This is an optimization exercise on Yosys and OpenROAD, whose aim is small area, a short achievable clock period and few clock cycles, not a production implementation.
At most, simulation tests tie the RTL to the original design; equivalence was not proved.
Some runs may be left out. An edit can pass the tests and still lose a function that they never use.
The RTL of run 1 was laid out without a check of its function.
No activity file was given, so power comes from the tool's default toggle rates.

==> design.v <==
module booth_mul64(clk, reset_n, multiplier, multiplicand, op_start, op_clear, op_done, result);
  input clk, reset_n;
  input op_start, op_clear;
  input [63:0] multiplier, multiplicand;
  output op_done;
  output [127:0] result;
  reg st_idle, st_busy, st_cpa, st_done;
  reg [2:0] cnt;
  reg [63:0] M;           
  reg [63:0] PL;          
  reg [64:0] S, C;        
  reg [7:0] SL, CL;       
  reg [3:0] bone0, btwo0, bneg0;   
  reg [3:0] bone1, btwo1, bneg1;   
  assign op_done = st_done;
  assign result = {S[63:0], PL};
  wire [64:0] xe  = {M[63], M};
  wire [64:0] x2e = {M, 1'b0};
  wire [64:0] pp0;
  assign pp0[32:0] = (({33{bone0[0]}} & xe[32:0]) | ({33{btwo0[0]}} & x2e[32:0])) ^ {33{bneg0[0]}};
  assign pp0[64:33] = (({32{bone1[0]}} | ~xe[64:33]) & ({32{btwo1[0]}} | ~x2e[64:33])) ^ {32{bneg1[0]}};
  wire [64:0] pp1;
  assign pp1[32:0] = (({33{bone0[1]}} & xe[32:0]) | ({33{btwo0[1]}} & x2e[32:0])) ^ {33{bneg0[1]}};
  assign pp1[64:33] = (({32{bone1[1]}} | ~xe[64:33]) & ({32{btwo1[1]}} | ~x2e[64:33])) ^ {32{bneg1[1]}};
  wire [64:0] pp2;
  assign pp2[32:0] = (({33{bone0[2]}} & xe[32:0]) | ({33{btwo0[2]}} & x2e[32:0])) ^ {33{bneg0[2]}};
  assign pp2[64:33] = (({32{bone1[2]}} | ~xe[64:33]) & ({32{btwo1[2]}} | ~x2e[64:33])) ^ {32{bneg1[2]}};
  wire [64:0] pp3;
  assign pp3[32:0] = (({33{bone0[3]}} & xe[32:0]) | ({33{btwo0[3]}} & x2e[32:0])) ^ {33{bneg0[3]}};
  assign pp3[64:33] = (({32{bone1[3]}} | ~xe[64:33]) & ({32{btwo1[3]}} | ~x2e[64:33])) ^ {32{bneg1[3]}};
  wire c8;
  wire hs0, hc0, fs1, fc1, fs2, fc2, hs3, hc3, fs4, fc4, fs5, fc5, fs6, fc6, fs7, fc7, fs8, fc8, fs9, fc9, fs10, fc10, fs11, fc11, fs12, fc12, fs13, fc13, fs14, fc14, fs15, fc15, fs16, fc16, fs17, fc17, fs18, fc18, fs19, fc19, fs20, fc20, fs21, fc21, fs22, fc22, fs23, fc23, fs24, fc24, fs25, fc25, fs26, fc26, fs27, fc27, fs28, fc28, fs29, fc29, fs30, fc30, fs31, fc31, fs32, fc32, fs33, fc33, fs34, fc34, fs35, fc35, fs36, fc36, fs37, fc37, fs38, fc38, fs39, fc39, fs40, fc40, fs41, fc41, fs42, fc42, fs43, fc43, fs44, fc44, fs45, fc45, fs46, fc46, fs47, fc47, fs48, fc48, fs49, fc49, fs50, fc50, fs51, fc51, fs52, fc52, fs53, fc53, fs54, fc54, fs55, fc55, fs56, fc56, fs57, fc57, fs58, fc58, fs59, fc59, fs60, fc60, fs61, fc61, fs62, fc62, fs63, fc63, fs64, fc64, fs65, fc65, fs66, fc66, fs67, fc67, fs68, fc68, fs69, fc69, fs70, fc70, fs71, fc71, fs72, fc72, fs73, fc73, fs74, fc74, fs75, fc75, fs76, fc76, fs77, fc77, fs78, fc78, fs79, fc79, fs80, fc80, fs81, fc81, fs82, fc82, fs83, fc83, fs84, fc84, fs85, fc85, fs86, fc86, fs87, fc87, fs88, fc88, fs89, fc89, fs90, fc90, fs91, fc91, fs92, fc92, fs93, fc93, fs94, fc94, fs95, fc95, fs96, fc96, fs97, fc97, fs98, fc98, fs99, fc99, fs100, fc100, fs101, fc101, fs102, fc102, fs103, fc103, fs104, fc104, fs105, fc105, fs106, fc106, fs107, fc107, fs108, fc108, fs109, fc109, fs110, fc110, fs111, fc111, fs112, fc112, fs113, fc113, fs114, fc114, fs115, fc115, fs116, fc116, fs117, fc117, fs118, fc118, fs119, fc119, fs120, fc120, hs121, hc121, hs122, hc122, fs123, fc123, fs124, fc124, fs125, fc125, fs126, fc126, fs127, fc127, fs128, fc128, fs129, fc129, fs130, fc130, fs131, fc131, fs132, fc132, fs133, fc133, fs134, fc134, fs135, fc135, fs136, fc136, fs137, fc137, fs138, fc138, fs139, fc139, fs140, fc140, fs141, fc141, fs142, fc142, fs143, fc143, fs144, fc144, fs145, fc145, fs146, fc146, fs147, fc147, fs148, fc148, fs149, fc149, fs150, fc150, fs151, fc151, fs152, fc152, fs153, fc153, fs154, fc154, fs155, fc155, fs156, fc156, fs157, fc157, fs158, fc158, fs159, fc159, fs160, fc160, fs161, fc161, fs162, fc162, fs163, fc163, fs164, fc164, fs165, fc165, fs166, fc166, fs167, fc167, fs168, fc168, fs169, fc169, fs170, fc170, fs171, fc171, fs172, fc172, fs173, fc173, fs174, fc174, fs175, fc175, fs176, fc176, fs177, fc177, fs178, fc178, fs179, fc179, fs180, fc180, fs181, fc181, fs182, fc182, fs183, fc183, fs184, fc184, fs185, fc185, fs186, fc186, fs187, fc187, hs188, hc188, hs189, hc189, fs190, fc190, fs191, fc191, fs192, fc192, fs193, fc193, fs194, fc194, fs195, fc195, fs196, fc196, fs197, fc197, fs198, fc198, fs199, fc199, fs200, fc200, fs201, fc201, fs202, fc202, fs203, fc203, fs204, fc204, fs205, fc205, fs206, fc206, fs207, fc207, fs208, fc208, fs209, fc209, fs210, fc210, fs211, fc211, fs212, fc212, fs213, fc213, fs214, fc214, fs215, fc215, fs216, fc216, fs217, fc217, fs218, fc218, fs219, fc219, fs220, fc220, fs221, fc221, fs222, fc222, fs223, fc223, fs224, fc224, fs225, fc225, fs226, fc226, fs227, fc227, fs228, fc228, fs229, fc229, fs230, fc230, fs231, fc231, fs232, fc232, fs233, fc233, fs234, fc234, fs235, fc235, fs236, fc236, fs237, fc237, fs238, fc238, fs239, fc239, fs240, fc240, fs241, fc241, fs242, fc242, fs243, fc243, fs244, fc244, fs245, fc245, fs246, fc246, fs247, fc247, fs248, fc248, fs249, fc249, fs250, fc250, fs251, fc251, fs252, fc252, fs253, fc253, fs254, fc254, fs255, fc255, fs256, fc256, fs257, fc257, hs258, hc258;
  assign hs0 = S[4] ^ C[4];
  assign hc0 = S[4] & C[4];
  assign fs1 = S[5] ^ C[5] ^ pp0[5];
  assign fc1 = (S[5] & C[5]) | (S[5] & pp0[5]) | (C[5] & pp0[5]);
  assign fs2 = S[6] ^ C[6] ^ pp0[6];
  assign fc2 = (S[6] & C[6]) | (S[6] & pp0[6]) | (C[6] & pp0[6]);
  assign hs3 = pp1[4] ^ pp2[2];
  assign hc3 = pp1[4] & pp2[2];
  assign fs4 = S[7] ^ C[7] ^ pp0[7];
  assign fc4 = (S[7] & C[7]) | (S[7] & pp0[7]) | (C[7] & pp0[7]);
  assign fs5 = pp1[5] ^ pp2[3] ^ pp3[1];
  assign fc5 = (pp1[5] & pp2[3]) | (pp1[5] & pp3[1]) | (pp2[3] & pp3[1]);
  assign fs6 = S[8] ^ C[8] ^ pp0[8];
  assign fc6 = (S[8] & C[8]) | (S[8] & pp0[8]) | (C[8] & pp0[8]);
  assign fs7 = pp1[6] ^ pp2[4] ^ pp3[2];
  assign fc7 = (pp1[6] & pp2[4]) | (pp1[6] & pp3[2]) | (pp2[4] & pp3[2]);
  assign fs8 = S[9] ^ C[9] ^ pp0[9];
  assign fc8 = (S[9] & C[9]) | (S[9] & pp0[9]) | (C[9] & pp0[9]);
  assign fs9 = pp1[7] ^ pp2[5] ^ pp3[3];
  assign fc9 = (pp1[7] & pp2[5]) | (pp1[7] & pp3[3]) | (pp2[5] & pp3[3]);
  assign fs10 = S[10] ^ C[10] ^ pp0[10];
  assign fc10 = (S[10] & C[10]) | (S[10] & pp0[10]) | (C[10] & pp0[10]);
  assign fs11 = pp1[8] ^ pp2[6] ^ pp3[4];
  assign fc11 = (pp1[8] & pp2[6]) | (pp1[8] & pp3[4]) | (pp2[6] & pp3[4]);
  assign fs12 = S[11] ^ C[11] ^ pp0[11];
  assign fc12 = (S[11] & C[11]) | (S[11] & pp0[11]) | (C[11] & pp0[11]);
  assign fs13 = pp1[9] ^ pp2[7] ^ pp3[5];
  assign fc13 = (pp1[9] & pp2[7]) | (pp1[9] & pp3[5]) | (pp2[7] & pp3[5]);
  assign fs14 = S[12] ^ C[12] ^ pp0[12];
  assign fc14 = (S[12] & C[12]) | (S[12] & pp0[12]) | (C[12] & pp0[12]);
  assign fs15 = pp1[10] ^ pp2[8] ^ pp3[6];
  assign fc15 = (pp1[10] & pp2[8]) | (pp1[10] & pp3[6]) | (pp2[8] & pp3[6]);
  assign fs16 = S[13] ^ C[13] ^ pp0[13];
  assign fc16 = (S[13] & C[13]) | (S[13] & pp0[13]) | (C[13] & pp0[13]);
  assign fs17 = pp1[11] ^ pp2[9] ^ pp3[7];
  assign fc17 = (pp1[11] & pp2[9]) | (pp1[11] & pp3[7]) | (pp2[9] & pp3[7]);
  assign fs18 = S[14] ^ C[14] ^ pp0[14];
  assign fc18 = (S[14] & C[14]) | (S[14] & pp0[14]) | (C[14] & pp0[14]);
  assign fs19 = pp1[12] ^ pp2[10] ^ pp3[8];
  assign fc19 = (pp1[12] & pp2[10]) | (pp1[12] & pp3[8]) | (pp2[10] & pp3[8]);
  assign fs20 = S[15] ^ C[15] ^ pp0[15];
  assign fc20 = (S[15] & C[15]) | (S[15] & pp0[15]) | (C[15] & pp0[15]);
  assign fs21 = pp1[13] ^ pp2[11] ^ pp3[9];
  assign fc21 = (pp1[13] & pp2[11]) | (pp1[13] & pp3[9]) | (pp2[11] & pp3[9]);
  assign fs22 = S[16] ^ C[16] ^ pp0[16];
  assign fc22 = (S[16] & C[16]) | (S[16] & pp0[16]) | (C[16] & pp0[16]);
  assign fs23 = pp1[14] ^ pp2[12] ^ pp3[10];
  assign fc23 = (pp1[14] & pp2[12]) | (pp1[14] & pp3[10]) | (pp2[12] & pp3[10]);
  assign fs24 = S[17] ^ C[17] ^ pp0[17];
  assign fc24 = (S[17] & C[17]) | (S[17] & pp0[17]) | (C[17] & pp0[17]);
  assign fs25 = pp1[15] ^ pp2[13] ^ pp3[11];
  assign fc25 = (pp1[15] & pp2[13]) | (pp1[15] & pp3[11]) | (pp2[13] & pp3[11]);
  assign fs26 = S[18] ^ C[18] ^ pp0[18];
  assign fc26 = (S[18] & C[18]) | (S[18] & pp0[18]) | (C[18] & pp0[18]);
  assign fs27 = pp1[16] ^ pp2[14] ^ pp3[12];
  assign fc27 = (pp1[16] & pp2[14]) | (pp1[16] & pp3[12]) | (pp2[14] & pp3[12]);
  assign fs28 = S[19] ^ C[19] ^ pp0[19];
  assign fc28 = (S[19] & C[19]) | (S[19] & pp0[19]) | (C[19] & pp0[19]);
  assign fs29 = pp1[17] ^ pp2[15] ^ pp3[13];
  assign fc29 = (pp1[17] & pp2[15]) | (pp1[17] & pp3[13]) | (pp2[15] & pp3[13]);
  assign fs30 = S[20] ^ C[20] ^ pp0[20];
  assign fc30 = (S[20] & C[20]) | (S[20] & pp0[20]) | (C[20] & pp0[20]);
  assign fs31 = pp1[18] ^ pp2[16] ^ pp3[14];
  assign fc31 = (pp1[18] & pp2[16]) | (pp1[18] & pp3[14]) | (pp2[16] & pp3[14]);
  assign fs32 = S[21] ^ C[21] ^ pp0[21];
  assign fc32 = (S[21] & C[21]) | (S[21] & pp0[21]) | (C[21] & pp0[21]);
  assign fs33 = pp1[19] ^ pp2[17] ^ pp3[15];
  assign fc33 = (pp1[19] & pp2[17]) | (pp1[19] & pp3[15]) | (pp2[17] & pp3[15]);
  assign fs34 = S[22] ^ C[22] ^ pp0[22];
  assign fc34 = (S[22] & C[22]) | (S[22] & pp0[22]) | (C[22] & pp0[22]);
  assign fs35 = pp1[20] ^ pp2[18] ^ pp3[16];
  assign fc35 = (pp1[20] & pp2[18]) | (pp1[20] & pp3[16]) | (pp2[18] & pp3[16]);
  assign fs36 = S[23] ^ C[23] ^ pp0[23];
  assign fc36 = (S[23] & C[23]) | (S[23] & pp0[23]) | (C[23] & pp0[23]);
  assign fs37 = pp1[21] ^ pp2[19] ^ pp3[17];
  assign fc37 = (pp1[21] & pp2[19]) | (pp1[21] & pp3[17]) | (pp2[19] & pp3[17]);
  assign fs38 = S[24] ^ C[24] ^ pp0[24];
  assign fc38 = (S[24] & C[24]) | (S[24] & pp0[24]) | (C[24] & pp0[24]);
  assign fs39 = pp1[22] ^ pp2[20] ^ pp3[18];
  assign fc39 = (pp1[22] & pp2[20]) | (pp1[22] & pp3[18]) | (pp2[20] & pp3[18]);
  assign fs40 = S[25] ^ C[25] ^ pp0[25];
  assign fc40 = (S[25] & C[25]) | (S[25] & pp0[25]) | (C[25] & pp0[25]);
  assign fs41 = pp1[23] ^ pp2[21] ^ pp3[19];
  assign fc41 = (pp1[23] & pp2[21]) | (pp1[23] & pp3[19]) | (pp2[21] & pp3[19]);
  assign fs42 = S[26] ^ C[26] ^ pp0[26];
  assign fc42 = (S[26] & C[26]) | (S[26] & pp0[26]) | (C[26] & pp0[26]);
  assign fs43 = pp1[24] ^ pp2[22] ^ pp3[20];
  assign fc43 = (pp1[24] & pp2[22]) | (pp1[24] & pp3[20]) | (pp2[22] & pp3[20]);
  assign fs44 = S[27] ^ C[27] ^ pp0[27];
  assign fc44 = (S[27] & C[27]) | (S[27] & pp0[27]) | (C[27] & pp0[27]);
  assign fs45 = pp1[25] ^ pp2[23] ^ pp3[21];
  assign fc45 = (pp1[25] & pp2[23]) | (pp1[25] & pp3[21]) | (pp2[23] & pp3[21]);
  assign fs46 = S[28] ^ C[28] ^ pp0[28];
  assign fc46 = (S[28] & C[28]) | (S[28] & pp0[28]) | (C[28] & pp0[28]);
  assign fs47 = pp1[26] ^ pp2[24] ^ pp3[22];
  assign fc47 = (pp1[26] & pp2[24]) | (pp1[26] & pp3[22]) | (pp2[24] & pp3[22]);
  assign fs48 = S[29] ^ C[29] ^ pp0[29];
  assign fc48 = (S[29] & C[29]) | (S[29] & pp0[29]) | (C[29] & pp0[29]);
  assign fs49 = pp1[27] ^ pp2[25] ^ pp3[23];
  assign fc49 = (pp1[27] & pp2[25]) | (pp1[27] & pp3[23]) | (pp2[25] & pp3[23]);
  assign fs50 = S[30] ^ C[30] ^ pp0[30];
  assign fc50 = (S[30] & C[30]) | (S[30] & pp0[30]) | (C[30] & pp0[30]);
  assign fs51 = pp1[28] ^ pp2[26] ^ pp3[24];
  assign fc51 = (pp1[28] & pp2[26]) | (pp1[28] & pp3[24]) | (pp2[26] & pp3[24]);
  assign fs52 = S[31] ^ C[31] ^ pp0[31];
  assign fc52 = (S[31] & C[31]) | (S[31] & pp0[31]) | (C[31] & pp0[31]);
  assign fs53 = pp1[29] ^ pp2[27] ^ pp3[25];
  assign fc53 = (pp1[29] & pp2[27]) | (pp1[29] & pp3[25]) | (pp2[27] & pp3[25]);
  assign fs54 = S[32] ^ C[32] ^ pp0[32];
  assign fc54 = (S[32] & C[32]) | (S[32] & pp0[32]) | (C[32] & pp0[32]);
  assign fs55 = pp1[30] ^ pp2[28] ^ pp3[26];
  assign fc55 = (pp1[30] & pp2[28]) | (pp1[30] & pp3[26]) | (pp2[28] & pp3[26]);
  assign fs56 = S[33] ^ C[33] ^ pp0[33];
  assign fc56 = (S[33] & C[33]) | (S[33] & pp0[33]) | (C[33] & pp0[33]);
  assign fs57 = pp1[31] ^ pp2[29] ^ pp3[27];
  assign fc57 = (pp1[31] & pp2[29]) | (pp1[31] & pp3[27]) | (pp2[29] & pp3[27]);
  assign fs58 = S[34] ^ C[34] ^ pp0[34];
  assign fc58 = (S[34] & C[34]) | (S[34] & pp0[34]) | (C[34] & pp0[34]);
  assign fs59 = pp1[32] ^ pp2[30] ^ pp3[28];
  assign fc59 = (pp1[32] & pp2[30]) | (pp1[32] & pp3[28]) | (pp2[30] & pp3[28]);
  assign fs60 = S[35] ^ C[35] ^ pp0[35];
  assign fc60 = (S[35] & C[35]) | (S[35] & pp0[35]) | (C[35] & pp0[35]);
  assign fs61 = pp1[33] ^ pp2[31] ^ pp3[29];
  assign fc61 = (pp1[33] & pp2[31]) | (pp1[33] & pp3[29]) | (pp2[31] & pp3[29]);
  assign fs62 = S[36] ^ C[36] ^ pp0[36];
  assign fc62 = (S[36] & C[36]) | (S[36] & pp0[36]) | (C[36] & pp0[36]);
  assign fs63 = pp1[34] ^ pp2[32] ^ pp3[30];
  assign fc63 = (pp1[34] & pp2[32]) | (pp1[34] & pp3[30]) | (pp2[32] & pp3[30]);
  assign fs64 = S[37] ^ C[37] ^ pp0[37];
  assign fc64 = (S[37] & C[37]) | (S[37] & pp0[37]) | (C[37] & pp0[37]);
  assign fs65 = pp1[35] ^ pp2[33] ^ pp3[31];
  assign fc65 = (pp1[35] & pp2[33]) | (pp1[35] & pp3[31]) | (pp2[33] & pp3[31]);
  assign fs66 = S[38] ^ C[38] ^ pp0[38];
  assign fc66 = (S[38] & C[38]) | (S[38] & pp0[38]) | (C[38] & pp0[38]);
  assign fs67 = pp1[36] ^ pp2[34] ^ pp3[32];
  assign fc67 = (pp1[36] & pp2[34]) | (pp1[36] & pp3[32]) | (pp2[34] & pp3[32]);
  assign fs68 = S[39] ^ C[39] ^ pp0[39];
  assign fc68 = (S[39] & C[39]) | (S[39] & pp0[39]) | (C[39] & pp0[39]);
  assign fs69 = pp1[37] ^ pp2[35] ^ pp3[33];
  assign fc69 = (pp1[37] & pp2[35]) | (pp1[37] & pp3[33]) | (pp2[35] & pp3[33]);
  assign fs70 = S[40] ^ C[40] ^ pp0[40];
  assign fc70 = (S[40] & C[40]) | (S[40] & pp0[40]) | (C[40] & pp0[40]);
  assign fs71 = pp1[38] ^ pp2[36] ^ pp3[34];
  assign fc71 = (pp1[38] & pp2[36]) | (pp1[38] & pp3[34]) | (pp2[36] & pp3[34]);
  assign fs72 = S[41] ^ C[41] ^ pp0[41];
  assign fc72 = (S[41] & C[41]) | (S[41] & pp0[41]) | (C[41] & pp0[41]);
  assign fs73 = pp1[39] ^ pp2[37] ^ pp3[35];
  assign fc73 = (pp1[39] & pp2[37]) | (pp1[39] & pp3[35]) | (pp2[37] & pp3[35]);
  assign fs74 = S[42] ^ C[42] ^ pp0[42];
  assign fc74 = (S[42] & C[42]) | (S[42] & pp0[42]) | (C[42] & pp0[42]);
  assign fs75 = pp1[40] ^ pp2[38] ^ pp3[36];
  assign fc75 = (pp1[40] & pp2[38]) | (pp1[40] & pp3[36]) | (pp2[38] & pp3[36]);
  assign fs76 = S[43] ^ C[43] ^ pp0[43];
  assign fc76 = (S[43] & C[43]) | (S[43] & pp0[43]) | (C[43] & pp0[43]);
  assign fs77 = pp1[41] ^ pp2[39] ^ pp3[37];
  assign fc77 = (pp1[41] & pp2[39]) | (pp1[41] & pp3[37]) | (pp2[39] & pp3[37]);
  assign fs78 = S[44] ^ C[44] ^ pp0[44];
  assign fc78 = (S[44] & C[44]) | (S[44] & pp0[44]) | (C[44] & pp0[44]);
  assign fs79 = pp1[42] ^ pp2[40] ^ pp3[38];
  assign fc79 = (pp1[42] & pp2[40]) | (pp1[42] & pp3[38]) | (pp2[40] & pp3[38]);
  assign fs80 = S[45] ^ C[45] ^ pp0[45];
  assign fc80 = (S[45] & C[45]) | (S[45] & pp0[45]) | (C[45] & pp0[45]);
  assign fs81 = pp1[43] ^ pp2[41] ^ pp3[39];
  assign fc81 = (pp1[43] & pp2[41]) | (pp1[43] & pp3[39]) | (pp2[41] & pp3[39]);
  assign fs82 = S[46] ^ C[46] ^ pp0[46];
  assign fc82 = (S[46] & C[46]) | (S[46] & pp0[46]) | (C[46] & pp0[46]);
  assign fs83 = pp1[44] ^ pp2[42] ^ pp3[40];
  assign fc83 = (pp1[44] & pp2[42]) | (pp1[44] & pp3[40]) | (pp2[42] & pp3[40]);
  assign fs84 = S[47] ^ C[47] ^ pp0[47];
  assign fc84 = (S[47] & C[47]) | (S[47] & pp0[47]) | (C[47] & pp0[47]);
  assign fs85 = pp1[45] ^ pp2[43] ^ pp3[41];
  assign fc85 = (pp1[45] & pp2[43]) | (pp1[45] & pp3[41]) | (pp2[43] & pp3[41]);
  assign fs86 = S[48] ^ C[48] ^ pp0[48];
  assign fc86 = (S[48] & C[48]) | (S[48] & pp0[48]) | (C[48] & pp0[48]);
  assign fs87 = pp1[46] ^ pp2[44] ^ pp3[42];
  assign fc87 = (pp1[46] & pp2[44]) | (pp1[46] & pp3[42]) | (pp2[44] & pp3[42]);
  assign fs88 = S[49] ^ C[49] ^ pp0[49];
  assign fc88 = (S[49] & C[49]) | (S[49] & pp0[49]) | (C[49] & pp0[49]);
  assign fs89 = pp1[47] ^ pp2[45] ^ pp3[43];
  assign fc89 = (pp1[47] & pp2[45]) | (pp1[47] & pp3[43]) | (pp2[45] & pp3[43]);
  assign fs90 = S[50] ^ C[50] ^ pp0[50];
  assign fc90 = (S[50] & C[50]) | (S[50] & pp0[50]) | (C[50] & pp0[50]);
  assign fs91 = pp1[48] ^ pp2[46] ^ pp3[44];
  assign fc91 = (pp1[48] & pp2[46]) | (pp1[48] & pp3[44]) | (pp2[46] & pp3[44]);
  assign fs92 = S[51] ^ C[51] ^ pp0[51];
  assign fc92 = (S[51] & C[51]) | (S[51] & pp0[51]) | (C[51] & pp0[51]);
  assign fs93 = pp1[49] ^ pp2[47] ^ pp3[45];
  assign fc93 = (pp1[49] & pp2[47]) | (pp1[49] & pp3[45]) | (pp2[47] & pp3[45]);
  assign fs94 = S[52] ^ C[52] ^ pp0[52];
  assign fc94 = (S[52] & C[52]) | (S[52] & pp0[52]) | (C[52] & pp0[52]);
  assign fs95 = pp1[50] ^ pp2[48] ^ pp3[46];
  assign fc95 = (pp1[50] & pp2[48]) | (pp1[50] & pp3[46]) | (pp2[48] & pp3[46]);
  assign fs96 = S[53] ^ C[53] ^ pp0[53];
  assign fc96 = (S[53] & C[53]) | (S[53] & pp0[53]) | (C[53] & pp0[53]);
  assign fs97 = pp1[51] ^ pp2[49] ^ pp3[47];
  assign fc97 = (pp1[51] & pp2[49]) | (pp1[51] & pp3[47]) | (pp2[49] & pp3[47]);
  assign fs98 = S[54] ^ C[54] ^ pp0[54];
  assign fc98 = (S[54] & C[54]) | (S[54] & pp0[54]) | (C[54] & pp0[54]);
  assign fs99 = pp1[52] ^ pp2[50] ^ pp3[48];
  assign fc99 = (pp1[52] & pp2[50]) | (pp1[52] & pp3[48]) | (pp2[50] & pp3[48]);
  assign fs100 = S[55] ^ C[55] ^ pp0[55];
  assign fc100 = (S[55] & C[55]) | (S[55] & pp0[55]) | (C[55] & pp0[55]);
  assign fs101 = pp1[53] ^ pp2[51] ^ pp3[49];
  assign fc101 = (pp1[53] & pp2[51]) | (pp1[53] & pp3[49]) | (pp2[51] & pp3[49]);
  assign fs102 = S[56] ^ C[56] ^ pp0[56];
  assign fc102 = (S[56] & C[56]) | (S[56] & pp0[56]) | (C[56] & pp0[56]);
  assign fs103 = pp1[54] ^ pp2[52] ^ pp3[50];
  assign fc103 = (pp1[54] & pp2[52]) | (pp1[54] & pp3[50]) | (pp2[52] & pp3[50]);
  assign fs104 = S[57] ^ C[57] ^ pp0[57];
  assign fc104 = (S[57] & C[57]) | (S[57] & pp0[57]) | (C[57] & pp0[57]);
  assign fs105 = pp1[55] ^ pp2[53] ^ pp3[51];
  assign fc105 = (pp1[55] & pp2[53]) | (pp1[55] & pp3[51]) | (pp2[53] & pp3[51]);
  assign fs106 = S[58] ^ C[58] ^ pp0[58];
  assign fc106 = (S[58] & C[58]) | (S[58] & pp0[58]) | (C[58] & pp0[58]);
  assign fs107 = pp1[56] ^ pp2[54] ^ pp3[52];
  assign fc107 = (pp1[56] & pp2[54]) | (pp1[56] & pp3[52]) | (pp2[54] & pp3[52]);
  assign fs108 = S[59] ^ C[59] ^ pp0[59];
  assign fc108 = (S[59] & C[59]) | (S[59] & pp0[59]) | (C[59] & pp0[59]);
  assign fs109 = pp1[57] ^ pp2[55] ^ pp3[53];
  assign fc109 = (pp1[57] & pp2[55]) | (pp1[57] & pp3[53]) | (pp2[55] & pp3[53]);
  assign fs110 = S[60] ^ C[60] ^ pp0[60];
  assign fc110 = (S[60] & C[60]) | (S[60] & pp0[60]) | (C[60] & pp0[60]);
  assign fs111 = pp1[58] ^ pp2[56] ^ pp3[54];
  assign fc111 = (pp1[58] & pp2[56]) | (pp1[58] & pp3[54]) | (pp2[56] & pp3[54]);
  assign fs112 = S[61] ^ C[61] ^ pp0[61];
  assign fc112 = (S[61] & C[61]) | (S[61] & pp0[61]) | (C[61] & pp0[61]);
  assign fs113 = pp1[59] ^ pp2[57] ^ pp3[55];
  assign fc113 = (pp1[59] & pp2[57]) | (pp1[59] & pp3[55]) | (pp2[57] & pp3[55]);
  assign fs114 = S[62] ^ C[62] ^ pp0[62];
  assign fc114 = (S[62] & C[62]) | (S[62] & pp0[62]) | (C[62] & pp0[62]);
  assign fs115 = pp1[60] ^ pp2[58] ^ pp3[56];
  assign fc115 = (pp1[60] & pp2[58]) | (pp1[60] & pp3[56]) | (pp2[58] & pp3[56]);
  assign fs116 = S[63] ^ C[63] ^ pp0[63];
  assign fc116 = (S[63] & C[63]) | (S[63] & pp0[63]) | (C[63] & pp0[63]);
  assign fs117 = pp1[61] ^ pp2[59] ^ pp3[57];
  assign fc117 = (pp1[61] & pp2[59]) | (pp1[61] & pp3[57]) | (pp2[59] & pp3[57]);
  assign fs118 = S[64] ^ C[64] ^ ~pp0[64];
  assign fc118 = (S[64] & C[64]) | (S[64] & ~pp0[64]) | (C[64] & ~pp0[64]);
  assign fs119 = pp1[62] ^ pp2[60] ^ pp3[58];
  assign fc119 = (pp1[62] & pp2[60]) | (pp1[62] & pp3[58]) | (pp2[60] & pp3[58]);
  assign fs120 = 1'b1 ^ pp1[63] ^ pp2[61];
  assign fc120 = (1'b1 & pp1[63]) | (1'b1 & pp2[61]) | (pp1[63] & pp2[61]);
  assign hs121 = S[0] ^ C[0];
  assign hc121 = S[0] & C[0];
  assign hs122 = S[1] ^ C[1];
  assign hc122 = S[1] & C[1];
  assign fs123 = S[2] ^ C[2] ^ pp0[2];
  assign fc123 = (S[2] & C[2]) | (S[2] & pp0[2]) | (C[2] & pp0[2]);
  assign fs124 = S[3] ^ C[3] ^ pp0[3];
  assign fc124 = (S[3] & C[3]) | (S[3] & pp0[3]) | (C[3] & pp0[3]);
  assign fs125 = hs0 ^ pp0[4] ^ pp1[2];
  assign fc125 = (hs0 & pp0[4]) | (hs0 & pp1[2]) | (pp0[4] & pp1[2]);
  assign fs126 = hc0 ^ pp1[3] ^ pp2[1];
  assign fc126 = (hc0 & pp1[3]) | (hc0 & pp2[1]) | (pp1[3] & pp2[1]);
  assign fs127 = pp3[0] ^ hs3 ^ fc1;
  assign fc127 = (pp3[0] & hs3) | (pp3[0] & fc1) | (hs3 & fc1);
  assign fs128 = hc3 ^ fc2 ^ fs4;
  assign fc128 = (hc3 & fc2) | (hc3 & fs4) | (fc2 & fs4);
  assign fs129 = fc4 ^ fc5 ^ fs6;
  assign fc129 = (fc4 & fc5) | (fc4 & fs6) | (fc5 & fs6);
  assign fs130 = fc6 ^ fc7 ^ fs8;
  assign fc130 = (fc6 & fc7) | (fc6 & fs8) | (fc7 & fs8);
  assign fs131 = fc8 ^ fc9 ^ fs10;
  assign fc131 = (fc8 & fc9) | (fc8 & fs10) | (fc9 & fs10);
  assign fs132 = fc10 ^ fc11 ^ fs12;
  assign fc132 = (fc10 & fc11) | (fc10 & fs12) | (fc11 & fs12);
  assign fs133 = fc12 ^ fc13 ^ fs14;
  assign fc133 = (fc12 & fc13) | (fc12 & fs14) | (fc13 & fs14);
  assign fs134 = fc14 ^ fc15 ^ fs16;
  assign fc134 = (fc14 & fc15) | (fc14 & fs16) | (fc15 & fs16);
  assign fs135 = fc16 ^ fc17 ^ fs18;
  assign fc135 = (fc16 & fc17) | (fc16 & fs18) | (fc17 & fs18);
  assign fs136 = fc18 ^ fc19 ^ fs20;
  assign fc136 = (fc18 & fc19) | (fc18 & fs20) | (fc19 & fs20);
  assign fs137 = fc20 ^ fc21 ^ fs22;
  assign fc137 = (fc20 & fc21) | (fc20 & fs22) | (fc21 & fs22);
  assign fs138 = fc22 ^ fc23 ^ fs24;
  assign fc138 = (fc22 & fc23) | (fc22 & fs24) | (fc23 & fs24);
  assign fs139 = fc24 ^ fc25 ^ fs26;
  assign fc139 = (fc24 & fc25) | (fc24 & fs26) | (fc25 & fs26);
  assign fs140 = fc26 ^ fc27 ^ fs28;
  assign fc140 = (fc26 & fc27) | (fc26 & fs28) | (fc27 & fs28);
  assign fs141 = fc28 ^ fc29 ^ fs30;
  assign fc141 = (fc28 & fc29) | (fc28 & fs30) | (fc29 & fs30);
  assign fs142 = fc30 ^ fc31 ^ fs32;
  assign fc142 = (fc30 & fc31) | (fc30 & fs32) | (fc31 & fs32);
  assign fs143 = fc32 ^ fc33 ^ fs34;
  assign fc143 = (fc32 & fc33) | (fc32 & fs34) | (fc33 & fs34);
  assign fs144 = fc34 ^ fc35 ^ fs36;
  assign fc144 = (fc34 & fc35) | (fc34 & fs36) | (fc35 & fs36);
  assign fs145 = fc36 ^ fc37 ^ fs38;
  assign fc145 = (fc36 & fc37) | (fc36 & fs38) | (fc37 & fs38);
  assign fs146 = fc38 ^ fc39 ^ fs40;
  assign fc146 = (fc38 & fc39) | (fc38 & fs40) | (fc39 & fs40);
  assign fs147 = fc40 ^ fc41 ^ fs42;
  assign fc147 = (fc40 & fc41) | (fc40 & fs42) | (fc41 & fs42);
  assign fs148 = fc42 ^ fc43 ^ fs44;
  assign fc148 = (fc42 & fc43) | (fc42 & fs44) | (fc43 & fs44);
  assign fs149 = fc44 ^ fc45 ^ fs46;
  assign fc149 = (fc44 & fc45) | (fc44 & fs46) | (fc45 & fs46);
  assign fs150 = fc46 ^ fc47 ^ fs48;
  assign fc150 = (fc46 & fc47) | (fc46 & fs48) | (fc47 & fs48);
  assign fs151 = fc48 ^ fc49 ^ fs50;
  assign fc151 = (fc48 & fc49) | (fc48 & fs50) | (fc49 & fs50);
  assign fs152 = fc50 ^ fc51 ^ fs52;
  assign fc152 = (fc50 & fc51) | (fc50 & fs52) | (fc51 & fs52);
  assign fs153 = fc52 ^ fc53 ^ fs54;
  assign fc153 = (fc52 & fc53) | (fc52 & fs54) | (fc53 & fs54);
  assign fs154 = fc54 ^ fc55 ^ fs56;
  assign fc154 = (fc54 & fc55) | (fc54 & fs56) | (fc55 & fs56);
  assign fs155 = fc56 ^ fc57 ^ fs58;
  assign fc155 = (fc56 & fc57) | (fc56 & fs58) | (fc57 & fs58);
  assign fs156 = fc58 ^ fc59 ^ fs60;
  assign fc156 = (fc58 & fc59) | (fc58 & fs60) | (fc59 & fs60);
  assign fs157 = fc60 ^ fc61 ^ fs62;
  assign fc157 = (fc60 & fc61) | (fc60 & fs62) | (fc61 & fs62);
  assign fs158 = fc62 ^ fc63 ^ fs64;
  assign fc158 = (fc62 & fc63) | (fc62 & fs64) | (fc63 & fs64);
  assign fs159 = fc64 ^ fc65 ^ fs66;
  assign fc159 = (fc64 & fc65) | (fc64 & fs66) | (fc65 & fs66);
  assign fs160 = fc66 ^ fc67 ^ fs68;
  assign fc160 = (fc66 & fc67) | (fc66 & fs68) | (fc67 & fs68);
  assign fs161 = fc68 ^ fc69 ^ fs70;
  assign fc161 = (fc68 & fc69) | (fc68 & fs70) | (fc69 & fs70);
  assign fs162 = fc70 ^ fc71 ^ fs72;
  assign fc162 = (fc70 & fc71) | (fc70 & fs72) | (fc71 & fs72);
  assign fs163 = fc72 ^ fc73 ^ fs74;
  assign fc163 = (fc72 & fc73) | (fc72 & fs74) | (fc73 & fs74);
  assign fs164 = fc74 ^ fc75 ^ fs76;
  assign fc164 = (fc74 & fc75) | (fc74 & fs76) | (fc75 & fs76);
  assign fs165 = fc76 ^ fc77 ^ fs78;
  assign fc165 = (fc76 & fc77) | (fc76 & fs78) | (fc77 & fs78);
  assign fs166 = fc78 ^ fc79 ^ fs80;
  assign fc166 = (fc78 & fc79) | (fc78 & fs80) | (fc79 & fs80);
  assign fs167 = fc80 ^ fc81 ^ fs82;
  assign fc167 = (fc80 & fc81) | (fc80 & fs82) | (fc81 & fs82);
  assign fs168 = fc82 ^ fc83 ^ fs84;
  assign fc168 = (fc82 & fc83) | (fc82 & fs84) | (fc83 & fs84);
  assign fs169 = fc84 ^ fc85 ^ fs86;
  assign fc169 = (fc84 & fc85) | (fc84 & fs86) | (fc85 & fs86);
  assign fs170 = fc86 ^ fc87 ^ fs88;
  assign fc170 = (fc86 & fc87) | (fc86 & fs88) | (fc87 & fs88);
  assign fs171 = fc88 ^ fc89 ^ fs90;
  assign fc171 = (fc88 & fc89) | (fc88 & fs90) | (fc89 & fs90);
  assign fs172 = fc90 ^ fc91 ^ fs92;
  assign fc172 = (fc90 & fc91) | (fc90 & fs92) | (fc91 & fs92);
  assign fs173 = fc92 ^ fc93 ^ fs94;
  assign fc173 = (fc92 & fc93) | (fc92 & fs94) | (fc93 & fs94);
  assign fs174 = fc94 ^ fc95 ^ fs96;
  assign fc174 = (fc94 & fc95) | (fc94 & fs96) | (fc95 & fs96);
  assign fs175 = fc96 ^ fc97 ^ fs98;
  assign fc175 = (fc96 & fc97) | (fc96 & fs98) | (fc97 & fs98);
  assign fs176 = fc98 ^ fc99 ^ fs100;
  assign fc176 = (fc98 & fc99) | (fc98 & fs100) | (fc99 & fs100);
  assign fs177 = fc100 ^ fc101 ^ fs102;
  assign fc177 = (fc100 & fc101) | (fc100 & fs102) | (fc101 & fs102);
  assign fs178 = fc102 ^ fc103 ^ fs104;
  assign fc178 = (fc102 & fc103) | (fc102 & fs104) | (fc103 & fs104);
  assign fs179 = fc104 ^ fc105 ^ fs106;
  assign fc179 = (fc104 & fc105) | (fc104 & fs106) | (fc105 & fs106);
  assign fs180 = fc106 ^ fc107 ^ fs108;
  assign fc180 = (fc106 & fc107) | (fc106 & fs108) | (fc107 & fs108);
  assign fs181 = fc108 ^ fc109 ^ fs110;
  assign fc181 = (fc108 & fc109) | (fc108 & fs110) | (fc109 & fs110);
  assign fs182 = fc110 ^ fc111 ^ fs112;
  assign fc182 = (fc110 & fc111) | (fc110 & fs112) | (fc111 & fs112);
  assign fs183 = fc112 ^ fc113 ^ fs114;
  assign fc183 = (fc112 & fc113) | (fc112 & fs114) | (fc113 & fs114);
  assign fs184 = fc114 ^ fc115 ^ fs116;
  assign fc184 = (fc114 & fc115) | (fc114 & fs116) | (fc115 & fs116);
  assign fs185 = fc116 ^ fc117 ^ fs118;
  assign fc185 = (fc116 & fc117) | (fc116 & fs118) | (fc117 & fs118);
  assign fs186 = pp3[59] ^ fc118 ^ fc119;
  assign fc186 = (pp3[59] & fc118) | (pp3[59] & fc119) | (fc118 & fc119);
  assign fs187 = ~pp1[64] ^ pp2[62] ^ pp3[60];
  assign fc187 = (~pp1[64] & pp2[62]) | (~pp1[64] & pp3[60]) | (pp2[62] & pp3[60]);
  assign hs188 = 1'b1 ^ pp2[63];
  assign hc188 = 1'b1 & pp2[63];
  assign hs189 = hs121 ^ pp0[0];
  assign hc189 = hs121 & pp0[0];
  assign fs190 = hc121 ^ hs122 ^ pp0[1];
  assign fc190 = (hc121 & hs122) | (hc121 & pp0[1]) | (hs122 & pp0[1]);
  assign fs191 = hc122 ^ pp1[0] ^ fs123;
  assign fc191 = (hc122 & pp1[0]) | (hc122 & fs123) | (pp1[0] & fs123);
  assign fs192 = pp1[1] ^ fc123 ^ fs124;
  assign fc192 = (pp1[1] & fc123) | (pp1[1] & fs124) | (fc123 & fs124);
  assign fs193 = pp2[0] ^ fc124 ^ fs125;
  assign fc193 = (pp2[0] & fc124) | (pp2[0] & fs125) | (fc124 & fs125);
  assign fs194 = fc125 ^ fs1 ^ fs126;
  assign fc194 = (fc125 & fs1) | (fc125 & fs126) | (fs1 & fs126);
  assign fs195 = fc126 ^ fs2 ^ fs127;
  assign fc195 = (fc126 & fs2) | (fc126 & fs127) | (fs2 & fs127);
  assign fs196 = fs5 ^ fc127 ^ fs128;
  assign fc196 = (fs5 & fc127) | (fs5 & fs128) | (fc127 & fs128);
  assign fs197 = fs7 ^ fc128 ^ fs129;
  assign fc197 = (fs7 & fc128) | (fs7 & fs129) | (fc128 & fs129);
  assign fs198 = fs9 ^ fc129 ^ fs130;
  assign fc198 = (fs9 & fc129) | (fs9 & fs130) | (fc129 & fs130);
  assign fs199 = fs11 ^ fc130 ^ fs131;
  assign fc199 = (fs11 & fc130) | (fs11 & fs131) | (fc130 & fs131);
  assign fs200 = fs13 ^ fc131 ^ fs132;
  assign fc200 = (fs13 & fc131) | (fs13 & fs132) | (fc131 & fs132);
  assign fs201 = fs15 ^ fc132 ^ fs133;
  assign fc201 = (fs15 & fc132) | (fs15 & fs133) | (fc132 & fs133);
  assign fs202 = fs17 ^ fc133 ^ fs134;
  assign fc202 = (fs17 & fc133) | (fs17 & fs134) | (fc133 & fs134);
  assign fs203 = fs19 ^ fc134 ^ fs135;
  assign fc203 = (fs19 & fc134) | (fs19 & fs135) | (fc134 & fs135);
  assign fs204 = fs21 ^ fc135 ^ fs136;
  assign fc204 = (fs21 & fc135) | (fs21 & fs136) | (fc135 & fs136);
  assign fs205 = fs23 ^ fc136 ^ fs137;
  assign fc205 = (fs23 & fc136) | (fs23 & fs137) | (fc136 & fs137);
  assign fs206 = fs25 ^ fc137 ^ fs138;
  assign fc206 = (fs25 & fc137) | (fs25 & fs138) | (fc137 & fs138);
  assign fs207 = fs27 ^ fc138 ^ fs139;
  assign fc207 = (fs27 & fc138) | (fs27 & fs139) | (fc138 & fs139);
  assign fs208 = fs29 ^ fc139 ^ fs140;
  assign fc208 = (fs29 & fc139) | (fs29 & fs140) | (fc139 & fs140);
  assign fs209 = fs31 ^ fc140 ^ fs141;
  assign fc209 = (fs31 & fc140) | (fs31 & fs141) | (fc140 & fs141);
  assign fs210 = fs33 ^ fc141 ^ fs142;
  assign fc210 = (fs33 & fc141) | (fs33 & fs142) | (fc141 & fs142);
  assign fs211 = fs35 ^ fc142 ^ fs143;
  assign fc211 = (fs35 & fc142) | (fs35 & fs143) | (fc142 & fs143);
  assign fs212 = fs37 ^ fc143 ^ fs144;
  assign fc212 = (fs37 & fc143) | (fs37 & fs144) | (fc143 & fs144);
  assign fs213 = fs39 ^ fc144 ^ fs145;
  assign fc213 = (fs39 & fc144) | (fs39 & fs145) | (fc144 & fs145);
  assign fs214 = fs41 ^ fc145 ^ fs146;
  assign fc214 = (fs41 & fc145) | (fs41 & fs146) | (fc145 & fs146);
  assign fs215 = fs43 ^ fc146 ^ fs147;
  assign fc215 = (fs43 & fc146) | (fs43 & fs147) | (fc146 & fs147);
  assign fs216 = fs45 ^ fc147 ^ fs148;
  assign fc216 = (fs45 & fc147) | (fs45 & fs148) | (fc147 & fs148);
  assign fs217 = fs47 ^ fc148 ^ fs149;
  assign fc217 = (fs47 & fc148) | (fs47 & fs149) | (fc148 & fs149);
  assign fs218 = fs49 ^ fc149 ^ fs150;
  assign fc218 = (fs49 & fc149) | (fs49 & fs150) | (fc149 & fs150);
  assign fs219 = fs51 ^ fc150 ^ fs151;
  assign fc219 = (fs51 & fc150) | (fs51 & fs151) | (fc150 & fs151);
  assign fs220 = fs53 ^ fc151 ^ fs152;
  assign fc220 = (fs53 & fc151) | (fs53 & fs152) | (fc151 & fs152);
  assign fs221 = fs55 ^ fc152 ^ fs153;
  assign fc221 = (fs55 & fc152) | (fs55 & fs153) | (fc152 & fs153);
  assign fs222 = fs57 ^ fc153 ^ fs154;
  assign fc222 = (fs57 & fc153) | (fs57 & fs154) | (fc153 & fs154);
  assign fs223 = fs59 ^ fc154 ^ fs155;
  assign fc223 = (fs59 & fc154) | (fs59 & fs155) | (fc154 & fs155);
  assign fs224 = fs61 ^ fc155 ^ fs156;
  assign fc224 = (fs61 & fc155) | (fs61 & fs156) | (fc155 & fs156);
  assign fs225 = fs63 ^ fc156 ^ fs157;
  assign fc225 = (fs63 & fc156) | (fs63 & fs157) | (fc156 & fs157);
  assign fs226 = fs65 ^ fc157 ^ fs158;
  assign fc226 = (fs65 & fc157) | (fs65 & fs158) | (fc157 & fs158);
  assign fs227 = fs67 ^ fc158 ^ fs159;
  assign fc227 = (fs67 & fc158) | (fs67 & fs159) | (fc158 & fs159);
  assign fs228 = fs69 ^ fc159 ^ fs160;
  assign fc228 = (fs69 & fc159) | (fs69 & fs160) | (fc159 & fs160);
  assign fs229 = fs71 ^ fc160 ^ fs161;
  assign fc229 = (fs71 & fc160) | (fs71 & fs161) | (fc160 & fs161);
  assign fs230 = fs73 ^ fc161 ^ fs162;
  assign fc230 = (fs73 & fc161) | (fs73 & fs162) | (fc161 & fs162);
  assign fs231 = fs75 ^ fc162 ^ fs163;
  assign fc231 = (fs75 & fc162) | (fs75 & fs163) | (fc162 & fs163);
  assign fs232 = fs77 ^ fc163 ^ fs164;
  assign fc232 = (fs77 & fc163) | (fs77 & fs164) | (fc163 & fs164);
  assign fs233 = fs79 ^ fc164 ^ fs165;
  assign fc233 = (fs79 & fc164) | (fs79 & fs165) | (fc164 & fs165);
  assign fs234 = fs81 ^ fc165 ^ fs166;
  assign fc234 = (fs81 & fc165) | (fs81 & fs166) | (fc165 & fs166);
  assign fs235 = fs83 ^ fc166 ^ fs167;
  assign fc235 = (fs83 & fc166) | (fs83 & fs167) | (fc166 & fs167);
  assign fs236 = fs85 ^ fc167 ^ fs168;
  assign fc236 = (fs85 & fc167) | (fs85 & fs168) | (fc167 & fs168);
  assign fs237 = fs87 ^ fc168 ^ fs169;
  assign fc237 = (fs87 & fc168) | (fs87 & fs169) | (fc168 & fs169);
  assign fs238 = fs89 ^ fc169 ^ fs170;
  assign fc238 = (fs89 & fc169) | (fs89 & fs170) | (fc169 & fs170);
  assign fs239 = fs91 ^ fc170 ^ fs171;
  assign fc239 = (fs91 & fc170) | (fs91 & fs171) | (fc170 & fs171);
  assign fs240 = fs93 ^ fc171 ^ fs172;
  assign fc240 = (fs93 & fc171) | (fs93 & fs172) | (fc171 & fs172);
  assign fs241 = fs95 ^ fc172 ^ fs173;
  assign fc241 = (fs95 & fc172) | (fs95 & fs173) | (fc172 & fs173);
  assign fs242 = fs97 ^ fc173 ^ fs174;
  assign fc242 = (fs97 & fc173) | (fs97 & fs174) | (fc173 & fs174);
  assign fs243 = fs99 ^ fc174 ^ fs175;
  assign fc243 = (fs99 & fc174) | (fs99 & fs175) | (fc174 & fs175);
  assign fs244 = fs101 ^ fc175 ^ fs176;
  assign fc244 = (fs101 & fc175) | (fs101 & fs176) | (fc175 & fs176);
  assign fs245 = fs103 ^ fc176 ^ fs177;
  assign fc245 = (fs103 & fc176) | (fs103 & fs177) | (fc176 & fs177);
  assign fs246 = fs105 ^ fc177 ^ fs178;
  assign fc246 = (fs105 & fc177) | (fs105 & fs178) | (fc177 & fs178);
  assign fs247 = fs107 ^ fc178 ^ fs179;
  assign fc247 = (fs107 & fc178) | (fs107 & fs179) | (fc178 & fs179);
  assign fs248 = fs109 ^ fc179 ^ fs180;
  assign fc248 = (fs109 & fc179) | (fs109 & fs180) | (fc179 & fs180);
  assign fs249 = fs111 ^ fc180 ^ fs181;
  assign fc249 = (fs111 & fc180) | (fs111 & fs181) | (fc180 & fs181);
  assign fs250 = fs113 ^ fc181 ^ fs182;
  assign fc250 = (fs113 & fc181) | (fs113 & fs182) | (fc181 & fs182);
  assign fs251 = fs115 ^ fc182 ^ fs183;
  assign fc251 = (fs115 & fc182) | (fs115 & fs183) | (fc182 & fs183);
  assign fs252 = fs117 ^ fc183 ^ fs184;
  assign fc252 = (fs117 & fc183) | (fs117 & fs184) | (fc183 & fs184);
  assign fs253 = fs119 ^ fc184 ^ fs185;
  assign fc253 = (fs119 & fc184) | (fs119 & fs185) | (fc184 & fs185);
  assign fs254 = fs120 ^ fc185 ^ fs186;
  assign fc254 = (fs120 & fc185) | (fs120 & fs186) | (fc185 & fs186);
  assign fs255 = fc120 ^ fs187 ^ fc186;
  assign fc255 = (fc120 & fs187) | (fc120 & fc186) | (fs187 & fc186);
  assign fs256 = pp3[61] ^ hs188 ^ fc187;
  assign fc256 = (pp3[61] & hs188) | (pp3[61] & fc187) | (hs188 & fc187);
  assign fs257 = ~pp2[64] ^ pp3[62] ^ hc188;
  assign fc257 = (~pp2[64] & pp3[62]) | (~pp2[64] & hc188) | (pp3[62] & hc188);
  assign hs258 = 1'b1 ^ pp3[63];
  assign hc258 = 1'b1 & pp3[63];
  wire [72:0] TS = {1'b0, 1'b1, hc258, fc257, fc256, fc255, fc254, fc253, fc252, fc251, fc250, fc249, fc248, fc247, fc246, fc245, fc244, fc243, fc242, fc241, fc240, fc239, fc238, fc237, fc236, fc235, fc234, fc233, fc232, fc231, fc230, fc229, fc228, fc227, fc226, fc225, fc224, fc223, fc222, fc221, fc220, fc219, fc218, fc217, fc216, fc215, fc214, fc213, fc212, fc211, fc210, fc209, fc208, fc207, fc206, fc205, fc204, fc203, fc202, fc201, fc200, fc199, fc198, fc197, fc196, fc195, fc194, fc193, fc192, fc191, fc190, hc189, c8};
  wire [72:0] TC = {1'b0, 1'b0, ~pp3[64], hs258, fs257, fs256, fs255, fs254, fs253, fs252, fs251, fs250, fs249, fs248, fs247, fs246, fs245, fs244, fs243, fs242, fs241, fs240, fs239, fs238, fs237, fs236, fs235, fs234, fs233, fs232, fs231, fs230, fs229, fs228, fs227, fs226, fs225, fs224, fs223, fs222, fs221, fs220, fs219, fs218, fs217, fs216, fs215, fs214, fs213, fs212, fs211, fs210, fs209, fs208, fs207, fs206, fs205, fs204, fs203, fs202, fs201, fs200, fs199, fs198, fs197, fs196, fs195, fs194, fs193, fs192, fs191, fs190, hs189};
  wire [71:0] aa = {S[63:0], SL};
  wire [71:0] bb = {C[63:0], CL};
  wire [71:0] pg_p = aa ^ bb;
  wire [71:0] pg_g = aa & bb;
  wire G1_1 = pg_g[0] | (pg_p[0] & 1'b0);
  wire G1_3 = pg_g[2] | (pg_p[2] & pg_g[1]);
  wire P1_3 = pg_p[2] & pg_p[1];
  wire G1_5 = pg_g[4] | (pg_p[4] & pg_g[3]);
  wire P1_5 = pg_p[4] & pg_p[3];
  wire G1_7 = pg_g[6] | (pg_p[6] & pg_g[5]);
  wire P1_7 = pg_p[6] & pg_p[5];
  wire G1_9 = pg_g[8] | (pg_p[8] & pg_g[7]);
  wire P1_9 = pg_p[8] & pg_p[7];
  wire G1_11 = pg_g[10] | (pg_p[10] & pg_g[9]);
  wire P1_11 = pg_p[10] & pg_p[9];
  wire G1_13 = pg_g[12] | (pg_p[12] & pg_g[11]);
  wire P1_13 = pg_p[12] & pg_p[11];
  wire G1_15 = pg_g[14] | (pg_p[14] & pg_g[13]);
  wire P1_15 = pg_p[14] & pg_p[13];
  wire G1_17 = pg_g[16] | (pg_p[16] & pg_g[15]);
  wire P1_17 = pg_p[16] & pg_p[15];
  wire G1_19 = pg_g[18] | (pg_p[18] & pg_g[17]);
  wire P1_19 = pg_p[18] & pg_p[17];
  wire G1_21 = pg_g[20] | (pg_p[20] & pg_g[19]);
  wire P1_21 = pg_p[20] & pg_p[19];
  wire G1_23 = pg_g[22] | (pg_p[22] & pg_g[21]);
  wire P1_23 = pg_p[22] & pg_p[21];
  wire G1_25 = pg_g[24] | (pg_p[24] & pg_g[23]);
  wire P1_25 = pg_p[24] & pg_p[23];
  wire G1_27 = pg_g[26] | (pg_p[26] & pg_g[25]);
  wire P1_27 = pg_p[26] & pg_p[25];
  wire G1_29 = pg_g[28] | (pg_p[28] & pg_g[27]);
  wire P1_29 = pg_p[28] & pg_p[27];
  wire G1_31 = pg_g[30] | (pg_p[30] & pg_g[29]);
  wire P1_31 = pg_p[30] & pg_p[29];
  wire G1_33 = pg_g[32] | (pg_p[32] & pg_g[31]);
  wire P1_33 = pg_p[32] & pg_p[31];
  wire G1_35 = pg_g[34] | (pg_p[34] & pg_g[33]);
  wire P1_35 = pg_p[34] & pg_p[33];
  wire G1_37 = pg_g[36] | (pg_p[36] & pg_g[35]);
  wire P1_37 = pg_p[36] & pg_p[35];
  wire G1_39 = pg_g[38] | (pg_p[38] & pg_g[37]);
  wire P1_39 = pg_p[38] & pg_p[37];
  wire G1_41 = pg_g[40] | (pg_p[40] & pg_g[39]);
  wire P1_41 = pg_p[40] & pg_p[39];
  wire G1_43 = pg_g[42] | (pg_p[42] & pg_g[41]);
  wire P1_43 = pg_p[42] & pg_p[41];
  wire G1_45 = pg_g[44] | (pg_p[44] & pg_g[43]);
  wire P1_45 = pg_p[44] & pg_p[43];
  wire G1_47 = pg_g[46] | (pg_p[46] & pg_g[45]);
  wire P1_47 = pg_p[46] & pg_p[45];
  wire G1_49 = pg_g[48] | (pg_p[48] & pg_g[47]);
  wire P1_49 = pg_p[48] & pg_p[47];
  wire G1_51 = pg_g[50] | (pg_p[50] & pg_g[49]);
  wire P1_51 = pg_p[50] & pg_p[49];
  wire G1_53 = pg_g[52] | (pg_p[52] & pg_g[51]);
  wire P1_53 = pg_p[52] & pg_p[51];
  wire G1_55 = pg_g[54] | (pg_p[54] & pg_g[53]);
  wire P1_55 = pg_p[54] & pg_p[53];
  wire G1_57 = pg_g[56] | (pg_p[56] & pg_g[55]);
  wire P1_57 = pg_p[56] & pg_p[55];
  wire G1_59 = pg_g[58] | (pg_p[58] & pg_g[57]);
  wire P1_59 = pg_p[58] & pg_p[57];
  wire G1_61 = pg_g[60] | (pg_p[60] & pg_g[59]);
  wire P1_61 = pg_p[60] & pg_p[59];
  wire G1_63 = pg_g[62] | (pg_p[62] & pg_g[61]);
  wire P1_63 = pg_p[62] & pg_p[61];
  wire G1_65 = pg_g[64] | (pg_p[64] & pg_g[63]);
  wire P1_65 = pg_p[64] & pg_p[63];
  wire G1_67 = pg_g[66] | (pg_p[66] & pg_g[65]);
  wire P1_67 = pg_p[66] & pg_p[65];
  wire G1_69 = pg_g[68] | (pg_p[68] & pg_g[67]);
  wire P1_69 = pg_p[68] & pg_p[67];
  wire G1_71 = pg_g[70] | (pg_p[70] & pg_g[69]);
  wire P1_71 = pg_p[70] & pg_p[69];
  wire G2_2 = pg_g[1] | (pg_p[1] & G1_1);
  wire G2_3 = G1_3 | (P1_3 & G1_1);
  wire G2_6 = pg_g[5] | (pg_p[5] & G1_5);
  wire P2_6 = pg_p[5] & P1_5;
  wire G2_7 = G1_7 | (P1_7 & G1_5);
  wire P2_7 = P1_7 & P1_5;
  wire G2_10 = pg_g[9] | (pg_p[9] & G1_9);
  wire P2_10 = pg_p[9] & P1_9;
  wire G2_11 = G1_11 | (P1_11 & G1_9);
  wire P2_11 = P1_11 & P1_9;
  wire G2_14 = pg_g[13] | (pg_p[13] & G1_13);
  wire P2_14 = pg_p[13] & P1_13;
  wire G2_15 = G1_15 | (P1_15 & G1_13);
  wire P2_15 = P1_15 & P1_13;
  wire G2_18 = pg_g[17] | (pg_p[17] & G1_17);
  wire P2_18 = pg_p[17] & P1_17;
  wire G2_19 = G1_19 | (P1_19 & G1_17);
  wire P2_19 = P1_19 & P1_17;
  wire G2_22 = pg_g[21] | (pg_p[21] & G1_21);
  wire P2_22 = pg_p[21] & P1_21;
  wire G2_23 = G1_23 | (P1_23 & G1_21);
  wire P2_23 = P1_23 & P1_21;
  wire G2_26 = pg_g[25] | (pg_p[25] & G1_25);
  wire P2_26 = pg_p[25] & P1_25;
  wire G2_27 = G1_27 | (P1_27 & G1_25);
  wire P2_27 = P1_27 & P1_25;
  wire G2_30 = pg_g[29] | (pg_p[29] & G1_29);
  wire P2_30 = pg_p[29] & P1_29;
  wire G2_31 = G1_31 | (P1_31 & G1_29);
  wire P2_31 = P1_31 & P1_29;
  wire G2_34 = pg_g[33] | (pg_p[33] & G1_33);
  wire P2_34 = pg_p[33] & P1_33;
  wire G2_35 = G1_35 | (P1_35 & G1_33);
  wire P2_35 = P1_35 & P1_33;
  wire G2_38 = pg_g[37] | (pg_p[37] & G1_37);
  wire P2_38 = pg_p[37] & P1_37;
  wire G2_39 = G1_39 | (P1_39 & G1_37);
  wire P2_39 = P1_39 & P1_37;
  wire G2_42 = pg_g[41] | (pg_p[41] & G1_41);
  wire P2_42 = pg_p[41] & P1_41;
  wire G2_43 = G1_43 | (P1_43 & G1_41);
  wire P2_43 = P1_43 & P1_41;
  wire G2_46 = pg_g[45] | (pg_p[45] & G1_45);
  wire P2_46 = pg_p[45] & P1_45;
  wire G2_47 = G1_47 | (P1_47 & G1_45);
  wire P2_47 = P1_47 & P1_45;
  wire G2_50 = pg_g[49] | (pg_p[49] & G1_49);
  wire P2_50 = pg_p[49] & P1_49;
  wire G2_51 = G1_51 | (P1_51 & G1_49);
  wire P2_51 = P1_51 & P1_49;
  wire G2_54 = pg_g[53] | (pg_p[53] & G1_53);
  wire P2_54 = pg_p[53] & P1_53;
  wire G2_55 = G1_55 | (P1_55 & G1_53);
  wire P2_55 = P1_55 & P1_53;
  wire G2_58 = pg_g[57] | (pg_p[57] & G1_57);
  wire P2_58 = pg_p[57] & P1_57;
  wire G2_59 = G1_59 | (P1_59 & G1_57);
  wire P2_59 = P1_59 & P1_57;
  wire G2_62 = pg_g[61] | (pg_p[61] & G1_61);
  wire P2_62 = pg_p[61] & P1_61;
  wire G2_63 = G1_63 | (P1_63 & G1_61);
  wire P2_63 = P1_63 & P1_61;
  wire G2_66 = pg_g[65] | (pg_p[65] & G1_65);
  wire P2_66 = pg_p[65] & P1_65;
  wire G2_67 = G1_67 | (P1_67 & G1_65);
  wire P2_67 = P1_67 & P1_65;
  wire G2_70 = pg_g[69] | (pg_p[69] & G1_69);
  wire P2_70 = pg_p[69] & P1_69;
  wire G2_71 = G1_71 | (P1_71 & G1_69);
  wire P2_71 = P1_71 & P1_69;
  wire G3_4 = pg_g[3] | (pg_p[3] & G2_3);
  wire G3_5 = G1_5 | (P1_5 & G2_3);
  wire G3_6 = G2_6 | (P2_6 & G2_3);
  wire G3_7 = G2_7 | (P2_7 & G2_3);
  wire G3_12 = pg_g[11] | (pg_p[11] & G2_11);
  wire P3_12 = pg_p[11] & P2_11;
  wire G3_13 = G1_13 | (P1_13 & G2_11);
  wire P3_13 = P1_13 & P2_11;
  wire G3_14 = G2_14 | (P2_14 & G2_11);
  wire P3_14 = P2_14 & P2_11;
  wire G3_15 = G2_15 | (P2_15 & G2_11);
  wire P3_15 = P2_15 & P2_11;
  wire G3_20 = pg_g[19] | (pg_p[19] & G2_19);
  wire P3_20 = pg_p[19] & P2_19;
  wire G3_21 = G1_21 | (P1_21 & G2_19);
  wire P3_21 = P1_21 & P2_19;
  wire G3_22 = G2_22 | (P2_22 & G2_19);
  wire P3_22 = P2_22 & P2_19;
  wire G3_23 = G2_23 | (P2_23 & G2_19);
  wire P3_23 = P2_23 & P2_19;
  wire G3_28 = pg_g[27] | (pg_p[27] & G2_27);
  wire P3_28 = pg_p[27] & P2_27;
  wire G3_29 = G1_29 | (P1_29 & G2_27);
  wire P3_29 = P1_29 & P2_27;
  wire G3_30 = G2_30 | (P2_30 & G2_27);
  wire P3_30 = P2_30 & P2_27;
  wire G3_31 = G2_31 | (P2_31 & G2_27);
  wire P3_31 = P2_31 & P2_27;
  wire G3_36 = pg_g[35] | (pg_p[35] & G2_35);
  wire P3_36 = pg_p[35] & P2_35;
  wire G3_37 = G1_37 | (P1_37 & G2_35);
  wire P3_37 = P1_37 & P2_35;
  wire G3_38 = G2_38 | (P2_38 & G2_35);
  wire P3_38 = P2_38 & P2_35;
  wire G3_39 = G2_39 | (P2_39 & G2_35);
  wire P3_39 = P2_39 & P2_35;
  wire G3_44 = pg_g[43] | (pg_p[43] & G2_43);
  wire P3_44 = pg_p[43] & P2_43;
  wire G3_45 = G1_45 | (P1_45 & G2_43);
  wire P3_45 = P1_45 & P2_43;
  wire G3_46 = G2_46 | (P2_46 & G2_43);
  wire P3_46 = P2_46 & P2_43;
  wire G3_47 = G2_47 | (P2_47 & G2_43);
  wire P3_47 = P2_47 & P2_43;
  wire G3_52 = pg_g[51] | (pg_p[51] & G2_51);
  wire P3_52 = pg_p[51] & P2_51;
  wire G3_53 = G1_53 | (P1_53 & G2_51);
  wire P3_53 = P1_53 & P2_51;
  wire G3_54 = G2_54 | (P2_54 & G2_51);
  wire P3_54 = P2_54 & P2_51;
  wire G3_55 = G2_55 | (P2_55 & G2_51);
  wire P3_55 = P2_55 & P2_51;
  wire G3_60 = pg_g[59] | (pg_p[59] & G2_59);
  wire P3_60 = pg_p[59] & P2_59;
  wire G3_61 = G1_61 | (P1_61 & G2_59);
  wire P3_61 = P1_61 & P2_59;
  wire G3_62 = G2_62 | (P2_62 & G2_59);
  wire P3_62 = P2_62 & P2_59;
  wire G3_63 = G2_63 | (P2_63 & G2_59);
  wire P3_63 = P2_63 & P2_59;
  wire G3_68 = pg_g[67] | (pg_p[67] & G2_67);
  wire P3_68 = pg_p[67] & P2_67;
  wire G3_69 = G1_69 | (P1_69 & G2_67);
  wire P3_69 = P1_69 & P2_67;
  wire G3_70 = G2_70 | (P2_70 & G2_67);
  wire P3_70 = P2_70 & P2_67;
  wire G3_71 = G2_71 | (P2_71 & G2_67);
  wire P3_71 = P2_71 & P2_67;
  wire G4_8 = pg_g[7] | (pg_p[7] & G3_7);
  wire G4_9 = G1_9 | (P1_9 & G3_7);
  wire G4_10 = G2_10 | (P2_10 & G3_7);
  wire G4_11 = G2_11 | (P2_11 & G3_7);
  wire G4_12 = G3_12 | (P3_12 & G3_7);
  wire G4_13 = G3_13 | (P3_13 & G3_7);
  wire G4_14 = G3_14 | (P3_14 & G3_7);
  wire G4_15 = G3_15 | (P3_15 & G3_7);
  wire G4_24 = pg_g[23] | (pg_p[23] & G3_23);
  wire P4_24 = pg_p[23] & P3_23;
  wire G4_25 = G1_25 | (P1_25 & G3_23);
  wire P4_25 = P1_25 & P3_23;
  wire G4_26 = G2_26 | (P2_26 & G3_23);
  wire P4_26 = P2_26 & P3_23;
  wire G4_27 = G2_27 | (P2_27 & G3_23);
  wire P4_27 = P2_27 & P3_23;
  wire G4_28 = G3_28 | (P3_28 & G3_23);
  wire P4_28 = P3_28 & P3_23;
  wire G4_29 = G3_29 | (P3_29 & G3_23);
  wire P4_29 = P3_29 & P3_23;
  wire G4_30 = G3_30 | (P3_30 & G3_23);
  wire P4_30 = P3_30 & P3_23;
  wire G4_31 = G3_31 | (P3_31 & G3_23);
  wire P4_31 = P3_31 & P3_23;
  wire G4_40 = pg_g[39] | (pg_p[39] & G3_39);
  wire P4_40 = pg_p[39] & P3_39;
  wire G4_41 = G1_41 | (P1_41 & G3_39);
  wire P4_41 = P1_41 & P3_39;
  wire G4_42 = G2_42 | (P2_42 & G3_39);
  wire P4_42 = P2_42 & P3_39;
  wire G4_43 = G2_43 | (P2_43 & G3_39);
  wire P4_43 = P2_43 & P3_39;
  wire G4_44 = G3_44 | (P3_44 & G3_39);
  wire P4_44 = P3_44 & P3_39;
  wire G4_45 = G3_45 | (P3_45 & G3_39);
  wire P4_45 = P3_45 & P3_39;
  wire G4_46 = G3_46 | (P3_46 & G3_39);
  wire P4_46 = P3_46 & P3_39;
  wire G4_47 = G3_47 | (P3_47 & G3_39);
  wire P4_47 = P3_47 & P3_39;
  wire G4_56 = pg_g[55] | (pg_p[55] & G3_55);
  wire P4_56 = pg_p[55] & P3_55;
  wire G4_57 = G1_57 | (P1_57 & G3_55);
  wire P4_57 = P1_57 & P3_55;
  wire G4_58 = G2_58 | (P2_58 & G3_55);
  wire P4_58 = P2_58 & P3_55;
  wire G4_59 = G2_59 | (P2_59 & G3_55);
  wire P4_59 = P2_59 & P3_55;
  wire G4_60 = G3_60 | (P3_60 & G3_55);
  wire P4_60 = P3_60 & P3_55;
  wire G4_61 = G3_61 | (P3_61 & G3_55);
  wire P4_61 = P3_61 & P3_55;
  wire G4_62 = G3_62 | (P3_62 & G3_55);
  wire P4_62 = P3_62 & P3_55;
  wire G4_63 = G3_63 | (P3_63 & G3_55);
  wire P4_63 = P3_63 & P3_55;
  wire G4_72 = pg_g[71] | (pg_p[71] & G3_71);
  wire P4_72 = pg_p[71] & P3_71;
  wire G5_16 = pg_g[15] | (pg_p[15] & G4_15);
  wire G5_17 = G1_17 | (P1_17 & G4_15);
  wire G5_18 = G2_18 | (P2_18 & G4_15);
  wire G5_19 = G2_19 | (P2_19 & G4_15);
  wire G5_20 = G3_20 | (P3_20 & G4_15);
  wire G5_21 = G3_21 | (P3_21 & G4_15);
  wire G5_22 = G3_22 | (P3_22 & G4_15);
  wire G5_23 = G3_23 | (P3_23 & G4_15);
  wire G5_24 = G4_24 | (P4_24 & G4_15);
  wire G5_25 = G4_25 | (P4_25 & G4_15);
  wire G5_26 = G4_26 | (P4_26 & G4_15);
  wire G5_27 = G4_27 | (P4_27 & G4_15);
  wire G5_28 = G4_28 | (P4_28 & G4_15);
  wire G5_29 = G4_29 | (P4_29 & G4_15);
  wire G5_30 = G4_30 | (P4_30 & G4_15);
  wire G5_31 = G4_31 | (P4_31 & G4_15);
  wire G5_48 = pg_g[47] | (pg_p[47] & G4_47);
  wire P5_48 = pg_p[47] & P4_47;
  wire G5_49 = G1_49 | (P1_49 & G4_47);
  wire P5_49 = P1_49 & P4_47;
  wire G5_50 = G2_50 | (P2_50 & G4_47);
  wire P5_50 = P2_50 & P4_47;
  wire G5_51 = G2_51 | (P2_51 & G4_47);
  wire P5_51 = P2_51 & P4_47;
  wire G5_52 = G3_52 | (P3_52 & G4_47);
  wire P5_52 = P3_52 & P4_47;
  wire G5_53 = G3_53 | (P3_53 & G4_47);
  wire P5_53 = P3_53 & P4_47;
  wire G5_54 = G3_54 | (P3_54 & G4_47);
  wire P5_54 = P3_54 & P4_47;
  wire G5_55 = G3_55 | (P3_55 & G4_47);
  wire P5_55 = P3_55 & P4_47;
  wire G5_56 = G4_56 | (P4_56 & G4_47);
  wire P5_56 = P4_56 & P4_47;
  wire G5_57 = G4_57 | (P4_57 & G4_47);
  wire P5_57 = P4_57 & P4_47;
  wire G5_58 = G4_58 | (P4_58 & G4_47);
  wire P5_58 = P4_58 & P4_47;
  wire G5_59 = G4_59 | (P4_59 & G4_47);
  wire P5_59 = P4_59 & P4_47;
  wire G5_60 = G4_60 | (P4_60 & G4_47);
  wire P5_60 = P4_60 & P4_47;
  wire G5_61 = G4_61 | (P4_61 & G4_47);
  wire P5_61 = P4_61 & P4_47;
  wire G5_62 = G4_62 | (P4_62 & G4_47);
  wire P5_62 = P4_62 & P4_47;
  wire G5_63 = G4_63 | (P4_63 & G4_47);
  wire P5_63 = P4_63 & P4_47;
  wire G6_32 = pg_g[31] | (pg_p[31] & G5_31);
  wire G6_33 = G1_33 | (P1_33 & G5_31);
  wire G6_34 = G2_34 | (P2_34 & G5_31);
  wire G6_35 = G2_35 | (P2_35 & G5_31);
  wire G6_36 = G3_36 | (P3_36 & G5_31);
  wire G6_37 = G3_37 | (P3_37 & G5_31);
  wire G6_38 = G3_38 | (P3_38 & G5_31);
  wire G6_39 = G3_39 | (P3_39 & G5_31);
  wire G6_40 = G4_40 | (P4_40 & G5_31);
  wire G6_41 = G4_41 | (P4_41 & G5_31);
  wire G6_42 = G4_42 | (P4_42 & G5_31);
  wire G6_43 = G4_43 | (P4_43 & G5_31);
  wire G6_44 = G4_44 | (P4_44 & G5_31);
  wire G6_45 = G4_45 | (P4_45 & G5_31);
  wire G6_46 = G4_46 | (P4_46 & G5_31);
  wire G6_47 = G4_47 | (P4_47 & G5_31);
  wire G6_48 = G5_48 | (P5_48 & G5_31);
  wire G6_49 = G5_49 | (P5_49 & G5_31);
  wire G6_50 = G5_50 | (P5_50 & G5_31);
  wire G6_51 = G5_51 | (P5_51 & G5_31);
  wire G6_52 = G5_52 | (P5_52 & G5_31);
  wire G6_53 = G5_53 | (P5_53 & G5_31);
  wire G6_54 = G5_54 | (P5_54 & G5_31);
  wire G6_55 = G5_55 | (P5_55 & G5_31);
  wire G6_56 = G5_56 | (P5_56 & G5_31);
  wire G6_57 = G5_57 | (P5_57 & G5_31);
  wire G6_58 = G5_58 | (P5_58 & G5_31);
  wire G6_59 = G5_59 | (P5_59 & G5_31);
  wire G6_60 = G5_60 | (P5_60 & G5_31);
  wire G6_61 = G5_61 | (P5_61 & G5_31);
  wire G6_62 = G5_62 | (P5_62 & G5_31);
  wire G6_63 = G5_63 | (P5_63 & G5_31);
  wire G7_64 = pg_g[63] | (pg_p[63] & G6_63);
  wire G7_65 = G1_65 | (P1_65 & G6_63);
  wire G7_66 = G2_66 | (P2_66 & G6_63);
  wire G7_67 = G2_67 | (P2_67 & G6_63);
  wire G7_68 = G3_68 | (P3_68 & G6_63);
  wire G7_69 = G3_69 | (P3_69 & G6_63);
  wire G7_70 = G3_70 | (P3_70 & G6_63);
  wire G7_71 = G3_71 | (P3_71 & G6_63);
  wire G7_72 = G4_72 | (P4_72 & G6_63);
  wire [71:0] carry = {G7_71, G7_70, G7_69, G7_68, G7_67, G7_66, G7_65, G7_64, G6_63, G6_62, G6_61, G6_60, G6_59, G6_58, G6_57, G6_56, G6_55, G6_54, G6_53, G6_52, G6_51, G6_50, G6_49, G6_48, G6_47, G6_46, G6_45, G6_44, G6_43, G6_42, G6_41, G6_40, G6_39, G6_38, G6_37, G6_36, G6_35, G6_34, G6_33, G6_32, G5_31, G5_30, G5_29, G5_28, G5_27, G5_26, G5_25, G5_24, G5_23, G5_22, G5_21, G5_20, G5_19, G5_18, G5_17, G5_16, G4_15, G4_14, G4_13, G4_12, G4_11, G4_10, G4_9, G4_8, G3_7, G3_6, G3_5, G3_4, G2_3, G2_2, G1_1, 1'b0};
  wire [71:0] sum = pg_p ^ carry;
  assign c8 = carry[8];    
  wire [8:0] win = st_idle ? {multiplier[7:0], 1'b0} : PL[15:7];
  wire [3:0] n_one, n_two, n_neg;
  genvar g;
  generate for (g = 0; g < 4; g = g + 1) begin : enc
    wire b0 = win[2*g], b1 = win[2*g+1], b2 = win[2*g+2];
    assign n_one[g] = b1 ^ b0;
    assign n_two[g] = (b2 & ~b1 & ~b0) | (~b2 & b1 & b0);
    assign n_neg[g] = b2 & ~(b1 & b0);
  end endgenerate
  wire [64:0] mx = {multiplier, 1'b0};
  wire [63:0] ninit;
  generate for (g = 0; g < 32; g = g + 1) begin : ni
    assign ninit[2*g] = mx[2*g+2] & ~(mx[2*g+1] & mx[2*g]);
    assign ninit[2*g+1] = 1'b0;
  end endgenerate
  always @(posedge clk or negedge reset_n)
    if (!reset_n) begin
      st_idle <= 1'b1; st_busy <= 1'b0; st_cpa <= 1'b0; st_done <= 1'b0;
      cnt <= 3'd0;
    end else begin
      st_idle <= op_clear | (st_idle & ~op_start);
      st_busy <= ~op_clear & ((st_idle & op_start) | (st_busy & (cnt != 3'd7)));
      st_cpa  <= ~op_clear & st_busy & (cnt == 3'd7);
      st_done <= ~op_clear & (st_cpa | st_done);
      cnt <= st_busy ? cnt + 3'd1 : 3'd0;
    end
  always @(posedge clk) begin
    M <= multiplicand;
    bone0 <= n_one; btwo0 <= n_two; bneg0 <= n_neg;
    bone1 <= ~n_one; btwo1 <= ~n_two; bneg1 <= ~n_neg;
    if (st_idle) PL <= multiplier;
    else if (st_busy | st_cpa) PL <= {sum[7:0], PL[63:8]};
    if (st_idle) begin
      S <= {1'b1, ninit};
      C <= 65'd0; SL <= 8'd0; CL <= 8'd0;
    end else if (st_busy) begin
      S <= TS[72:8]; C <= TC[72:8];
      SL <= TS[7:0]; CL <= TC[7:0];
    end else begin
      S[63:0] <= sum[71:8];
      C <= 65'd0; SL <= 8'd0; CL <= 8'd0;
    end
  end
endmodule
==> flow/run.sh <==
#!/bin/bash
# Layout flow: the standard flow, with the port buffers made of the
# smallest plain buffer instead of the default delay buffer, and no dummy
# loads in the clock tree.
set -o pipefail
export BUFFER_PORTS_ARGS="-buffer_cell sky130_fd_sc_hd__buf_1"
export CTS_ARGS="-sink_clustering_enable -repair_clock_nets -dont_use_dummy_load"
bash standard.sh > standard.log 2>&1
==> standard.sh <==
#!/bin/bash
# synth_recipe.tcl (not shown) runs the flow's synth.tcl, then flattens the netlist and writes it again
# the make line also repeats each setting of config.mk as NAME=value (left out here)
make -C /OpenROAD-flow-scripts/flow DESIGN_CONFIG=/design/flow/config.mk WORK_HOME=/design/flow/orfs CLKGATE_MAP_FILE= SYNTH_SCRIPT=/design/flow/synth_recipe.tcl "${@:-finish}"
==> config.mk <==
export PLATFORM = sky130hd
export DESIGN_NAME = booth_mul64
export DESIGN_NICKNAME = booth_mul64
export VERILOG_FILES = /design/flow/design.v
export SDC_FILE = /design/flow/constraint.sdc
export NUM_CORES = 4
export LEC_CHECK = 0
export CAP_MARGIN = 20
export CORE_MARGIN = 2
export CORE_UTILIZATION = 40
export SETUP_SLACK_MARGIN = 4.0
export SLEW_MARGIN = 20
==> constraint.sdc <==
create_clock -name core_clock -period 7.0 [get_ports {clk}]
set_input_delay 1.4000 -clock core_clock [delete_from_list [all_inputs] [get_ports {clk}]]
set_output_delay 1.4000 -clock core_clock [all_outputs]
set_load 0.01 [all_outputs]
Fig. 1: run 1, PDN straps and rails
(2 px per um) Pins as bars on the die edge. Tap cells in gray.
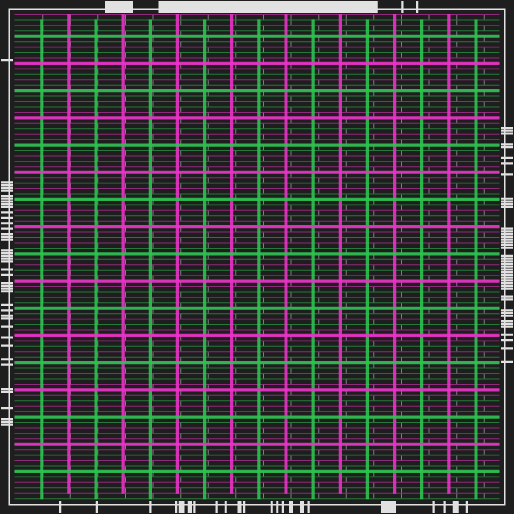
legend:
  green:
    net: VSS
  magenta:
    net: VDD
rows: 89
met1 rails: 90

Fig. 2: run 1, metal 2
(1.5 px per um) Cells faint in the background.
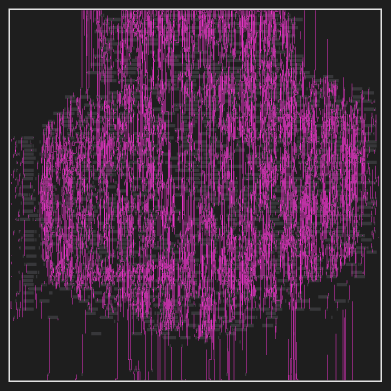
nets with wire on the layer: 2626
wire length on this layer: 37.0 mm
main direction: vertical
share of all routed wire: 46%
fraction of met2 tracks used by global routing: 0.3981
Total Routed Length: 80000 um
via count of the routed design: 18460

Fig. 3: run 1, I/O pins on the die edge
(1.5 px per um) Pins as bars across the die edge, other pins in gray.
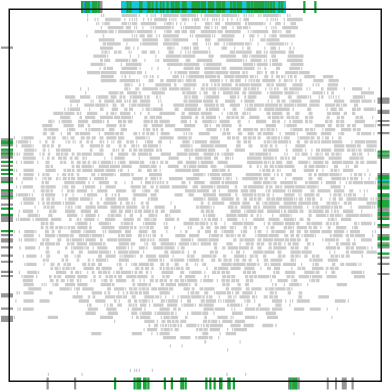
legend:
  blue:
    port: op_start
    pins: 1
    direction: input
    edge: north
  cyan:
    port: multiplier
    pins: 64
    direction: input
    edge: 63 north, 1 east
  green:
    port: result
    pins: 128
    direction: output
    edge: 69 north, 25 south, 21 east, 13 west

run 1: Yosys cell counts, types with 64 or more instances:
cell	n
fa_1	255
buf_4	64
clkbuf_1	102
inv_1	344
edfxtp_1	64
and2_1	84
a21oi_1	72
xnor2_1	153
ha_1	82
o22ai_1	126
xor2_1	160
a22oi_1	131
dfxtp_1	232
nand2_1	124
run 1: metrics by stage:
stage	setup slack (ns)	power (W)
after global routing	3.912	0.01181
after global placement	3.427	0.008610
after floorplan	4.007	0.006830
after detailed placement	3.416	0.008661
final	3.992	0.01072
after CTS	3.969	0.01050
run 1: layout make-up:
cell class | count | area share
antenna | 1 | 0.00009225
clock buffer | 37 | 0.03413
inverter | 346 | 0.04802
multi-input combinational | 1536 | 0.5565
sequential | 303 | 0.2523
tap | 773 | 0.03566
timing repair buffer | 338 | 0.07339
run 1: cell families (layout without fill, tap and decap cells):
logic type	after synthesis	count (layout)	share of synthesized area
flops	303	303	0.2854
simple gates	332	334	0.06873
compound gates	487	487	0.1392
buf+inv	563	721	0.1008
fa+ha+maj	337	337	0.2595
other cells	0	1	0
xor+xnor	313	313	0.1160
mux	65	65	0.03050
==> results.rst, run 1 <==
.. list-table::
   :header-rows: 1

   * - Metric
     - Value
   * - Run status
     - timing/DRC/antenna clean
   * - Number of DRC violations after detailed-routing iteration 0
     - roughly 1800
   * - Clock Sink Count
     - about 300
   * - Area of the mapped netlist
     - around 24000 um^2
   * - Biggest power consumer among the groups
     - combinational cells
   * - R2r setup slk
     - roughly 4.0 ns
   * - Period utilisation layout
     - 0.4297
   * - TritonCTS clock tree
     - built
   * - Worst setup path endpoint
     - S[50]
   * - Site row count
     - 89
   * - Part of the power in the clock network
     - 0.154
   * - Final Wtd Congestion
     - between 0.9 and 1
   * - Critical path peak fanout
     - 5
   * - Worst hold path cell count
     - 1
   * - Final Util
     - 0.4622
   * - Pin count of the biggest net entering global routing
     - between 60 and 70
   * - First-pass DRT Iterations
     - 5
   * - Leading post-synthesis cells by cell area
     - fa_1, dfxtp_1, edfxtp_1
   * - Fraction of power consumed by sequential logic
     - 0.239
   * - Post-detailed-route count of antenna-violating nets
     - 0
   * - Critical path depth in cells
     - 12
   * - Crit path kind
     - register to register
   * - Width of the die
     - around 250 um
   * - Filler-free cell count of the finished design
     - 3334
   * - Register bit total from synthesis
     - 303
   * - Most prevalent standard cell on the critical path
     - o21ai_4
   * - Power in combinational cells
     - between 0.006 and 0.007 W
   * - Internal Pwr Total
     - 0.005822 W
   * - Hold slack final
     - 0.4286 ns
   * - Total net switching power
     - 0.004897 W
   * - Final setup violation count
     - 0
   * - Power per Cell Area
     - roughly 400 nW/um^2
   * - Fmax
     - about 330 MHz
   * - Area growth from synthesis to final layout
     - 14.80%
   * - Worst-margin pin slew
     - about 1.1 ns
   * - CORE AREA
     - between 50000 and 60000 um^2
   * - Commonest non-fill, non-tap cells in the layout
     - inv_1, buf_1, fa_1
   * - Seq pwr
     - 0.00256 W
   * - Number of different library cells in the post-synthesis netlist
     - 72
   * - Final hold violations
     - 0
   * - Critical Path Source
     - C[17]
   * - Area taken by flip-flops and latches
     - 6843 um^2
   * - Switching Share
     - 0.4568
   * - Fraction of met3 tracks used by global routing
     - 0.03657
   * - Area used by multi-input combinational logic
     - 15090 um^2
   * - Worst relative slew slack
     - 0.2577
   * - Number of cells upsized or downsized after cts
     - slightly above 80
   * - Yosys warning count
     - 1
   * - Setup TNS
     - 0 ns
   * - Cell depth of the worst flop-to-flop path
     - 12
   * - Maximum root-to-sink buffer count
     - 3
   * - Skew-Pair Late Insertion Delay
     - around 0.56 ns
   * - Post-route cell area
     - roughly 27000 um^2
   * - Cell type contributing the most total cell area after synthesis
     - fa_1
   * - Worst path cell trace
     - ha_1 > nand4_1 > nor2_2 > buf_4 > a2bb2oi_2 > o21ai_4 > o21ai_4 > o21bai_4 > a211o_4 > o311ai_4 > mux2_4 > o221ai_2
   * - Overall die area
     - 61030 um^2
   * - Max-slew violation count
     - 0
   * - Detailed-route vias per instance
     - about 5.5
   * - Initial core utilization
     - 0.4026
   * - Fill cell count
     - 5545
   * - Amount of wire on met2 after detailed routing
     - approximately 37000 um
   * - Synthesized area divided by synthesized cell count
     - roughly 9.8 um^2
   * - Grt met1 use
     - 0.3351
   * - Total routing resource utilization after global routing
     - 0.2509
   * - Highest-utilization routing layer at the global route stage
     - met2
   * - Routed wl met3
     - roughly 6600 um
   * - Post-synth ARST share
     - 0.02310
   * - Combinational share of power
     - 0.607
   * - Nets
     - around 3000
   * - Die Span Y
     - 247.0 um
   * - Total clock network power
     - 0.00166 W
   * - Largest Register
     - S
   * - Startpoint type of the worst setup path
     - register
   * - Crit path capture type
     - register
   * - Detailed-placement wirelength estimate
     - approximately 56000 um
   * - Worst clock skew
     - approximately 0.024 ns
   * - Sequential share of the synthesized area
     - 0.2854
   * - Uppermost signal routing layer after detailed routing
     - met4
   * - Leakage power of the design
     - approximately 11 nW
   * - CP Data Required Time
     - 7.47 ns
   * - Instance area after placement
     - 24740 um^2
   * - EDFF count, synth
     - between 60 and 70
Fig. 4: run 1, clock tree branches
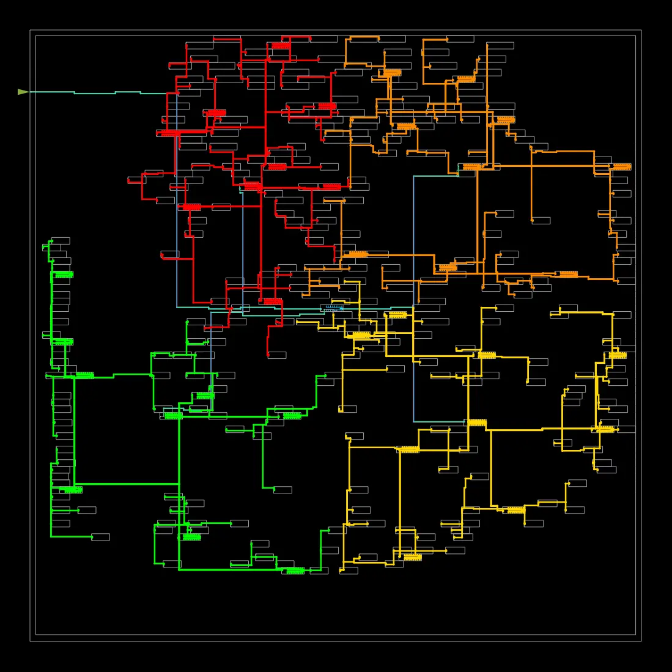

==> run 2: changes to the inputs <==
--- a/design.v
+++ b/design.v
@@ -31,241 +31,243 @@
   wire c8;
+  reg first;
+  wire [64:0] Si = S & {65{~first}};
   wire hs0, hc0, fs1, fc1, fs2, fc2, hs3, hc3, fs4, fc4, fs5, fc5, fs6, fc6, fs7, fc7, fs8, fc8, fs9, fc9, fs10, fc10, fs11, fc11, fs12, fc12, fs13, fc13, fs14, fc14, fs15, fc15, fs16, fc16, fs17, fc17, fs18, fc18, fs19, fc19, fs20, fc20, fs21, fc21, fs22, fc22, fs23, fc23, fs24, fc24, fs25, fc25, fs26, fc26, fs27, fc27, fs28, fc28, fs29, fc29, fs30, fc30, fs31, fc31, fs32, fc32, fs33, fc33, fs34, fc34, fs35, fc35, fs36, fc36, fs37, fc37, fs38, fc38, fs39, fc39, fs40, fc40, fs41, fc41, fs42, fc42, fs43, fc43, fs44, fc44, fs45, fc45, fs46, fc46, fs47, fc47, fs48, fc48, fs49, fc49, fs50, fc50, fs51, fc51, fs52, fc52, fs53, fc53, fs54, fc54, fs55, fc55, fs56, fc56, fs57, fc57, fs58, fc58, fs59, fc59, fs60, fc60, fs61, fc61, fs62, fc62, fs63, fc63, fs64, fc64, fs65, fc65, fs66, fc66, fs67, fc67, fs68, fc68, fs69, fc69, fs70, fc70, fs71, fc71, fs72, fc72, fs73, fc73, fs74, fc74, fs75, fc75, fs76, fc76, fs77, fc77, fs78, fc78, fs79, fc79, fs80, fc80, fs81, fc81, fs82, fc82, fs83, fc83, fs84, fc84, fs85, fc85, fs86, fc86, fs87, fc87, fs88, fc88, fs89, fc89, fs90, fc90, fs91, fc91, fs92, fc92, fs93, fc93, fs94, fc94, fs95, fc95, fs96, fc96, fs97, fc97, fs98, fc98, fs99, fc99, fs100, fc100, fs101, fc101, fs102, fc102, fs103, fc103, fs104, fc104, fs105, fc105, fs106, fc106, fs107, fc107, fs108, fc108, fs109, fc109, fs110, fc110, fs111, fc111, fs112, fc112, fs113, fc113, fs114, fc114, fs115, fc115, fs116, fc116, fs117, fc117, fs118, fc118, fs119, fc119, fs120, fc120, hs121, hc121, hs122, hc122, fs123, fc123, fs124, fc124, fs125, fc125, fs126, fc126, fs127, fc127, fs128, fc128, fs129, fc129, fs130, fc130, fs131, fc131, fs132, fc132, fs133, fc133, fs134, fc134, fs135, fc135, fs136, fc136, fs137, fc137, fs138, fc138, fs139, fc139, fs140, fc140, fs141, fc141, fs142, fc142, fs143, fc143, fs144, fc144, fs145, fc145, fs146, fc146, fs147, fc147, fs148, fc148, fs149, fc149, fs150, fc150, fs151, fc151, fs152, fc152, fs153, fc153, fs154, fc154, fs155, fc155, fs156, fc156, fs157, fc157, fs158, fc158, fs159, fc159, fs160, fc160, fs161, fc161, fs162, fc162, fs163, fc163, fs164, fc164, fs165, fc165, fs166, fc166, fs167, fc167, fs168, fc168, fs169, fc169, fs170, fc170, fs171, fc171, fs172, fc172, fs173, fc173, fs174, fc174, fs175, fc175, fs176, fc176, fs177, fc177, fs178, fc178, fs179, fc179, fs180, fc180, fs181, fc181, fs182, fc182, fs183, fc183, fs184, fc184, fs185, fc185, fs186, fc186, fs187, fc187, hs188, hc188, hs189, hc189, fs190, fc190, fs191, fc191, fs192, fc192, fs193, fc193, fs194, fc194, fs195, fc195, fs196, fc196, fs197, fc197, fs198, fc198, fs199, fc199, fs200, fc200, fs201, fc201, fs202, fc202, fs203, fc203, fs204, fc204, fs205, fc205, fs206, fc206, fs207, fc207, fs208, fc208, fs209, fc209, fs210, fc210, fs211, fc211, fs212, fc212, fs213, fc213, fs214, fc214, fs215, fc215, fs216, fc216, fs217, fc217, fs218, fc218, fs219, fc219, fs220, fc220, fs221, fc221, fs222, fc222, fs223, fc223, fs224, fc224, fs225, fc225, fs226, fc226, fs227, fc227, fs228, fc228, fs229, fc229, fs230, fc230, fs231, fc231, fs232, fc232, fs233, fc233, fs234, fc234, fs235, fc235, fs236, fc236, fs237, fc237, fs238, fc238, fs239, fc239, fs240, fc240, fs241, fc241, fs242, fc242, fs243, fc243, fs244, fc244, fs245, fc245, fs246, fc246, fs247, fc247, fs248, fc248, fs249, fc249, fs250, fc250, fs251, fc251, fs252, fc252, fs253, fc253, fs254, fc254, fs255, fc255, fs256, fc256, fs257, fc257, hs258, hc258;
-  assign hs0 = S[4] ^ C[4];
-  assign hc0 = S[4] & C[4];
-  assign fs1 = S[5] ^ C[5] ^ pp0[5];
-  assign fc1 = (S[5] & C[5]) | (S[5] & pp0[5]) | (C[5] & pp0[5]);
-  assign fs2 = S[6] ^ C[6] ^ pp0[6];
-  assign fc2 = (S[6] & C[6]) | (S[6] & pp0[6]) | (C[6] & pp0[6]);
+  assign hs0 = C[4] ^ Si[4];
+  assign hc0 = C[4] & Si[4];
+  assign fs1 = C[5] ^ Si[5] ^ pp0[5];
+  assign fc1 = (C[5] & Si[5]) | (C[5] & pp0[5]) | (Si[5] & pp0[5]);
+  assign fs2 = C[6] ^ Si[6] ^ pp0[6];
+  assign fc2 = (C[6] & Si[6]) | (C[6] & pp0[6]) | (Si[6] & pp0[6]);
   assign hs3 = pp1[4] ^ pp2[2];
   assign hc3 = pp1[4] & pp2[2];
-  assign fs4 = S[7] ^ C[7] ^ pp0[7];
-  assign fc4 = (S[7] & C[7]) | (S[7] & pp0[7]) | (C[7] & pp0[7]);
+  assign fs4 = C[7] ^ Si[7] ^ pp0[7];
+  assign fc4 = (C[7] & Si[7]) | (C[7] & pp0[7]) | (Si[7] & pp0[7]);
   assign fs5 = pp1[5] ^ pp2[3] ^ pp3[1];
   assign fc5 = (pp1[5] & pp2[3]) | (pp1[5] & pp3[1]) | (pp2[3] & pp3[1]);
-  assign fs6 = S[8] ^ C[8] ^ pp0[8];
-  assign fc6 = (S[8] & C[8]) | (S[8] & pp0[8]) | (C[8] & pp0[8]);
+  assign fs6 = C[8] ^ Si[8] ^ pp0[8];
+  assign fc6 = (C[8] & Si[8]) | (C[8] & pp0[8]) | (Si[8] & pp0[8]);
   assign fs7 = pp1[6] ^ pp2[4] ^ pp3[2];
   assign fc7 = (pp1[6] & pp2[4]) | (pp1[6] & pp3[2]) | (pp2[4] & pp3[2]);
-  assign fs8 = S[9] ^ C[9] ^ pp0[9];
-  assign fc8 = (S[9] & C[9]) | (S[9] & pp0[9]) | (C[9] & pp0[9]);
+  assign fs8 = C[9] ^ Si[9] ^ pp0[9];
+  assign fc8 = (C[9] & Si[9]) | (C[9] & pp0[9]) | (Si[9] & pp0[9]);
   assign fs9 = pp1[7] ^ pp2[5] ^ pp3[3];
   assign fc9 = (pp1[7] & pp2[5]) | (pp1[7] & pp3[3]) | (pp2[5] & pp3[3]);
-  assign fs10 = S[10] ^ C[10] ^ pp0[10];
-  assign fc10 = (S[10] & C[10]) | (S[10] & pp0[10]) | (C[10] & pp0[10]);
+  assign fs10 = C[10] ^ Si[10] ^ pp0[10];
+  assign fc10 = (C[10] & Si[10]) | (C[10] & pp0[10]) | (Si[10] & pp0[10]);
   assign fs11 = pp1[8] ^ pp2[6] ^ pp3[4];
   assign fc11 = (pp1[8] & pp2[6]) | (pp1[8] & pp3[4]) | (pp2[6] & pp3[4]);
-  assign fs12 = S[11] ^ C[11] ^ pp0[11];
-  assign fc12 = (S[11] & C[11]) | (S[11] & pp0[11]) | (C[11] & pp0[11]);
+  assign fs12 = C[11] ^ Si[11] ^ pp0[11];
+  assign fc12 = (C[11] & Si[11]) | (C[11] & pp0[11]) | (Si[11] & pp0[11]);
   assign fs13 = pp1[9] ^ pp2[7] ^ pp3[5];
   assign fc13 = (pp1[9] & pp2[7]) | (pp1[9] & pp3[5]) | (pp2[7] & pp3[5]);
-  assign fs14 = S[12] ^ C[12] ^ pp0[12];
-  assign fc14 = (S[12] & C[12]) | (S[12] & pp0[12]) | (C[12] & pp0[12]);
+  assign fs14 = C[12] ^ Si[12] ^ pp0[12];
+  assign fc14 = (C[12] & Si[12]) | (C[12] & pp0[12]) | (Si[12] & pp0[12]);
   assign fs15 = pp1[10] ^ pp2[8] ^ pp3[6];
   assign fc15 = (pp1[10] & pp2[8]) | (pp1[10] & pp3[6]) | (pp2[8] & pp3[6]);
-  assign fs16 = S[13] ^ C[13] ^ pp0[13];
-  assign fc16 = (S[13] & C[13]) | (S[13] & pp0[13]) | (C[13] & pp0[13]);
+  assign fs16 = C[13] ^ Si[13] ^ pp0[13];
+  assign fc16 = (C[13] & Si[13]) | (C[13] & pp0[13]) | (Si[13] & pp0[13]);
   assign fs17 = pp1[11] ^ pp2[9] ^ pp3[7];
   assign fc17 = (pp1[11] & pp2[9]) | (pp1[11] & pp3[7]) | (pp2[9] & pp3[7]);
-  assign fs18 = S[14] ^ C[14] ^ pp0[14];
-  assign fc18 = (S[14] & C[14]) | (S[14] & pp0[14]) | (C[14] & pp0[14]);
+  assign fs18 = C[14] ^ Si[14] ^ pp0[14];
+  assign fc18 = (C[14] & Si[14]) | (C[14] & pp0[14]) | (Si[14] & pp0[14]);
   assign fs19 = pp1[12] ^ pp2[10] ^ pp3[8];
   assign fc19 = (pp1[12] & pp2[10]) | (pp1[12] & pp3[8]) | (pp2[10] & pp3[8]);
-  assign fs20 = S[15] ^ C[15] ^ pp0[15];
-  assign fc20 = (S[15] & C[15]) | (S[15] & pp0[15]) | (C[15] & pp0[15]);
+  assign fs20 = C[15] ^ Si[15] ^ pp0[15];
+  assign fc20 = (C[15] & Si[15]) | (C[15] & pp0[15]) | (Si[15] & pp0[15]);
   assign fs21 = pp1[13] ^ pp2[11] ^ pp3[9];
   assign fc21 = (pp1[13] & pp2[11]) | (pp1[13] & pp3[9]) | (pp2[11] & pp3[9]);
-  assign fs22 = S[16] ^ C[16] ^ pp0[16];
-  assign fc22 = (S[16] & C[16]) | (S[16] & pp0[16]) | (C[16] & pp0[16]);
+  assign fs22 = C[16] ^ Si[16] ^ pp0[16];
+  assign fc22 = (C[16] & Si[16]) | (C[16] & pp0[16]) | (Si[16] & pp0[16]);
   assign fs23 = pp1[14] ^ pp2[12] ^ pp3[10];
   assign fc23 = (pp1[14] & pp2[12]) | (pp1[14] & pp3[10]) | (pp2[12] & pp3[10]);
-  assign fs24 = S[17] ^ C[17] ^ pp0[17];
-  assign fc24 = (S[17] & C[17]) | (S[17] & pp0[17]) | (C[17] & pp0[17]);
+  assign fs24 = C[17] ^ Si[17] ^ pp0[17];
+  assign fc24 = (C[17] & Si[17]) | (C[17] & pp0[17]) | (Si[17] & pp0[17]);
   assign fs25 = pp1[15] ^ pp2[13] ^ pp3[11];
   assign fc25 = (pp1[15] & pp2[13]) | (pp1[15] & pp3[11]) | (pp2[13] & pp3[11]);
-  assign fs26 = S[18] ^ C[18] ^ pp0[18];
-  assign fc26 = (S[18] & C[18]) | (S[18] & pp0[18]) | (C[18] & pp0[18]);
+  assign fs26 = C[18] ^ Si[18] ^ pp0[18];
+  assign fc26 = (C[18] & Si[18]) | (C[18] & pp0[18]) | (Si[18] & pp0[18]);
   assign fs27 = pp1[16] ^ pp2[14] ^ pp3[12];
   assign fc27 = (pp1[16] & pp2[14]) | (pp1[16] & pp3[12]) | (pp2[14] & pp3[12]);
-  assign fs28 = S[19] ^ C[19] ^ pp0[19];
-  assign fc28 = (S[19] & C[19]) | (S[19] & pp0[19]) | (C[19] & pp0[19]);
+  assign fs28 = C[19] ^ Si[19] ^ pp0[19];
+  assign fc28 = (C[19] & Si[19]) | (C[19] & pp0[19]) | (Si[19] & pp0[19]);
   assign fs29 = pp1[17] ^ pp2[15] ^ pp3[13];
   assign fc29 = (pp1[17] & pp2[15]) | (pp1[17] & pp3[13]) | (pp2[15] & pp3[13]);
-  assign fs30 = S[20] ^ C[20] ^ pp0[20];
-  assign fc30 = (S[20] & C[20]) | (S[20] & pp0[20]) | (C[20] & pp0[20]);
+  assign fs30 = C[20] ^ Si[20] ^ pp0[20];
+  assign fc30 = (C[20] & Si[20]) | (C[20] & pp0[20]) | (Si[20] & pp0[20]);
   assign fs31 = pp1[18] ^ pp2[16] ^ pp3[14];
   assign fc31 = (pp1[18] & pp2[16]) | (pp1[18] & pp3[14]) | (pp2[16] & pp3[14]);
-  assign fs32 = S[21] ^ C[21] ^ pp0[21];
-  assign fc32 = (S[21] & C[21]) | (S[21] & pp0[21]) | (C[21] & pp0[21]);
+  assign fs32 = C[21] ^ Si[21] ^ pp0[21];
+  assign fc32 = (C[21] & Si[21]) | (C[21] & pp0[21]) | (Si[21] & pp0[21]);
   assign fs33 = pp1[19] ^ pp2[17] ^ pp3[15];
   assign fc33 = (pp1[19] & pp2[17]) | (pp1[19] & pp3[15]) | (pp2[17] & pp3[15]);
-  assign fs34 = S[22] ^ C[22] ^ pp0[22];
-  assign fc34 = (S[22] & C[22]) | (S[22] & pp0[22]) | (C[22] & pp0[22]);
+  assign fs34 = C[22] ^ Si[22] ^ pp0[22];
+  assign fc34 = (C[22] & Si[22]) | (C[22] & pp0[22]) | (Si[22] & pp0[22]);
   assign fs35 = pp1[20] ^ pp2[18] ^ pp3[16];
   assign fc35 = (pp1[20] & pp2[18]) | (pp1[20] & pp3[16]) | (pp2[18] & pp3[16]);
-  assign fs36 = S[23] ^ C[23] ^ pp0[23];
-  assign fc36 = (S[23] & C[23]) | (S[23] & pp0[23]) | (C[23] & pp0[23]);
+  assign fs36 = C[23] ^ Si[23] ^ pp0[23];
+  assign fc36 = (C[23] & Si[23]) | (C[23] & pp0[23]) | (Si[23] & pp0[23]);
   assign fs37 = pp1[21] ^ pp2[19] ^ pp3[17];
   assign fc37 = (pp1[21] & pp2[19]) | (pp1[21] & pp3[17]) | (pp2[19] & pp3[17]);
-  assign fs38 = S[24] ^ C[24] ^ pp0[24];
-  assign fc38 = (S[24] & C[24]) | (S[24] & pp0[24]) | (C[24] & pp0[24]);
+  assign fs38 = C[24] ^ Si[24] ^ pp0[24];
+  assign fc38 = (C[24] & Si[24]) | (C[24] & pp0[24]) | (Si[24] & pp0[24]);
   assign fs39 = pp1[22] ^ pp2[20] ^ pp3[18];
   assign fc39 = (pp1[22] & pp2[20]) | (pp1[22] & pp3[18]) | (pp2[20] & pp3[18]);
-  assign fs40 = S[25] ^ C[25] ^ pp0[25];
-  assign fc40 = (S[25] & C[25]) | (S[25] & pp0[25]) | (C[25] & pp0[25]);
+  assign fs40 = C[25] ^ Si[25] ^ pp0[25];
+  assign fc40 = (C[25] & Si[25]) | (C[25] & pp0[25]) | (Si[25] & pp0[25]);
   assign fs41 = pp1[23] ^ pp2[21] ^ pp3[19];
   assign fc41 = (pp1[23] & pp2[21]) | (pp1[23] & pp3[19]) | (pp2[21] & pp3[19]);
-  assign fs42 = S[26] ^ C[26] ^ pp0[26];
-  assign fc42 = (S[26] & C[26]) | (S[26] & pp0[26]) | (C[26] & pp0[26]);
+  assign fs42 = C[26] ^ Si[26] ^ pp0[26];
+  assign fc42 = (C[26] & Si[26]) | (C[26] & pp0[26]) | (Si[26] & pp0[26]);
   assign fs43 = pp1[24] ^ pp2[22] ^ pp3[20];
   assign fc43 = (pp1[24] & pp2[22]) | (pp1[24] & pp3[20]) | (pp2[22] & pp3[20]);
-  assign fs44 = S[27] ^ C[27] ^ pp0[27];
-  assign fc44 = (S[27] & C[27]) | (S[27] & pp0[27]) | (C[27] & pp0[27]);
+  assign fs44 = C[27] ^ Si[27] ^ pp0[27];
+  assign fc44 = (C[27] & Si[27]) | (C[27] & pp0[27]) | (Si[27] & pp0[27]);
   assign fs45 = pp1[25] ^ pp2[23] ^ pp3[21];
   assign fc45 = (pp1[25] & pp2[23]) | (pp1[25] & pp3[21]) | (pp2[23] & pp3[21]);
-  assign fs46 = S[28] ^ C[28] ^ pp0[28];
-  assign fc46 = (S[28] & C[28]) | (S[28] & pp0[28]) | (C[28] & pp0[28]);
+  assign fs46 = C[28] ^ Si[28] ^ pp0[28];
+  assign fc46 = (C[28] & Si[28]) | (C[28] & pp0[28]) | (Si[28] & pp0[28]);
   assign fs47 = pp1[26] ^ pp2[24] ^ pp3[22];
   assign fc47 = (pp1[26] & pp2[24]) | (pp1[26] & pp3[22]) | (pp2[24] & pp3[22]);
-  assign fs48 = S[29] ^ C[29] ^ pp0[29];
-  assign fc48 = (S[29] & C[29]) | (S[29] & pp0[29]) | (C[29] & pp0[29]);
+  assign fs48 = C[29] ^ Si[29] ^ pp0[29];
+  assign fc48 = (C[29] & Si[29]) | (C[29] & pp0[29]) | (Si[29] & pp0[29]);
   assign fs49 = pp1[27] ^ pp2[25] ^ pp3[23];
   assign fc49 = (pp1[27] & pp2[25]) | (pp1[27] & pp3[23]) | (pp2[25] & pp3[23]);
-  assign fs50 = S[30] ^ C[30] ^ pp0[30];
-  assign fc50 = (S[30] & C[30]) | (S[30] & pp0[30]) | (C[30] & pp0[30]);
+  assign fs50 = C[30] ^ Si[30] ^ pp0[30];
+  assign fc50 = (C[30] & Si[30]) | (C[30] & pp0[30]) | (Si[30] & pp0[30]);
   assign fs51 = pp1[28] ^ pp2[26] ^ pp3[24];
   assign fc51 = (pp1[28] & pp2[26]) | (pp1[28] & pp3[24]) | (pp2[26] & pp3[24]);
-  assign fs52 = S[31] ^ C[31] ^ pp0[31];
-  assign fc52 = (S[31] & C[31]) | (S[31] & pp0[31]) | (C[31] & pp0[31]);
+  assign fs52 = C[31] ^ Si[31] ^ pp0[31];
+  assign fc52 = (C[31] & Si[31]) | (C[31] & pp0[31]) | (Si[31] & pp0[31]);
   assign fs53 = pp1[29] ^ pp2[27] ^ pp3[25];
   assign fc53 = (pp1[29] & pp2[27]) | (pp1[29] & pp3[25]) | (pp2[27] & pp3[25]);
-  assign fs54 = S[32] ^ C[32] ^ pp0[32];
-  assign fc54 = (S[32] & C[32]) | (S[32] & pp0[32]) | (C[32] & pp0[32]);
+  assign fs54 = C[32] ^ Si[32] ^ pp0[32];
+  assign fc54 = (C[32] & Si[32]) | (C[32] & pp0[32]) | (Si[32] & pp0[32]);
   assign fs55 = pp1[30] ^ pp2[28] ^ pp3[26];
   assign fc55 = (pp1[30] & pp2[28]) | (pp1[30] & pp3[26]) | (pp2[28] & pp3[26]);
-  assign fs56 = S[33] ^ C[33] ^ pp0[33];
-  assign fc56 = (S[33] & C[33]) | (S[33] & pp0[33]) | (C[33] & pp0[33]);
+  assign fs56 = C[33] ^ Si[33] ^ pp0[33];
+  assign fc56 = (C[33] & Si[33]) | (C[33] & pp0[33]) | (Si[33] & pp0[33]);
   assign fs57 = pp1[31] ^ pp2[29] ^ pp3[27];
   assign fc57 = (pp1[31] & pp2[29]) | (pp1[31] & pp3[27]) | (pp2[29] & pp3[27]);
-  assign fs58 = S[34] ^ C[34] ^ pp0[34];
-  assign fc58 = (S[34] & C[34]) | (S[34] & pp0[34]) | (C[34] & pp0[34]);
+  assign fs58 = C[34] ^ Si[34] ^ pp0[34];
+  assign fc58 = (C[34] & Si[34]) | (C[34] & pp0[34]) | (Si[34] & pp0[34]);
   assign fs59 = pp1[32] ^ pp2[30] ^ pp3[28];
   assign fc59 = (pp1[32] & pp2[30]) | (pp1[32] & pp3[28]) | (pp2[30] & pp3[28]);
-  assign fs60 = S[35] ^ C[35] ^ pp0[35];
-  assign fc60 = (S[35] & C[35]) | (S[35] & pp0[35]) | (C[35] & pp0[35]);
+  assign fs60 = C[35] ^ Si[35] ^ pp0[35];
+  assign fc60 = (C[35] & Si[35]) | (C[35] & pp0[35]) | (Si[35] & pp0[35]);
   assign fs61 = pp1[33] ^ pp2[31] ^ pp3[29];
   assign fc61 = (pp1[33] & pp2[31]) | (pp1[33] & pp3[29]) | (pp2[31] & pp3[29]);
-  assign fs62 = S[36] ^ C[36] ^ pp0[36];
-  assign fc62 = (S[36] & C[36]) | (S[36] & pp0[36]) | (C[36] & pp0[36]);
+  assign fs62 = C[36] ^ Si[36] ^ pp0[36];
+  assign fc62 = (C[36] & Si[36]) | (C[36] & pp0[36]) | (Si[36] & pp0[36]);
   assign fs63 = pp1[34] ^ pp2[32] ^ pp3[30];
   assign fc63 = (pp1[34] & pp2[32]) | (pp1[34] & pp3[30]) | (pp2[32] & pp3[30]);
-  assign fs64 = S[37] ^ C[37] ^ pp0[37];
-  assign fc64 = (S[37] & C[37]) | (S[37] & pp0[37]) | (C[37] & pp0[37]);
+  assign fs64 = C[37] ^ Si[37] ^ pp0[37];
+  assign fc64 = (C[37] & Si[37]) | (C[37] & pp0[37]) | (Si[37] & pp0[37]);
   assign fs65 = pp1[35] ^ pp2[33] ^ pp3[31];
   assign fc65 = (pp1[35] & pp2[33]) | (pp1[35] & pp3[31]) | (pp2[33] & pp3[31]);
-  assign fs66 = S[38] ^ C[38] ^ pp0[38];
-  assign fc66 = (S[38] & C[38]) | (S[38] & pp0[38]) | (C[38] & pp0[38]);
+  assign fs66 = C[38] ^ Si[38] ^ pp0[38];
+  assign fc66 = (C[38] & Si[38]) | (C[38] & pp0[38]) | (Si[38] & pp0[38]);
   assign fs67 = pp1[36] ^ pp2[34] ^ pp3[32];
   assign fc67 = (pp1[36] & pp2[34]) | (pp1[36] & pp3[32]) | (pp2[34] & pp3[32]);
-  assign fs68 = S[39] ^ C[39] ^ pp0[39];
-  assign fc68 = (S[39] & C[39]) | (S[39] & pp0[39]) | (C[39] & pp0[39]);
+  assign fs68 = C[39] ^ Si[39] ^ pp0[39];
+  assign fc68 = (C[39] & Si[39]) | (C[39] & pp0[39]) | (Si[39] & pp0[39]);
   assign fs69 = pp1[37] ^ pp2[35] ^ pp3[33];
   assign fc69 = (pp1[37] & pp2[35]) | (pp1[37] & pp3[33]) | (pp2[35] & pp3[33]);
-  assign fs70 = S[40] ^ C[40] ^ pp0[40];
-  assign fc70 = (S[40] & C[40]) | (S[40] & pp0[40]) | (C[40] & pp0[40]);
+  assign fs70 = C[40] ^ Si[40] ^ pp0[40];
+  assign fc70 = (C[40] & Si[40]) | (C[40] & pp0[40]) | (Si[40] & pp0[40]);
   assign fs71 = pp1[38] ^ pp2[36] ^ pp3[34];
   assign fc71 = (pp1[38] & pp2[36]) | (pp1[38] & pp3[34]) | (pp2[36] & pp3[34]);
-  assign fs72 = S[41] ^ C[41] ^ pp0[41];
-  assign fc72 = (S[41] & C[41]) | (S[41] & pp0[41]) | (C[41] & pp0[41]);
+  assign fs72 = C[41] ^ Si[41] ^ pp0[41];
+  assign fc72 = (C[41] & Si[41]) | (C[41] & pp0[41]) | (Si[41] & pp0[41]);
   assign fs73 = pp1[39] ^ pp2[37] ^ pp3[35];
   assign fc73 = (pp1[39] & pp2[37]) | (pp1[39] & pp3[35]) | (pp2[37] & pp3[35]);
-  assign fs74 = S[42] ^ C[42] ^ pp0[42];
-  assign fc74 = (S[42] & C[42]) | (S[42] & pp0[42]) | (C[42] & pp0[42]);
+  assign fs74 = C[42] ^ Si[42] ^ pp0[42];
+  assign fc74 = (C[42] & Si[42]) | (C[42] & pp0[42]) | (Si[42] & pp0[42]);
   assign fs75 = pp1[40] ^ pp2[38] ^ pp3[36];
   assign fc75 = (pp1[40] & pp2[38]) | (pp1[40] & pp3[36]) | (pp2[38] & pp3[36]);
-  assign fs76 = S[43] ^ C[43] ^ pp0[43];
-  assign fc76 = (S[43] & C[43]) | (S[43] & pp0[43]) | (C[43] & pp0[43]);
+  assign fs76 = C[43] ^ Si[43] ^ pp0[43];
+  assign fc76 = (C[43] & Si[43]) | (C[43] & pp0[43]) | (Si[43] & pp0[43]);
   assign fs77 = pp1[41] ^ pp2[39] ^ pp3[37];
   assign fc77 = (pp1[41] & pp2[39]) | (pp1[41] & pp3[37]) | (pp2[39] & pp3[37]);
-  assign fs78 = S[44] ^ C[44] ^ pp0[44];
-  assign fc78 = (S[44] & C[44]) | (S[44] & pp0[44]) | (C[44] & pp0[44]);
+  assign fs78 = C[44] ^ Si[44] ^ pp0[44];
+  assign fc78 = (C[44] & Si[44]) | (C[44] & pp0[44]) | (Si[44] & pp0[44]);
   assign fs79 = pp1[42] ^ pp2[40] ^ pp3[38];
   assign fc79 = (pp1[42] & pp2[40]) | (pp1[42] & pp3[38]) | (pp2[40] & pp3[38]);
-  assign fs80 = S[45] ^ C[45] ^ pp0[45];
-  assign fc80 = (S[45] & C[45]) | (S[45] & pp0[45]) | (C[45] & pp0[45]);
+  assign fs80 = C[45] ^ Si[45] ^ pp0[45];
+  assign fc80 = (C[45] & Si[45]) | (C[45] & pp0[45]) | (Si[45] & pp0[45]);
   assign fs81 = pp1[43] ^ pp2[41] ^ pp3[39];
   assign fc81 = (pp1[43] & pp2[41]) | (pp1[43] & pp3[39]) | (pp2[41] & pp3[39]);
-  assign fs82 = S[46] ^ C[46] ^ pp0[46];
-  assign fc82 = (S[46] & C[46]) | (S[46] & pp0[46]) | (C[46] & pp0[46]);
+  assign fs82 = C[46] ^ Si[46] ^ pp0[46];
+  assign fc82 = (C[46] & Si[46]) | (C[46] & pp0[46]) | (Si[46] & pp0[46]);
   assign fs83 = pp1[44] ^ pp2[42] ^ pp3[40];
   assign fc83 = (pp1[44] & pp2[42]) | (pp1[44] & pp3[40]) | (pp2[42] & pp3[40]);
-  assign fs84 = S[47] ^ C[47] ^ pp0[47];
-  assign fc84 = (S[47] & C[47]) | (S[47] & pp0[47]) | (C[47] & pp0[47]);
+  assign fs84 = C[47] ^ Si[47] ^ pp0[47];
+  assign fc84 = (C[47] & Si[47]) | (C[47] & pp0[47]) | (Si[47] & pp0[47]);
   assign fs85 = pp1[45] ^ pp2[43] ^ pp3[41];
   assign fc85 = (pp1[45] & pp2[43]) | (pp1[45] & pp3[41]) | (pp2[43] & pp3[41]);
-  assign fs86 = S[48] ^ C[48] ^ pp0[48];
-  assign fc86 = (S[48] & C[48]) | (S[48] & pp0[48]) | (C[48] & pp0[48]);
+  assign fs86 = C[48] ^ Si[48] ^ pp0[48];
+  assign fc86 = (C[48] & Si[48]) | (C[48] & pp0[48]) | (Si[48] & pp0[48]);
   assign fs87 = pp1[46] ^ pp2[44] ^ pp3[42];
   assign fc87 = (pp1[46] & pp2[44]) | (pp1[46] & pp3[42]) | (pp2[44] & pp3[42]);
-  assign fs88 = S[49] ^ C[49] ^ pp0[49];
-  assign fc88 = (S[49] & C[49]) | (S[49] & pp0[49]) | (C[49] & pp0[49]);
+  assign fs88 = C[49] ^ Si[49] ^ pp0[49];
+  assign fc88 = (C[49] & Si[49]) | (C[49] & pp0[49]) | (Si[49] & pp0[49]);
   assign fs89 = pp1[47] ^ pp2[45] ^ pp3[43];
   assign fc89 = (pp1[47] & pp2[45]) | (pp1[47] & pp3[43]) | (pp2[45] & pp3[43]);
-  assign fs90 = S[50] ^ C[50] ^ pp0[50];
-  assign fc90 = (S[50] & C[50]) | (S[50] & pp0[50]) | (C[50] & pp0[50]);
+  assign fs90 = C[50] ^ Si[50] ^ pp0[50];
+  assign fc90 = (C[50] & Si[50]) | (C[50] & pp0[50]) | (Si[50] & pp0[50]);
   assign fs91 = pp1[48] ^ pp2[46] ^ pp3[44];
   assign fc91 = (pp1[48] & pp2[46]) | (pp1[48] & pp3[44]) | (pp2[46] & pp3[44]);
-  assign fs92 = S[51] ^ C[51] ^ pp0[51];
-  assign fc92 = (S[51] & C[51]) | (S[51] & pp0[51]) | (C[51] & pp0[51]);
+  assign fs92 = C[51] ^ Si[51] ^ pp0[51];
+  assign fc92 = (C[51] & Si[51]) | (C[51] & pp0[51]) | (Si[51] & pp0[51]);
   assign fs93 = pp1[49] ^ pp2[47] ^ pp3[45];
   assign fc93 = (pp1[49] & pp2[47]) | (pp1[49] & pp3[45]) | (pp2[47] & pp3[45]);
-  assign fs94 = S[52] ^ C[52] ^ pp0[52];
-  assign fc94 = (S[52] & C[52]) | (S[52] & pp0[52]) | (C[52] & pp0[52]);
+  assign fs94 = C[52] ^ Si[52] ^ pp0[52];
+  assign fc94 = (C[52] & Si[52]) | (C[52] & pp0[52]) | (Si[52] & pp0[52]);
   assign fs95 = pp1[50] ^ pp2[48] ^ pp3[46];
   assign fc95 = (pp1[50] & pp2[48]) | (pp1[50] & pp3[46]) | (pp2[48] & pp3[46]);
-  assign fs96 = S[53] ^ C[53] ^ pp0[53];
-  assign fc96 = (S[53] & C[53]) | (S[53] & pp0[53]) | (C[53] & pp0[53]);
+  assign fs96 = C[53] ^ Si[53] ^ pp0[53];
+  assign fc96 = (C[53] & Si[53]) | (C[53] & pp0[53]) | (Si[53] & pp0[53]);
   assign fs97 = pp1[51] ^ pp2[49] ^ pp3[47];
   assign fc97 = (pp1[51] & pp2[49]) | (pp1[51] & pp3[47]) | (pp2[49] & pp3[47]);
-  assign fs98 = S[54] ^ C[54] ^ pp0[54];
-  assign fc98 = (S[54] & C[54]) | (S[54] & pp0[54]) | (C[54] & pp0[54]);
+  assign fs98 = C[54] ^ Si[54] ^ pp0[54];
+  assign fc98 = (C[54] & Si[54]) | (C[54] & pp0[54]) | (Si[54] & pp0[54]);
   assign fs99 = pp1[52] ^ pp2[50] ^ pp3[48];
   assign fc99 = (pp1[52] & pp2[50]) | (pp1[52] & pp3[48]) | (pp2[50] & pp3[48]);
-  assign fs100 = S[55] ^ C[55] ^ pp0[55];
-  assign fc100 = (S[55] & C[55]) | (S[55] & pp0[55]) | (C[55] & pp0[55]);
+  assign fs100 = C[55] ^ Si[55] ^ pp0[55];
+  assign fc100 = (C[55] & Si[55]) | (C[55] & pp0[55]) | (Si[55] & pp0[55]);
   assign fs101 = pp1[53] ^ pp2[51] ^ pp3[49];
   assign fc101 = (pp1[53] & pp2[51]) | (pp1[53] & pp3[49]) | (pp2[51] & pp3[49]);
-  assign fs102 = S[56] ^ C[56] ^ pp0[56];
-  assign fc102 = (S[56] & C[56]) | (S[56] & pp0[56]) | (C[56] & pp0[56]);
+  assign fs102 = C[56] ^ Si[56] ^ pp0[56];
+  assign fc102 = (C[56] & Si[56]) | (C[56] & pp0[56]) | (Si[56] & pp0[56]);
   assign fs103 = pp1[54] ^ pp2[52] ^ pp3[50];
   assign fc103 = (pp1[54] & pp2[52]) | (pp1[54] & pp3[50]) | (pp2[52] & pp3[50]);
-  assign fs104 = S[57] ^ C[57] ^ pp0[57];
-  assign fc104 = (S[57] & C[57]) | (S[57] & pp0[57]) | (C[57] & pp0[57]);
+  assign fs104 = C[57] ^ Si[57] ^ pp0[57];
+  assign fc104 = (C[57] & Si[57]) | (C[57] & pp0[57]) | (Si[57] & pp0[57]);
   assign fs105 = pp1[55] ^ pp2[53] ^ pp3[51];
   assign fc105 = (pp1[55] & pp2[53]) | (pp1[55] & pp3[51]) | (pp2[53] & pp3[51]);
-  assign fs106 = S[58] ^ C[58] ^ pp0[58];
-  assign fc106 = (S[58] & C[58]) | (S[58] & pp0[58]) | (C[58] & pp0[58]);
+  assign fs106 = C[58] ^ Si[58] ^ pp0[58];
+  assign fc106 = (C[58] & Si[58]) | (C[58] & pp0[58]) | (Si[58] & pp0[58]);
   assign fs107 = pp1[56] ^ pp2[54] ^ pp3[52];
   assign fc107 = (pp1[56] & pp2[54]) | (pp1[56] & pp3[52]) | (pp2[54] & pp3[52]);
-  assign fs108 = S[59] ^ C[59] ^ pp0[59];
-  assign fc108 = (S[59] & C[59]) | (S[59] & pp0[59]) | (C[59] & pp0[59]);
+  assign fs108 = C[59] ^ Si[59] ^ pp0[59];
+  assign fc108 = (C[59] & Si[59]) | (C[59] & pp0[59]) | (Si[59] & pp0[59]);
   assign fs109 = pp1[57] ^ pp2[55] ^ pp3[53];
   assign fc109 = (pp1[57] & pp2[55]) | (pp1[57] & pp3[53]) | (pp2[55] & pp3[53]);
-  assign fs110 = S[60] ^ C[60] ^ pp0[60];
-  assign fc110 = (S[60] & C[60]) | (S[60] & pp0[60]) | (C[60] & pp0[60]);
+  assign fs110 = C[60] ^ Si[60] ^ pp0[60];
+  assign fc110 = (C[60] & Si[60]) | (C[60] & pp0[60]) | (Si[60] & pp0[60]);
   assign fs111 = pp1[58] ^ pp2[56] ^ pp3[54];
   assign fc111 = (pp1[58] & pp2[56]) | (pp1[58] & pp3[54]) | (pp2[56] & pp3[54]);
-  assign fs112 = S[61] ^ C[61] ^ pp0[61];
-  assign fc112 = (S[61] & C[61]) | (S[61] & pp0[61]) | (C[61] & pp0[61]);
+  assign fs112 = C[61] ^ Si[61] ^ pp0[61];
+  assign fc112 = (C[61] & Si[61]) | (C[61] & pp0[61]) | (Si[61] & pp0[61]);
   assign fs113 = pp1[59] ^ pp2[57] ^ pp3[55];
   assign fc113 = (pp1[59] & pp2[57]) | (pp1[59] & pp3[55]) | (pp2[57] & pp3[55]);
-  assign fs114 = S[62] ^ C[62] ^ pp0[62];
-  assign fc114 = (S[62] & C[62]) | (S[62] & pp0[62]) | (C[62] & pp0[62]);
+  assign fs114 = C[62] ^ Si[62] ^ pp0[62];
+  assign fc114 = (C[62] & Si[62]) | (C[62] & pp0[62]) | (Si[62] & pp0[62]);
   assign fs115 = pp1[60] ^ pp2[58] ^ pp3[56];
   assign fc115 = (pp1[60] & pp2[58]) | (pp1[60] & pp3[56]) | (pp2[58] & pp3[56]);
-  assign fs116 = S[63] ^ C[63] ^ pp0[63];
-  assign fc116 = (S[63] & C[63]) | (S[63] & pp0[63]) | (C[63] & pp0[63]);
+  assign fs116 = C[63] ^ Si[63] ^ pp0[63];
+  assign fc116 = (C[63] & Si[63]) | (C[63] & pp0[63]) | (Si[63] & pp0[63]);
   assign fs117 = pp1[61] ^ pp2[59] ^ pp3[57];
   assign fc117 = (pp1[61] & pp2[59]) | (pp1[61] & pp3[57]) | (pp2[59] & pp3[57]);
-  assign fs118 = S[64] ^ C[64] ^ ~pp0[64];
-  assign fc118 = (S[64] & C[64]) | (S[64] & ~pp0[64]) | (C[64] & ~pp0[64]);
+  assign fs118 = C[64] ^ Si[64] ^ ~pp0[64];
+  assign fc118 = (C[64] & Si[64]) | (C[64] & ~pp0[64]) | (Si[64] & ~pp0[64]);
   assign fs119 = pp1[62] ^ pp2[60] ^ pp3[58];
@@ -274,14 +276,14 @@
   assign fc120 = (1'b1 & pp1[63]) | (1'b1 & pp2[61]) | (pp1[63] & pp2[61]);
-  assign hs121 = S[0] ^ C[0];
-  assign hc121 = S[0] & C[0];
-  assign hs122 = S[1] ^ C[1];
-  assign hc122 = S[1] & C[1];
-  assign fs123 = S[2] ^ C[2] ^ pp0[2];
-  assign fc123 = (S[2] & C[2]) | (S[2] & pp0[2]) | (C[2] & pp0[2]);
-  assign fs124 = S[3] ^ C[3] ^ pp0[3];
-  assign fc124 = (S[3] & C[3]) | (S[3] & pp0[3]) | (C[3] & pp0[3]);
-  assign fs125 = hs0 ^ pp0[4] ^ pp1[2];
-  assign fc125 = (hs0 & pp0[4]) | (hs0 & pp1[2]) | (pp0[4] & pp1[2]);
-  assign fs126 = hc0 ^ pp1[3] ^ pp2[1];
-  assign fc126 = (hc0 & pp1[3]) | (hc0 & pp2[1]) | (pp1[3] & pp2[1]);
+  assign hs121 = C[0] ^ Si[0];
+  assign hc121 = C[0] & Si[0];
+  assign hs122 = C[1] ^ Si[1];
+  assign hc122 = C[1] & Si[1];
+  assign fs123 = C[2] ^ Si[2] ^ pp0[2];
+  assign fc123 = (C[2] & Si[2]) | (C[2] & pp0[2]) | (Si[2] & pp0[2]);
+  assign fs124 = C[3] ^ Si[3] ^ pp0[3];
+  assign fc124 = (C[3] & Si[3]) | (C[3] & pp0[3]) | (Si[3] & pp0[3]);
+  assign fs125 = pp0[4] ^ pp1[2] ^ pp2[0];
+  assign fc125 = (pp0[4] & pp1[2]) | (pp0[4] & pp2[0]) | (pp1[2] & pp2[0]);
+  assign fs126 = pp1[3] ^ pp2[1] ^ hc0;
+  assign fc126 = (pp1[3] & pp2[1]) | (pp1[3] & hc0) | (pp2[1] & hc0);
   assign fs127 = pp3[0] ^ hs3 ^ fc1;
@@ -410,16 +412,16 @@
   assign hc188 = 1'b1 & pp2[63];
-  assign hs189 = hs121 ^ pp0[0];
-  assign hc189 = hs121 & pp0[0];
-  assign fs190 = hc121 ^ hs122 ^ pp0[1];
-  assign fc190 = (hc121 & hs122) | (hc121 & pp0[1]) | (hs122 & pp0[1]);
-  assign fs191 = hc122 ^ pp1[0] ^ fs123;
-  assign fc191 = (hc122 & pp1[0]) | (hc122 & fs123) | (pp1[0] & fs123);
+  assign hs189 = pp0[0] ^ c8;
+  assign hc189 = pp0[0] & c8;
+  assign fs190 = pp0[1] ^ hc121 ^ hs122;
+  assign fc190 = (pp0[1] & hc121) | (pp0[1] & hs122) | (hc121 & hs122);
+  assign fs191 = pp1[0] ^ hc122 ^ fs123;
+  assign fc191 = (pp1[0] & hc122) | (pp1[0] & fs123) | (hc122 & fs123);
   assign fs192 = pp1[1] ^ fc123 ^ fs124;
   assign fc192 = (pp1[1] & fc123) | (pp1[1] & fs124) | (fc123 & fs124);
-  assign fs193 = pp2[0] ^ fc124 ^ fs125;
-  assign fc193 = (pp2[0] & fc124) | (pp2[0] & fs125) | (fc124 & fs125);
+  assign fs193 = hs0 ^ fc124 ^ fs125;
+  assign fc193 = (hs0 & fc124) | (hs0 & fs125) | (fc124 & fs125);
   assign fs194 = fc125 ^ fs1 ^ fs126;
   assign fc194 = (fc125 & fs1) | (fc125 & fs126) | (fs1 & fs126);
-  assign fs195 = fc126 ^ fs2 ^ fs127;
-  assign fc195 = (fc126 & fs2) | (fc126 & fs127) | (fs2 & fs127);
+  assign fs195 = fs2 ^ fc126 ^ fs127;
+  assign fc195 = (fs2 & fc126) | (fs2 & fs127) | (fc126 & fs127);
   assign fs196 = fs5 ^ fc127 ^ fs128;
@@ -550,3 +552,3 @@
   assign hc258 = 1'b1 & pp3[63];
-  wire [72:0] TS = {1'b0, 1'b1, hc258, fc257, fc256, fc255, fc254, fc253, fc252, fc251, fc250, fc249, fc248, fc247, fc246, fc245, fc244, fc243, fc242, fc241, fc240, fc239, fc238, fc237, fc236, fc235, fc234, fc233, fc232, fc231, fc230, fc229, fc228, fc227, fc226, fc225, fc224, fc223, fc222, fc221, fc220, fc219, fc218, fc217, fc216, fc215, fc214, fc213, fc212, fc211, fc210, fc209, fc208, fc207, fc206, fc205, fc204, fc203, fc202, fc201, fc200, fc199, fc198, fc197, fc196, fc195, fc194, fc193, fc192, fc191, fc190, hc189, c8};
+  wire [72:0] TS = {1'b0, 1'b1, hc258, fc257, fc256, fc255, fc254, fc253, fc252, fc251, fc250, fc249, fc248, fc247, fc246, fc245, fc244, fc243, fc242, fc241, fc240, fc239, fc238, fc237, fc236, fc235, fc234, fc233, fc232, fc231, fc230, fc229, fc228, fc227, fc226, fc225, fc224, fc223, fc222, fc221, fc220, fc219, fc218, fc217, fc216, fc215, fc214, fc213, fc212, fc211, fc210, fc209, fc208, fc207, fc206, fc205, fc204, fc203, fc202, fc201, fc200, fc199, fc198, fc197, fc196, fc195, fc194, fc193, fc192, fc191, fc190, hc189, hs121};
   wire [72:0] TC = {1'b0, 1'b0, ~pp3[64], hs258, fs257, fs256, fs255, fs254, fs253, fs252, fs251, fs250, fs249, fs248, fs247, fs246, fs245, fs244, fs243, fs242, fs241, fs240, fs239, fs238, fs237, fs236, fs235, fs234, fs233, fs232, fs231, fs230, fs229, fs228, fs227, fs226, fs225, fs224, fs223, fs222, fs221, fs220, fs219, fs218, fs217, fs216, fs215, fs214, fs213, fs212, fs211, fs210, fs209, fs208, fs207, fs206, fs205, fs204, fs203, fs202, fs201, fs200, fs199, fs198, fs197, fs196, fs195, fs194, fs193, fs192, fs191, fs190, hs189};
@@ -934,2 +936,3 @@
       cnt <= 3'd0;
+      first <= 1'b0;
     end else begin
@@ -940,2 +943,3 @@
       cnt <= st_busy ? cnt + 3'd1 : 3'd0;
+      first <= st_idle;
     end
@@ -947,11 +951,8 @@
     else if (st_busy | st_cpa) PL <= {sum[7:0], PL[63:8]};
-    if (st_idle) begin
-      S <= {1'b1, ninit};
-      C <= 65'd0; SL <= 8'd0; CL <= 8'd0;
-    end else if (st_busy) begin
-      S <= TS[72:8]; C <= TC[72:8];
-      SL <= TS[7:0]; CL <= TC[7:0];
+    if (st_busy) S <= TS[72:8];
+    else S[63:0] <= sum[71:8];
+    if (st_busy) begin
+      C <= TC[72:8]; SL <= TS[7:0]; CL <= TC[7:0];
     end else begin
-      S[63:0] <= sum[71:8];
-      C <= 65'd0; SL <= 8'd0; CL <= 8'd0;
+      C <= {st_idle, ninit & {64{st_idle}}}; SL <= 8'd0; CL <= 8'd0;
     end
--- a/config.mk
+++ b/config.mk
@@ -10,3 +10,3 @@
 export CORE_UTILIZATION = 40
-export SETUP_SLACK_MARGIN = 4.0
+export SETUP_SLACK_MARGIN = 3.7
 export SLEW_MARGIN = 20
Fig. 5: run 2, clock tree branches
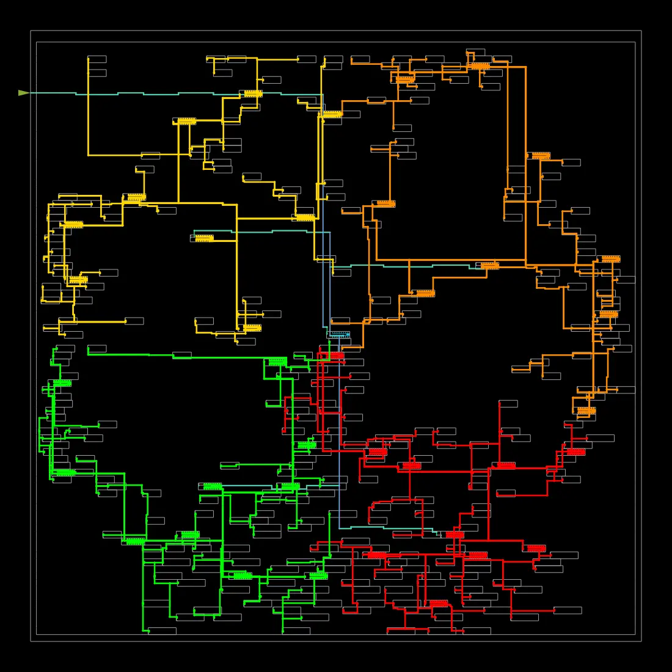
clock buffers created by TritonCTS: 39
count of H-tree levels built during CTS: 2
cell at the root of the clock tree: clkbuf_16
Clock Sink Count: 304

Fig. 6: run 2, PDN straps and rails
(2 px per um) Pins as bars on the die edge. Tap cells in gray.
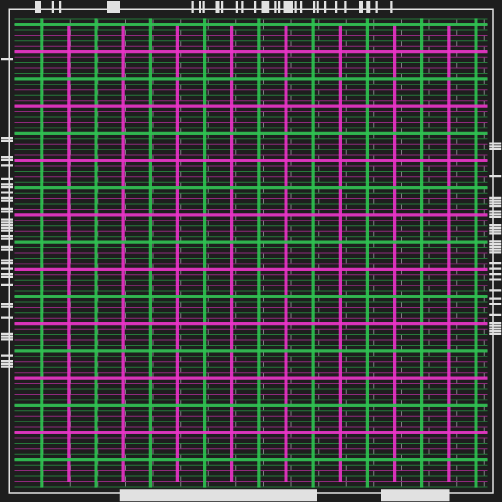
legend:
  green:
    net: VSS
  magenta:
    net: VDD
signal pins: 261
met1 rails: 87
tap cells: 748
met4 straps: 17

==> run 2 against run 1 <==
Combinational power is 13% higher. Die area is 4.7% lower. Critical endpoint is now result[119]. Area after synthesis is 4.8% lower. Sequential share of layout area is 2.0 points higher. Non-clock buffer count is 59 lower. Global-route usage is 0.78 points lower. Cell area is 7.7% lower. First-iteration DRC count is 23% lower. Sequential power is 12% higher. Synthesized cell count is 10% lower. Clock power is 3% higher. Critical path type unchanged. Fmax is 6.0% lower.
==> results.rst, run 2 <==
.. list-table::
   :header-rows: 1

   * - Metric
     - Value
   * - Arrival time worst endpoint
     - 3.65 ns (was 3.48 ns)
   * - Combinational family with the most area after synthesis
     - adder cells (unchanged)
   * - Overall die area
     - 58170 um^2 (was 61030 um^2)
   * - Setup TNS
     - 0 ns (unchanged)
   * - Pin count of the biggest net entering global routing
     - 93 (was 65)
   * - Seq pwr
     - 0.00286 W (was 0.00256 W)
   * - Clock buffer count in the final layout
     - 39 (was 37)
   * - Worst relative slew slack
     - 0.2931 (was 0.2577)
   * - Complex-gate fraction of the synthesized area
     - 0.1431 (was 0.1392)
   * - Initial core utilization
     - 0.4068 (was 0.4026)
   * - Crit path capture type
     - register (unchanged)
   * - Worst-margin pin slew
     - 1.060 ns (was 1.111 ns)
   * - Repair and plain buffers
     - 279 (was 338)
   * - Inverter count
     - 89 (was 346)
   * - First-pass DRT Iterations
     - 6 (was 5)
   * - Fraction of area in multi-input gates
     - 0.5933 (was 0.5565)
   * - Final hold violations
     - 0 (unchanged)
   * - Site row count
     - 86 (was 89)
   * - Crit path kind
     - register to register (unchanged)
   * - Antenna Cells
     - 0 (was 1)
   * - Detailed-route vias per instance
     - 5.574 (was 5.536)
   * - Most frequent cell after synthesis
     - xnor2_1 (was inv_1)
   * - Post-synth ARST share
     - 0.02632 (was 0.02310)
   * - Type of the worst min-delay path
     - register to register (unchanged)
   * - Ranking of synthesized cells by instance count
     - xnor2_1, fa_1, dfxtp_1 (was inv_1, fa_1, dfxtp_1)
   * - CP Data Required Time
     - 7.44 ns (was 7.47 ns)
   * - Fraction of met3 tracks used by global routing
     - 0.03832 (was 0.03657)
   * - Critical path peak fanout
     - 4 (was 5)
   * - Fmax
     - 312.4 MHz (was 332.5 MHz)
   * - Worst hold path cell count
     - 1 (unchanged)
   * - Power in combinational cells
     - 0.00738 W (was 0.00651 W)
   * - Maximum root-to-sink buffer count
     - 3 (unchanged)
   * - Cell depth of the worst flop-to-flop path
     - 9 (was 12)
   * - Hold slack final
     - 0.4456 ns (was 0.4286 ns)
   * - Grt met1 use
     - 0.3163 (was 0.3351)
   * - Critical Path Source
     - C[21] (was C[17])
   * - DRC errors left
     - 0 (unchanged)
   * - Main flop type after synthesis
     - dfxtp_1 (unchanged)
   * - Part of the power in the clock network
     - 0.143 (was 0.154)
   * - Worst slack, placed
     - 3.433 ns (was 3.416 ns)
   * - Amount of wire on met2 after detailed routing
     - 34700 um (was 36970 um)
   * - Internal Pwr Total
     - 0.006575 W (was 0.005822 W)
   * - Post-synthesis adder-cell area fraction
     - 0.2741 (was 0.2595)
   * - Total clock network power
     - 0.00171 W (was 0.00166 W)
   * - Detailed-placement wirelength estimate
     - 52730 um (was 55960 um)
   * - Final Wtd Congestion
     - 0.9084 (was 0.9371)
   * - Highest-utilization routing layer at the global route stage
     - met2 (unchanged)
   * - Commonest non-fill, non-tap cells in the layout
     - xnor2_1, buf_1, fa_1 (was inv_1, buf_1, fa_1)
   * - Worst setup path endpoint
     - result[119] (was S[50])
   * - CORE AREA
     - 55310 um^2 (was 58690 um^2)
   * - Number of well taps
     - 748 (was 773)
   * - Total net switching power
     - 0.005376 W (was 0.004897 W)
   * - Yosys warning count
     - 1 (unchanged)
   * - Area growth from synthesis to final layout
     - 11.25% (was 14.80%)
   * - Width of the die
     - 241.2 um (was 247.0 um)
   * - Synth Area in XOR/XNOR
     - 0.1226 (was 0.1160)
   * - Run status
     - timing/DRC/antenna clean (unchanged)
   * - Routed wl met3
     - 4323 um (was 6639 um)
   * - Via count of the routed design
     - 17020 (was 18460)
   * - Fraction of met2 tracks used by global routing
     - 0.4115 (was 0.3981)
   * - Post-CTS Setup Repair Bufs
     - 0 (was 15)
   * - Sequential share of the synthesized area
     - 0.3008 (was 0.2854)
   * - Final setup violation count
     - 0 (unchanged)
   * - Multiplexer area fraction after synthesis
     - 0.03069 (was 0.03050)
   * - Total routing resource utilization after global routing
     - 0.2430 (was 0.2509)
   * - Simple-gate portion of the synthesized area
     - 0.08563 (was 0.06873)
   * - Die Span Y
     - 241.2 um (was 247.0 um)
   * - Fraction of power consumed by sequential logic
     - 0.239 (about the same)
   * - Skew-Pair Late Insertion Delay
     - 0.56 ns (about the same)
   * - Power per Cell Area
     - 477.4 nW/um^2 (was 395.2 nW/um^2)
   * - Final Util
     - 0.4526 (was 0.4622)
   * - Period utilisation layout
     - 0.4573 (was 0.4297)
   * - R2r setup slk
     - 3.80 ns (was 3.99 ns)
   * - Worst clock skew
     - 0.02073 ns (was 0.02381 ns)
   * - Leakage power of the design
     - 9.597 nW (was 11.26 nW)
   * - Combinational share of power
     - 0.617 (was 0.607)
   * - Area used by multi-input combinational logic
     - 14850 um^2 (was 15090 um^2)
   * - Leading post-synthesis cells by cell area
     - fa_1, dfxtp_1, xnor2_1 (was fa_1, dfxtp_1, edfxtp_1)
   * - Biggest power consumer among the groups
     - combinational cells (unchanged)
   * - Number of different library cells in the post-synthesis netlist
     - 61 (was 72)
   * - Most area-hungry cell class in the final design
     - multi-input gates (unchanged)
   * - Number of sequential cells in the layout
     - 304 (was 303)
   * - Synthesized area divided by synthesized cell count
     - 10.47 um^2 (was 9.845 um^2)
   * - Nets
     - 2780 (was 3031)
   * - Final-layout non-clock buffer area share
     - 0.04483 (was 0.07339)
   * - Post-detailed-route count of antenna-violating nets
     - 0 (unchanged)
   * - Cell type contributing the most total cell area after synthesis
     - fa_1 (unchanged)
   * - Top-level I/O count
     - 261 (unchanged)
   * - Final critical-path setup slack
     - 3.799 ns (was 3.992 ns)
   * - Fill cell count
     - 5347 (was 5545)
   * - Area of the mapped netlist
     - 22500 um^2 (was 23630 um^2)
   * - Sequential share of cell area
     - 0.2722 (was 0.2523)
   * - Total Routed Length
     - 69900 um (was 80000 um)
   * - Area taken by flip-flops and latches
     - 6813 um^2 (was 6843 um^2)
   * - EDFF count, synth
     - 64 (unchanged)
   * - Switching Share
     - 0.4498 (was 0.4568)
   * - Register bit total from synthesis
     - 304 (was 303)
   * - TritonCTS clock tree
     - built (unchanged)
   * - Count of multi-input combinational gates
     - 1595 (was 1536)
   * - Startpoint type of the worst setup path
     - register (unchanged)
   * - Number of DRC violations after detailed-routing iteration 0
     - 1368 (was 1788)
   * - Clock Network Area Fraction
     - 0.03899 (was 0.03413)
   * - Uppermost signal routing layer after detailed routing
     - met5 (was met4)
   * - Max-slew violation count
     - 0 (unchanged)
Testbench counts for the RTL of run 2, summed over its fixed seeds: cycles 6,144.
Fig. 7: run 2, logic cells by family
(1.5 px per um)
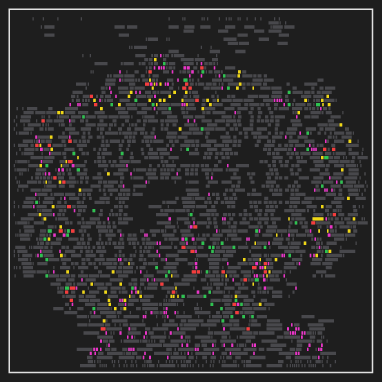
legend:
  magenta:
    family: nand cells
    cells: 223
    most_used: nand2_1
    where: widely spread
  yellow:
    family: nor cells
    cells: 102
    most_used: nor2b_1
  red:
    family: non-inverting ao/oa cells
    cells: 42
    most_used: a21o_1
  green:
    family: and/or cells
    cells: 65
    most_used: and2_1

==> run 2: cell types whose count changed in the layout (fill, tap and decap cells not counted), moves of 25 or more <==
cell | before | now
nor2b_1 | 6 | 64
inv_1 | 338 | 88
o21ai_0 | 45 | 93
nor2_1 | 53 | 24
dfxtp_1 | 176 | 221
nand2_1 | 122 | 161
xnor2_1 | 153 | 287
dfxtp_2 | 46 | 2
and2_1 | 82 | 52
xor2_1 | 159 | 28
a21oi_1 | 63 | 38
==> run 2: timing repair <==
item,CTS,global route
setup endpoints to repair,80,38
resized for setup,11,17
pin swaps,0,2
==> run 2: critical path, stage by stage (launching register included) <==
cell and delay [ns]:
dfxtp_1 0.33, ha_1 0.35, and4_1 0.27, nand2_1 0.16, nor4_4 0.39, o21ai_2 0.18, a2111oi_4 0.44, a21o_1 0.27
fa_1 0.44, mux2_2 0.26
==> run 2: per-stage QoR <==
stage	cell area, um^2	total power, W	std cells
CTS	24970	0.01204	3054
floorplan	22500	0.007827	2149
detailed placement	23940	0.01022	3015
finish	25030	0.01195	3054
global placement	23940	0.01010	3015
global route	25030	0.01302	3054
Fig. 8: run 2, metal 2
(1.5 px per um) Cells faint in the background.
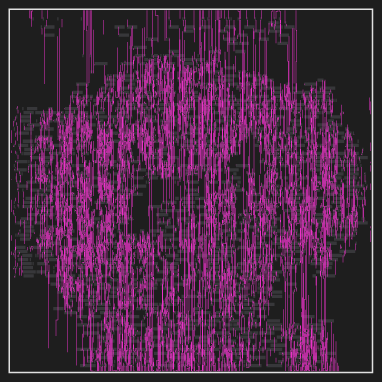

==> run 3: changes to the inputs <==
--- a/config.mk
+++ b/config.mk
@@ -10,3 +10,3 @@
 export CORE_UTILIZATION = 40
-export SETUP_SLACK_MARGIN = 3.7
+export SETUP_SLACK_MARGIN = 4.0
 export SLEW_MARGIN = 20
Fig. 9: run 3, metal 2
(1.5 px per um) Cells faint in the background.
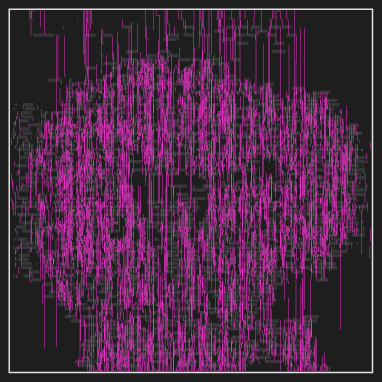
main direction: vertical
share of all routed wire: 49%
wire length on this layer: 35.8 mm

Fig. 10: run 3, clock tree branches
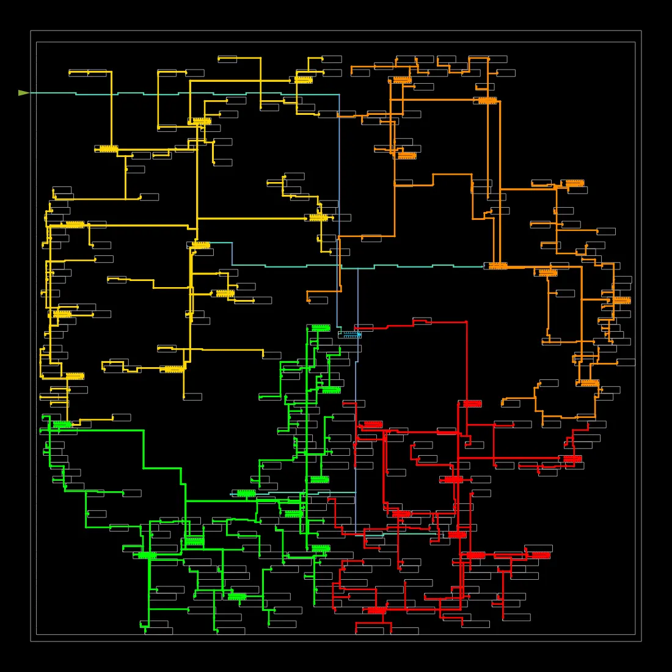
number of sequential cells in the layout: 304
clock buffers created by TritonCTS: 38

==> run 3 against run 2 <==
Worst hold slack worse by 0.014 ns. Fmax up 6.4%. Combinational power up 4.5%. Power up 3.2%. Non-clock buffer count up 26. Global-route usage up 0.34 points. Utilization up 1.7 points. Largest cell class unchanged.
==> results.rst, run 3 <==
.. list-table::
   :header-rows: 1

   * - Metric
     - Value
   * - Final critical-path setup slack
     - 3.991 ns (was 3.799 ns)
   * - Detailed-placement wirelength estimate
     - 52860 um (was 52730 um)
   * - Period utilisation layout
     - 0.4299 (was 0.4573)
   * - Type of the worst min-delay path
     - register to register (unchanged)
   * - Yosys warning count
     - 1 (unchanged)
   * - Initial core utilization
     - 0.4068 (unchanged)
   * - Post-synth ARST share
     - 0.02632 (unchanged)
   * - Complex-gate fraction of the synthesized area
     - 0.1431 (unchanged)
   * - Arrival time worst endpoint
     - 3.45 ns (was 3.65 ns)
   * - Max-slew violation count
     - 0 (unchanged)
   * - Number of different library cells in the post-synthesis netlist
     - 61 (unchanged)
   * - TritonCTS clock tree
     - built (unchanged)
   * - Clock Sink Count
     - 304 (unchanged)
   * - Cell family with most CP delay
     - simple AND/OR/NAND/NOR gates (was compound AO/OA/AOI/OAI gates)
   * - Antenna Cells
     - 0 (unchanged)
   * - Crit path capture type
     - register (unchanged)
   * - Leakage power of the design
     - 9.821 nW (was 9.597 nW)
   * - Post-CTS Setup Repair Bufs
     - 7 (was 0)
   * - Area growth from synthesis to final layout
     - 15.38% (was 11.25%)
   * - Final Util
     - 0.4694 (was 0.4526)
   * - Most frequent cell after synthesis
     - xnor2_1 (unchanged)
   * - Simple-gate portion of the synthesized area
     - 0.08563 (unchanged)
   * - Critical path peak fanout
     - 5 (was 4)
   * - Run status
     - timing/DRC/antenna clean (unchanged)
   * - Overall die area
     - 58170 um^2 (unchanged)
   * - Worst slack, placed
     - 3.393 ns (was 3.433 ns)
   * - Main flop type after synthesis
     - dfxtp_1 (unchanged)
   * - CORE AREA
     - 55310 um^2 (unchanged)
   * - Crit path largest cell delay
     - 0.62 ns (was 0.44 ns)
   * - Final hold violations
     - 0 (unchanged)
   * - Worst hold path cell count
     - 1 (unchanged)
   * - Area of the mapped netlist
     - 22500 um^2 (unchanged)
   * - Site row count
     - 86 (unchanged)
   * - CP bufs+invs
     - 0 (unchanged)
   * - EDFF count, synth
     - 64 (unchanged)
   * - Critical path depth in cells
     - 7 (was 9)
   * - Final Wtd Congestion
     - 0.9125 (was 0.9084)
   * - Number of cells upsized or downsized after cts
     - 59 (was 11)
   * - Part of the power in the clock network
     - 0.137 (was 0.143)
   * - DRC errors left
     - 0 (unchanged)
   * - Number of DRC violations after detailed-routing iteration 0
     - 1582 (was 1368)
   * - Cell with the largest stage delay on the worst path
     - or4_4 (was a2111oi_4)
   * - Post-synthesis adder-cell area fraction
     - 0.2741 (unchanged)
   * - Combinational family with the most area after synthesis
     - adder cells (unchanged)
   * - Maximum root-to-sink buffer count
     - 3 (unchanged)
   * - Leading post-synthesis cells by cell area
     - fa_1, dfxtp_1, xnor2_1 (unchanged)
   * - Fraction of power consumed by sequential logic
     - 0.237 (was 0.239)
   * - Switching Share
     - 0.4482 (was 0.4498)
   * - Cell depth of the worst flop-to-flop path
     - 7 (was 9)
   * - Fmax
     - 332.3 MHz (was 312.4 MHz)
   * - Total routing resource utilization after global routing
     - 0.2465 (was 0.2430)
Fig. 11: run 3, I/O pins on the die edge
(1.5 px per um) Pins as bars across the die edge, other pins in gray.
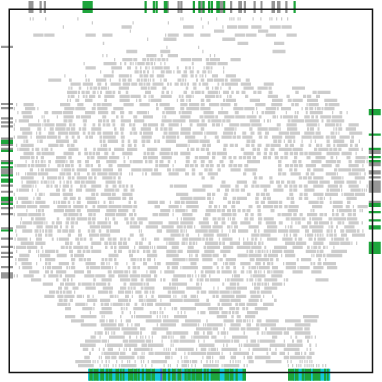
legend:
  cyan:
    port: multiplier
    pins: 64
    direction: input
    edge: south
  blue:
    port: op_start
    pins: 1
    direction: input
    edge: south
  green:
    port: result
    pins: 128
    direction: output
    edge: 76 south, 21 north, 19 east, 12 west

[run 3: cell counts after synthesis]
No cell type changed its count.
[run 3: routing by layer]
layer / up-vias / share of wire / track usage
li1: 7725 / - / -
met1: 8833 / 0.41 / 0.3229
met2: 671 / 0.49 / 0.4194
met3: 131 / 0.063 / 0.03500
met4: 2 / 0.035 / 0.08025
met5: - / 0.00018 / 0
[run 3: path summary, 6_finish.rpt]
check                       startpoint           to  slack, ns
hold / removal                  cnt[0]       cnt[0]       0.43
setup reg to reg           result[107]  result[119]       3.99
setup / recovery           result[107]  result[119]       3.99
max in group asynchronous      reset_n        first       5.92
hold reg to reg                 cnt[0]       cnt[0]       0.43
min in group asynchronous      reset_n       cnt[2]       0.74
[run 3: cell type report]
type                    count  area [um^2]  area share
clock buffers              38        950.9     0.03663
multi-input cells        1595        15360      0.5915
flip-flops and latches    304         6863      0.2643
well taps                 748        935.9     0.03605
repair buffers            305         1521     0.05860
inverters                  89        334.1     0.01287
[run 3: cells by family after synthesis]
kind of cell / count (synthesis)
mux: 62
compound gates: 488
simple gates: 390
fa+ha+maj: 340
flops: 304
buf+inv: 250
xor+xnor: 315
==> run 4: changes to the inputs <==
==> flow/run.sh (replaced) <==
#!/bin/bash
# Layout flow: the standard flow, with the port buffers made of the
# smallest plain buffer instead of the default delay buffer, and a clock tree
# of fewer, smaller buffers without dummy loads.
set -o pipefail
export BUFFER_PORTS_ARGS="-buffer_cell sky130_fd_sc_hd__buf_1"
export CTS_ARGS="-sink_clustering_enable -repair_clock_nets -dont_use_dummy_load -buf_list {sky130_fd_sc_hd__clkbuf_8 sky130_fd_sc_hd__clkbuf_16} -sink_clustering_size 20"
bash standard.sh > standard.log 2>&1
Fig. 12: run 4, PDN straps and rails
(2 px per um) Pins as bars on the die edge. Tap cells in gray.
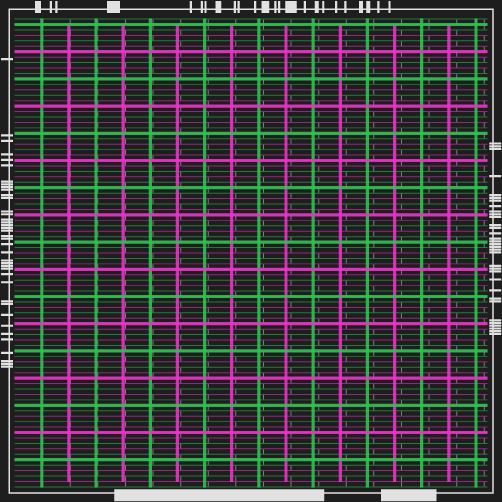
legend:
  green:
    net: VSS
  magenta:
    net: VDD
signal pins: 261
rows: 86
tap cells: 748
met5 straps: 17

==> run 4 against run 3 <==
Worst hold slack stayed put. Count of clock-buffer cells in the layout stayed put. Sequential power hardly changed. First-iteration DRC count stayed put. Highest routed layer unchanged. Cell count stayed put. Critical path type unchanged.
==> results.rst, run 4 <==
.. list-table::
   :header-rows: 1

   * - Metric
     - Value
   * - Run status
     - timing/DRC/antenna clean (unchanged)
   * - Leading post-synthesis cells by cell area
     - fa_1, dfxtp_1, xnor2_1 (unchanged)
   * - CP Data Required Time
     - 7.45 ns (about the same)
   * - Crit path kind
     - register to register (unchanged)
   * - Count of H-tree levels built during CTS
     - 2 (unchanged)
   * - Arrival time worst endpoint
     - 3.45 ns (about the same)
   * - Amount of wire on met2 after detailed routing
     - 35810 um (unchanged)
   * - Area of the mapped netlist
     - 22500 um^2 (unchanged)
   * - Grt met1 use
     - 0.3229 (unchanged)
   * - First-pass DRT Iterations
     - 6 (unchanged)
   * - TritonCTS clock tree
     - built (unchanged)
   * - Number of cells upsized or downsized after cts
     - 59 (unchanged)
   * - Width of the die
     - 241.2 um (unchanged)
   * - Critical Path Source
     - result[107] (unchanged)
   * - Post-synth ARST share
     - 0.02632 (unchanged)
   * - Crit path capture type
     - register (unchanged)
   * - Detailed-route vias per instance
     - 5.639 (unchanged)
   * - Via count of the routed design
     - 17360 (unchanged)
   * - Number of sequential cells in the layout
     - 304 (unchanged)
   * - Area used by multi-input combinational logic
     - 15360 um^2 (unchanged)
   * - Destination of the worst register-to-register timing path
     - result[119] (unchanged)
   * - Combinational family with the most area after synthesis
     - adder cells (unchanged)
   * - Cell with the largest stage delay on the worst path
     - or4_4 (unchanged)
   * - Simple-gate portion of the synthesized area
     - 0.08563 (unchanged)
   * - Final Wtd Congestion
     - 0.9125 (unchanged)
   * - Multiplexer area fraction after synthesis
     - 0.03069 (unchanged)
   * - Setup TNS
     - 0 ns (unchanged)
   * - Instance area after placement
     - 23960 um^2 (unchanged)
   * - Synth Area in XOR/XNOR
     - 0.1226 (unchanged)
   * - Complex-gate fraction of the synthesized area
     - 0.1431 (unchanged)
   * - RR Startpoint
     - result[107] (unchanged)
   * - Fill cell count
     - 5283 (unchanged)
   * - Cell depth of the worst flop-to-flop path
     - 7 (unchanged)
   * - Number of well taps
     - 748 (unchanged)
   * - Type of the worst min-delay path
     - register to register (unchanged)
   * - Worst-margin pin slew
     - 0.7812 ns (unchanged)
   * - Final setup violation count
     - 0 (unchanged)
   * - Fraction of met3 tracks used by global routing
     - 0.03500 (unchanged)
   * - Post-CTS Setup Repair Bufs
     - 7 (unchanged)
   * - Max-slew violation count
     - 0 (unchanged)
   * - Final-layout non-clock buffer area share
     - 0.05860 (unchanged)
   * - Nets
     - 2805 (unchanged)
   * - Top-level I/O count
     - 261 (unchanged)
   * - Routed metal-1 wirelength
     - 29810 um (unchanged)
   * - Maximum root-to-sink buffer count
     - 3 (unchanged)
Fig. 13: run 4, logic cells by family
(1.5 px per um)
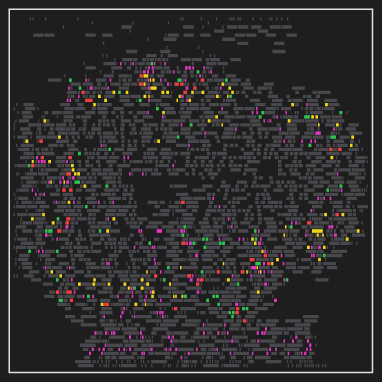
legend:
  magenta:
    family: nand cells
    cells: 223
    most_used: nand2_1
    where: widely spread
  green:
    family: and/or cells
    cells: 65
    most_used: and2_1
  red:
    family: non-inverting ao/oa cells
    cells: 42
    most_used: a21o_1
  yellow:
    family: nor cells
    cells: 102
    most_used: nor2b_1
most common cell after layout, fill and taps aside: xnor2_1
filler-free cell count of the finished design: 3079
fraction of area in multi-input gates: 0.5915

==> run 4: power breakdown <==
part	leakage [nW]	internal (W)	switching, W
Clock	0.468	0.000949	0.000744
Combinational	6.64	0.00354	0.00417
Sequential	2.71	0.00231	0.000613
Total	9.82	0.00680	0.00553
==> run 4: critical path, delay by kind of cell (launching register included) <==
kind | cells | cell delay, ns
compound gates | 2 | 0.68
fa+ha+maj | 2 | 0.74
flops | 1 | 0.36
mux | 1 | 0.27
simple gates | 2 | 0.83
==> run 4: stage by stage <==
stage / total power, W / setup slack (ns) / hold WS [ns] / instances
after global placement: 0.01005 / 3.411 / 0.4140 / 3017
after detailed placement: 0.01016 / 3.393 / 0.4270 / 3017
final: 0.01233 / 3.991 / 0.4313 / 3079
after floorplan: 0.007826 / 3.972 / 0.4031 / 2149
after CTS: 0.01204 / 3.970 / 0.4378 / 3062
after global routing: 0.01341 / 3.914 / 0.4544 / 3079
==> run 4: cell families (layout without fill, tap and decap cells) <==
family          after synthesis  count (layout)
simple gates                390             390
xor+xnor                    315             315
fa+ha+maj                   340             340
buf+inv                     250             432
compound gates              488             488
mux                          62              62
flops                       304             304
==> run 5: changes to the inputs <==
==> flow/run.sh (replaced) <==
#!/bin/bash
# Layout flow: the standard flow, with the port buffers made of the
# smallest plain buffer instead of the default delay buffer, and a clock tree
# of fewer buffers without dummy loads.
set -o pipefail
export BUFFER_PORTS_ARGS="-buffer_cell sky130_fd_sc_hd__buf_1"
export CTS_ARGS="-sink_clustering_enable -repair_clock_nets -dont_use_dummy_load -buf_list sky130_fd_sc_hd__clkbuf_16 -sink_clustering_size 22 -sink_clustering_max_diameter 110"
bash standard.sh > standard.log 2>&1
Fig. 14: run 5, clock tree branches
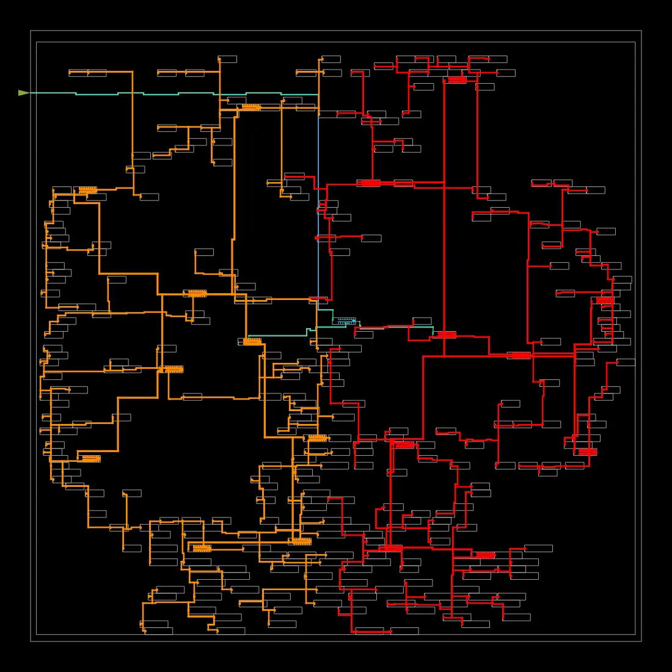
clock buffers created by TritonCTS: 19
count of H-tree levels built during CTS: 1

Fig. 15: run 5, metal 2
(1.5 px per um) Cells faint in the background.
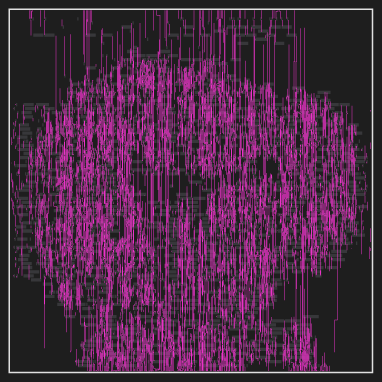
share of all routed wire: 50%
main direction: vertical
longest straight run: 118 um
nets with wire on the layer: 2447
wire length on this layer: 36.1 mm
Total Routed Length: 72710 um
fraction of met2 tracks used by global routing: 0.4205
via count of the routed design: 17320

==> run 5 against run 4 <==
Setup slack got worse by 0.027 ns. Synthesized cell count unchanged. Count of clock-buffer cells in the layout decreased by 19. Sequential share of layout area increased by 0.54 points. Flip-flop and latch count unchanged. Highest routed layer unchanged. Utilization decreased by 0.90 points. Register-to-register slack got worse by 0.03 ns. Critical endpoint is now result[126]. Cell count decreased by 0.68%.
==> results.rst, run 5 <==
.. list-table::
   :header-rows: 1

   * - Metric
     - Value
   * - Simple-gate portion of the synthesized area
     - 0.08563 (unchanged)
   * - Area used by multi-input combinational logic
     - 15320 um^2 (was 15360 um^2)
   * - Number of DRC violations after detailed-routing iteration 0
     - 1684 (was 1582)
   * - Max-slew violation count
     - 0 (unchanged)
   * - Area of the mapped netlist
     - 22500 um^2 (unchanged)
   * - Repair and plain buffers
     - 303 (was 305)
   * - Nets
     - 2784 (was 2805)
   * - Synth Area in XOR/XNOR
     - 0.1226 (unchanged)
   * - CORE AREA
     - 55310 um^2 (unchanged)
   * - Most frequent cell after synthesis
     - xnor2_1 (unchanged)
   * - Fmax
     - 329.4 MHz (was 332.3 MHz)
   * - Run status
     - timing/DRC/antenna clean (unchanged)
   * - Overall die area
     - 58170 um^2 (unchanged)
   * - Type of the worst min-delay path
     - register to register (unchanged)
   * - Width of the die
     - 241.2 um (unchanged)
   * - First-pass DRT Iterations
     - 6 (unchanged)
   * - Total clock network power
     - 0.00112 W (was 0.00169 W)
   * - R2r setup slk
     - 3.96 ns (was 3.99 ns)
   * - Worst relative slew slack
     - 0.4634 (was 0.4643)
   * - Switching Share
     - 0.4616 (was 0.4482)
   * - Leakage power of the design
     - 9.564 nW (was 9.821 nW)
   * - RR Startpoint
     - C[37] (was result[107])
   * - Most common cell after layout, fill and taps aside
     - xnor2_1 (unchanged)
   * - Total net switching power
     - 0.005418 W (was 0.005526 W)
   * - Worst-margin pin slew
     - 0.8049 ns (was 0.7812 ns)
   * - Part of the power in the clock network
     - 0.095 (was 0.137)
   * - Number of sequential cells in the layout
     - 304 (unchanged)
   * - DRC errors left
     - 0 (unchanged)
   * - CP Data Required Time
     - 7.41 ns (was 7.45 ns)
   * - EDFF count, synth
     - 64 (unchanged)
   * - Post-synth ARST share
     - 0.02632 (unchanged)
   * - Worst clock skew
     - 0.04063 ns (was 0.04748 ns)
   * - Cell type contributing the most total cell area after synthesis
     - fa_1 (unchanged)
   * - Multiplexer area fraction after synthesis
     - 0.03069 (unchanged)
   * - Most area-hungry cell class in the final design
     - multi-input gates (unchanged)
   * - Detailed-placement wirelength estimate
     - 52860 um (unchanged)
   * - Period utilisation layout
     - 0.4337 (was 0.4299)
   * - Fill cell count
     - 5353 (was 5283)
   * - Routed wl met3
     - 4066 um (was 4611 um)
   * - Critical Path Source
     - C[37] (was result[107])
   * - Internal Pwr Total
     - 0.006318 W (was 0.006803 W)
   * - Crit path kind
     - register to register (unchanged)
   * - Sequential share of cell area
     - 0.2697 (was 0.2643)
   * - Site row count
     - 86 (unchanged)
   * - Die Span Y
     - 241.2 um (unchanged)
   * - Cell at the root of the clock tree
     - clkbuf_16 (unchanged)
   * - Worst hold path cell count
     - 1 (unchanged)
   * - Cell with the largest stage delay on the worst path
     - a221o_2 (was or4_4)
   * - Uppermost signal routing layer after detailed routing
     - met5 (unchanged)
   * - Post-detailed-route count of antenna-violating nets
     - 0 (unchanged)
   * - Skew-Pair Late Insertion Delay
     - 0.55 ns (was 0.57 ns)
   * - Clock buffer count in the final layout
     - 19 (was 38)
   * - Commonest non-fill, non-tap cells in the layout
     - xnor2_1, buf_1, fa_1 (unchanged)
   * - Number of different library cells in the post-synthesis netlist
     - 61 (unchanged)
   * - TritonCTS clock tree
     - built (unchanged)
   * - Initial core utilization
     - 0.4068 (unchanged)
   * - Biggest power consumer among the groups
     - combinational cells (unchanged)
   * - Cell family with most CP delay
     - compound AO/OA/AOI/OAI gates (was simple AND/OR/NAND/NOR gates)
   * - Area taken by flip-flops and latches
     - 6869 um^2 (was 6863 um^2)
   * - Worst path cell trace
     - ha_2 > nor4_2 > nand3_1 > a21oi_2 > a31oi_4 > a211o_1 > a21o_1 > a221o_2 > a211oi_2 > xor2_1 > a21oi_1 (was ha_4 > nand4_1 > or4_4 > a2111oi_4 > a21o_1 > fa_1 > mux2_2)
   * - Pin count of the biggest net entering global routing
     - 87 (unchanged)
   * - Main flop type after synthesis
     - dfxtp_1 (unchanged)
   * - Worst slack, placed
     - 3.393 ns (unchanged)
   * - Combinational share of power
     - 0.656 (was 0.625)
   * - Detailed-route vias per instance
     - 5.663 (was 5.639)
   * - Number of well taps
     - 748 (unchanged)
   * - Sequential share of the synthesized area
     - 0.3008 (unchanged)
   * - Routed metal-1 wirelength
     - 29880 um (was 29810 um)
   * - Power in combinational cells
     - 0.00770 W (was 0.00771 W)
   * - Fraction of area in multi-input gates
     - 0.6017 (was 0.5915)
   * - Setup TNS
     - 0 ns (unchanged)
   * - Area growth from synthesis to final layout
     - 13.18% (was 15.38%)
   * - Total routing resource utilization after global routing
     - 0.2443 (was 0.2465)
   * - Top-level I/O count
     - 261 (unchanged)
   * - Clock Sink Count
     - 304 (unchanged)
   * - Clock Network Area Fraction
     - 0.01867 (was 0.03663)
   * - Hold Startpoint
     - cnt[0] (unchanged)
   * - Crit path capture type
     - register (unchanged)
   * - Final-layout non-clock buffer area share
     - 0.05999 (was 0.05860)
   * - Final setup violation count
     - 0 (unchanged)
   * - Count of multi-input combinational gates
     - 1595 (unchanged)
   * - Power per Cell Area
     - 460.8 nW/um^2 (was 474.9 nW/um^2)
   * - Antenna Cells
     - 0 (unchanged)
   * - Critical path depth in cells
     - 11 (was 7)
   * - Count of maximum capacitance violations
     - 0 (unchanged)
   * - Final critical-path setup slack
     - 3.964 ns (was 3.991 ns)
   * - Maximum root-to-sink buffer count
     - 3 (unchanged)
   * - Leading post-synthesis cells by cell area
     - fa_1, dfxtp_1, xnor2_1 (unchanged)
   * - Register bit total from synthesis
     - 304 (unchanged)
   * - Cell depth of the worst flop-to-flop path
     - 11 (was 7)
   * - Final Wtd Congestion
     - 0.9125 (unchanged)
   * - Yosys warning count
     - 1 (unchanged)
   * - Fraction of power consumed by sequential logic
     - 0.248 (was 0.237)
   * - Crit path largest cell delay
     - 0.45 ns (was 0.62 ns)
   * - Destination of the worst register-to-register timing path
     - result[126] (was result[119])
   * - Seq pwr
     - 0.00291 W (was 0.00293 W)
   * - Synthesized area divided by synthesized cell count
     - 10.47 um^2 (unchanged)
   * - CP bufs+invs
     - 0 (unchanged)
   * - Complex-gate fraction of the synthesized area
     - 0.1431 (unchanged)
   * - Inverter count
     - 89 (unchanged)
   * - Combinational family with the most area after synthesis
     - adder cells (unchanged)
   * - Critical path peak fanout
     - 5 (unchanged)
   * - Final hold violations
     - 0 (unchanged)
Fig. 16: run 5, logic cells by family
(1.5 px per um)
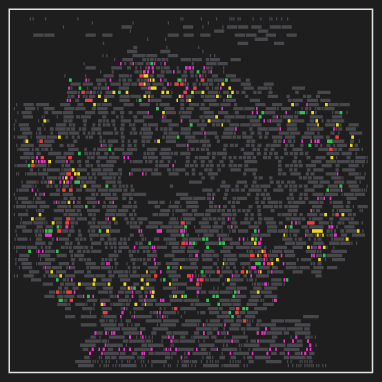
legend:
  green:
    family: and/or cells
    cells: 65
    most_used: and2_1
  red:
    family: non-inverting ao/oa cells
    cells: 42
    most_used: a21o_1
  magenta:
    family: nand cells
    cells: 223
    most_used: nand2_1
    where: widely spread
  yellow:
    family: nor cells
    cells: 102
    most_used: nor2b_1

[run 5: metrics by stage]
step	std cells	hold slack, ns	power [W]	area (um^2)	util
2_1_floorplan	2149	0.4031	0.007826	22510	-
3_3_place_gp	3017	0.4140	0.01005	23960	0.4332
3_5_place_dp	3017	0.4270	0.01016	23960	0.4332
4_1_cts	3045	0.4425	0.01153	24910	0.4504
5_1_grt	3058	0.4599	0.01278	25470	0.4605
6_report	3058	0.4445	0.01174	25470	0.4605
[run 5: repair_timing]
| item | CTS | global route |
|---|---|---|
| gates cloned | 0 | 4 |
| hold buffers | 0 | 0 |
| resized for setup | 77 | 93 |
| pin swaps | 12 | 27 |
| setup endpoints to repair | 126 | 111 |
| buffers inserted | 9 | 9 |
[run 5: worst reg2reg max path, cell delays in order (launching register included)]
cell and delay (ns):
dfxtp_1 0.37, ha_2 0.25, nor4_2 0.30, nand3_1 0.14, a21oi_2 0.23, a31oi_4 0.16
a211o_1 0.29, a21o_1 0.21, a221o_2 0.45, a211oi_2 0.26, xor2_1 0.17, a21oi_1 0.08
[run 5: per-layer routing]
metal  GRT usage  vias up
li1            -     7685
met1      0.3255     8804
met2      0.4205      698
met3     0.02333      127
met4     0.07407        2
met5           0        -
Fig. 17: run 5, I/O pins on the die edge
(1.5 px per um) Pins as bars across the die edge, other pins in gray.
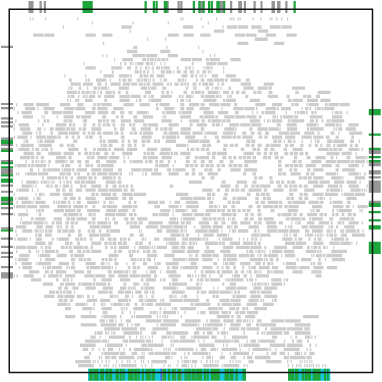

==> run 6: changes to the inputs <==
--- a/config.mk
+++ b/config.mk
@@ -7,2 +7,3 @@
 export LEC_CHECK = 0
+export ABC_AREA = 1
 export CAP_MARGIN = 20
Fig. 18: run 6, I/O pins on the die edge
(1.5 px per um) Pins as bars across the die edge, other pins in gray.
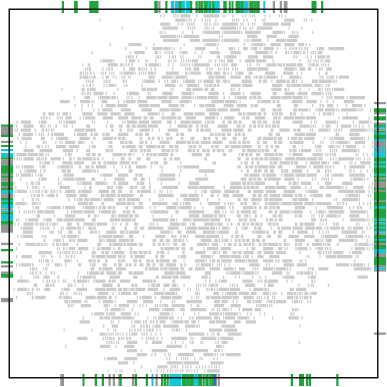
legend:
  blue:
    port: op_start
    pins: 1
    direction: input
    edge: south
  green:
    port: result
    pins: 128
    direction: output
    edge: 40 east, 38 north, 29 south, 21 west
  cyan:
    port: multiplier
    pins: 64
    direction: input
    edge: 19 east, 18 north, 15 south, 12 west
all pins by edge: 80 east, 69 north, 57 west, 55 south

Fig. 19: run 6, metal 2
(1.5 px per um) Cells faint in the background.
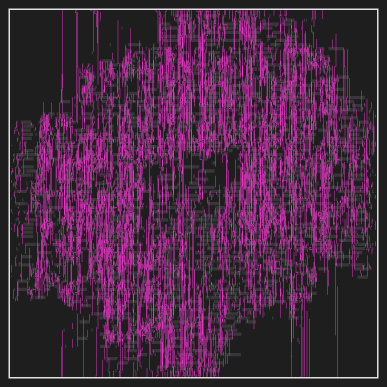
longest straight run: 92.5 um
main direction: vertical
nets with wire on the layer: 2765
share of all routed wire: 46%

==> run 6 against run 5 <==
Still clean on timing, DRC and antenna. Cell count rose by 18%. Worst hold slack improved by 0.0076 ns. Count of clock-buffer cells in the layout did not move. Clock skew rose by 0.012 ns. First-iteration DRC count rose by 7.1%. Sequential power fell by 2%. Fmax rose by 2.9%. Via count rose by 14%. Register-to-register slack improved by 0.09 ns. Wire length rose by 8.5%. Cell area rose by 1.5%. Setup slack improved by 0.085 ns. Highest routed layer unchanged.
==> results.rst, run 6 <==
.. list-table::
   :header-rows: 1

   * - Metric
     - Value
   * - Critical path peak fanout
     - 62 (was 5)
   * - Cell depth of the worst flop-to-flop path
     - 6 (was 11)
   * - Overall power after layout
     - 0.01166 W (was 0.01174 W)
   * - Die Span Y
     - 244.7 um (was 241.2 um)
   * - Power in combinational cells
     - 0.00768 W (was 0.00770 W)
   * - Cell at the root of the clock tree
     - clkbuf_16 (unchanged)
   * - Hold slack final
     - 0.4522 ns (was 0.4445 ns)
   * - Maximum root-to-sink buffer count
     - 3 (unchanged)
   * - Clock buffers created by TritonCTS
     - 19 (unchanged)
   * - Cell with the largest stage delay on the worst path
     - fa_1 (was a221o_2)
   * - Hold Startpoint
     - cnt[0] (unchanged)
   * - Post-CTS Hold Buffers
     - 0 (unchanged)
   * - Post-synth ARST share
     - 0.02632 (unchanged)
   * - TritonCTS clock tree
     - built (unchanged)
   * - Via count of the routed design
     - 19670 (was 17320)
   * - Skew-Pair Late Insertion Delay
     - 0.56 ns (was 0.55 ns)
   * - Leakage power of the design
     - 12.38 nW (was 9.564 nW)
   * - Register bit total from synthesis
     - 304 (unchanged)
   * - CORE AREA
     - 57480 um^2 (was 55310 um^2)
   * - Final setup violation count
     - 0 (unchanged)
   * - Amount of wire on met2 after detailed routing
     - 36670 um (was 36100 um)
   * - Grt met1 use
     - 0.3467 (was 0.3255)
   * - Part of the power in the clock network
     - 0.096 (was 0.095)
   * - Final critical-path setup slack
     - 4.050 ns (was 3.964 ns)
   * - Run status
     - timing/DRC/antenna clean (unchanged)
   * - Ranking of synthesized cells by instance count
     - nand2_1, inv_1, xor2_1 (was xnor2_1, fa_1, dfxtp_1)
   * - Area taken by flip-flops and latches
     - 6798 um^2 (was 6869 um^2)
   * - Highest-utilization routing layer at the global route stage
     - met2 (unchanged)
   * - Top-level I/O count
     - 261 (unchanged)
   * - Switching Share
     - 0.4860 (was 0.4616)
   * - Fraction of met2 tracks used by global routing
     - 0.4226 (was 0.4205)
   * - Post-route cell area
     - 25850 um^2 (was 25470 um^2)
   * - Fraction of power consumed by sequential logic
     - 0.245 (was 0.248)
   * - Placed insts
     - 3561 (was 3017)
   * - Number of cells upsized or downsized after cts
     - 26 (was 77)
   * - Sequential share of the synthesized area
     - 0.2920 (was 0.3008)
   * - First-pass DRT Iterations
     - 7 (was 6)
   * - Clock Sink Count
     - 304 (unchanged)
   * - Crit path largest cell delay
     - 0.52 ns (was 0.45 ns)
   * - Worst slack, placed
     - 3.214 ns (was 3.393 ns)
   * - Final Util
     - 0.4497 (was 0.4605)
   * - Count of maximum capacitance violations
     - 0 (unchanged)
   * - Total routing resource utilization after global routing
     - 0.2581 (was 0.2443)
   * - Power per Cell Area
     - 450.9 nW/um^2 (was 460.8 nW/um^2)
   * - Worst relative slew slack
     - 0.3373 (was 0.4634)
   * - Routed metal-1 wirelength
     - 32360 um (was 29880 um)
   * - CP bufs+invs
     - 1 (was 0)
   * - Type of the worst min-delay path
     - register to register (unchanged)
   * - Number of different library cells in the post-synthesis netlist
     - 46 (was 61)
   * - Post-CTS Setup Repair Bufs
     - 22 (was 9)
   * - Period utilisation layout
     - 0.4215 (was 0.4337)
   * - Routed wl met3
     - 6897 um (was 4066 um)
   * - Leading post-synthesis cells by cell area
     - fa_1, dfxtp_1, xor2_1 (was fa_1, dfxtp_1, xnor2_1)
   * - DRC errors left
     - 0 (unchanged)
   * - Arrival time worst endpoint
     - 3.39 ns (was 3.45 ns)
   * - Biggest power consumer among the groups
     - combinational cells (unchanged)
   * - Area used by multi-input combinational logic
     - 14730 um^2 (was 15320 um^2)
   * - Critical path depth in cells
     - 6 (was 11)
   * - Area growth from synthesis to final layout
     - 11.54% (was 13.18%)
   * - Fraction of met3 tracks used by global routing
     - 0.04428 (was 0.02333)
   * - Synthesized area divided by synthesized cell count
     - 8.778 um^2 (was 10.47 um^2)
   * - Worst path cell trace
     - clkbuf_8 > nor2_1 > fa_1 > fa_1 > fa_1 > a32o_1 (was ha_2 > nor4_2 > nand3_1 > a21oi_2 > a31oi_4 > a211o_1 > a21o_1 > a221o_2 > a211oi_2 > xor2_1 > a21oi_1)
   * - Instance area after placement
     - 24790 um^2 (was 23960 um^2)
   * - CP Data Required Time
     - 7.44 ns (was 7.41 ns)
   * - Fmax
     - 338.9 MHz (was 329.4 MHz)
   * - Nets
     - 3328 (was 2784)
   * - Most prevalent standard cell on the critical path
     - fa_1
   * - Worst-margin pin slew
     - 0.9836 ns (was 0.8049 ns)
   * - Crit path kind
     - register to register (unchanged)
   * - Cell type contributing the most total cell area after synthesis
     - fa_1 (unchanged)
   * - Most frequent cell after synthesis
     - nand2_1 (was xnor2_1)
   * - Overall die area
     - 59880 um^2 (was 58170 um^2)
   * - EDFF count, synth
     - 64 (unchanged)
   * - Fill cell count
     - 5617 (was 5353)
   * - Uppermost signal routing layer after detailed routing
     - met5 (unchanged)
   * - Internal Pwr Total
     - 0.005990 W (was 0.006318 W)
   * - R2r setup slk
     - 4.05 ns (was 3.96 ns)
   * - Final hold violations
     - 0 (unchanged)
   * - Total Routed Length
     - 78910 um (was 72710 um)
   * - Area of the mapped netlist
     - 23170 um^2 (was 22500 um^2)
   * - Worst clock skew
     - 0.05228 ns (was 0.04063 ns)
   * - Final Wtd Congestion
     - 0.9360 (was 0.9125)
   * - WHS Endpoint
     - cnt[0] (unchanged)
   * - Width of the die
     - 244.7 um (was 241.2 um)
   * - RR Startpoint
     - first (was C[37])
   * - Site row count
     - 88 (was 86)
   * - Combinational share of power
     - 0.659 (was 0.656)
Fig. 20: run 6, logic cells by family
(1.5 px per um)
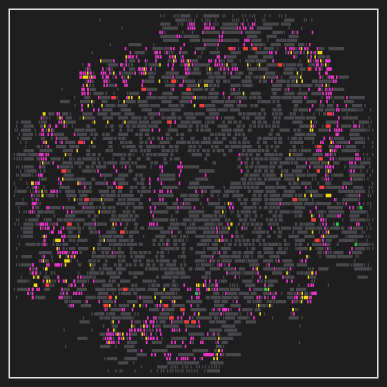
legend:
  green:
    family: and/or cells
    cells: 5
    most_used: or2_2
  yellow:
    family: nor cells
    cells: 157
    most_used: nor2_1
    where: widely spread
  red:
    family: non-inverting ao/oa cells
    cells: 35
    most_used: a32o_1
    where: widely spread
  magenta:
    family: nand cells
    cells: 686
    most_used: nand2_1
    where: widely spread
most common cell after layout, fill and taps aside: nand2_1
filler-free cell count of the finished design: 3620
fraction of area in multi-input gates: 0.5700

## run 6: worst max path at each step
stage,slack [ns],end,startpoint
6_report,4.05,C[26],first
5_1_grt,3.97,C[26],first
4_1_cts,4.00,C[24],bone0[0]
3_5_place_dp,3.21,C[36],bneg1[0]
3_3_place_gp,3.29,C[36],bneg1[0]
2_1_floorplan,4.15,C[10],bneg0[0]
## run 6: worst reg2reg max path: stages (launching register included)
cell	delay [ns]
dfrtp_2	0.40
clkbuf_8	0.32
nor2_1	0.39
fa_1	0.49
fa_1	0.52
fa_1	0.49
a32o_1	0.22
## run 6: final cells by class
| type | instances | area share |
|---|---|---|
| Inverter | 337 | 0.05034 |
| Clock buffer | 19 | 0.01839 |
| Antenna cell | 1 | 0.00009681 |
| Sequential cell | 304 | 0.2630 |
| Timing Repair inverter | 8 | 0.002227 |
| Timing Repair Buffer | 312 | 0.05891 |
| Multi-Input combinational cell | 1874 | 0.5700 |
| Tap cell | 765 | 0.03703 |
## run 6: cell families after synthesis
logic type	after synthesis	share of synthesized area
and+or+nand+nor	847	0.1491
buffers and inverters	463	0.07650
AOI/OAI and AO/OA	411	0.1122
adders and majority gates	340	0.2662
DFF	304	0.2920
xor gates and xnor gates	275	0.1039
Fig. 21: run 6, PDN straps and rails
(2 px per um) Pins as bars on the die edge. Tap cells in gray.
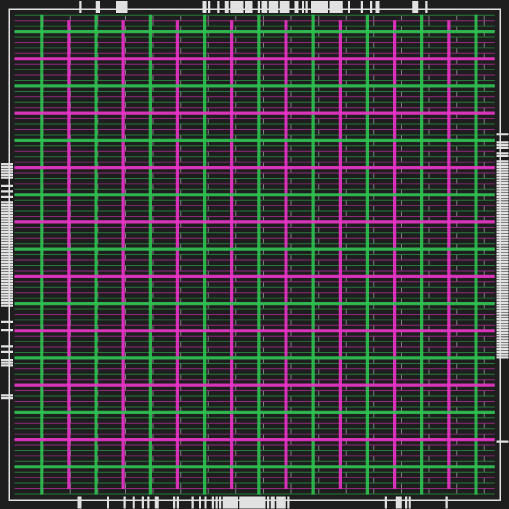

==> run 7: changes to the inputs <==
--- a/config.mk
+++ b/config.mk
@@ -7,3 +7,2 @@
 export LEC_CHECK = 0
-export ABC_AREA = 1
 export CAP_MARGIN = 20
@@ -11,3 +10,3 @@
 export CORE_UTILIZATION = 40
-export SETUP_SLACK_MARGIN = 4.0
+export SETUP_SLACK_MARGIN = 4.2
 export SLEW_MARGIN = 20
Fig. 22: run 7, PDN straps and rails
(2 px per um) Pins as bars on the die edge. Tap cells in gray.
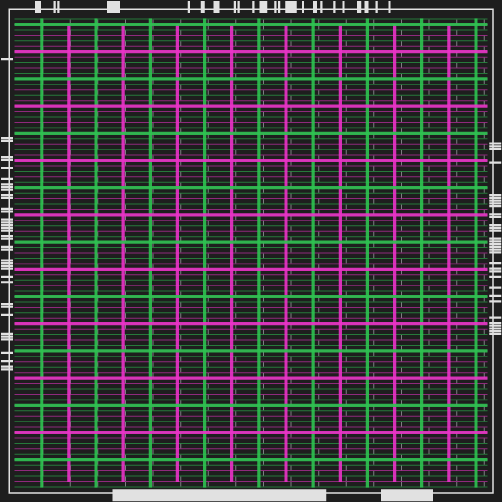
legend:
  magenta:
    net: VDD
  green:
    net: VSS
tap cells: 748
rows: 86

Fig. 23: run 7, logic cells by family
(1.5 px per um)
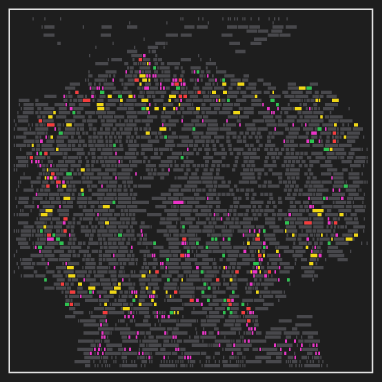
legend:
  red:
    family: non-inverting ao/oa cells
    cells: 42
    most_used: a21o_1
  magenta:
    family: nand cells
    cells: 223
    most_used: nand2_1
    where: widely spread
  yellow:
    family: nor cells
    cells: 102
    most_used: nor2b_1
  green:
    family: and/or cells
    cells: 65
    most_used: and2_1

Fig. 24: run 7, metal 2
(1.5 px per um) Cells faint in the background.
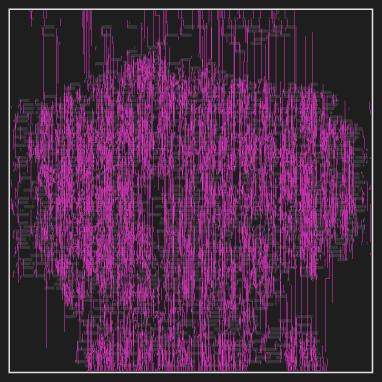
share of all routed wire: 48%
longest straight run: 93.5 um

==> run 7 against run 6 <==
Clock skew rose by 0.0077 ns. Fmax fell by 2.9%. Register-to-register slack lost 0.09 ns. Power is 11% higher. Largest power group unchanged. Sequential share of layout area fell by 2.2 points. Die area fell by 2.9%. Combinational power rose by 17%. Cell area up 11%. Utilization grew 7.1 points. Critical path depth up 3.
==> results.rst, run 7 <==
.. list-table::
   :header-rows: 1

   * - Metric
     - Value
   * - Nets
     - 2908 (was 3328)
   * - Routed wl met3
     - 6512 um (was 6897 um)
   * - Switching Share
     - 0.4519 (was 0.4860)
   * - Max-slew violation count
     - 0 (unchanged)
   * - CP bufs+invs
     - 0 (was 1)
   * - Critical path depth in cells
     - 9 (was 6)
   * - Cell type contributing the most total cell area after synthesis
     - fa_1 (unchanged)
   * - Commonest non-fill, non-tap cells in the layout
     - buf_1, xnor2_1, fa_1 (was nand2_1, inv_1, xor2_1)
   * - Overall die area
     - 58170 um^2 (was 59880 um^2)
   * - Clock Sink Count
     - 304 (unchanged)
   * - Count of maximum capacitance violations
     - 0 (unchanged)
   * - WHS Endpoint
     - cnt[0] (unchanged)
   * - Combinational share of power
     - 0.690 (was 0.659)
   * - Ranking of synthesized cells by instance count
     - xnor2_1, fa_1, dfxtp_1 (was nand2_1, inv_1, xor2_1)
   * - Most frequent cell after synthesis
     - xnor2_1 (was nand2_1)
   * - Worst relative slew slack
     - 0.4079 (was 0.3373)
   * - Cell depth of the worst flop-to-flop path
     - 9 (was 6)
   * - Top-level I/O count
     - 261 (unchanged)
   * - Most common cell after layout, fill and taps aside
     - buf_1 (was nand2_1)
   * - Post-detailed-route count of antenna-violating nets
     - 0 (unchanged)
   * - Most prevalent standard cell on the critical path
     - nand4_1 (was fa_1)
   * - Detailed-placement wirelength estimate
     - 52680 um (was 58030 um)
   * - Skew-Pair Late Insertion Delay
     - 0.57 ns (was 0.56 ns)
   * - Worst hold path cell count
     - 1 (unchanged)
   * - Yosys warning count
     - 1 (unchanged)
   * - Uppermost signal routing layer after detailed routing
     - met4 (was met5)
   * - First-pass DRT Iterations
     - 5 (was 7)
   * - Clock buffers created by TritonCTS
     - 19 (unchanged)
   * - Seq pwr
     - 0.00290 W (was 0.00286 W)
   * - Routed metal-1 wirelength
     - 30550 um (was 32360 um)
   * - Final hold violations
     - 0 (unchanged)
   * - Fill cell count
     - 4873 (was 5617)
   * - CP Data Required Time
     - 7.44 ns (about the same)
   * - Worst-margin pin slew
     - 0.8872 ns (was 0.9836 ns)
   * - Biggest power consumer among the groups
     - combinational cells (unchanged)
   * - TritonCTS clock tree
     - built (unchanged)
   * - Synthesized area divided by synthesized cell count
     - 10.47 um^2 (was 8.778 um^2)
   * - Crit path largest cell delay
     - 0.43 ns (was 0.52 ns)
   * - Leading post-synthesis cells by cell area
     - fa_1, dfxtp_1, xnor2_1 (was fa_1, dfxtp_1, xor2_1)
   * - Critical Path Source
     - C[46] (was first)
   * - Crit path capture type
     - register (unchanged)
   * - Area taken by flip-flops and latches
     - 6954 um^2 (was 6798 um^2)
   * - Pin count of the biggest net entering global routing
     - 107 (was 65)
   * - Antenna Cells
     - 0 (was 1)
   * - Area growth from synthesis to final layout
     - 27.99% (was 11.54%)
   * - Register bit total from synthesis
     - 304 (unchanged)
   * - Sequential share of the synthesized area
     - 0.3008 (was 0.2920)
   * - RR Startpoint
     - C[46] (was first)
   * - Number of different library cells in the post-synthesis netlist
     - 61 (was 46)
   * - Die Span Y
     - 241.2 um (was 244.7 um)
   * - DRC errors left
     - 0 (unchanged)
   * - Highest-utilization routing layer at the global route stage
     - met2 (unchanged)
   * - Part of the power in the clock network
     - 0.086 (was 0.096)
   * - Initial antenna violation count
     - 1 (was 2)
   * - Total routing resource utilization after global routing
     - 0.2594 (was 0.2581)
   * - Arrival time worst endpoint
     - 3.48 ns (was 3.39 ns)
   * - Final Wtd Congestion
     - 0.9245 (was 0.9360)
   * - Cell family with most CP delay
     - simple AND/OR/NAND/NOR gates (was adder cells)
   * - Critical path peak fanout
     - 4 (was 62)
   * - Via count of the routed design
     - 18400 (was 19670)
   * - Startpoint type of the worst setup path
     - register (unchanged)
   * - Cell at the root of the clock tree
     - clkbuf_16 (unchanged)
   * - Power in combinational cells
     - 0.00896 W (was 0.00768 W)
   * - Type of the worst min-delay path
     - register to register (unchanged)
   * - EDFF count, synth
     - 64 (unchanged)
   * - Total Routed Length
     - 80760 um (was 78910 um)
   * - Leakage power of the design
     - 10.80 nW (was 12.38 nW)
   * - Count of H-tree levels built during CTS
     - 1 (unchanged)
   * - Fraction of power consumed by sequential logic
     - 0.224 (was 0.245)
   * - R2r setup slk
     - 3.96 ns (was 4.05 ns)
   * - Worst clock skew
     - 0.05996 ns (was 0.05228 ns)
   * - Area of the mapped netlist
     - 22500 um^2 (was 23170 um^2)
   * - Worst path cell trace
     - ha_4 > nand4_1 > nor2_2 > nand4_1 > a31oi_4 > a211o_1 > a21o_1 > fa_1 > mux2_2 (was clkbuf_8 > nor2_1 > fa_1 > fa_1 > fa_1 > a32o_1)
   * - Worst setup path endpoint
     - result[119] (was C[26])
   * - Main flop type after synthesis
     - dfxtp_1 (unchanged)
   * - Final setup violation count
     - 0 (unchanged)
   * - Total net switching power
     - 0.005865 W (was 0.005665 W)
   * - Initial core utilization
     - 0.4068 (was 0.4032)
   * - Total clock network power
     - 0.00111 W (was 0.00112 W)
   * - Site row count
     - 86 (was 88)
   * - Amount of wire on met2 after detailed routing
     - 38840 um (was 36670 um)
   * - Destination of the worst register-to-register timing path
     - result[119] (was C[26])
   * - Placed insts
     - 3015 (was 3561)
   * - Area used by multi-input combinational logic
     - 16780 um^2 (was 14730 um^2)
   * - Period utilisation layout
     - 0.4341 (was 0.4215)
   * - Power per Cell Area
     - 450.7 nW/um^2 (was 450.9 nW/um^2)
   * - Post-synth ARST share
     - 0.02632 (unchanged)
   * - Cell with the largest stage delay on the worst path
     - fa_1 (unchanged)
   * - Grt met1 use
     - 0.3301 (was 0.3467)
   * - Number of DRC violations after detailed-routing iteration 0
     - 1923 (was 1803)
   * - Fmax
     - 329.1 MHz (was 338.9 MHz)
   * - Run status
     - timing/DRC/antenna clean (unchanged)
   * - Fraction of met2 tracks used by global routing
     - 0.4213 (was 0.4226)
   * - CORE AREA
     - 55310 um^2 (was 57480 um^2)
   * - Filler-free cell count of the finished design
     - 3182 (was 3620)
   * - Internal Pwr Total
     - 0.007113 W (was 0.005990 W)
   * - Fraction of met3 tracks used by global routing
     - 0.05101 (was 0.04428)
   * - Clock-pin slew of the registers on the worst-case setup and hold paths
     - 0.11 ns (was 0.09 ns)
   * - Detailed-route vias per instance
     - 5.783 (was 5.433)
   * - Maximum root-to-sink buffer count
     - 3 (unchanged)
   * - Post-CTS Hold Buffers
     - 0 (unchanged)
   * - Crit path kind
     - register to register (unchanged)
   * - Hold Startpoint
     - cnt[0] (unchanged)
   * - Setup TNS
     - 0 ns (unchanged)
   * - Width of the die
     - 241.2 um (was 244.7 um)
-- run 7: final cells by class --
cell class                 instances  area share
multi-input combinational       1595      0.5827
tap                              748     0.03250
timing repair buffer             427      0.1137
inverter                          89     0.01321
sequential                       304      0.2415
clock buffer                      19     0.01651
-- run 7: logic make-up (layout without fill, tap and decap cells) --
logic type,after synthesis,count (layout),synth area share
adder cells (fa/ha/maj),340,340,0.2741
AO/OA/AOI/OAI,488,488,0.1431
XOR/XNOR,315,315,0.1226
AND/OR/NAND/NOR,390,390,0.08563
flip-flops,304,304,0.3008
buffers and inverters,250,535,0.04304
multiplexers,62,62,0.03069
-- run 7: through the flow --
step	total power [W]	utilization	worst slack, ns	cell area [um^2]	hold slack, ns
2_1_floorplan	0.007830	-	3.972	22520	0.4031
3_3_place_gp	0.01009	0.4329	3.436	23940	0.4150
3_5_place_dp	0.01017	0.4329	3.365	23940	0.4221
4_1_cts	0.01197	0.4726	3.958	26140	0.4384
5_1_grt	0.01401	0.5207	3.872	28800	0.4520
6_report	0.01298	0.5207	3.961	28800	0.4378
-- run 7: what timing repair did --
action | CTS | global route
pin swaps | 120 | 254
setup endpoints to repair | 129 | 128
cloned | 9 | 11
resized for setup | 249 | 420
setup buffers | 32 | 96
Fig. 25: run 7, clock tree branches
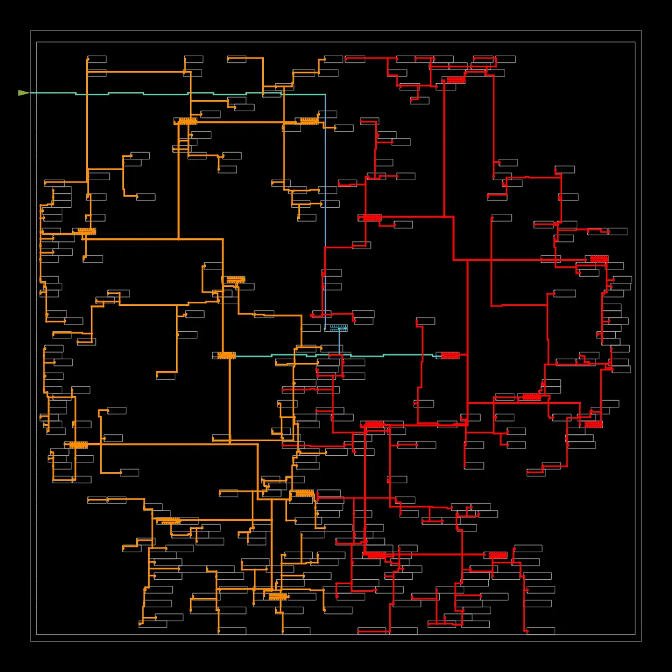

==> run 8: changes to the inputs <==
--- a/config.mk
+++ b/config.mk
@@ -7,2 +7,3 @@
 export LEC_CHECK = 0
+export ABC_AREA = 1
 export CAP_MARGIN = 20
Fig. 26: run 8, clock tree branches
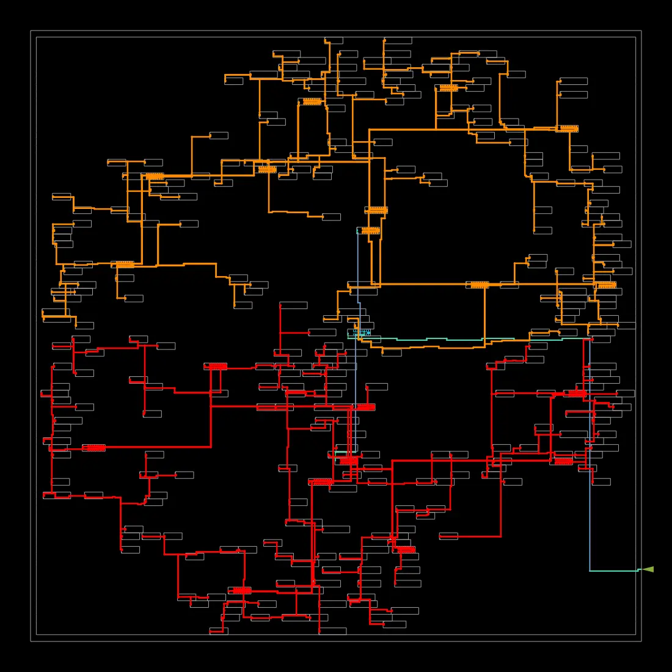
clock buffers created by TritonCTS: 20

Fig. 27: run 8, metal 2
(1.5 px per um) Cells faint in the background.
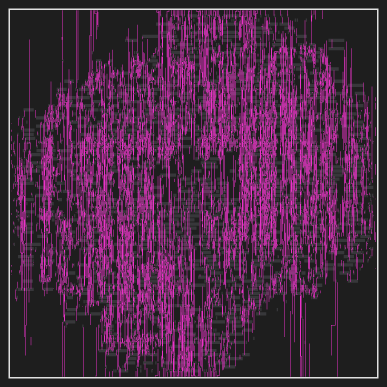
wire length on this layer: 37.7 mm
longest straight run: 89.8 um
share of all routed wire: 47%

Fig. 28: run 8, PDN straps and rails
(2 px per um) Pins as bars on the die edge. Tap cells in gray.
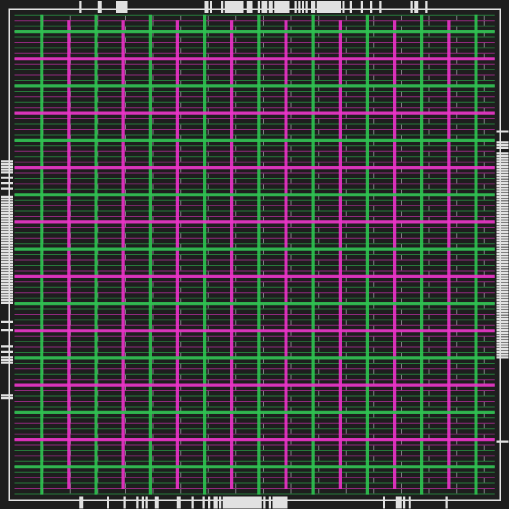
legend:
  green:
    net: VSS
  magenta:
    net: VDD
tap cells: 765
rows: 88
signal pins: 261
met4 straps: 17
met1 rails: 89
CORE AREA: 57480 um^2
width of the die: 244.7 um

==> run 8 against run 7 <==
Still clean. Synthesized cell count increased by 23%. Setup slack improved by 0.13 ns. Sequential power decreased by 2%. Global-route usage increased by 0.19 points. First-iteration DRC count decreased by 19%. Clock skew decreased by 0.015 ns. Critical path depth unchanged.
==> results.rst, run 8 <==
.. list-table::
   :header-rows: 1

   * - Metric
     - Value
   * - Unrepaired setup endpoints after global routing
     - true (unchanged)
   * - Final hold violations
     - 0 (unchanged)
   * - Number of sequential cells in the layout
     - 304 (unchanged)
   * - Area used by multi-input combinational logic
     - 15160 um^2 (was 16780 um^2)
   * - Initial antenna violation count
     - 0 (was 1)
   * - Overall power after layout
     - 0.01175 W (was 0.01298 W)
   * - Yosys warning count
     - 1 (unchanged)
   * - Most frequent cell after synthesis
     - nand2_1 (was xnor2_1)
   * - Leakage power of the design
     - 12.53 nW (was 10.80 nW)
   * - Final Util
     - 0.4645 (was 0.5207)
   * - Area growth from synthesis to final layout
     - 15.20% (was 27.99%)
   * - Arrival time worst endpoint
     - 3.31 ns (was 3.48 ns)
   * - Final setup violation count
     - 0 (unchanged)
   * - Detailed-placement wirelength estimate
     - 58420 um (was 52680 um)
   * - Number of cells upsized or downsized after cts
     - 91 (was 249)
   * - DRC errors left
     - 0 (unchanged)
   * - Detailed-route vias per instance
     - 5.461 (was 5.783)
   * - Post-route cell area
     - 26700 um^2 (was 28800 um^2)
   * - Via count of the routed design
     - 19840 (was 18400)
   * - Uppermost signal routing layer after detailed routing
     - met4 (unchanged)
   * - Setup TNS
     - 0 ns (unchanged)
   * - Amount of wire on met2 after detailed routing
     - 37730 um (was 38840 um)
   * - Clock buffer count in the final layout
     - 20 (was 19)
   * - Worst relative slew slack
     - 0.2851 (was 0.4079)
   * - Highest-utilization routing layer at the global route stage
     - met2 (unchanged)
   * - Total Routed Length
     - 80800 um (was 80760 um)
   * - Number of different library cells in the post-synthesis netlist
     - 46 (was 61)
   * - Count of maximum capacitance violations
     - 0 (unchanged)
   * - Clock-pin slew of the registers on the worst-case setup and hold paths
     - 0.09 ns (was 0.11 ns)
   * - Routed wl met3
     - 7786 um (was 6512 um)
   * - Synth Area in XOR/XNOR
     - 0.1039 (was 0.1226)
   * - Worst clock skew
     - 0.04488 ns (was 0.05996 ns)
   * - Crit path kind
     - register to register (unchanged)
   * - Fill cell count
     - 5565 (was 4873)
   * - Most common cell after layout, fill and taps aside
     - nand2_1 (was buf_1)
   * - Worst-margin pin slew
     - 1.072 ns (was 0.8872 ns)
   * - Count of H-tree levels built during CTS
     - 1 (unchanged)
   * - Grt met1 use
     - 0.3450 (was 0.3301)
   * - Main flop type after synthesis
     - dfxtp_1 (unchanged)
   * - Post-synth ARST share
     - 0.02632 (unchanged)
   * - Post-synthesis adder-cell area fraction
     - 0.2662 (was 0.2741)
   * - Max-slew violation count
     - 0 (unchanged)
   * - Crit path largest cell delay
     - 0.53 ns (was 0.43 ns)
   * - Area of the mapped netlist
     - 23170 um^2 (was 22500 um^2)
   * - Most area-hungry cell class in the final design
     - multi-input gates (unchanged)
   * - Worst slack, placed
     - 3.532 ns (was 3.365 ns)
   * - Startpoint type of the worst setup path
     - register (unchanged)
   * - Hold slack final
     - 0.4510 ns (was 0.4378 ns)
   * - Sequential share of the synthesized area
     - 0.2920 (was 0.3008)
   * - Most prevalent standard cell on the critical path
     - fa_1 (was nand4_1)
   * - Synthesized area divided by synthesized cell count
     - 8.778 um^2 (was 10.47 um^2)
   * - Instance area after placement
     - 24780 um^2 (was 23940 um^2)
   * - CP Data Required Time
     - 7.40 ns (was 7.44 ns)
   * - Maximum root-to-sink buffer count
     - 3 (unchanged)
   * - Cell type contributing the most total cell area after synthesis
     - fa_1 (unchanged)
   * - Cell with the largest stage delay on the worst path
     - fa_1 (unchanged)
   * - Leading post-synthesis cells by cell area
     - fa_1, dfxtp_1, xor2_1 (was fa_1, dfxtp_1, xnor2_1)
   * - Total routing resource utilization after global routing
     - 0.2613 (was 0.2594)
   * - Final critical-path setup slack
     - 4.093 ns (was 3.961 ns)
   * - Filler-free cell count of the finished design
     - 3633 (was 3182)
   * - TritonCTS clock tree
     - built (unchanged)
   * - First-pass DRT Iterations
     - 9 (was 5)
   * - Count of multi-input combinational gates
     - 1873 (was 1595)
   * - Critical path peak fanout
     - 16 (was 4)
   * - EDFF count, synth
     - 64 (unchanged)
   * - First-pass GRT wire length
     - 120000 um (was 113000 um)
   * - Pin count of the biggest net entering global routing
     - 72 (was 107)
   * - Commonest non-fill, non-tap cells in the layout
     - nand2_1, inv_1, buf_1 (was buf_1, xnor2_1, fa_1)
   * - Register bit total from synthesis
     - 304 (unchanged)
   * - Sequential share of cell area
     - 0.2558 (was 0.2415)
   * - Overall die area
     - 59880 um^2 (was 58170 um^2)
   * - Type of the worst min-delay path
     - register to register (unchanged)
   * - Routed metal-1 wirelength
     - 32580 um (was 30550 um)
   * - Post-CTS Setup Repair Bufs
     - 35 (was 32)
   * - Multiplexer area fraction after synthesis
     - 0 (was 0.03069)
   * - Final critical delay including setup and external delays
     - 2.907 ns (was 3.039 ns)
   * - Post-Syn Instances
     - 2640 (was 2149)
   * - Area taken by flip-flops and latches
     - 6830 um^2 (was 6954 um^2)
   * - Worst path cell trace
     - clkinvlp_4 > buf_12 > o22ai_1 > xor2_1 > fa_1 > fa_1 > fa_1 > nand2_1 > o21ai_0 (was ha_4 > nand4_1 > nor2_2 > nand4_1 > a31oi_4 > a211o_1 > a21o_1 > fa_1 > mux2_2)
   * - Inverter count
     - 345 (was 89)
   * - Final-layout non-clock buffer area share
     - 0.07016 (was 0.1137)
   * - Cell at the root of the clock tree
     - clkbuf_16 (unchanged)
   * - Fraction of area in multi-input gates
     - 0.5679 (was 0.5827)
   * - Period utilisation layout
     - 0.4153 (was 0.4341)
   * - Number of DRC violations after detailed-routing iteration 0
     - 1556 (was 1923)
   * - Top-level I/O count
     - 261 (unchanged)
   * - Fraction of met2 tracks used by global routing
     - 0.4283 (was 0.4213)
   * - Skew-Pair Late Insertion Delay
     - 0.56 ns (was 0.57 ns)
   * - Placed insts
     - 3560 (was 3015)
   * - Crit path capture type
     - register (unchanged)
   * - Nets
     - 3342 (was 2908)
   * - Run status
     - timing/DRC/antenna clean (unchanged)
   * - Antenna Cells
     - 0 (unchanged)
   * - Power per Cell Area
     - 440.1 nW/um^2 (was 450.7 nW/um^2)
   * - Fraction of met3 tracks used by global routing
     - 0.05642 (was 0.05101)
   * - Site row count
     - 88 (was 86)
   * - Final Wtd Congestion
     - 0.9549 (was 0.9245)
   * - Clock Sink Count
     - 304 (unchanged)
   * - Simple-gate portion of the synthesized area
     - 0.1491 (was 0.08563)
   * - Clock Network Area Fraction
     - 0.01875 (was 0.01651)
   * - Fmax
     - 344.0 MHz (was 329.1 MHz)
   * - Post-CTS Hold Buffers
     - 0 (unchanged)
   * - Post-detailed-route count of antenna-violating nets
     - 0 (unchanged)
   * - Number of well taps
     - 765 (was 748)
   * - Initial core utilization
     - 0.4032 (was 0.4068)
   * - Ranking of synthesized cells by instance count
     - nand2_1, inv_1, xor2_1 (was xnor2_1, fa_1, dfxtp_1)
   * - Repair and plain buffers
     - 326 (was 427)
   * - Combinational family with the most area after synthesis
     - adder cells (unchanged)
   * - Complex-gate fraction of the synthesized area
     - 0.1122 (was 0.1431)
[run 8: logic make-up after synthesis]
kind of cell             count (synthesis)
AO/OA/AOI/OAI                          411
XOR/XNOR                               275
adder cells (fa/ha/maj)                340
buffers and inverters                  463
flip-flops                             304
AND/OR/NAND/NOR                        847
[run 8: power breakdown]
group	switching (W)	internal, W	total [W]
Combinational	0.00447	0.00328	0.00774
Sequential	0.000553	0.00230	0.00285
Clock	0.000646	0.000510	0.00116
Total	0.00567	0.00608	0.0117
[run 8: critical path: cells and delay by family (launching register included)]
kind / cells / cell delay (ns)
AOI/OAI and AO/OA: 2 / 0.32
adders and majority gates: 3 / 1.45
buffers and inverters: 2 / 0.27
DFF: 1 / 0.40
and+or+nand+nor: 1 / 0.09
xor gates and xnor gates: 1 / 0.22
[run 8: final timing paths]
check                              start         end  slack, ns  cells past startpoint
worst max-delay path            bone0[0]  result[88]       4.09                      9
worst min-delay path              cnt[0]      cnt[0]       0.45                      1
worst max register to register  bone0[0]  result[88]       4.09                      9
worst min register to register    cnt[0]      cnt[0]       0.45                      1
max in group asynchronous        reset_n     st_busy       5.90                      1
min in group asynchronous        reset_n     st_done       0.76                      1
Fig. 29: run 8, I/O pins on the die edge
(1.5 px per um) Pins as bars across the die edge, other pins in gray.
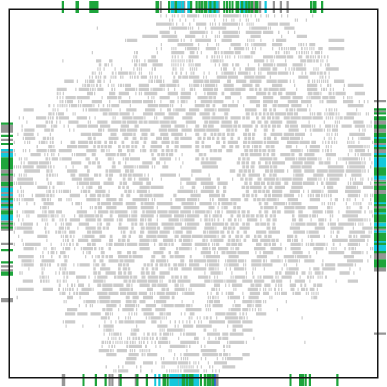

==> run 9: changes to the inputs <==
--- a/config.mk
+++ b/config.mk
@@ -7,7 +7,6 @@
 export LEC_CHECK = 0
-export ABC_AREA = 1
 export CAP_MARGIN = 20
 export CORE_MARGIN = 2
-export CORE_UTILIZATION = 40
-export SETUP_SLACK_MARGIN = 4.2
+export CORE_UTILIZATION = 55
+export SETUP_SLACK_MARGIN = 4.0
 export SLEW_MARGIN = 20
Fig. 30: run 9, I/O pins on the die edge
(2 px per um) Pins as bars across the die edge, other pins in gray.
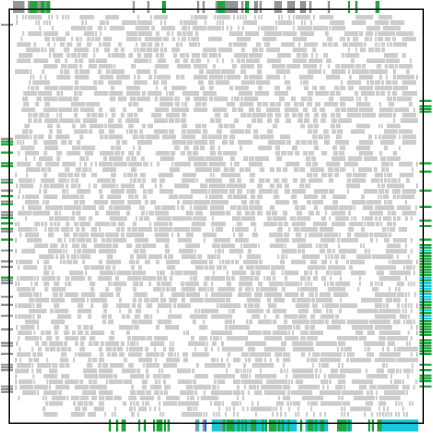
legend:
  blue:
    port: op_start
    pins: 1
    direction: input
    edge: south
  cyan:
    port: multiplier
    pins: 64
    direction: input
    edge: 53 south, 11 east
  green:
    port: result
    pins: 128
    direction: output
    edge: 49 south, 46 east, 20 north, 13 west

Fig. 31: run 9, metal 2
(2 px per um) Cells faint in the background.
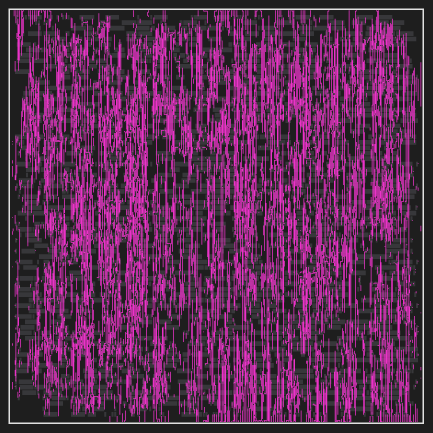
main direction: vertical
share of all routed wire: 48%

==> run 9 against run 8 <==
Still clean. Global-route usage grew 5.8 points. Power shrank 0.45%. First-iteration DRC count shrank 3.6%. Synthesized cell count shrank 19%. Count of clock-buffer cells in the layout shrank 2. Combinational power shrank 0.5%. Setup slack lost 0.079 ns. Critical endpoint is now result[119].
==> results.rst, run 9 <==
.. list-table::
   :header-rows: 1

   * - Metric
     - Value
   * - CP bufs+invs
     - 0 (was 2)
   * - Antenna Cells
     - 0 (unchanged)
   * - Final setup violation count
     - 0 (unchanged)
   * - Final hold violations
     - 0 (unchanged)
   * - Detailed-route vias per instance
     - 6.058 (was 5.461)
   * - Instance area after placement
     - 23690 um^2 (was 24780 um^2)
   * - Detailed-placement wirelength estimate
     - 50140 um (was 58420 um)
   * - RR Startpoint
     - C[19] (was bone0[0])
   * - Combinational share of power
     - 0.658 (was 0.659)
   * - Cell type contributing the most total cell area after synthesis
     - fa_1 (unchanged)
   * - First-pass DRT Iterations
     - 6 (was 9)
   * - Most common cell after layout, fill and taps aside
     - xnor2_1 (was nand2_1)
   * - Post-detailed-route count of antenna-violating nets
     - 0 (unchanged)
   * - Maximum root-to-sink buffer count
     - 3 (unchanged)
   * - Fmax
     - 334.9 MHz (was 344.0 MHz)
   * - Yosys warning count
     - 1 (unchanged)
   * - Nets
     - 2790 (was 3342)
   * - Total net switching power
     - 0.005347 W (was 0.005665 W)
   * - Leading post-synthesis cells by cell area
     - fa_1, dfxtp_1, xnor2_1 (was fa_1, dfxtp_1, xor2_1)
   * - Worst slack, placed
     - 3.392 ns (was 3.532 ns)
   * - Cell at the root of the clock tree
     - clkbuf_16 (unchanged)
   * - Biggest power consumer among the groups
     - combinational cells (unchanged)
   * - Period utilisation layout
     - 0.4266 (was 0.4153)
   * - Final critical delay including setup and external delays
     - 2.986 ns (was 2.907 ns)
   * - Synthesized area divided by synthesized cell count
     - 10.47 um^2 (was 8.778 um^2)
   * - Number of DRC violations after detailed-routing iteration 0
     - 1500 (was 1556)
   * - Ranking of synthesized cells by instance count
     - xnor2_1, fa_1, dfxtp_1 (was nand2_1, inv_1, xor2_1)
   * - Overall die area
     - 42550 um^2 (was 59880 um^2)
   * - Hold Startpoint
     - cnt[0] (unchanged)
   * - Post-synth ARST share
     - 0.02632 (unchanged)
   * - Post-Syn Instances
     - 2149 (was 2640)
   * - Worst setup path endpoint
     - result[119] (was result[88])
   * - Commonest non-fill, non-tap cells in the layout
     - xnor2_1, buf_1, fa_1 (was nand2_1, inv_1, buf_1)
   * - Clock Sink Count
     - 304 (unchanged)
   * - Worst path cell trace
     - ha_4 > and4_4 > nand2_2 > nor4_4 > o21ai_4 > a2111oi_4 > a21o_4 > fa_1 > mux2_4 (was clkinvlp_4 > buf_12 > o22ai_1 > xor2_1 > fa_1 > fa_1 > fa_1 > nand2_1 > o21ai_0)
   * - Pin count of the biggest net entering global routing
     - 87 (was 72)
   * - Site row count
     - 74 (was 88)
   * - First-pass GRT wire length
     - 102600 um (was 120000 um)
   * - Total routing resource utilization after global routing
     - 0.3195 (was 0.2613)
   * - Register bit total from synthesis
     - 304 (unchanged)
   * - Count of maximum capacitance violations
     - 0 (unchanged)
   * - Area of the mapped netlist
     - 22500 um^2 (was 23170 um^2)
   * - EDFF count, synth
     - 64 (unchanged)
   * - Final Wtd Congestion
     - 0.9150 (was 0.9549)
   * - Die Span Y
     - 206.3 um (was 244.7 um)
   * - Placed insts
     - 2801 (was 3560)
   * - Count of H-tree levels built during CTS
     - 1 (unchanged)
   * - Area growth from synthesis to final layout
     - 12.69% (was 15.20%)
   * - Power per Cell Area
     - 461.3 nW/um^2 (was 440.1 nW/um^2)
   * - Worst clock skew
     - 0.04404 ns (was 0.04488 ns)
   * - Width of the die
     - 206.3 um (was 244.7 um)
   * - Switching Share
     - 0.4572 (was 0.4822)
   * - Worst hold path cell count
     - 1 (unchanged)
   * - Startpoint type of the worst setup path
     - register (unchanged)
   * - Part of the power in the clock network
     - 0.092 (was 0.098)
   * - Seq pwr
     - 0.00293 W (was 0.00285 W)
   * - Worst relative slew slack
     - 0.4301 (was 0.2851)
   * - Total Routed Length
     - 69330 um (was 80800 um)
   * - Power in combinational cells
     - 0.00770 W (was 0.00774 W)
   * - Fraction of power consumed by sequential logic
     - 0.250 (was 0.243)
   * - Crit path capture type
     - register (unchanged)
   * - TritonCTS clock tree
     - built (unchanged)
   * - Most frequent cell after synthesis
     - xnor2_1 (was nand2_1)
   * - Skew-Pair Late Insertion Delay
     - 0.55 ns (was 0.56 ns)
   * - Initial core utilization
     - 0.5536 (was 0.4032)
   * - Setup TNS
     - 0 ns (unchanged)
   * - Crit path largest cell delay
     - 0.42 ns (was 0.53 ns)
   * - DRC errors left
     - 0 (unchanged)
   * - Cell depth of the worst flop-to-flop path
     - 9 (unchanged)
   * - Filler-free cell count of the finished design
     - 2848 (was 3633)
   * - Leakage power of the design
     - 9.627 nW (was 12.53 nW)
   * - Type of the worst min-delay path
     - register to register (unchanged)
   * - Total clock network power
     - 0.00107 W (was 0.00116 W)
   * - Critical path depth in cells
     - 9 (unchanged)
   * - Cell with the largest stage delay on the worst path
     - fa_1 (unchanged)
   * - Arrival time worst endpoint
     - 3.39 ns (was 3.31 ns)
   * - Run status
     - timing/DRC/antenna clean (unchanged)
   * - CORE AREA
     - 40650 um^2 (was 57480 um^2)
   * - Critical path peak fanout
     - 4 (was 16)
   * - Worst-margin pin slew
     - 0.8548 ns (was 1.072 ns)
   * - Post-route cell area
     - 25360 um^2 (was 26700 um^2)
   * - Internal Pwr Total
     - 0.006349 W (was 0.006084 W)
   * - Sequential share of the synthesized area
     - 0.3008 (was 0.2920)
   * - Via count of the routed design
     - 17250 (was 19840)
   * - Main flop type after synthesis
     - dfxtp_1 (unchanged)
   * - Max-slew violation count
     - 0 (unchanged)
   * - Unrepaired setup endpoints after global routing
     - true (unchanged)
   * - Post-CTS Hold Buffers
     - 0 (unchanged)
   * - Destination of the worst register-to-register timing path
     - result[119] (was result[88])
   * - CP Data Required Time
     - 7.40 ns (about the same)
   * - Crit path kind
     - register to register (unchanged)
   * - R2r setup slk
     - 4.01 ns (was 4.09 ns)
   * - WHS Endpoint
     - cnt[0] (unchanged)
   * - Cell family with most CP delay
     - compound AO/OA/AOI/OAI gates (was adder cells)
   * - Initial antenna violation count
     - 1 (was 0)
   * - Top-level I/O count
     - 261 (unchanged)
   * - Final critical-path setup slack
     - 4.014 ns (was 4.093 ns)
   * - Clock-pin slew of the registers on the worst-case setup and hold paths
     - 0.09 ns (about the same)
Fig. 32: run 9, clock tree branches
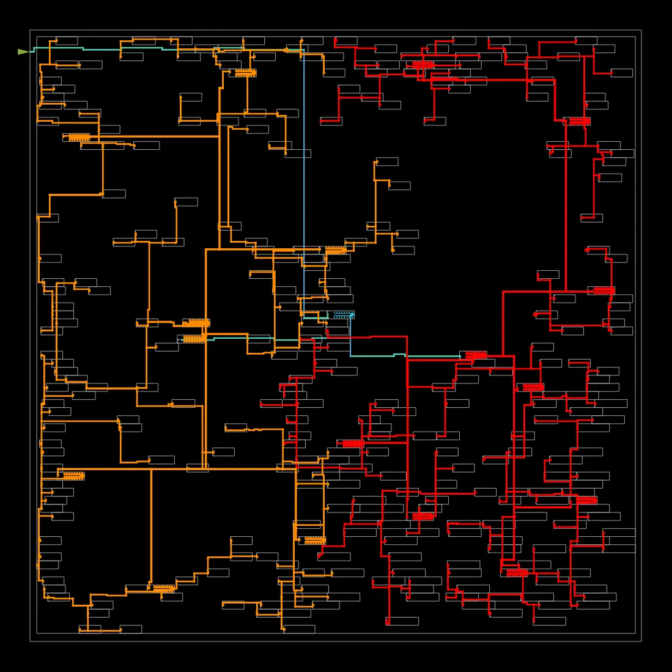
clock buffers created by TritonCTS: 18

-- run 9: cells by family after synthesis --
group / Yosys count / share of synthesized area
simple gates: 390 / 0.08563
xor+xnor: 315 / 0.1226
buf+inv: 250 / 0.04304
compound gates: 488 / 0.1431
mux: 62 / 0.03069
flops: 304 / 0.3008
fa+ha+maj: 340 / 0.2741
-- run 9: metrics by stage --
stage	hold slack [ns]	util	total power, W
finish	0.4467	0.6238	0.01170
CTS	0.4462	0.6060	0.01132
floorplan	0.4031	-	0.007826
global route	0.4978	0.6238	0.01277
detailed placement	0.4323	0.5827	0.01002
global placement	0.4167	0.5827	0.009920
-- run 9: per-layer routing --
metal	routed length [um]	global-route usage	up-vias
li1	-	-	7707
met4	2088	0.08520	2
met1	29720	0.4538	8747
met5	13	0	-
met2	33140	0.5229	682
met3	4362	0.03374	114
-- run 9: area by class of cell --
cell class,count,area (um^2)
repair buffers,310,1598
inverters,89,334.1
well taps,532,665.6
fillers,3481,15290
flip-flops and latches,304,6903
multi-input cells,1595,15410
clock buffers,18,450.4
-- run 9: timing repair --
item / CTS / global route
pin swaps: 19 / 32
cloned: 0 / 3
endpoints found under the setup margin: 126 / 55
resized for setup: 82 / 130
buffers inserted: 12 / 14
Fig. 33: run 9, PDN straps and rails
(2 px per um) Pins as bars on the die edge. Tap cells in gray.
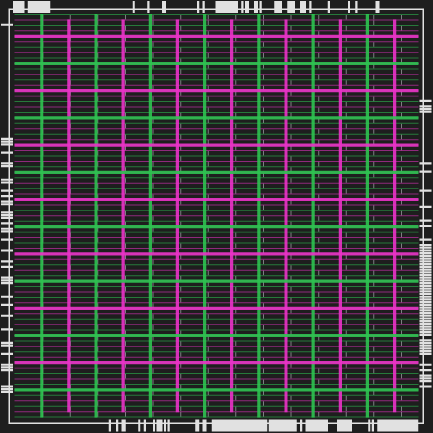

==> run 10: changes to the inputs <==
--- a/config.mk
+++ b/config.mk
@@ -7,2 +7,3 @@
 export LEC_CHECK = 0
+export ABC_AREA = 1
 export CAP_MARGIN = 20
Fig. 34: run 10, PDN straps and rails
(2 px per um) Pins as bars on the die edge. Tap cells in gray.
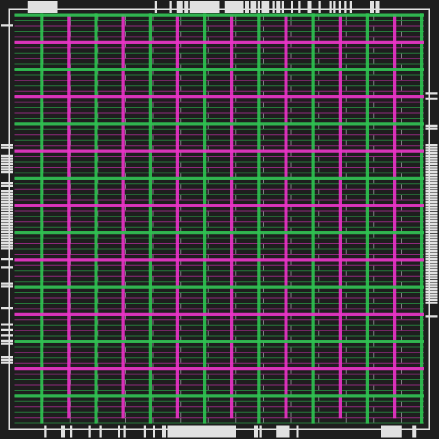
legend:
  magenta:
    net: VDD
  green:
    net: VSS
rows: 75
met1 rails: 76
met4 straps: 15
width of the die: 209.3 um
CORE AREA: 41760 um^2
Die Span Y: 209.3 um
peak supply drop: 0.3463 mV

Fig. 35: run 10, logic cells by family
(2 px per um)
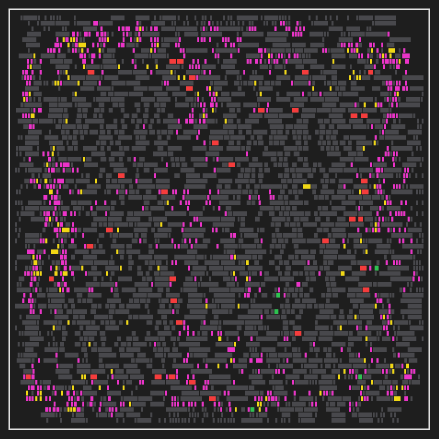
legend:
  green:
    family: and/or cells
    cells: 5
    most_used: or2_2
  magenta:
    family: nand cells
    cells: 685
    most_used: nand2_1
    where: widely spread
  red:
    family: non-inverting ao/oa cells
    cells: 35
    most_used: a32o_1
    where: widely spread
  yellow:
    family: nor cells
    cells: 157
    most_used: nor2_1
    where: widely spread

==> run 10 against run 9 <==
First-iteration DRC count increased by 34%. Worst hold slack got worse by 0.0084 ns. Utilization decreased by 1.3 points. Clock skew decreased by 0.0042 ns. Die area increased by 2.9%. Setup slack improved by 0.055 ns. Fmax increased by 1.9%. Critical endpoint is now C[52]. Largest cell class unchanged. Highest routed layer unchanged.
==> results.rst, run 10 <==
.. list-table::
   :header-rows: 1

   * - Metric
     - Value
   * - Run status
     - timing/DRC/antenna clean (unchanged)
   * - Critical path depth in cells
     - 7 (was 9)
   * - TritonCTS clock tree
     - built (unchanged)
   * - Count of multi-input combinational gates
     - 1873 (was 1595)
   * - Total Routed Length
     - 75740 um (was 69330 um)
   * - Routed metal-1 wirelength
     - 30420 um (was 29720 um)
   * - R2r setup slk
     - 4.07 ns (was 4.01 ns)
   * - Clock Network Area Fraction
     - 0.01767 (was 0.01776)
   * - Detailed-placement wirelength estimate
     - 55110 um (was 50140 um)
   * - Worst relative slew slack
     - 0.3288 (was 0.4301)
   * - Inverter count
     - 343 (was 89)
   * - Critical path peak fanout
     - 32 (was 4)
   * - Overall die area
     - 43790 um^2 (was 42550 um^2)
   * - Unrepaired setup endpoints after global routing
     - true (unchanged)
   * - Routed wl met3
     - 6897 um (was 4362 um)
   * - Register bit total from synthesis
     - 304 (unchanged)
   * - Layout cell share with drive strength beyond 1
     - 0.05798 (was 0.1239)
   * - Cell with the largest stage delay on the worst path
     - fa_1 (unchanged)
   * - Via count of the routed design
     - 19680 (was 17250)
   * - Main flop type after synthesis
     - dfxtp_1 (unchanged)
   * - Final Util
     - 0.6106 (was 0.6238)
   * - WHS Endpoint
     - cnt[0] (unchanged)
   * - Final setup violation count
     - 0 (unchanged)
   * - Skew-Pair Late Insertion Delay
     - 0.55 ns (about the same)
   * - Worst setup path endpoint
     - C[52] (was result[119])
   * - Initial antenna violation count
     - 1 (unchanged)
   * - RR Startpoint
     - btwo1[1] (was C[19])
   * - Area growth from synthesis to final layout
     - 10.02% (was 12.69%)
   * - Cell depth of the worst flop-to-flop path
     - 7 (was 9)
   * - Worst clock skew
     - 0.03986 ns (was 0.04404 ns)
   * - First-pass GRT wire length
     - 116300 um (was 102600 um)
   * - Sequential share of the synthesized area
     - 0.2920 (was 0.3008)
   * - Worst-margin pin slew
     - 1.007 ns (was 0.8548 ns)
   * - Max-slew violation count
     - 0 (unchanged)
   * - Commonest non-fill, non-tap cells in the layout
     - nand2_1, inv_1, xor2_1 (was xnor2_1, buf_1, fa_1)
   * - Clock buffer count in the final layout
     - 18 (unchanged)
   * - CP Data Required Time
     - 7.42 ns (was 7.40 ns)
   * - Final Wtd Congestion
     - 0.9290 (was 0.9150)
   * - Nets
     - 3320 (was 2790)
   * - Power per Cell Area
     - 451.6 nW/um^2 (was 461.3 nW/um^2)
   * - Most prevalent standard cell on the critical path
     - fa_1
   * - Setup TNS
     - 0 ns (unchanged)
   * - Post-detailed-route count of antenna-violating nets
     - 0 (unchanged)
   * - Fraction of met3 tracks used by global routing
     - 0.07287 (was 0.03374)
   * - Most area-hungry cell class in the final design
     - multi-input gates (unchanged)
   * - Cell family with most CP delay
     - adder cells (was compound AO/OA/AOI/OAI gates)
   * - Maximum root-to-sink buffer count
     - 3 (unchanged)
   * - Fmax
     - 341.1 MHz (was 334.9 MHz)
   * - EDFF count, synth
     - 64 (unchanged)
   * - Startpoint type of the worst setup path
     - register (unchanged)
   * - Uppermost signal routing layer after detailed routing
     - met5 (unchanged)
   * - Crit path capture type
     - register (unchanged)
   * - Type of the worst min-delay path
     - register to register (unchanged)
   * - Sequential share of cell area
     - 0.2668 (was 0.2722)
   * - Instance area after placement
     - 24490 um^2 (was 23690 um^2)
   * - Pin count of the biggest net entering global routing
     - 82 (was 87)
   * - Period utilisation layout
     - 0.4188 (was 0.4266)
   * - CP bufs+invs
     - 1 (was 0)
   * - Initial core utilization
     - 0.5550 (was 0.5536)
   * - Ranking of synthesized cells by instance count
     - nand2_1, inv_1, xor2_1 (was xnor2_1, fa_1, dfxtp_1)
   * - Highest-utilization routing layer at the global route stage
     - met2 (unchanged)
   * - Count of maximum capacitance violations
     - 0 (unchanged)
   * - Fill cell count
     - 3780 (was 3481)
   * - Synthesized area divided by synthesized cell count
     - 8.778 um^2 (was 10.47 um^2)
   * - First-pass DRT Iterations
     - 6 (unchanged)
   * - Post-route cell area
     - 25500 um^2 (was 25360 um^2)
   * - Worst path cell trace
     - buf_4 > o22ai_1 > xor2_1 > fa_1 > fa_1 > fa_1 > a32o_1 (was ha_4 > and4_4 > nand2_2 > nor4_4 > o21ai_4 > a2111oi_4 > a21o_4 > fa_1 > mux2_4)
   * - Detailed-route vias per instance
     - 5.814 (was 6.058)
   * - Post-CTS Hold Buffers
     - 0 (unchanged)
   * - Amount of wire on met2 after detailed routing
     - 35690 um (was 33140 um)
   * - Site row count
     - 75 (was 74)
   * - Clock-pin slew of the registers on the worst-case setup and hold paths
     - 0.09 ns (about the same)
   * - Leading post-synthesis cells by cell area
     - fa_1, dfxtp_1, xor2_1 (was fa_1, dfxtp_1, xnor2_1)
   * - Clock Sink Count
     - 304 (unchanged)
   * - Hold Startpoint
     - cnt[0] (unchanged)
   * - Destination of the worst register-to-register timing path
     - C[52] (was result[119])
   * - Area used by multi-input combinational logic
     - 14740 um^2 (was 15410 um^2)
   * - Leakage power of the design
     - 12.30 nW (was 9.627 nW)
   * - Area taken by flip-flops and latches
     - 6802 um^2 (was 6903 um^2)
   * - Final hold violations
     - 0 (unchanged)
   * - Post-Syn Instances
     - 2640 (was 2149)
   * - Total routing resource utilization after global routing
     - 0.3466 (was 0.3195)
   * - Cell type contributing the most total cell area after synthesis
     - fa_1 (unchanged)
   * - Count of H-tree levels built during CTS
     - 1 (unchanged)
   * - Arrival time worst endpoint
     - 3.35 ns (was 3.39 ns)
   * - Final-layout non-clock buffer area share
     - 0.05845 (was 0.06301)
   * - Critical Path Source
     - btwo1[1] (was C[19])
   * - Top-level I/O count
     - 261 (unchanged)
   * - Antenna Cells
     - 0 (unchanged)
   * - Fraction of area in multi-input gates
     - 0.5780 (was 0.6076)
   * - Yosys warning count
     - 1 (unchanged)
   * - Final critical delay including setup and external delays
     - 2.932 ns (was 2.986 ns)
   * - Crit path kind
     - register to register (unchanged)
   * - Grt met1 use
     - 0.4589 (was 0.4538)
Fig. 36: run 10, metal 2
(2 px per um) Cells faint in the background.
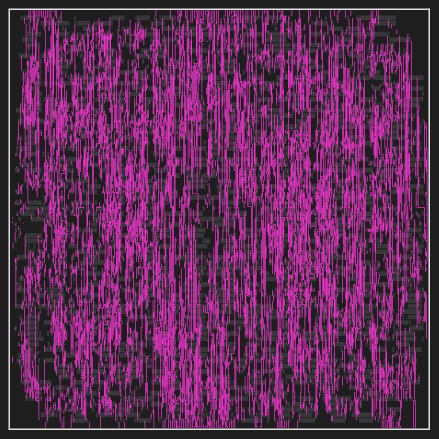
share of all routed wire: 47%
longest straight run: 86.0 um
main direction: vertical

run 10: cell types whose count changed in the layout (fill, tap and decap cells not counted), sizes merged, moves of 122 or more:
cell,before,now
nor2,24,146
nand2,162,606
inv,89,325
xor2,28,271
o22ai,124,252
xnor2,287,4
a22oi,129,0
run 10: report_power, final:
group / internal [W] / switching, W / leakage [nW]
registers: 0.00229 / 0.000537 / 2.71
logic: 0.00318 / 0.00442 / 9.37
clock network: 0.000461 / 0.000621 / 0.222
run 10: logic make-up after synthesis:
family          Yosys count  share of synthesized area
flops                   304                     0.2920
simple gates            847                     0.1491
xor+xnor                275                     0.1039
buf+inv                 463                    0.07650
compound gates          411                     0.1122
fa+ha+maj               340                     0.2662
run 10: metrics by stage:
step	worst slack (ns)	power, W	std cells	hold slack, ns
final	4.068	0.01152	3385	0.4384
after CTS	4.000	0.01145	3377	0.4377
after global routing	3.981	0.01261	3385	0.4614
after floorplan	4.151	0.008029	2640	0.3953
after detailed placement	3.601	0.01024	3333	0.4253
after global placement	3.655	0.01008	3333	0.4220
run 10: timing repair:
action,CTS,global route
buffers inserted,20,8
endpoints found under the setup margin,97,89
cloned,6,0
resized for setup,22,41
pin swaps,0,12
Fig. 37: run 10, clock tree branches
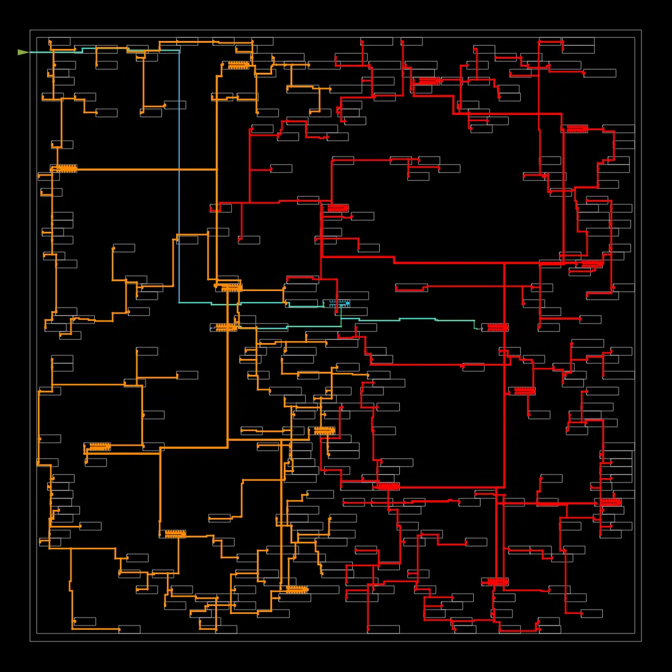

==> run 11: changes to the inputs <==
--- a/config.mk
+++ b/config.mk
@@ -10,3 +10,3 @@
 export CORE_MARGIN = 2
-export CORE_UTILIZATION = 55
+export CORE_UTILIZATION = 65
 export SETUP_SLACK_MARGIN = 4.0
Fig. 38: run 11, clock tree branches
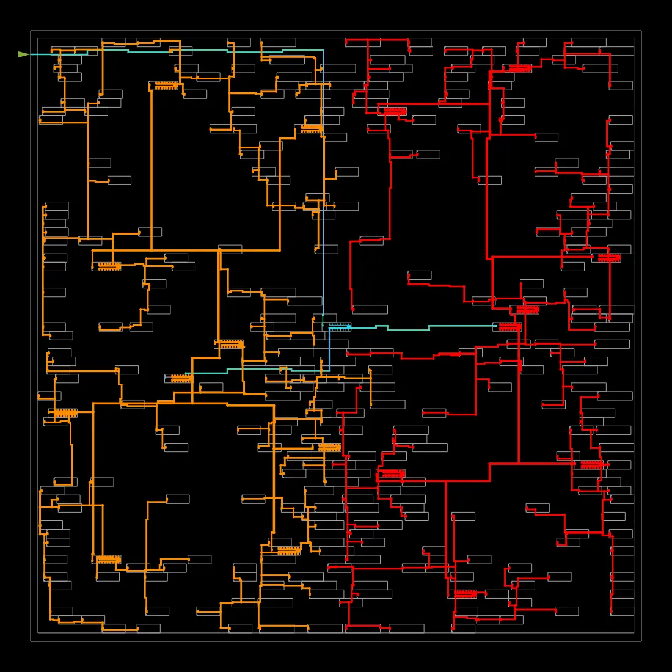

Fig. 39: run 11, PDN straps and rails
(2 px per um) Pins as bars on the die edge. Tap cells in gray.
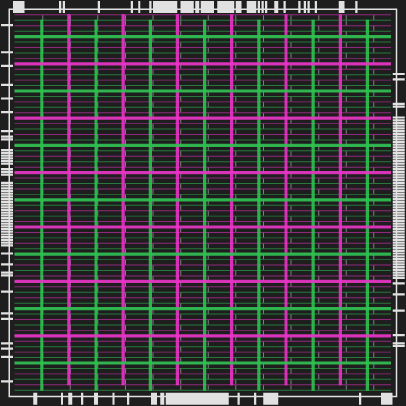
legend:
  magenta:
    net: VDD
  green:
    net: VSS
rows: 69
signal pins: 261
met1 rails: 70
tap cells: 461

Fig. 40: run 11, metal 2
(2 px per um) Cells faint in the background.
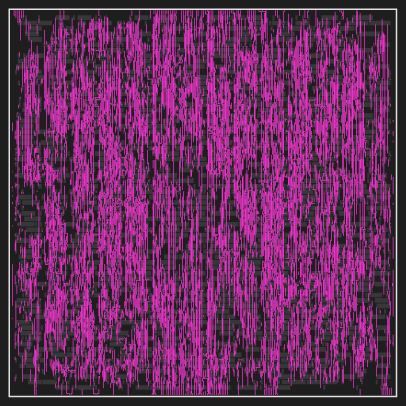
share of all routed wire: 47%
main direction: vertical
wire length on this layer: 34.1 mm
nets with wire on the layer: 2839
longest straight run: 78.9 um

==> run 11 against run 10 <==
Register-to-register slack got worse by 0.02 ns. Critical path type unchanged. Non-clock buffer count down 5. Flip-flop and latch count stayed put. Still clean on timing, DRC and antenna. Worst hold slack improved by 0.0097 ns. Clock power about the same. Utilization is 11 points higher. Global-route usage grew 4.9 points.
==> results.rst, run 11 <==
.. list-table::
   :header-rows: 1

   * - Metric
     - Value
   * - Count of maximum capacitance violations
     - 0 (unchanged)
   * - Main flop type after synthesis
     - dfxtp_1 (unchanged)
   * - Most frequent cell after synthesis
     - nand2_1 (unchanged)
   * - TritonCTS clock tree
     - built (unchanged)
   * - Final critical delay including setup and external delays
     - 2.957 ns (was 2.932 ns)
   * - Final Wtd Congestion
     - 0.9572 (was 0.9290)
   * - Worst hold path cell count
     - 1 (unchanged)
   * - Total clock network power
     - 0.00107 W (was 0.00108 W)
   * - Fraction of met2 tracks used by global routing
     - 0.6391 (was 0.5745)
   * - Overall die area
     - 37180 um^2 (was 43790 um^2)
   * - DRC errors left
     - 0 (unchanged)
   * - Peak supply drop
     - 0.2653 mV (was 0.3463 mV)
   * - Routed metal-1 wirelength
     - 27340 um (was 30420 um)
   * - Seq pwr
     - 0.00282 W (was 0.00283 W)
   * - First-pass GRT wire length
     - 111900 um (was 116300 um)
   * - Final setup violation count
     - 0 (unchanged)
   * - RR Startpoint
     - bone0[0] (was btwo1[1])
   * - Width of the die
     - 192.8 um (was 209.3 um)
   * - Clock-pin slew of the registers on the worst-case setup and hold paths
     - 0.09 ns (about the same)
   * - Initial core utilization
     - 0.6563 (was 0.5550)
   * - Worst path cell trace
     - inv_1 > buf_8 > o22ai_2 > xor2_2 > fa_1 > fa_1 > fa_1 > nand2_1 > inv_1 (was buf_4 > o22ai_1 > xor2_1 > fa_1 > fa_1 > fa_1 > a32o_1)
   * - Nets
     - 3315 (was 3320)
   * - Initial antenna violation count
     - 0 (was 1)
   * - Area of the mapped netlist
     - 23170 um^2 (unchanged)
   * - Total net switching power
     - 0.005622 W (was 0.005582 W)
   * - Layout cell share with drive strength beyond 1
     - 0.05174 (was 0.05798)
   * - Yosys warning count
     - 1 (unchanged)
   * - Top-level I/O count
     - 261 (unchanged)
   * - Post-synth ARST share
     - 0.02632 (unchanged)
   * - Fraction of power consumed by sequential logic
     - 0.244 (was 0.246)
   * - Hold slack final
     - 0.4481 ns (was 0.4384 ns)
   * - Area taken by flip-flops and latches
     - 6795 um^2 (was 6802 um^2)
   * - Placed insts
     - 3257 (was 3333)
   * - Worst clock skew
     - 0.05420 ns (was 0.03986 ns)
   * - Crit path largest cell delay
     - 0.63 ns (was 0.54 ns)
   * - Amount of wire on met2 after detailed routing
     - 34100 um (was 35690 um)
   * - Startpoint type of the worst setup path
     - register (unchanged)
   * - Worst relative slew slack
     - 0.3509 (was 0.3288)
   * - Combinational share of power
     - 0.663 (was 0.660)
   * - Number of DRC violations after detailed-routing iteration 0
     - 2450 (was 2011)
   * - Site row count
     - 69 (was 75)
   * - Total routing resource utilization after global routing
     - 0.3953 (was 0.3466)
   * - R2r setup slk
     - 4.04 ns (was 4.07 ns)
   * - Total Routed Length
     - 73150 um (was 75740 um)
   * - Biggest power consumer among the groups
     - combinational cells (unchanged)
   * - Max-slew violation count
     - 0 (unchanged)
   * - Switching Share
     - 0.4866 (was 0.4848)
   * - Destination of the worst register-to-register timing path
     - C[7] (was C[52])
   * - Count of H-tree levels built during CTS
     - 1 (unchanged)
   * - Setup TNS
     - 0 ns (unchanged)
   * - Final Util
     - 0.7166 (was 0.6106)
   * - Post-CTS Hold Buffers
     - 0 (unchanged)
   * - Cell at the root of the clock tree
     - clkbuf_16 (unchanged)
   * - Crit path capture type
     - register (unchanged)
   * - Die Span Y
     - 192.8 um (was 209.3 um)
   * - Critical Path Source
     - bone0[0] (was btwo1[1])
   * - CORE AREA
     - 35310 um^2 (was 41760 um^2)
   * - Crit path kind
     - register to register (unchanged)
   * - Routed wl met3
     - 8179 um (was 6897 um)
   * - Register bit total from synthesis
     - 304 (unchanged)
   * - Leakage power of the design
     - 12.27 nW (was 12.30 nW)
   * - Critical path peak fanout
     - 32 (unchanged)
   * - Most common cell after layout, fill and taps aside
     - nand2_1 (unchanged)
   * - Most prevalent standard cell on the critical path
     - fa_1 (unchanged)
   * - Filler-free cell count of the finished design
     - 3302 (was 3385)
   * - Overall power after layout
     - 0.01155 W (was 0.01152 W)
   * - Area used by multi-input combinational logic
     - 14700 um^2 (was 14740 um^2)
   * - Fmax
     - 338.2 MHz (was 341.1 MHz)
   * - Internal Pwr Total
     - 0.005932 W (was 0.005933 W)
   * - Detailed-placement wirelength estimate
     - 53080 um (was 55110 um)
   * - Detailed-route vias per instance
     - 6.135 (was 5.814)
   * - Leading post-synthesis cells by cell area
     - fa_1, dfxtp_1, xor2_1 (unchanged)
   * - Run status
     - timing/DRC/antenna clean (unchanged)
   * - Antenna Cells
     - 0 (unchanged)
   * - Post-Syn Instances
     - 2640 (unchanged)
   * - Pin count of the biggest net entering global routing
     - 76 (was 82)
   * - Clock buffers created by TritonCTS
     - 18 (unchanged)
   * - Highest-utilization routing layer at the global route stage
     - met2 (unchanged)
   * - Fill cell count
     - 2838 (was 3780)
   * - Hold Startpoint
     - cnt[0] (unchanged)
   * - Post-CTS Setup Repair Bufs
     - 15 (was 20)
   * - Cell with the largest stage delay on the worst path
     - fa_1 (unchanged)
   * - Final critical-path setup slack
     - 4.044 ns (was 4.068 ns)
   * - Clock Sink Count
     - 304 (unchanged)
   * - WHS Endpoint
     - cnt[0] (unchanged)
   * - Maximum root-to-sink buffer count
     - 3 (unchanged)
run 11: cell counts after synthesis:
No cell type changed its count.
run 11: final cells by class:
| class | instances | area share |
|---|---|---|
| inverter | 337 | 0.05103 |
| timing repair inverter | 6 | 0.001780 |
| sequential | 304 | 0.2686 |
| timing repair buffer | 303 | 0.05706 |
| tap | 461 | 0.02280 |
| multi-input combinational | 1873 | 0.5810 |
| clock buffer | 18 | 0.01780 |
run 11: cell families (layout without fill, tap and decap cells):
family                   Yosys count  count (layout)  synth area share
AO/OA/AOI/OAI                    411             411            0.1122
XOR/XNOR                         275             275            0.1039
adder cells (fa/ha/maj)          340             340            0.2662
buffers and inverters            463             664           0.07650
flip-flops                       304             304            0.2920
AND/OR/NAND/NOR                  847             847            0.1491
run 11: worst max-delay path: cells and delay by family, from the launching register on:
| family | cells | cell delay (ns) |
|---|---|---|
| adder cells (fa/ha/maj) | 3 | 1.73 |
| buffers and inverters | 3 | 0.40 |
| AO/OA/AOI/OAI | 1 | 0.16 |
| flip-flops | 1 | 0.32 |
| XOR/XNOR | 1 | 0.18 |
| AND/OR/NAND/NOR | 1 | 0.07 |
Fig. 41: run 11, logic cells by family
(2 px per um)
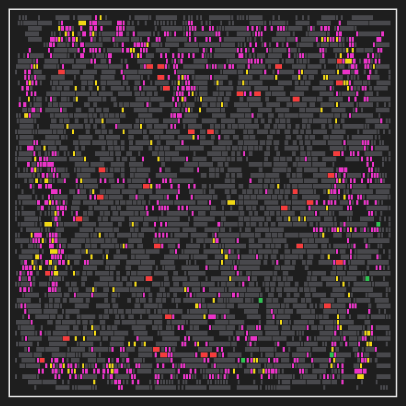

==> run 12: changes to the inputs <==
--- a/config.mk
+++ b/config.mk
@@ -10,4 +10,4 @@
 export CORE_MARGIN = 2
-export CORE_UTILIZATION = 65
-export SETUP_SLACK_MARGIN = 4.0
+export CORE_UTILIZATION = 40
+export SETUP_SLACK_MARGIN = 3.9
 export SLEW_MARGIN = 20
Fig. 42: run 12, logic cells by family
(1.5 px per um)
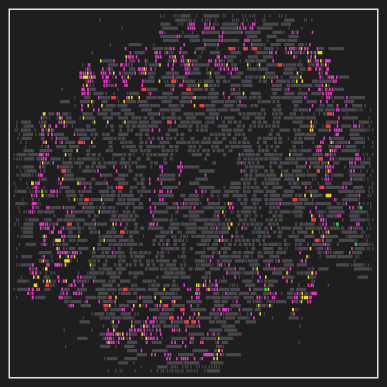
legend:
  yellow:
    family: nor cells
    cells: 157
    most_used: nor2_1
    where: widely spread
  green:
    family: and/or cells
    cells: 5
    most_used: or2_2
  red:
    family: non-inverting ao/oa cells
    cells: 35
    most_used: a32o_1
    where: widely spread
  magenta:
    family: nand cells
    cells: 685
    most_used: nand2_1
    where: widely spread

Fig. 43: run 12, clock tree branches
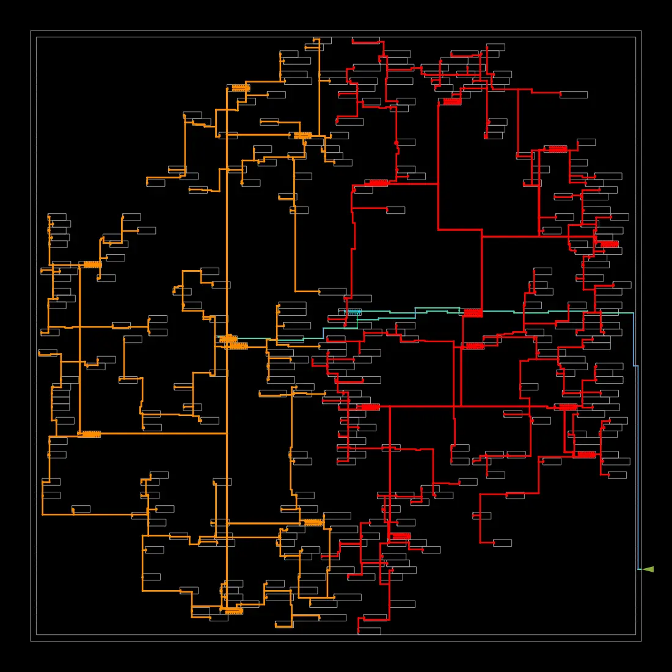
clock buffers created by TritonCTS: 19

Fig. 44: run 12, I/O pins on the die edge
(1.5 px per um) Pins as bars across the die edge, other pins in gray.
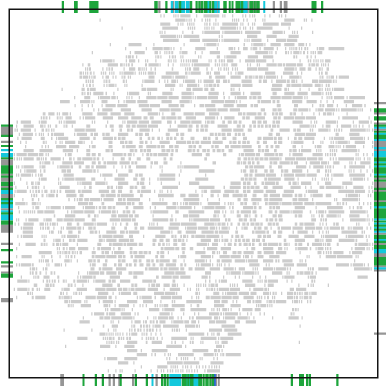
legend:
  green:
    port: result
    pins: 128
    direction: output
    edge: 40 east, 38 north, 29 south, 21 west
  cyan:
    port: multiplier
    pins: 64
    direction: input
    edge: 19 east, 18 north, 15 south, 12 west
  blue:
    port: op_start
    pins: 1
    direction: input
    edge: south
Die Span Y: 244.7 um
width of the die: 244.7 um

==> run 12 against run 11 <==
Still clean on timing, DRC and antenna. Clock skew is 0.0041 ns lower. Register-to-register slack worse by 0.06 ns. Sequential share of layout area is 0.45 points lower. First-iteration DRC count is 29% lower. Die area is 61% higher. Count of clock-buffer cells in the layout is 1 higher. Area after synthesis stayed put. Sequential power hardly changed.
==> results.rst, run 12 <==
.. list-table::
   :header-rows: 1

   * - Metric
     - Value
   * - DRC errors left
     - 0 (unchanged)
   * - Worst setup path endpoint
     - C[16] (was C[7])
   * - Antenna Cells
     - 0 (unchanged)
   * - Most prevalent standard cell on the critical path
     - fa_1 (unchanged)
   * - Post-detailed-route count of antenna-violating nets
     - 0 (unchanged)
   * - Post-CTS Hold Buffers
     - 0 (unchanged)
   * - Destination of the worst register-to-register timing path
     - C[16] (was C[7])
   * - Leading post-synthesis cells by cell area
     - fa_1, dfxtp_1, xor2_1 (unchanged)
   * - Site row count
     - 88 (was 69)
   * - Cell family with most CP delay
     - adder cells (unchanged)
   * - Most common cell after layout, fill and taps aside
     - nand2_1 (unchanged)
   * - Crit path capture type
     - register (unchanged)
   * - Hold slack final
     - 0.4522 ns (was 0.4481 ns)
   * - Synthesized area divided by synthesized cell count
     - 8.778 um^2 (unchanged)
   * - Worst hold path cell count
     - 1 (unchanged)
   * - CP Data Required Time
     - 7.45 ns (was 7.47 ns)
   * - Register bit total from synthesis
     - 304 (unchanged)
   * - Arrival time worst endpoint
     - 3.47 ns (was 3.43 ns)
   * - CORE AREA
     - 57480 um^2 (was 35310 um^2)
   * - Worst-margin pin slew
     - 1.047 ns (was 0.9736 ns)
   * - Initial antenna violation count
     - 0 (unchanged)
   * - First-pass GRT wire length
     - 118800 um (was 111900 um)
   * - Worst clock skew
     - 0.05011 ns (was 0.05420 ns)
   * - Post-Syn Instances
     - 2640 (unchanged)
   * - Worst relative slew slack
     - 0.2945 (was 0.3509)
   * - Count of H-tree levels built during CTS
     - 1 (unchanged)
   * - Clock-pin slew of the registers on the worst-case setup and hold paths
     - 0.09 ns (about the same)
   * - EDFF count, synth
     - 64 (unchanged)
   * - Uppermost signal routing layer after detailed routing
     - met4 (unchanged)
   * - Hold Startpoint
     - cnt[0] (unchanged)
   * - Clock Sink Count
     - 304 (unchanged)
   * - Detailed-placement wirelength estimate
     - 58030 um (was 53080 um)
   * - Final hold violations
     - 0 (unchanged)
   * - Final setup violation count
     - 0 (unchanged)
   * - Cell type contributing the most total cell area after synthesis
     - fa_1 (unchanged)
   * - Post-route cell area
     - 25700 um^2 (was 25300 um^2)
   * - Top-level I/O count
     - 261 (unchanged)
   * - Overall power after layout
     - 0.01156 W (was 0.01155 W)
   * - WHS Endpoint
     - cnt[0] (unchanged)
   * - Fraction of met3 tracks used by global routing
     - 0.04166 (was 0.09311)
   * - Commonest non-fill, non-tap cells in the layout
     - nand2_1, inv_1, xor2_1 (unchanged)
   * - Unrepaired setup endpoints after global routing
     - true (unchanged)
   * - Skew-Pair Late Insertion Delay
     - 0.56 ns (about the same)
   * - Sequential share of the synthesized area
     - 0.2920 (unchanged)
   * - Startpoint type of the worst setup path
     - register (unchanged)
   * - Cell at the root of the clock tree
     - clkbuf_16 (unchanged)
   * - Amount of wire on met2 after detailed routing
     - 36390 um (was 34100 um)
   * - Number of DRC violations after detailed-routing iteration 0
     - 1742 (was 2450)
   * - Yosys warning count
     - 1 (unchanged)
   * - CP bufs+invs
     - 2 (was 3)
   * - Fraction of met2 tracks used by global routing
     - 0.4213 (was 0.6391)
   * - Maximum root-to-sink buffer count
     - 3 (unchanged)
   * - Run status
     - timing/DRC/antenna clean (unchanged)
   * - Final Util
     - 0.4471 (was 0.7166)
   * - Nets
     - 3320 (was 3315)
   * - Leakage power of the design
     - 12.31 nW (was 12.27 nW)
   * - RR Startpoint
     - bone0[3] (was bone0[0])
   * - Total Routed Length
     - 77930 um (was 73150 um)
   * - Routed wl met3
     - 6228 um (was 8179 um)
   * - Final critical-path setup slack
     - 3.982 ns (was 4.044 ns)
   * - Crit path largest cell delay
     - 0.53 ns (was 0.63 ns)
   * - Peak supply drop
     - 0.2255 mV (was 0.2653 mV)
   * - Final critical delay including setup and external delays
     - 3.018 ns (was 2.957 ns)
   * - Fill cell count
     - 5632 (was 2838)
   * - Pin count of the biggest net entering global routing
     - 65 (was 76)
   * - Ranking of synthesized cells by instance count
     - nand2_1, inv_1, xor2_1 (unchanged)
   * - TritonCTS clock tree
     - built (unchanged)
   * - Worst slack, placed
     - 3.214 ns (was 3.596 ns)
   * - Cell with the largest stage delay on the worst path
     - fa_1 (unchanged)
   * - Grt met1 use
     - 0.3471 (was 0.5145)
   * - Instance area after placement
     - 24790 um^2 (was 24410 um^2)
   * - Overall die area
     - 59880 um^2 (was 37180 um^2)
   * - Crit path kind
     - register to register (unchanged)
   * - Area growth from synthesis to final layout
     - 10.89% (was 9.184%)
   * - First-pass DRT Iterations
     - 5 (was 7)
   * - Most frequent cell after synthesis
     - nand2_1 (unchanged)
   * - Area used by multi-input combinational logic
     - 14660 um^2 (was 14700 um^2)
   * - Critical path peak fanout
     - 15 (was 32)
   * - Via count of the routed design
     - 19650 (was 20260)
   * - Count of maximum capacitance violations
     - 0 (unchanged)
   * - Worst path cell trace
     - clkinvlp_4 > buf_12 > o22ai_1 > xor2_1 > fa_1 > fa_1 > fa_1 > a32o_1 (was inv_1 > buf_8 > o22ai_2 > xor2_2 > fa_1 > fa_1 > fa_1 > nand2_1 > inv_1)
   * - Setup TNS
     - 0 ns (unchanged)
   * - Cell depth of the worst flop-to-flop path
     - 8 (was 9)
   * - Detailed-route vias per instance
     - 5.442 (was 6.135)
   * - Fmax
     - 331.3 MHz (was 338.2 MHz)
   * - Main flop type after synthesis
     - dfxtp_1 (unchanged)
   * - Filler-free cell count of the finished design
     - 3611 (was 3302)
   * - Total routing resource utilization after global routing
     - 0.2568 (was 0.3953)
   * - Period utilisation layout
     - 0.4312 (was 0.4224)
   * - Highest-utilization routing layer at the global route stage
     - met2 (unchanged)
   * - Number of different library cells in the post-synthesis netlist
     - 46 (unchanged)
   * - Layout cell share with drive strength beyond 1
     - 0.04884 (was 0.05174)
   * - Routed metal-1 wirelength
     - 32640 um (was 27340 um)
-- run 12: layout make-up --
class / instances / area share
Timing Repair Buffer: 306 / 0.05653
Clock buffer: 19 / 0.01850
Inverter: 337 / 0.05127
Sequential cell: 304 / 0.2640
Timing Repair inverter: 7 / 0.002045
Multi-Input combinational cell: 1873 / 0.5704
Tap cell: 765 / 0.03725
-- run 12: power breakdown --
| part | total, W | switching (W) | leakage [nW] | internal, W |
|---|---|---|---|---|
| registers | 0.00285 | 0.000563 | 2.71 | 0.00229 |
| clock network | 0.00112 | 0.000635 | 0.234 | 0.000485 |
| logic | 0.00759 | 0.00442 | 9.36 | 0.00317 |
| total | 0.0116 | 0.00562 | 12.3 | 0.00594 |
-- run 12: kinds of logic (layout without fill, tap and decap cells) --
family,Yosys count,count (layout),synth area share
fa+ha+maj,340,340,0.2662
compound gates,411,411,0.1122
simple gates,847,847,0.1491
flops,304,304,0.2920
buf+inv,463,669,0.07650
xor+xnor,275,275,0.1039
-- run 12: timing repair --
item	in CTS	in global routing
resized for setup	18	9
endpoints found under the setup margin	118	142
cloned	7	0
setup buffers	12	12
Fig. 45: run 12, metal 2
(1.5 px per um) Cells faint in the background.
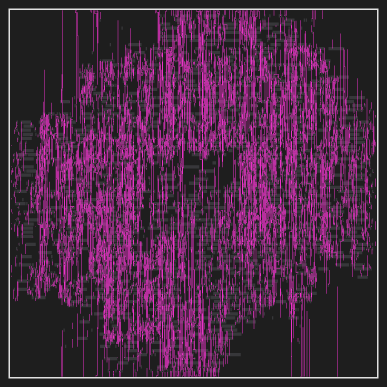

==> run 13: changes to the inputs <==
--- a/design.v
+++ b/design.v
@@ -32,3 +32,10 @@
   reg first;
-  wire [64:0] Si = S & {65{~first}};
+  wire [64:0] px = {PL, 1'b0};
+  wire [63:0] npl;
+  genvar q;
+  generate for (q = 0; q < 32; q = q + 1) begin : nq
+    assign npl[2*q] = px[2*q+2] & ~(px[2*q+1] & px[2*q]);
+    assign npl[2*q+1] = 1'b0;
+  end endgenerate
+  wire [64:0] Si = first ? {1'b1, npl} : S;
   wire hs0, hc0, fs1, fc1, fs2, fc2, hs3, hc3, fs4, fc4, fs5, fc5, fs6, fc6, fs7, fc7, fs8, fc8, fs9, fc9, fs10, fc10, fs11, fc11, fs12, fc12, fs13, fc13, fs14, fc14, fs15, fc15, fs16, fc16, fs17, fc17, fs18, fc18, fs19, fc19, fs20, fc20, fs21, fc21, fs22, fc22, fs23, fc23, fs24, fc24, fs25, fc25, fs26, fc26, fs27, fc27, fs28, fc28, fs29, fc29, fs30, fc30, fs31, fc31, fs32, fc32, fs33, fc33, fs34, fc34, fs35, fc35, fs36, fc36, fs37, fc37, fs38, fc38, fs39, fc39, fs40, fc40, fs41, fc41, fs42, fc42, fs43, fc43, fs44, fc44, fs45, fc45, fs46, fc46, fs47, fc47, fs48, fc48, fs49, fc49, fs50, fc50, fs51, fc51, fs52, fc52, fs53, fc53, fs54, fc54, fs55, fc55, fs56, fc56, fs57, fc57, fs58, fc58, fs59, fc59, fs60, fc60, fs61, fc61, fs62, fc62, fs63, fc63, fs64, fc64, fs65, fc65, fs66, fc66, fs67, fc67, fs68, fc68, fs69, fc69, fs70, fc70, fs71, fc71, fs72, fc72, fs73, fc73, fs74, fc74, fs75, fc75, fs76, fc76, fs77, fc77, fs78, fc78, fs79, fc79, fs80, fc80, fs81, fc81, fs82, fc82, fs83, fc83, fs84, fc84, fs85, fc85, fs86, fc86, fs87, fc87, fs88, fc88, fs89, fc89, fs90, fc90, fs91, fc91, fs92, fc92, fs93, fc93, fs94, fc94, fs95, fc95, fs96, fc96, fs97, fc97, fs98, fc98, fs99, fc99, fs100, fc100, fs101, fc101, fs102, fc102, fs103, fc103, fs104, fc104, fs105, fc105, fs106, fc106, fs107, fc107, fs108, fc108, fs109, fc109, fs110, fc110, fs111, fc111, fs112, fc112, fs113, fc113, fs114, fc114, fs115, fc115, fs116, fc116, fs117, fc117, fs118, fc118, fs119, fc119, fs120, fc120, hs121, hc121, hs122, hc122, fs123, fc123, fs124, fc124, fs125, fc125, fs126, fc126, fs127, fc127, fs128, fc128, fs129, fc129, fs130, fc130, fs131, fc131, fs132, fc132, fs133, fc133, fs134, fc134, fs135, fc135, fs136, fc136, fs137, fc137, fs138, fc138, fs139, fc139, fs140, fc140, fs141, fc141, fs142, fc142, fs143, fc143, fs144, fc144, fs145, fc145, fs146, fc146, fs147, fc147, fs148, fc148, fs149, fc149, fs150, fc150, fs151, fc151, fs152, fc152, fs153, fc153, fs154, fc154, fs155, fc155, fs156, fc156, fs157, fc157, fs158, fc158, fs159, fc159, fs160, fc160, fs161, fc161, fs162, fc162, fs163, fc163, fs164, fc164, fs165, fc165, fs166, fc166, fs167, fc167, fs168, fc168, fs169, fc169, fs170, fc170, fs171, fc171, fs172, fc172, fs173, fc173, fs174, fc174, fs175, fc175, fs176, fc176, fs177, fc177, fs178, fc178, fs179, fc179, fs180, fc180, fs181, fc181, fs182, fc182, fs183, fc183, fs184, fc184, fs185, fc185, fs186, fc186, fs187, fc187, hs188, hc188, hs189, hc189, fs190, fc190, fs191, fc191, fs192, fc192, fs193, fc193, fs194, fc194, fs195, fc195, fs196, fc196, fs197, fc197, fs198, fc198, fs199, fc199, fs200, fc200, fs201, fc201, fs202, fc202, fs203, fc203, fs204, fc204, fs205, fc205, fs206, fc206, fs207, fc207, fs208, fc208, fs209, fc209, fs210, fc210, fs211, fc211, fs212, fc212, fs213, fc213, fs214, fc214, fs215, fc215, fs216, fc216, fs217, fc217, fs218, fc218, fs219, fc219, fs220, fc220, fs221, fc221, fs222, fc222, fs223, fc223, fs224, fc224, fs225, fc225, fs226, fc226, fs227, fc227, fs228, fc228, fs229, fc229, fs230, fc230, fs231, fc231, fs232, fc232, fs233, fc233, fs234, fc234, fs235, fc235, fs236, fc236, fs237, fc237, fs238, fc238, fs239, fc239, fs240, fc240, fs241, fc241, fs242, fc242, fs243, fc243, fs244, fc244, fs245, fc245, fs246, fc246, fs247, fc247, fs248, fc248, fs249, fc249, fs250, fc250, fs251, fc251, fs252, fc252, fs253, fc253, fs254, fc254, fs255, fc255, fs256, fc256, fs257, fc257, hs258, hc258;
@@ -926,8 +933,2 @@
   end endgenerate
-  wire [64:0] mx = {multiplier, 1'b0};
-  wire [63:0] ninit;
-  generate for (g = 0; g < 32; g = g + 1) begin : ni
-    assign ninit[2*g] = mx[2*g+2] & ~(mx[2*g+1] & mx[2*g]);
-    assign ninit[2*g+1] = 1'b0;
-  end endgenerate
   always @(posedge clk or negedge reset_n)
@@ -956,3 +957,3 @@
     end else begin
-      C <= {st_idle, ninit & {64{st_idle}}}; SL <= 8'd0; CL <= 8'd0;
+      C <= 65'd0; SL <= 8'd0; CL <= 8'd0;
     end
--- a/config.mk
+++ b/config.mk
@@ -10,4 +10,4 @@
 export CORE_MARGIN = 2
-export CORE_UTILIZATION = 40
-export SETUP_SLACK_MARGIN = 3.9
+export CORE_UTILIZATION = 55
+export SETUP_SLACK_MARGIN = 4.0
 export SLEW_MARGIN = 20
Fig. 46: run 13, metal 2
(2 px per um) Cells faint in the background.
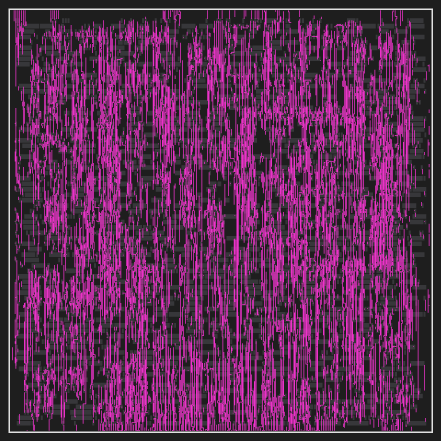
longest straight run: 93.5 um
wire length on this layer: 34.7 mm

Fig. 47: run 13, I/O pins on the die edge
(2 px per um) Pins as bars across the die edge, other pins in gray.
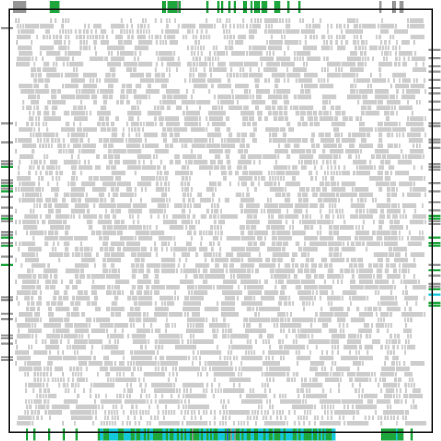
legend:
  cyan:
    port: multiplier
    pins: 64
    direction: input
    edge: 63 south, 1 east
  blue:
    port: op_start
    pins: 1
    direction: input
    edge: south
  green:
    port: result
    pins: 128
    direction: output
    edge: 80 south, 32 north, 9 east, 7 west

==> run 13 against run 12 <==
Clock power is 4% lower. Combinational power is 9.9% lower. Critical path depth increased by 1.
==> results.rst, run 13 <==
.. list-table::
   :header-rows: 1

   * - Metric
     - Value
   * - Run status
     - timing/DRC/antenna clean (unchanged)
   * - Combinational share of power
     - 0.638 (was 0.656)
   * - Fraction of met3 tracks used by global routing
     - 0.05293 (was 0.04166)
   * - Register bit total from synthesis
     - 303 (was 304)
   * - CORE AREA
     - 42040 um^2 (was 57480 um^2)
   * - Fraction of power consumed by sequential logic
     - 0.262 (was 0.247)
   * - Net Count, Synth
     - 3234 (was 3112)
   * - Final Wtd Congestion
     - 0.9496 (was 0.9360)
   * - EDFF count, synth
     - 64 (unchanged)
   * - Peak supply drop
     - 0.2153 mV (was 0.2255 mV)
   * - Switching Share
     - 0.4845 (was 0.4860)
   * - Biggest power consumer among the groups
     - combinational cells (unchanged)
   * - DRC errors left
     - 0 (unchanged)
   * - Post-synth ARST share
     - 0.02640 (was 0.02632)
   * - Worst slack, placed
     - 3.338 ns (was 3.214 ns)
   * - Critical Path Source
     - first (was bone0[3])
   * - Arrival time worst endpoint
     - 3.42 ns (was 3.47 ns)
   * - Initial antenna violation count
     - 0 (unchanged)
   * - Layout cell share with drive strength beyond 1
     - 0.04429 (was 0.04884)
   * - Total clock network power
     - 0.00107 W (was 0.00112 W)
   * - Total net switching power
     - 0.005194 W (was 0.005619 W)
   * - Fraction of met2 tracks used by global routing
     - 0.5466 (was 0.4213)
   * - Seq pwr
     - 0.00281 W (was 0.00285 W)
   * - First-pass DRT Iterations
     - 5 (unchanged)
   * - Number of DRC violations after detailed-routing iteration 0
     - 1844 (was 1742)
   * - Antenna Cells
     - 0 (unchanged)
   * - RR Startpoint
     - first (was bone0[3])
   * - Worst setup path endpoint
     - result[105] (was C[16])
   * - Post-synthesis adder-cell area fraction
     - 0.2625 (was 0.2662)
   * - Worst clock skew
     - 0.03935 ns (was 0.05011 ns)
   * - Complex-gate fraction of the synthesized area
     - 0.1075 (was 0.1122)
   * - Width of the die
     - 210.7 um (was 244.7 um)
   * - Grt met1 use
     - 0.4592 (was 0.3471)
   * - Via count of the routed design
     - 19810 (was 19650)
   * - Number of different library cells in the post-synthesis netlist
     - 51 (was 46)
   * - Hold slack final
     - 0.4408 ns (was 0.4522 ns)
   * - Final critical-path setup slack
     - 4.024 ns (was 3.982 ns)
   * - Commonest non-fill, non-tap cells in the layout
     - nand2_1, inv_1, xor2_1 (unchanged)
   * - Sequential share of the synthesized area
     - 0.2872 (was 0.2920)
   * - Area of the mapped netlist
     - 23500 um^2 (was 23170 um^2)
   * - Destination of the worst register-to-register timing path
     - result[105] (was C[16])
   * - Cell at the root of the clock tree
     - clkbuf_16 (unchanged)
   * - Unrepaired setup endpoints after global routing
     - true (unchanged)
   * - Count of H-tree levels built during CTS
     - 1 (unchanged)
   * - CP Data Required Time
     - 7.44 ns (was 7.45 ns)
   * - Fmax
     - 336.1 MHz (was 331.3 MHz)
   * - Most frequent cell after synthesis
     - nand2_1 (unchanged)
   * - Total routing resource utilization after global routing
     - 0.3384 (was 0.2568)
   * - Total Routed Length
     - 74280 um (was 77930 um)
   * - Highest-utilization routing layer at the global route stage
     - met2 (unchanged)
   * - Instance area after placement
     - 24830 um^2 (was 24790 um^2)
   * - Area share of the largest cell type after synthesis
     - 0.2173 (was 0.2203)
   * - Ranking of synthesized cells by instance count
     - nand2_1, inv_1, xor2_1 (unchanged)
   * - Power in combinational cells
     - 0.00684 W (was 0.00759 W)
   * - Site row count
     - 75 (was 88)
   * - Internal Pwr Total
     - 0.005527 W (was 0.005943 W)
   * - Yosys warning count
     - 1 (unchanged)
   * - Die Span Y
     - 210.7 um (was 244.7 um)
   * - Crit path capture type
     - register (unchanged)
   * - Most common cell after layout, fill and taps aside
     - nand2_1 (unchanged)
   * - Detailed-route vias per instance
     - 5.666 (was 5.442)
   * - Clock-pin slew of the registers on the worst-case setup and hold paths
     - 0.09 ns (about the same)
   * - Power per Cell Area
     - 419.0 nW/um^2 (was 449.9 nW/um^2)
   * - Filler-free cell count of the finished design
     - 3497 (was 3611)
   * - Post-CTS Setup Repair Bufs
     - 13 (was 12)
   * - Area growth from synthesis to final layout
     - 8.908% (was 10.89%)
   * - Top-level I/O count
     - 261 (unchanged)
   * - Max-slew violation count
     - 0 (unchanged)
   * - Worst hold path cell count
     - 1 (unchanged)
   * - Part of the power in the clock network
     - 0.100 (was 0.097)
   * - Period utilisation layout
     - 0.4251 (was 0.4312)
   * - Final setup violation count
     - 0 (unchanged)
   * - Placed insts
     - 3458 (was 3561)
   * - R2r setup slk
     - 4.02 ns (was 3.98 ns)
   * - Synthesized area divided by synthesized cell count
     - 8.507 um^2 (was 8.778 um^2)
   * - Overall die area
     - 44390 um^2 (was 59880 um^2)
   * - Detailed-placement wirelength estimate
     - 55110 um (was 58030 um)
   * - Type of the worst min-delay path
     - register to register (unchanged)
   * - Initial core utilization
     - 0.5589 (was 0.4032)
   * - Simple-gate portion of the synthesized area
     - 0.1520 (was 0.1491)
   * - Cell depth of the worst flop-to-flop path
     - 9 (was 8)
   * - Pin count of the biggest net entering global routing
     - 78 (was 65)
   * - Count of maximum capacitance violations
     - 0 (unchanged)
   * - Post-detailed-route count of antenna-violating nets
     - 0 (unchanged)
   * - Worst-margin pin slew
     - 0.8908 ns (was 1.047 ns)
   * - Final Util
     - 0.6087 (was 0.4471)
   * - Maximum root-to-sink buffer count
     - 3 (unchanged)
   * - Post-route cell area
     - 25590 um^2 (was 25700 um^2)
   * - Final hold violations
     - 0 (unchanged)
   * - Post-Syn Instances
     - 2762 (was 2640)
   * - Nets
     - 3432 (was 3320)
   * - Leading post-synthesis cells by cell area
     - fa_1, dfxtp_1, nand2_1 (was fa_1, dfxtp_1, xor2_1)
   * - Multiplexer area fraction after synthesis
     - 0.0004260 (was 0)
   * - Crit path kind
     - register to register (unchanged)
   * - First-pass GRT wire length
     - 114300 um (was 118800 um)
   * - Overall power after layout
     - 0.01072 W (was 0.01156 W)
   * - Startpoint type of the worst setup path
     - register (unchanged)
   * - Post-CTS Hold Buffers
     - 0 (unchanged)
   * - Setup TNS
     - 0 ns (unchanged)
   * - Final critical delay including setup and external delays
     - 2.976 ns (was 3.018 ns)
   * - Main flop type after synthesis
     - dfxtp_1 (unchanged)
   * - Leakage power of the design
     - 12.72 nW (was 12.31 nW)
   * - Number of cells upsized or downsized after cts
     - 19 (was 18)
   * - Hold Startpoint
     - cnt[0] (unchanged)
   * - Skew-Pair Late Insertion Delay
     - 0.55 ns (was 0.56 ns)
Testbench counts for the RTL of run 13, summed over its fixed seeds: cycles 6,144.
Fig. 48: run 13, clock tree branches
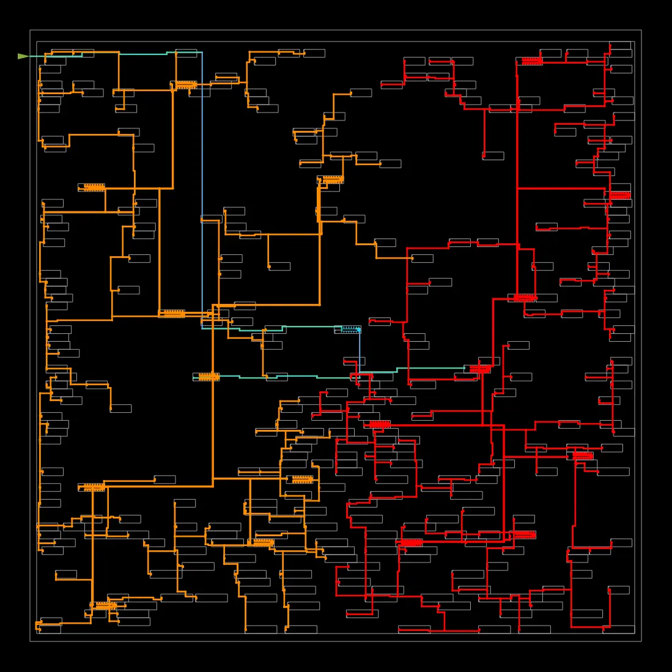
number of sequential cells in the layout: 303
Clock Sink Count: 303
clock buffers created by TritonCTS: 18

[run 13: changes by cell type after synthesis, sizes merged, moves of 9 or more]
cell,before,now
clkbuf,110,101
o21ai,40,67
a21oi,66,78
nand2,606,661
inv,333,417
nor2,146,124
a32o,31,0
[run 13: kinds of logic after synthesis]
group | count (synthesis)
AND/OR/NAND/NOR | 875
AO/OA/AOI/OAI | 426
XOR/XNOR | 273
flip-flops | 303
adder cells (fa/ha/maj) | 340
multiplexers | 1
buffers and inverters | 544
[run 13: worst max-delay path: stages (launching register included)]
cell and delay (ns):
dfrtp_4 0.58, buf_8 0.20, nand2_1 0.08, o221ai_1 0.22, fa_1 0.55, inv_1 0.06
fa_1 0.51, fa_1 0.49, nand2_1 0.12, nand2_1 0.08
[run 13: final cells by class]
cell class / count / area [um^2]
tap: 539 / 674.4
inverter: 420 / 1613
sequential: 303 / 6779
timing repair buffer: 300 / 1376
multi-input combinational: 1915 / 14680
clock buffer: 18 / 450.4
timing repair inverter: 2 / 15.01
fill: 3836 / 16450
[run 13: layer usage]
layer  wire, um  part of all wire
met4       3321             0.045
met1      30450              0.41
met2      34680              0.47
met5          0                 0
met3       5830             0.078
Fig. 49: run 13, logic cells by family
(2 px per um)
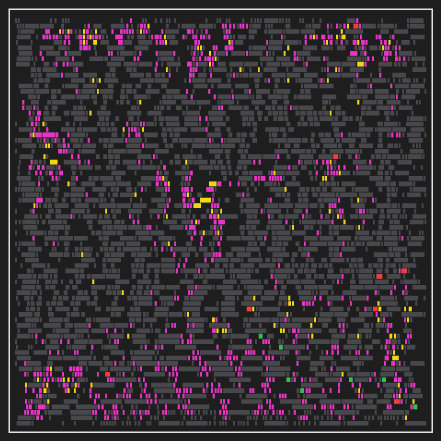

==> run 14: changes to the inputs <==
--- a/config.mk
+++ b/config.mk
@@ -11,3 +11,3 @@
 export CORE_UTILIZATION = 55
-export SETUP_SLACK_MARGIN = 4.0
+export SETUP_SLACK_MARGIN = 4.2
 export SLEW_MARGIN = 20
Fig. 50: run 14, logic cells by family
(2 px per um)
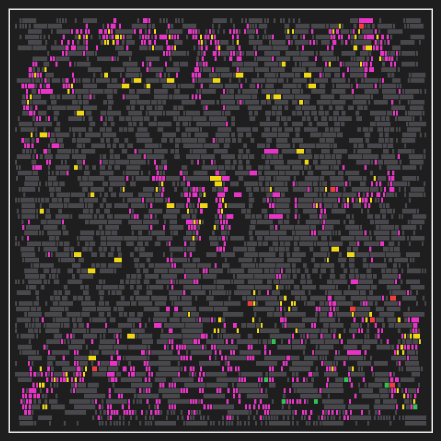
legend:
  red:
    family: non-inverting ao/oa cells
    cells: 8
    most_used: a21o_1
  yellow:
    family: nor cells
    cells: 133
    most_used: nor2_1
    where: widely spread
  magenta:
    family: nand cells
    cells: 735
    most_used: nand2_1
    where: widely spread
  green:
    family: and/or cells
    cells: 7
    most_used: or2_2

Fig. 51: run 14, PDN straps and rails
(2 px per um) Pins as bars on the die edge. Tap cells in gray.
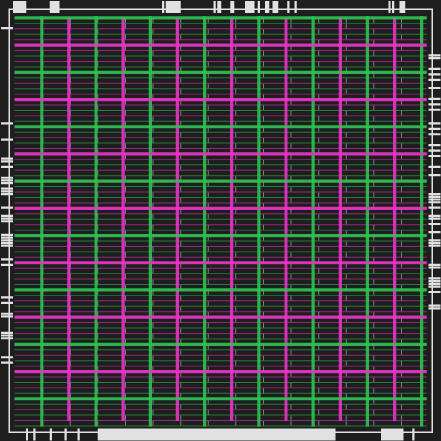
legend:
  green:
    net: VSS
  magenta:
    net: VDD
met1 rails: 76
met5 straps: 15
signal pins: 261
peak supply drop: 0.2392 mV
Die Span Y: 210.7 um
CORE AREA: 42040 um^2
width of the die: 210.7 um

Fig. 52: run 14, I/O pins on the die edge
(2 px per um) Pins as bars across the die edge, other pins in gray.
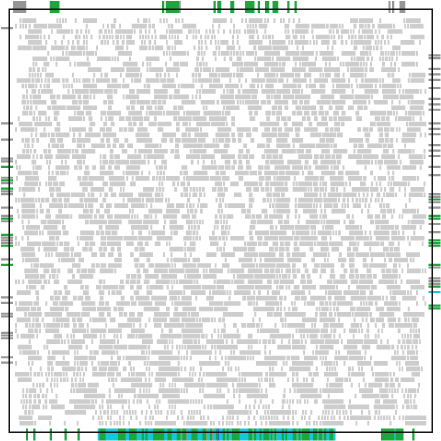
legend:
  cyan:
    port: multiplier
    pins: 64
    direction: input
    edge: 63 south, 1 east
  blue:
    port: op_start
    pins: 1
    direction: input
    edge: south
  green:
    port: result
    pins: 128
    direction: output
    edge: 80 south, 31 north, 10 east, 7 west
all pins by edge: 147 south, 44 north, 38 east, 32 west
Port Buffers: 260

==> run 14 against run 13 <==
Cell count rose by 0.94%. First-iteration DRC count rose by 3.5%. Utilization rose by 3.8 points. Largest cell class unchanged. Still clean. Setup slack improved by 0.039 ns. Clock power barely moved. Flip-flop and latch count did not move. Power rose by 5.1%. Sequential power rose by 2%.
==> results.rst, run 14 <==
.. list-table::
   :header-rows: 1

   * - Metric
     - Value
   * - Final setup violation count
     - 0 (unchanged)
   * - Fraction of met2 tracks used by global routing
     - 0.5623 (was 0.5466)
   * - Worst path cell trace
     - buf_16 > clkinvlp_4 > buf_6 > a21oi_4 > fa_1 > inv_2 > fa_2 > fa_1 > nand2_1 > inv_1 (was buf_8 > nand2_1 > o221ai_1 > fa_1 > inv_1 > fa_1 > fa_1 > nand2_1 > nand2_1)
   * - Most prevalent standard cell on the critical path
     - fa_1
   * - Total routing resource utilization after global routing
     - 0.3435 (was 0.3384)
   * - Clock buffers created by TritonCTS
     - 18 (unchanged)
   * - Worst clock skew
     - 0.05143 ns (was 0.03935 ns)
   * - Initial core utilization
     - 0.5589 (unchanged)
   * - Pin count of the biggest net entering global routing
     - 87 (was 78)
   * - Cell type contributing the most total cell area after synthesis
     - fa_1 (unchanged)
   * - TritonCTS clock tree
     - built (unchanged)
   * - Yosys warning count
     - 1 (unchanged)
   * - Register bit total from synthesis
     - 303 (unchanged)
   * - Setup TNS
     - 0 ns (unchanged)
   * - Post-route cell area
     - 27190 um^2 (was 25590 um^2)
   * - Routed metal-1 wirelength
     - 32090 um (was 30450 um)
   * - Routed wl met3
     - 5629 um (was 5830 um)
   * - Power in combinational cells
     - 0.00735 W (was 0.00684 W)
   * - Main flop type after synthesis
     - dfxtp_1 (unchanged)
   * - Skew-Pair Late Insertion Delay
     - 0.56 ns (was 0.55 ns)
   * - Layout cell share with drive strength beyond 1
     - 0.1204 (was 0.04429)
   * - Unrepaired setup endpoints after global routing
     - true (unchanged)
   * - Combinational share of power
     - 0.652 (was 0.638)
   * - CP Data Required Time
     - 7.45 ns (was 7.44 ns)
   * - CP bufs+invs
     - 5 (was 2)
   * - Hold slack final
     - 0.4546 ns (was 0.4408 ns)
   * - Cell with the largest stage delay on the worst path
     - dfrtp_4 (unchanged)
   * - First-pass GRT wire length
     - 116500 um (was 114300 um)
   * - Worst-margin pin slew
     - 0.9908 ns (was 0.8908 ns)
   * - Run status
     - timing/DRC/antenna clean (unchanged)
   * - Total net switching power
     - 0.005467 W (was 0.005194 W)
   * - Amount of wire on met2 after detailed routing
     - 36710 um (was 34680 um)
   * - Area of the mapped netlist
     - 23500 um^2 (unchanged)
   * - Area growth from synthesis to final layout
     - 15.72% (was 8.908%)
   * - Leakage power of the design
     - 13.08 nW (was 12.72 nW)
   * - Crit path kind
     - register to register (unchanged)
   * - First-pass DRT Iterations
     - 6 (was 5)
   * - Number of different library cells in the post-synthesis netlist
     - 51 (unchanged)
   * - Initial antenna violation count
     - 0 (unchanged)
   * - Count of maximum capacitance violations
     - 0 (unchanged)
   * - Detailed-route vias per instance
     - 5.734 (was 5.666)
   * - Final hold violations
     - 0 (unchanged)
   * - R2r setup slk
     - 4.06 ns (was 4.02 ns)
   * - Commonest non-fill, non-tap cells in the layout
     - nand2_1, inv_1, xor2_1, buf_1, o22ai_1 (was nand2_1, inv_1, xor2_1)
   * - Destination of the worst register-to-register timing path
     - C[38] (was result[105])
   * - Maximum root-to-sink buffer count
     - 3 (unchanged)
   * - Instance area after placement
     - 24820 um^2 (was 24830 um^2)
   * - Cell depth of the worst flop-to-flop path
     - 10 (was 9)
   * - Post-CTS Hold Buffers
     - 0 (unchanged)
   * - Crit path capture type
     - register (unchanged)
   * - Internal Pwr Total
     - 0.005804 W (was 0.005527 W)
## run 14: cell types whose count changed in the layout (fill, tap and decap cells not counted), sizes merged
cell / change
clkinvlp: +7
buf: +27
bufbuf: +1
clkbuf: +3
clkinv: +1
inv: -6
## run 14: cells by family after synthesis
kind of cell | Yosys count | share of synthesized area
adders and majority gates | 340 | 0.2625
DFF | 303 | 0.2872
AOI/OAI and AO/OA | 426 | 0.1075
buffers and inverters | 544 | 0.08866
muxes | 1 | 0.0004260
and+or+nand+nor | 875 | 0.1520
xor gates and xnor gates | 273 | 0.1018
## run 14: cell type report
| type | instances | share of cell area |
|---|---|---|
| Inverter | 420 | 0.05991 |
| Clock buffer | 18 | 0.01657 |
| Timing Repair inverter | 4 | 0.001104 |
| Sequential cell | 303 | 0.2504 |
| Multi-Input combinational cell | 1915 | 0.5733 |
| Timing Repair Buffer | 331 | 0.07390 |
| Tap cell | 539 | 0.02480 |
## run 14: how the worst max path moves through the flow
stage	endpoint	slack, ns	depth (start not counted)
after CTS	C[48]	4.11	10
after floorplan	C[46]	4.21	11
after detailed placement	C[38]	3.27	9
final	C[38]	4.06	10
after global routing	result[71]	3.98	10
after global placement	C[38]	3.30	9

## port drivers added, routing unchanged
In the flow no input, the clock included, has a driving cell. The finished layouts below were timed again as built, in two steps.
Step 1, drivers: a clkbuf_16 drives clk and a buf_2 each remaining input, both assumed.
Step 2 adds t to the input delays and takes it off the output delays; t is the mean of the earliest and latest rising clock arrival at the registers after step 1. Input paths then give back, and output paths get back, about the clock's delay inside the block.
Slacks: ideal ports / drivers / drivers and shift; pairs: ideal ports / drivers.
run	shift t [ns]	slack for setup (ns)	hold slack, ns	worst data-port slew with drivers (ns)
run 1	0.607	3.992 / 3.992 / 3.992	0.429 / 0.429 / 0.429	0.08
run 2	0.603	3.799 / 3.799 / 3.799	0.446 / 0.446 / 0.446	0.06
run 3	0.606	3.991 / 3.991 / 3.788	0.431 / 0.431 / 0.431	0.06
run 4	0.606	3.991 / 3.991 / 3.788	0.431 / 0.431 / 0.431	0.06
run 5	0.583	3.964 / 3.964 / 3.838	0.445 / 0.445 / 0.445	0.06
run 6	0.595	4.050 / 4.050 / 4.023	0.452 / 0.452 / 0.452	0.05
run 7	0.595	3.961 / 3.961 / 3.923	0.438 / 0.438 / 0.438	0.06
run 8	0.595	4.093 / 4.093 / 4.093	0.451 / 0.451 / 0.451	0.05
run 9	0.587	4.014 / 4.014 / 4.014	0.447 / 0.447 / 0.447	0.05
run 10	0.593	4.068 / 4.068 / 4.068	0.438 / 0.438 / 0.438	0.04
run 11	0.584	4.044 / 4.044 / 4.044	0.448 / 0.448 / 0.448	0.05
run 12	0.596	3.982 / 3.982 / 3.982	0.452 / 0.452 / 0.452	0.05
run 13	0.593	4.024 / 4.024 / 4.024	0.441 / 0.441 / 0.441	0.06
run 14	0.587	4.064 / 4.064 / 4.064	0.455 / 0.455 / 0.455	0.07
After both steps every run listed still meets setup and hold.
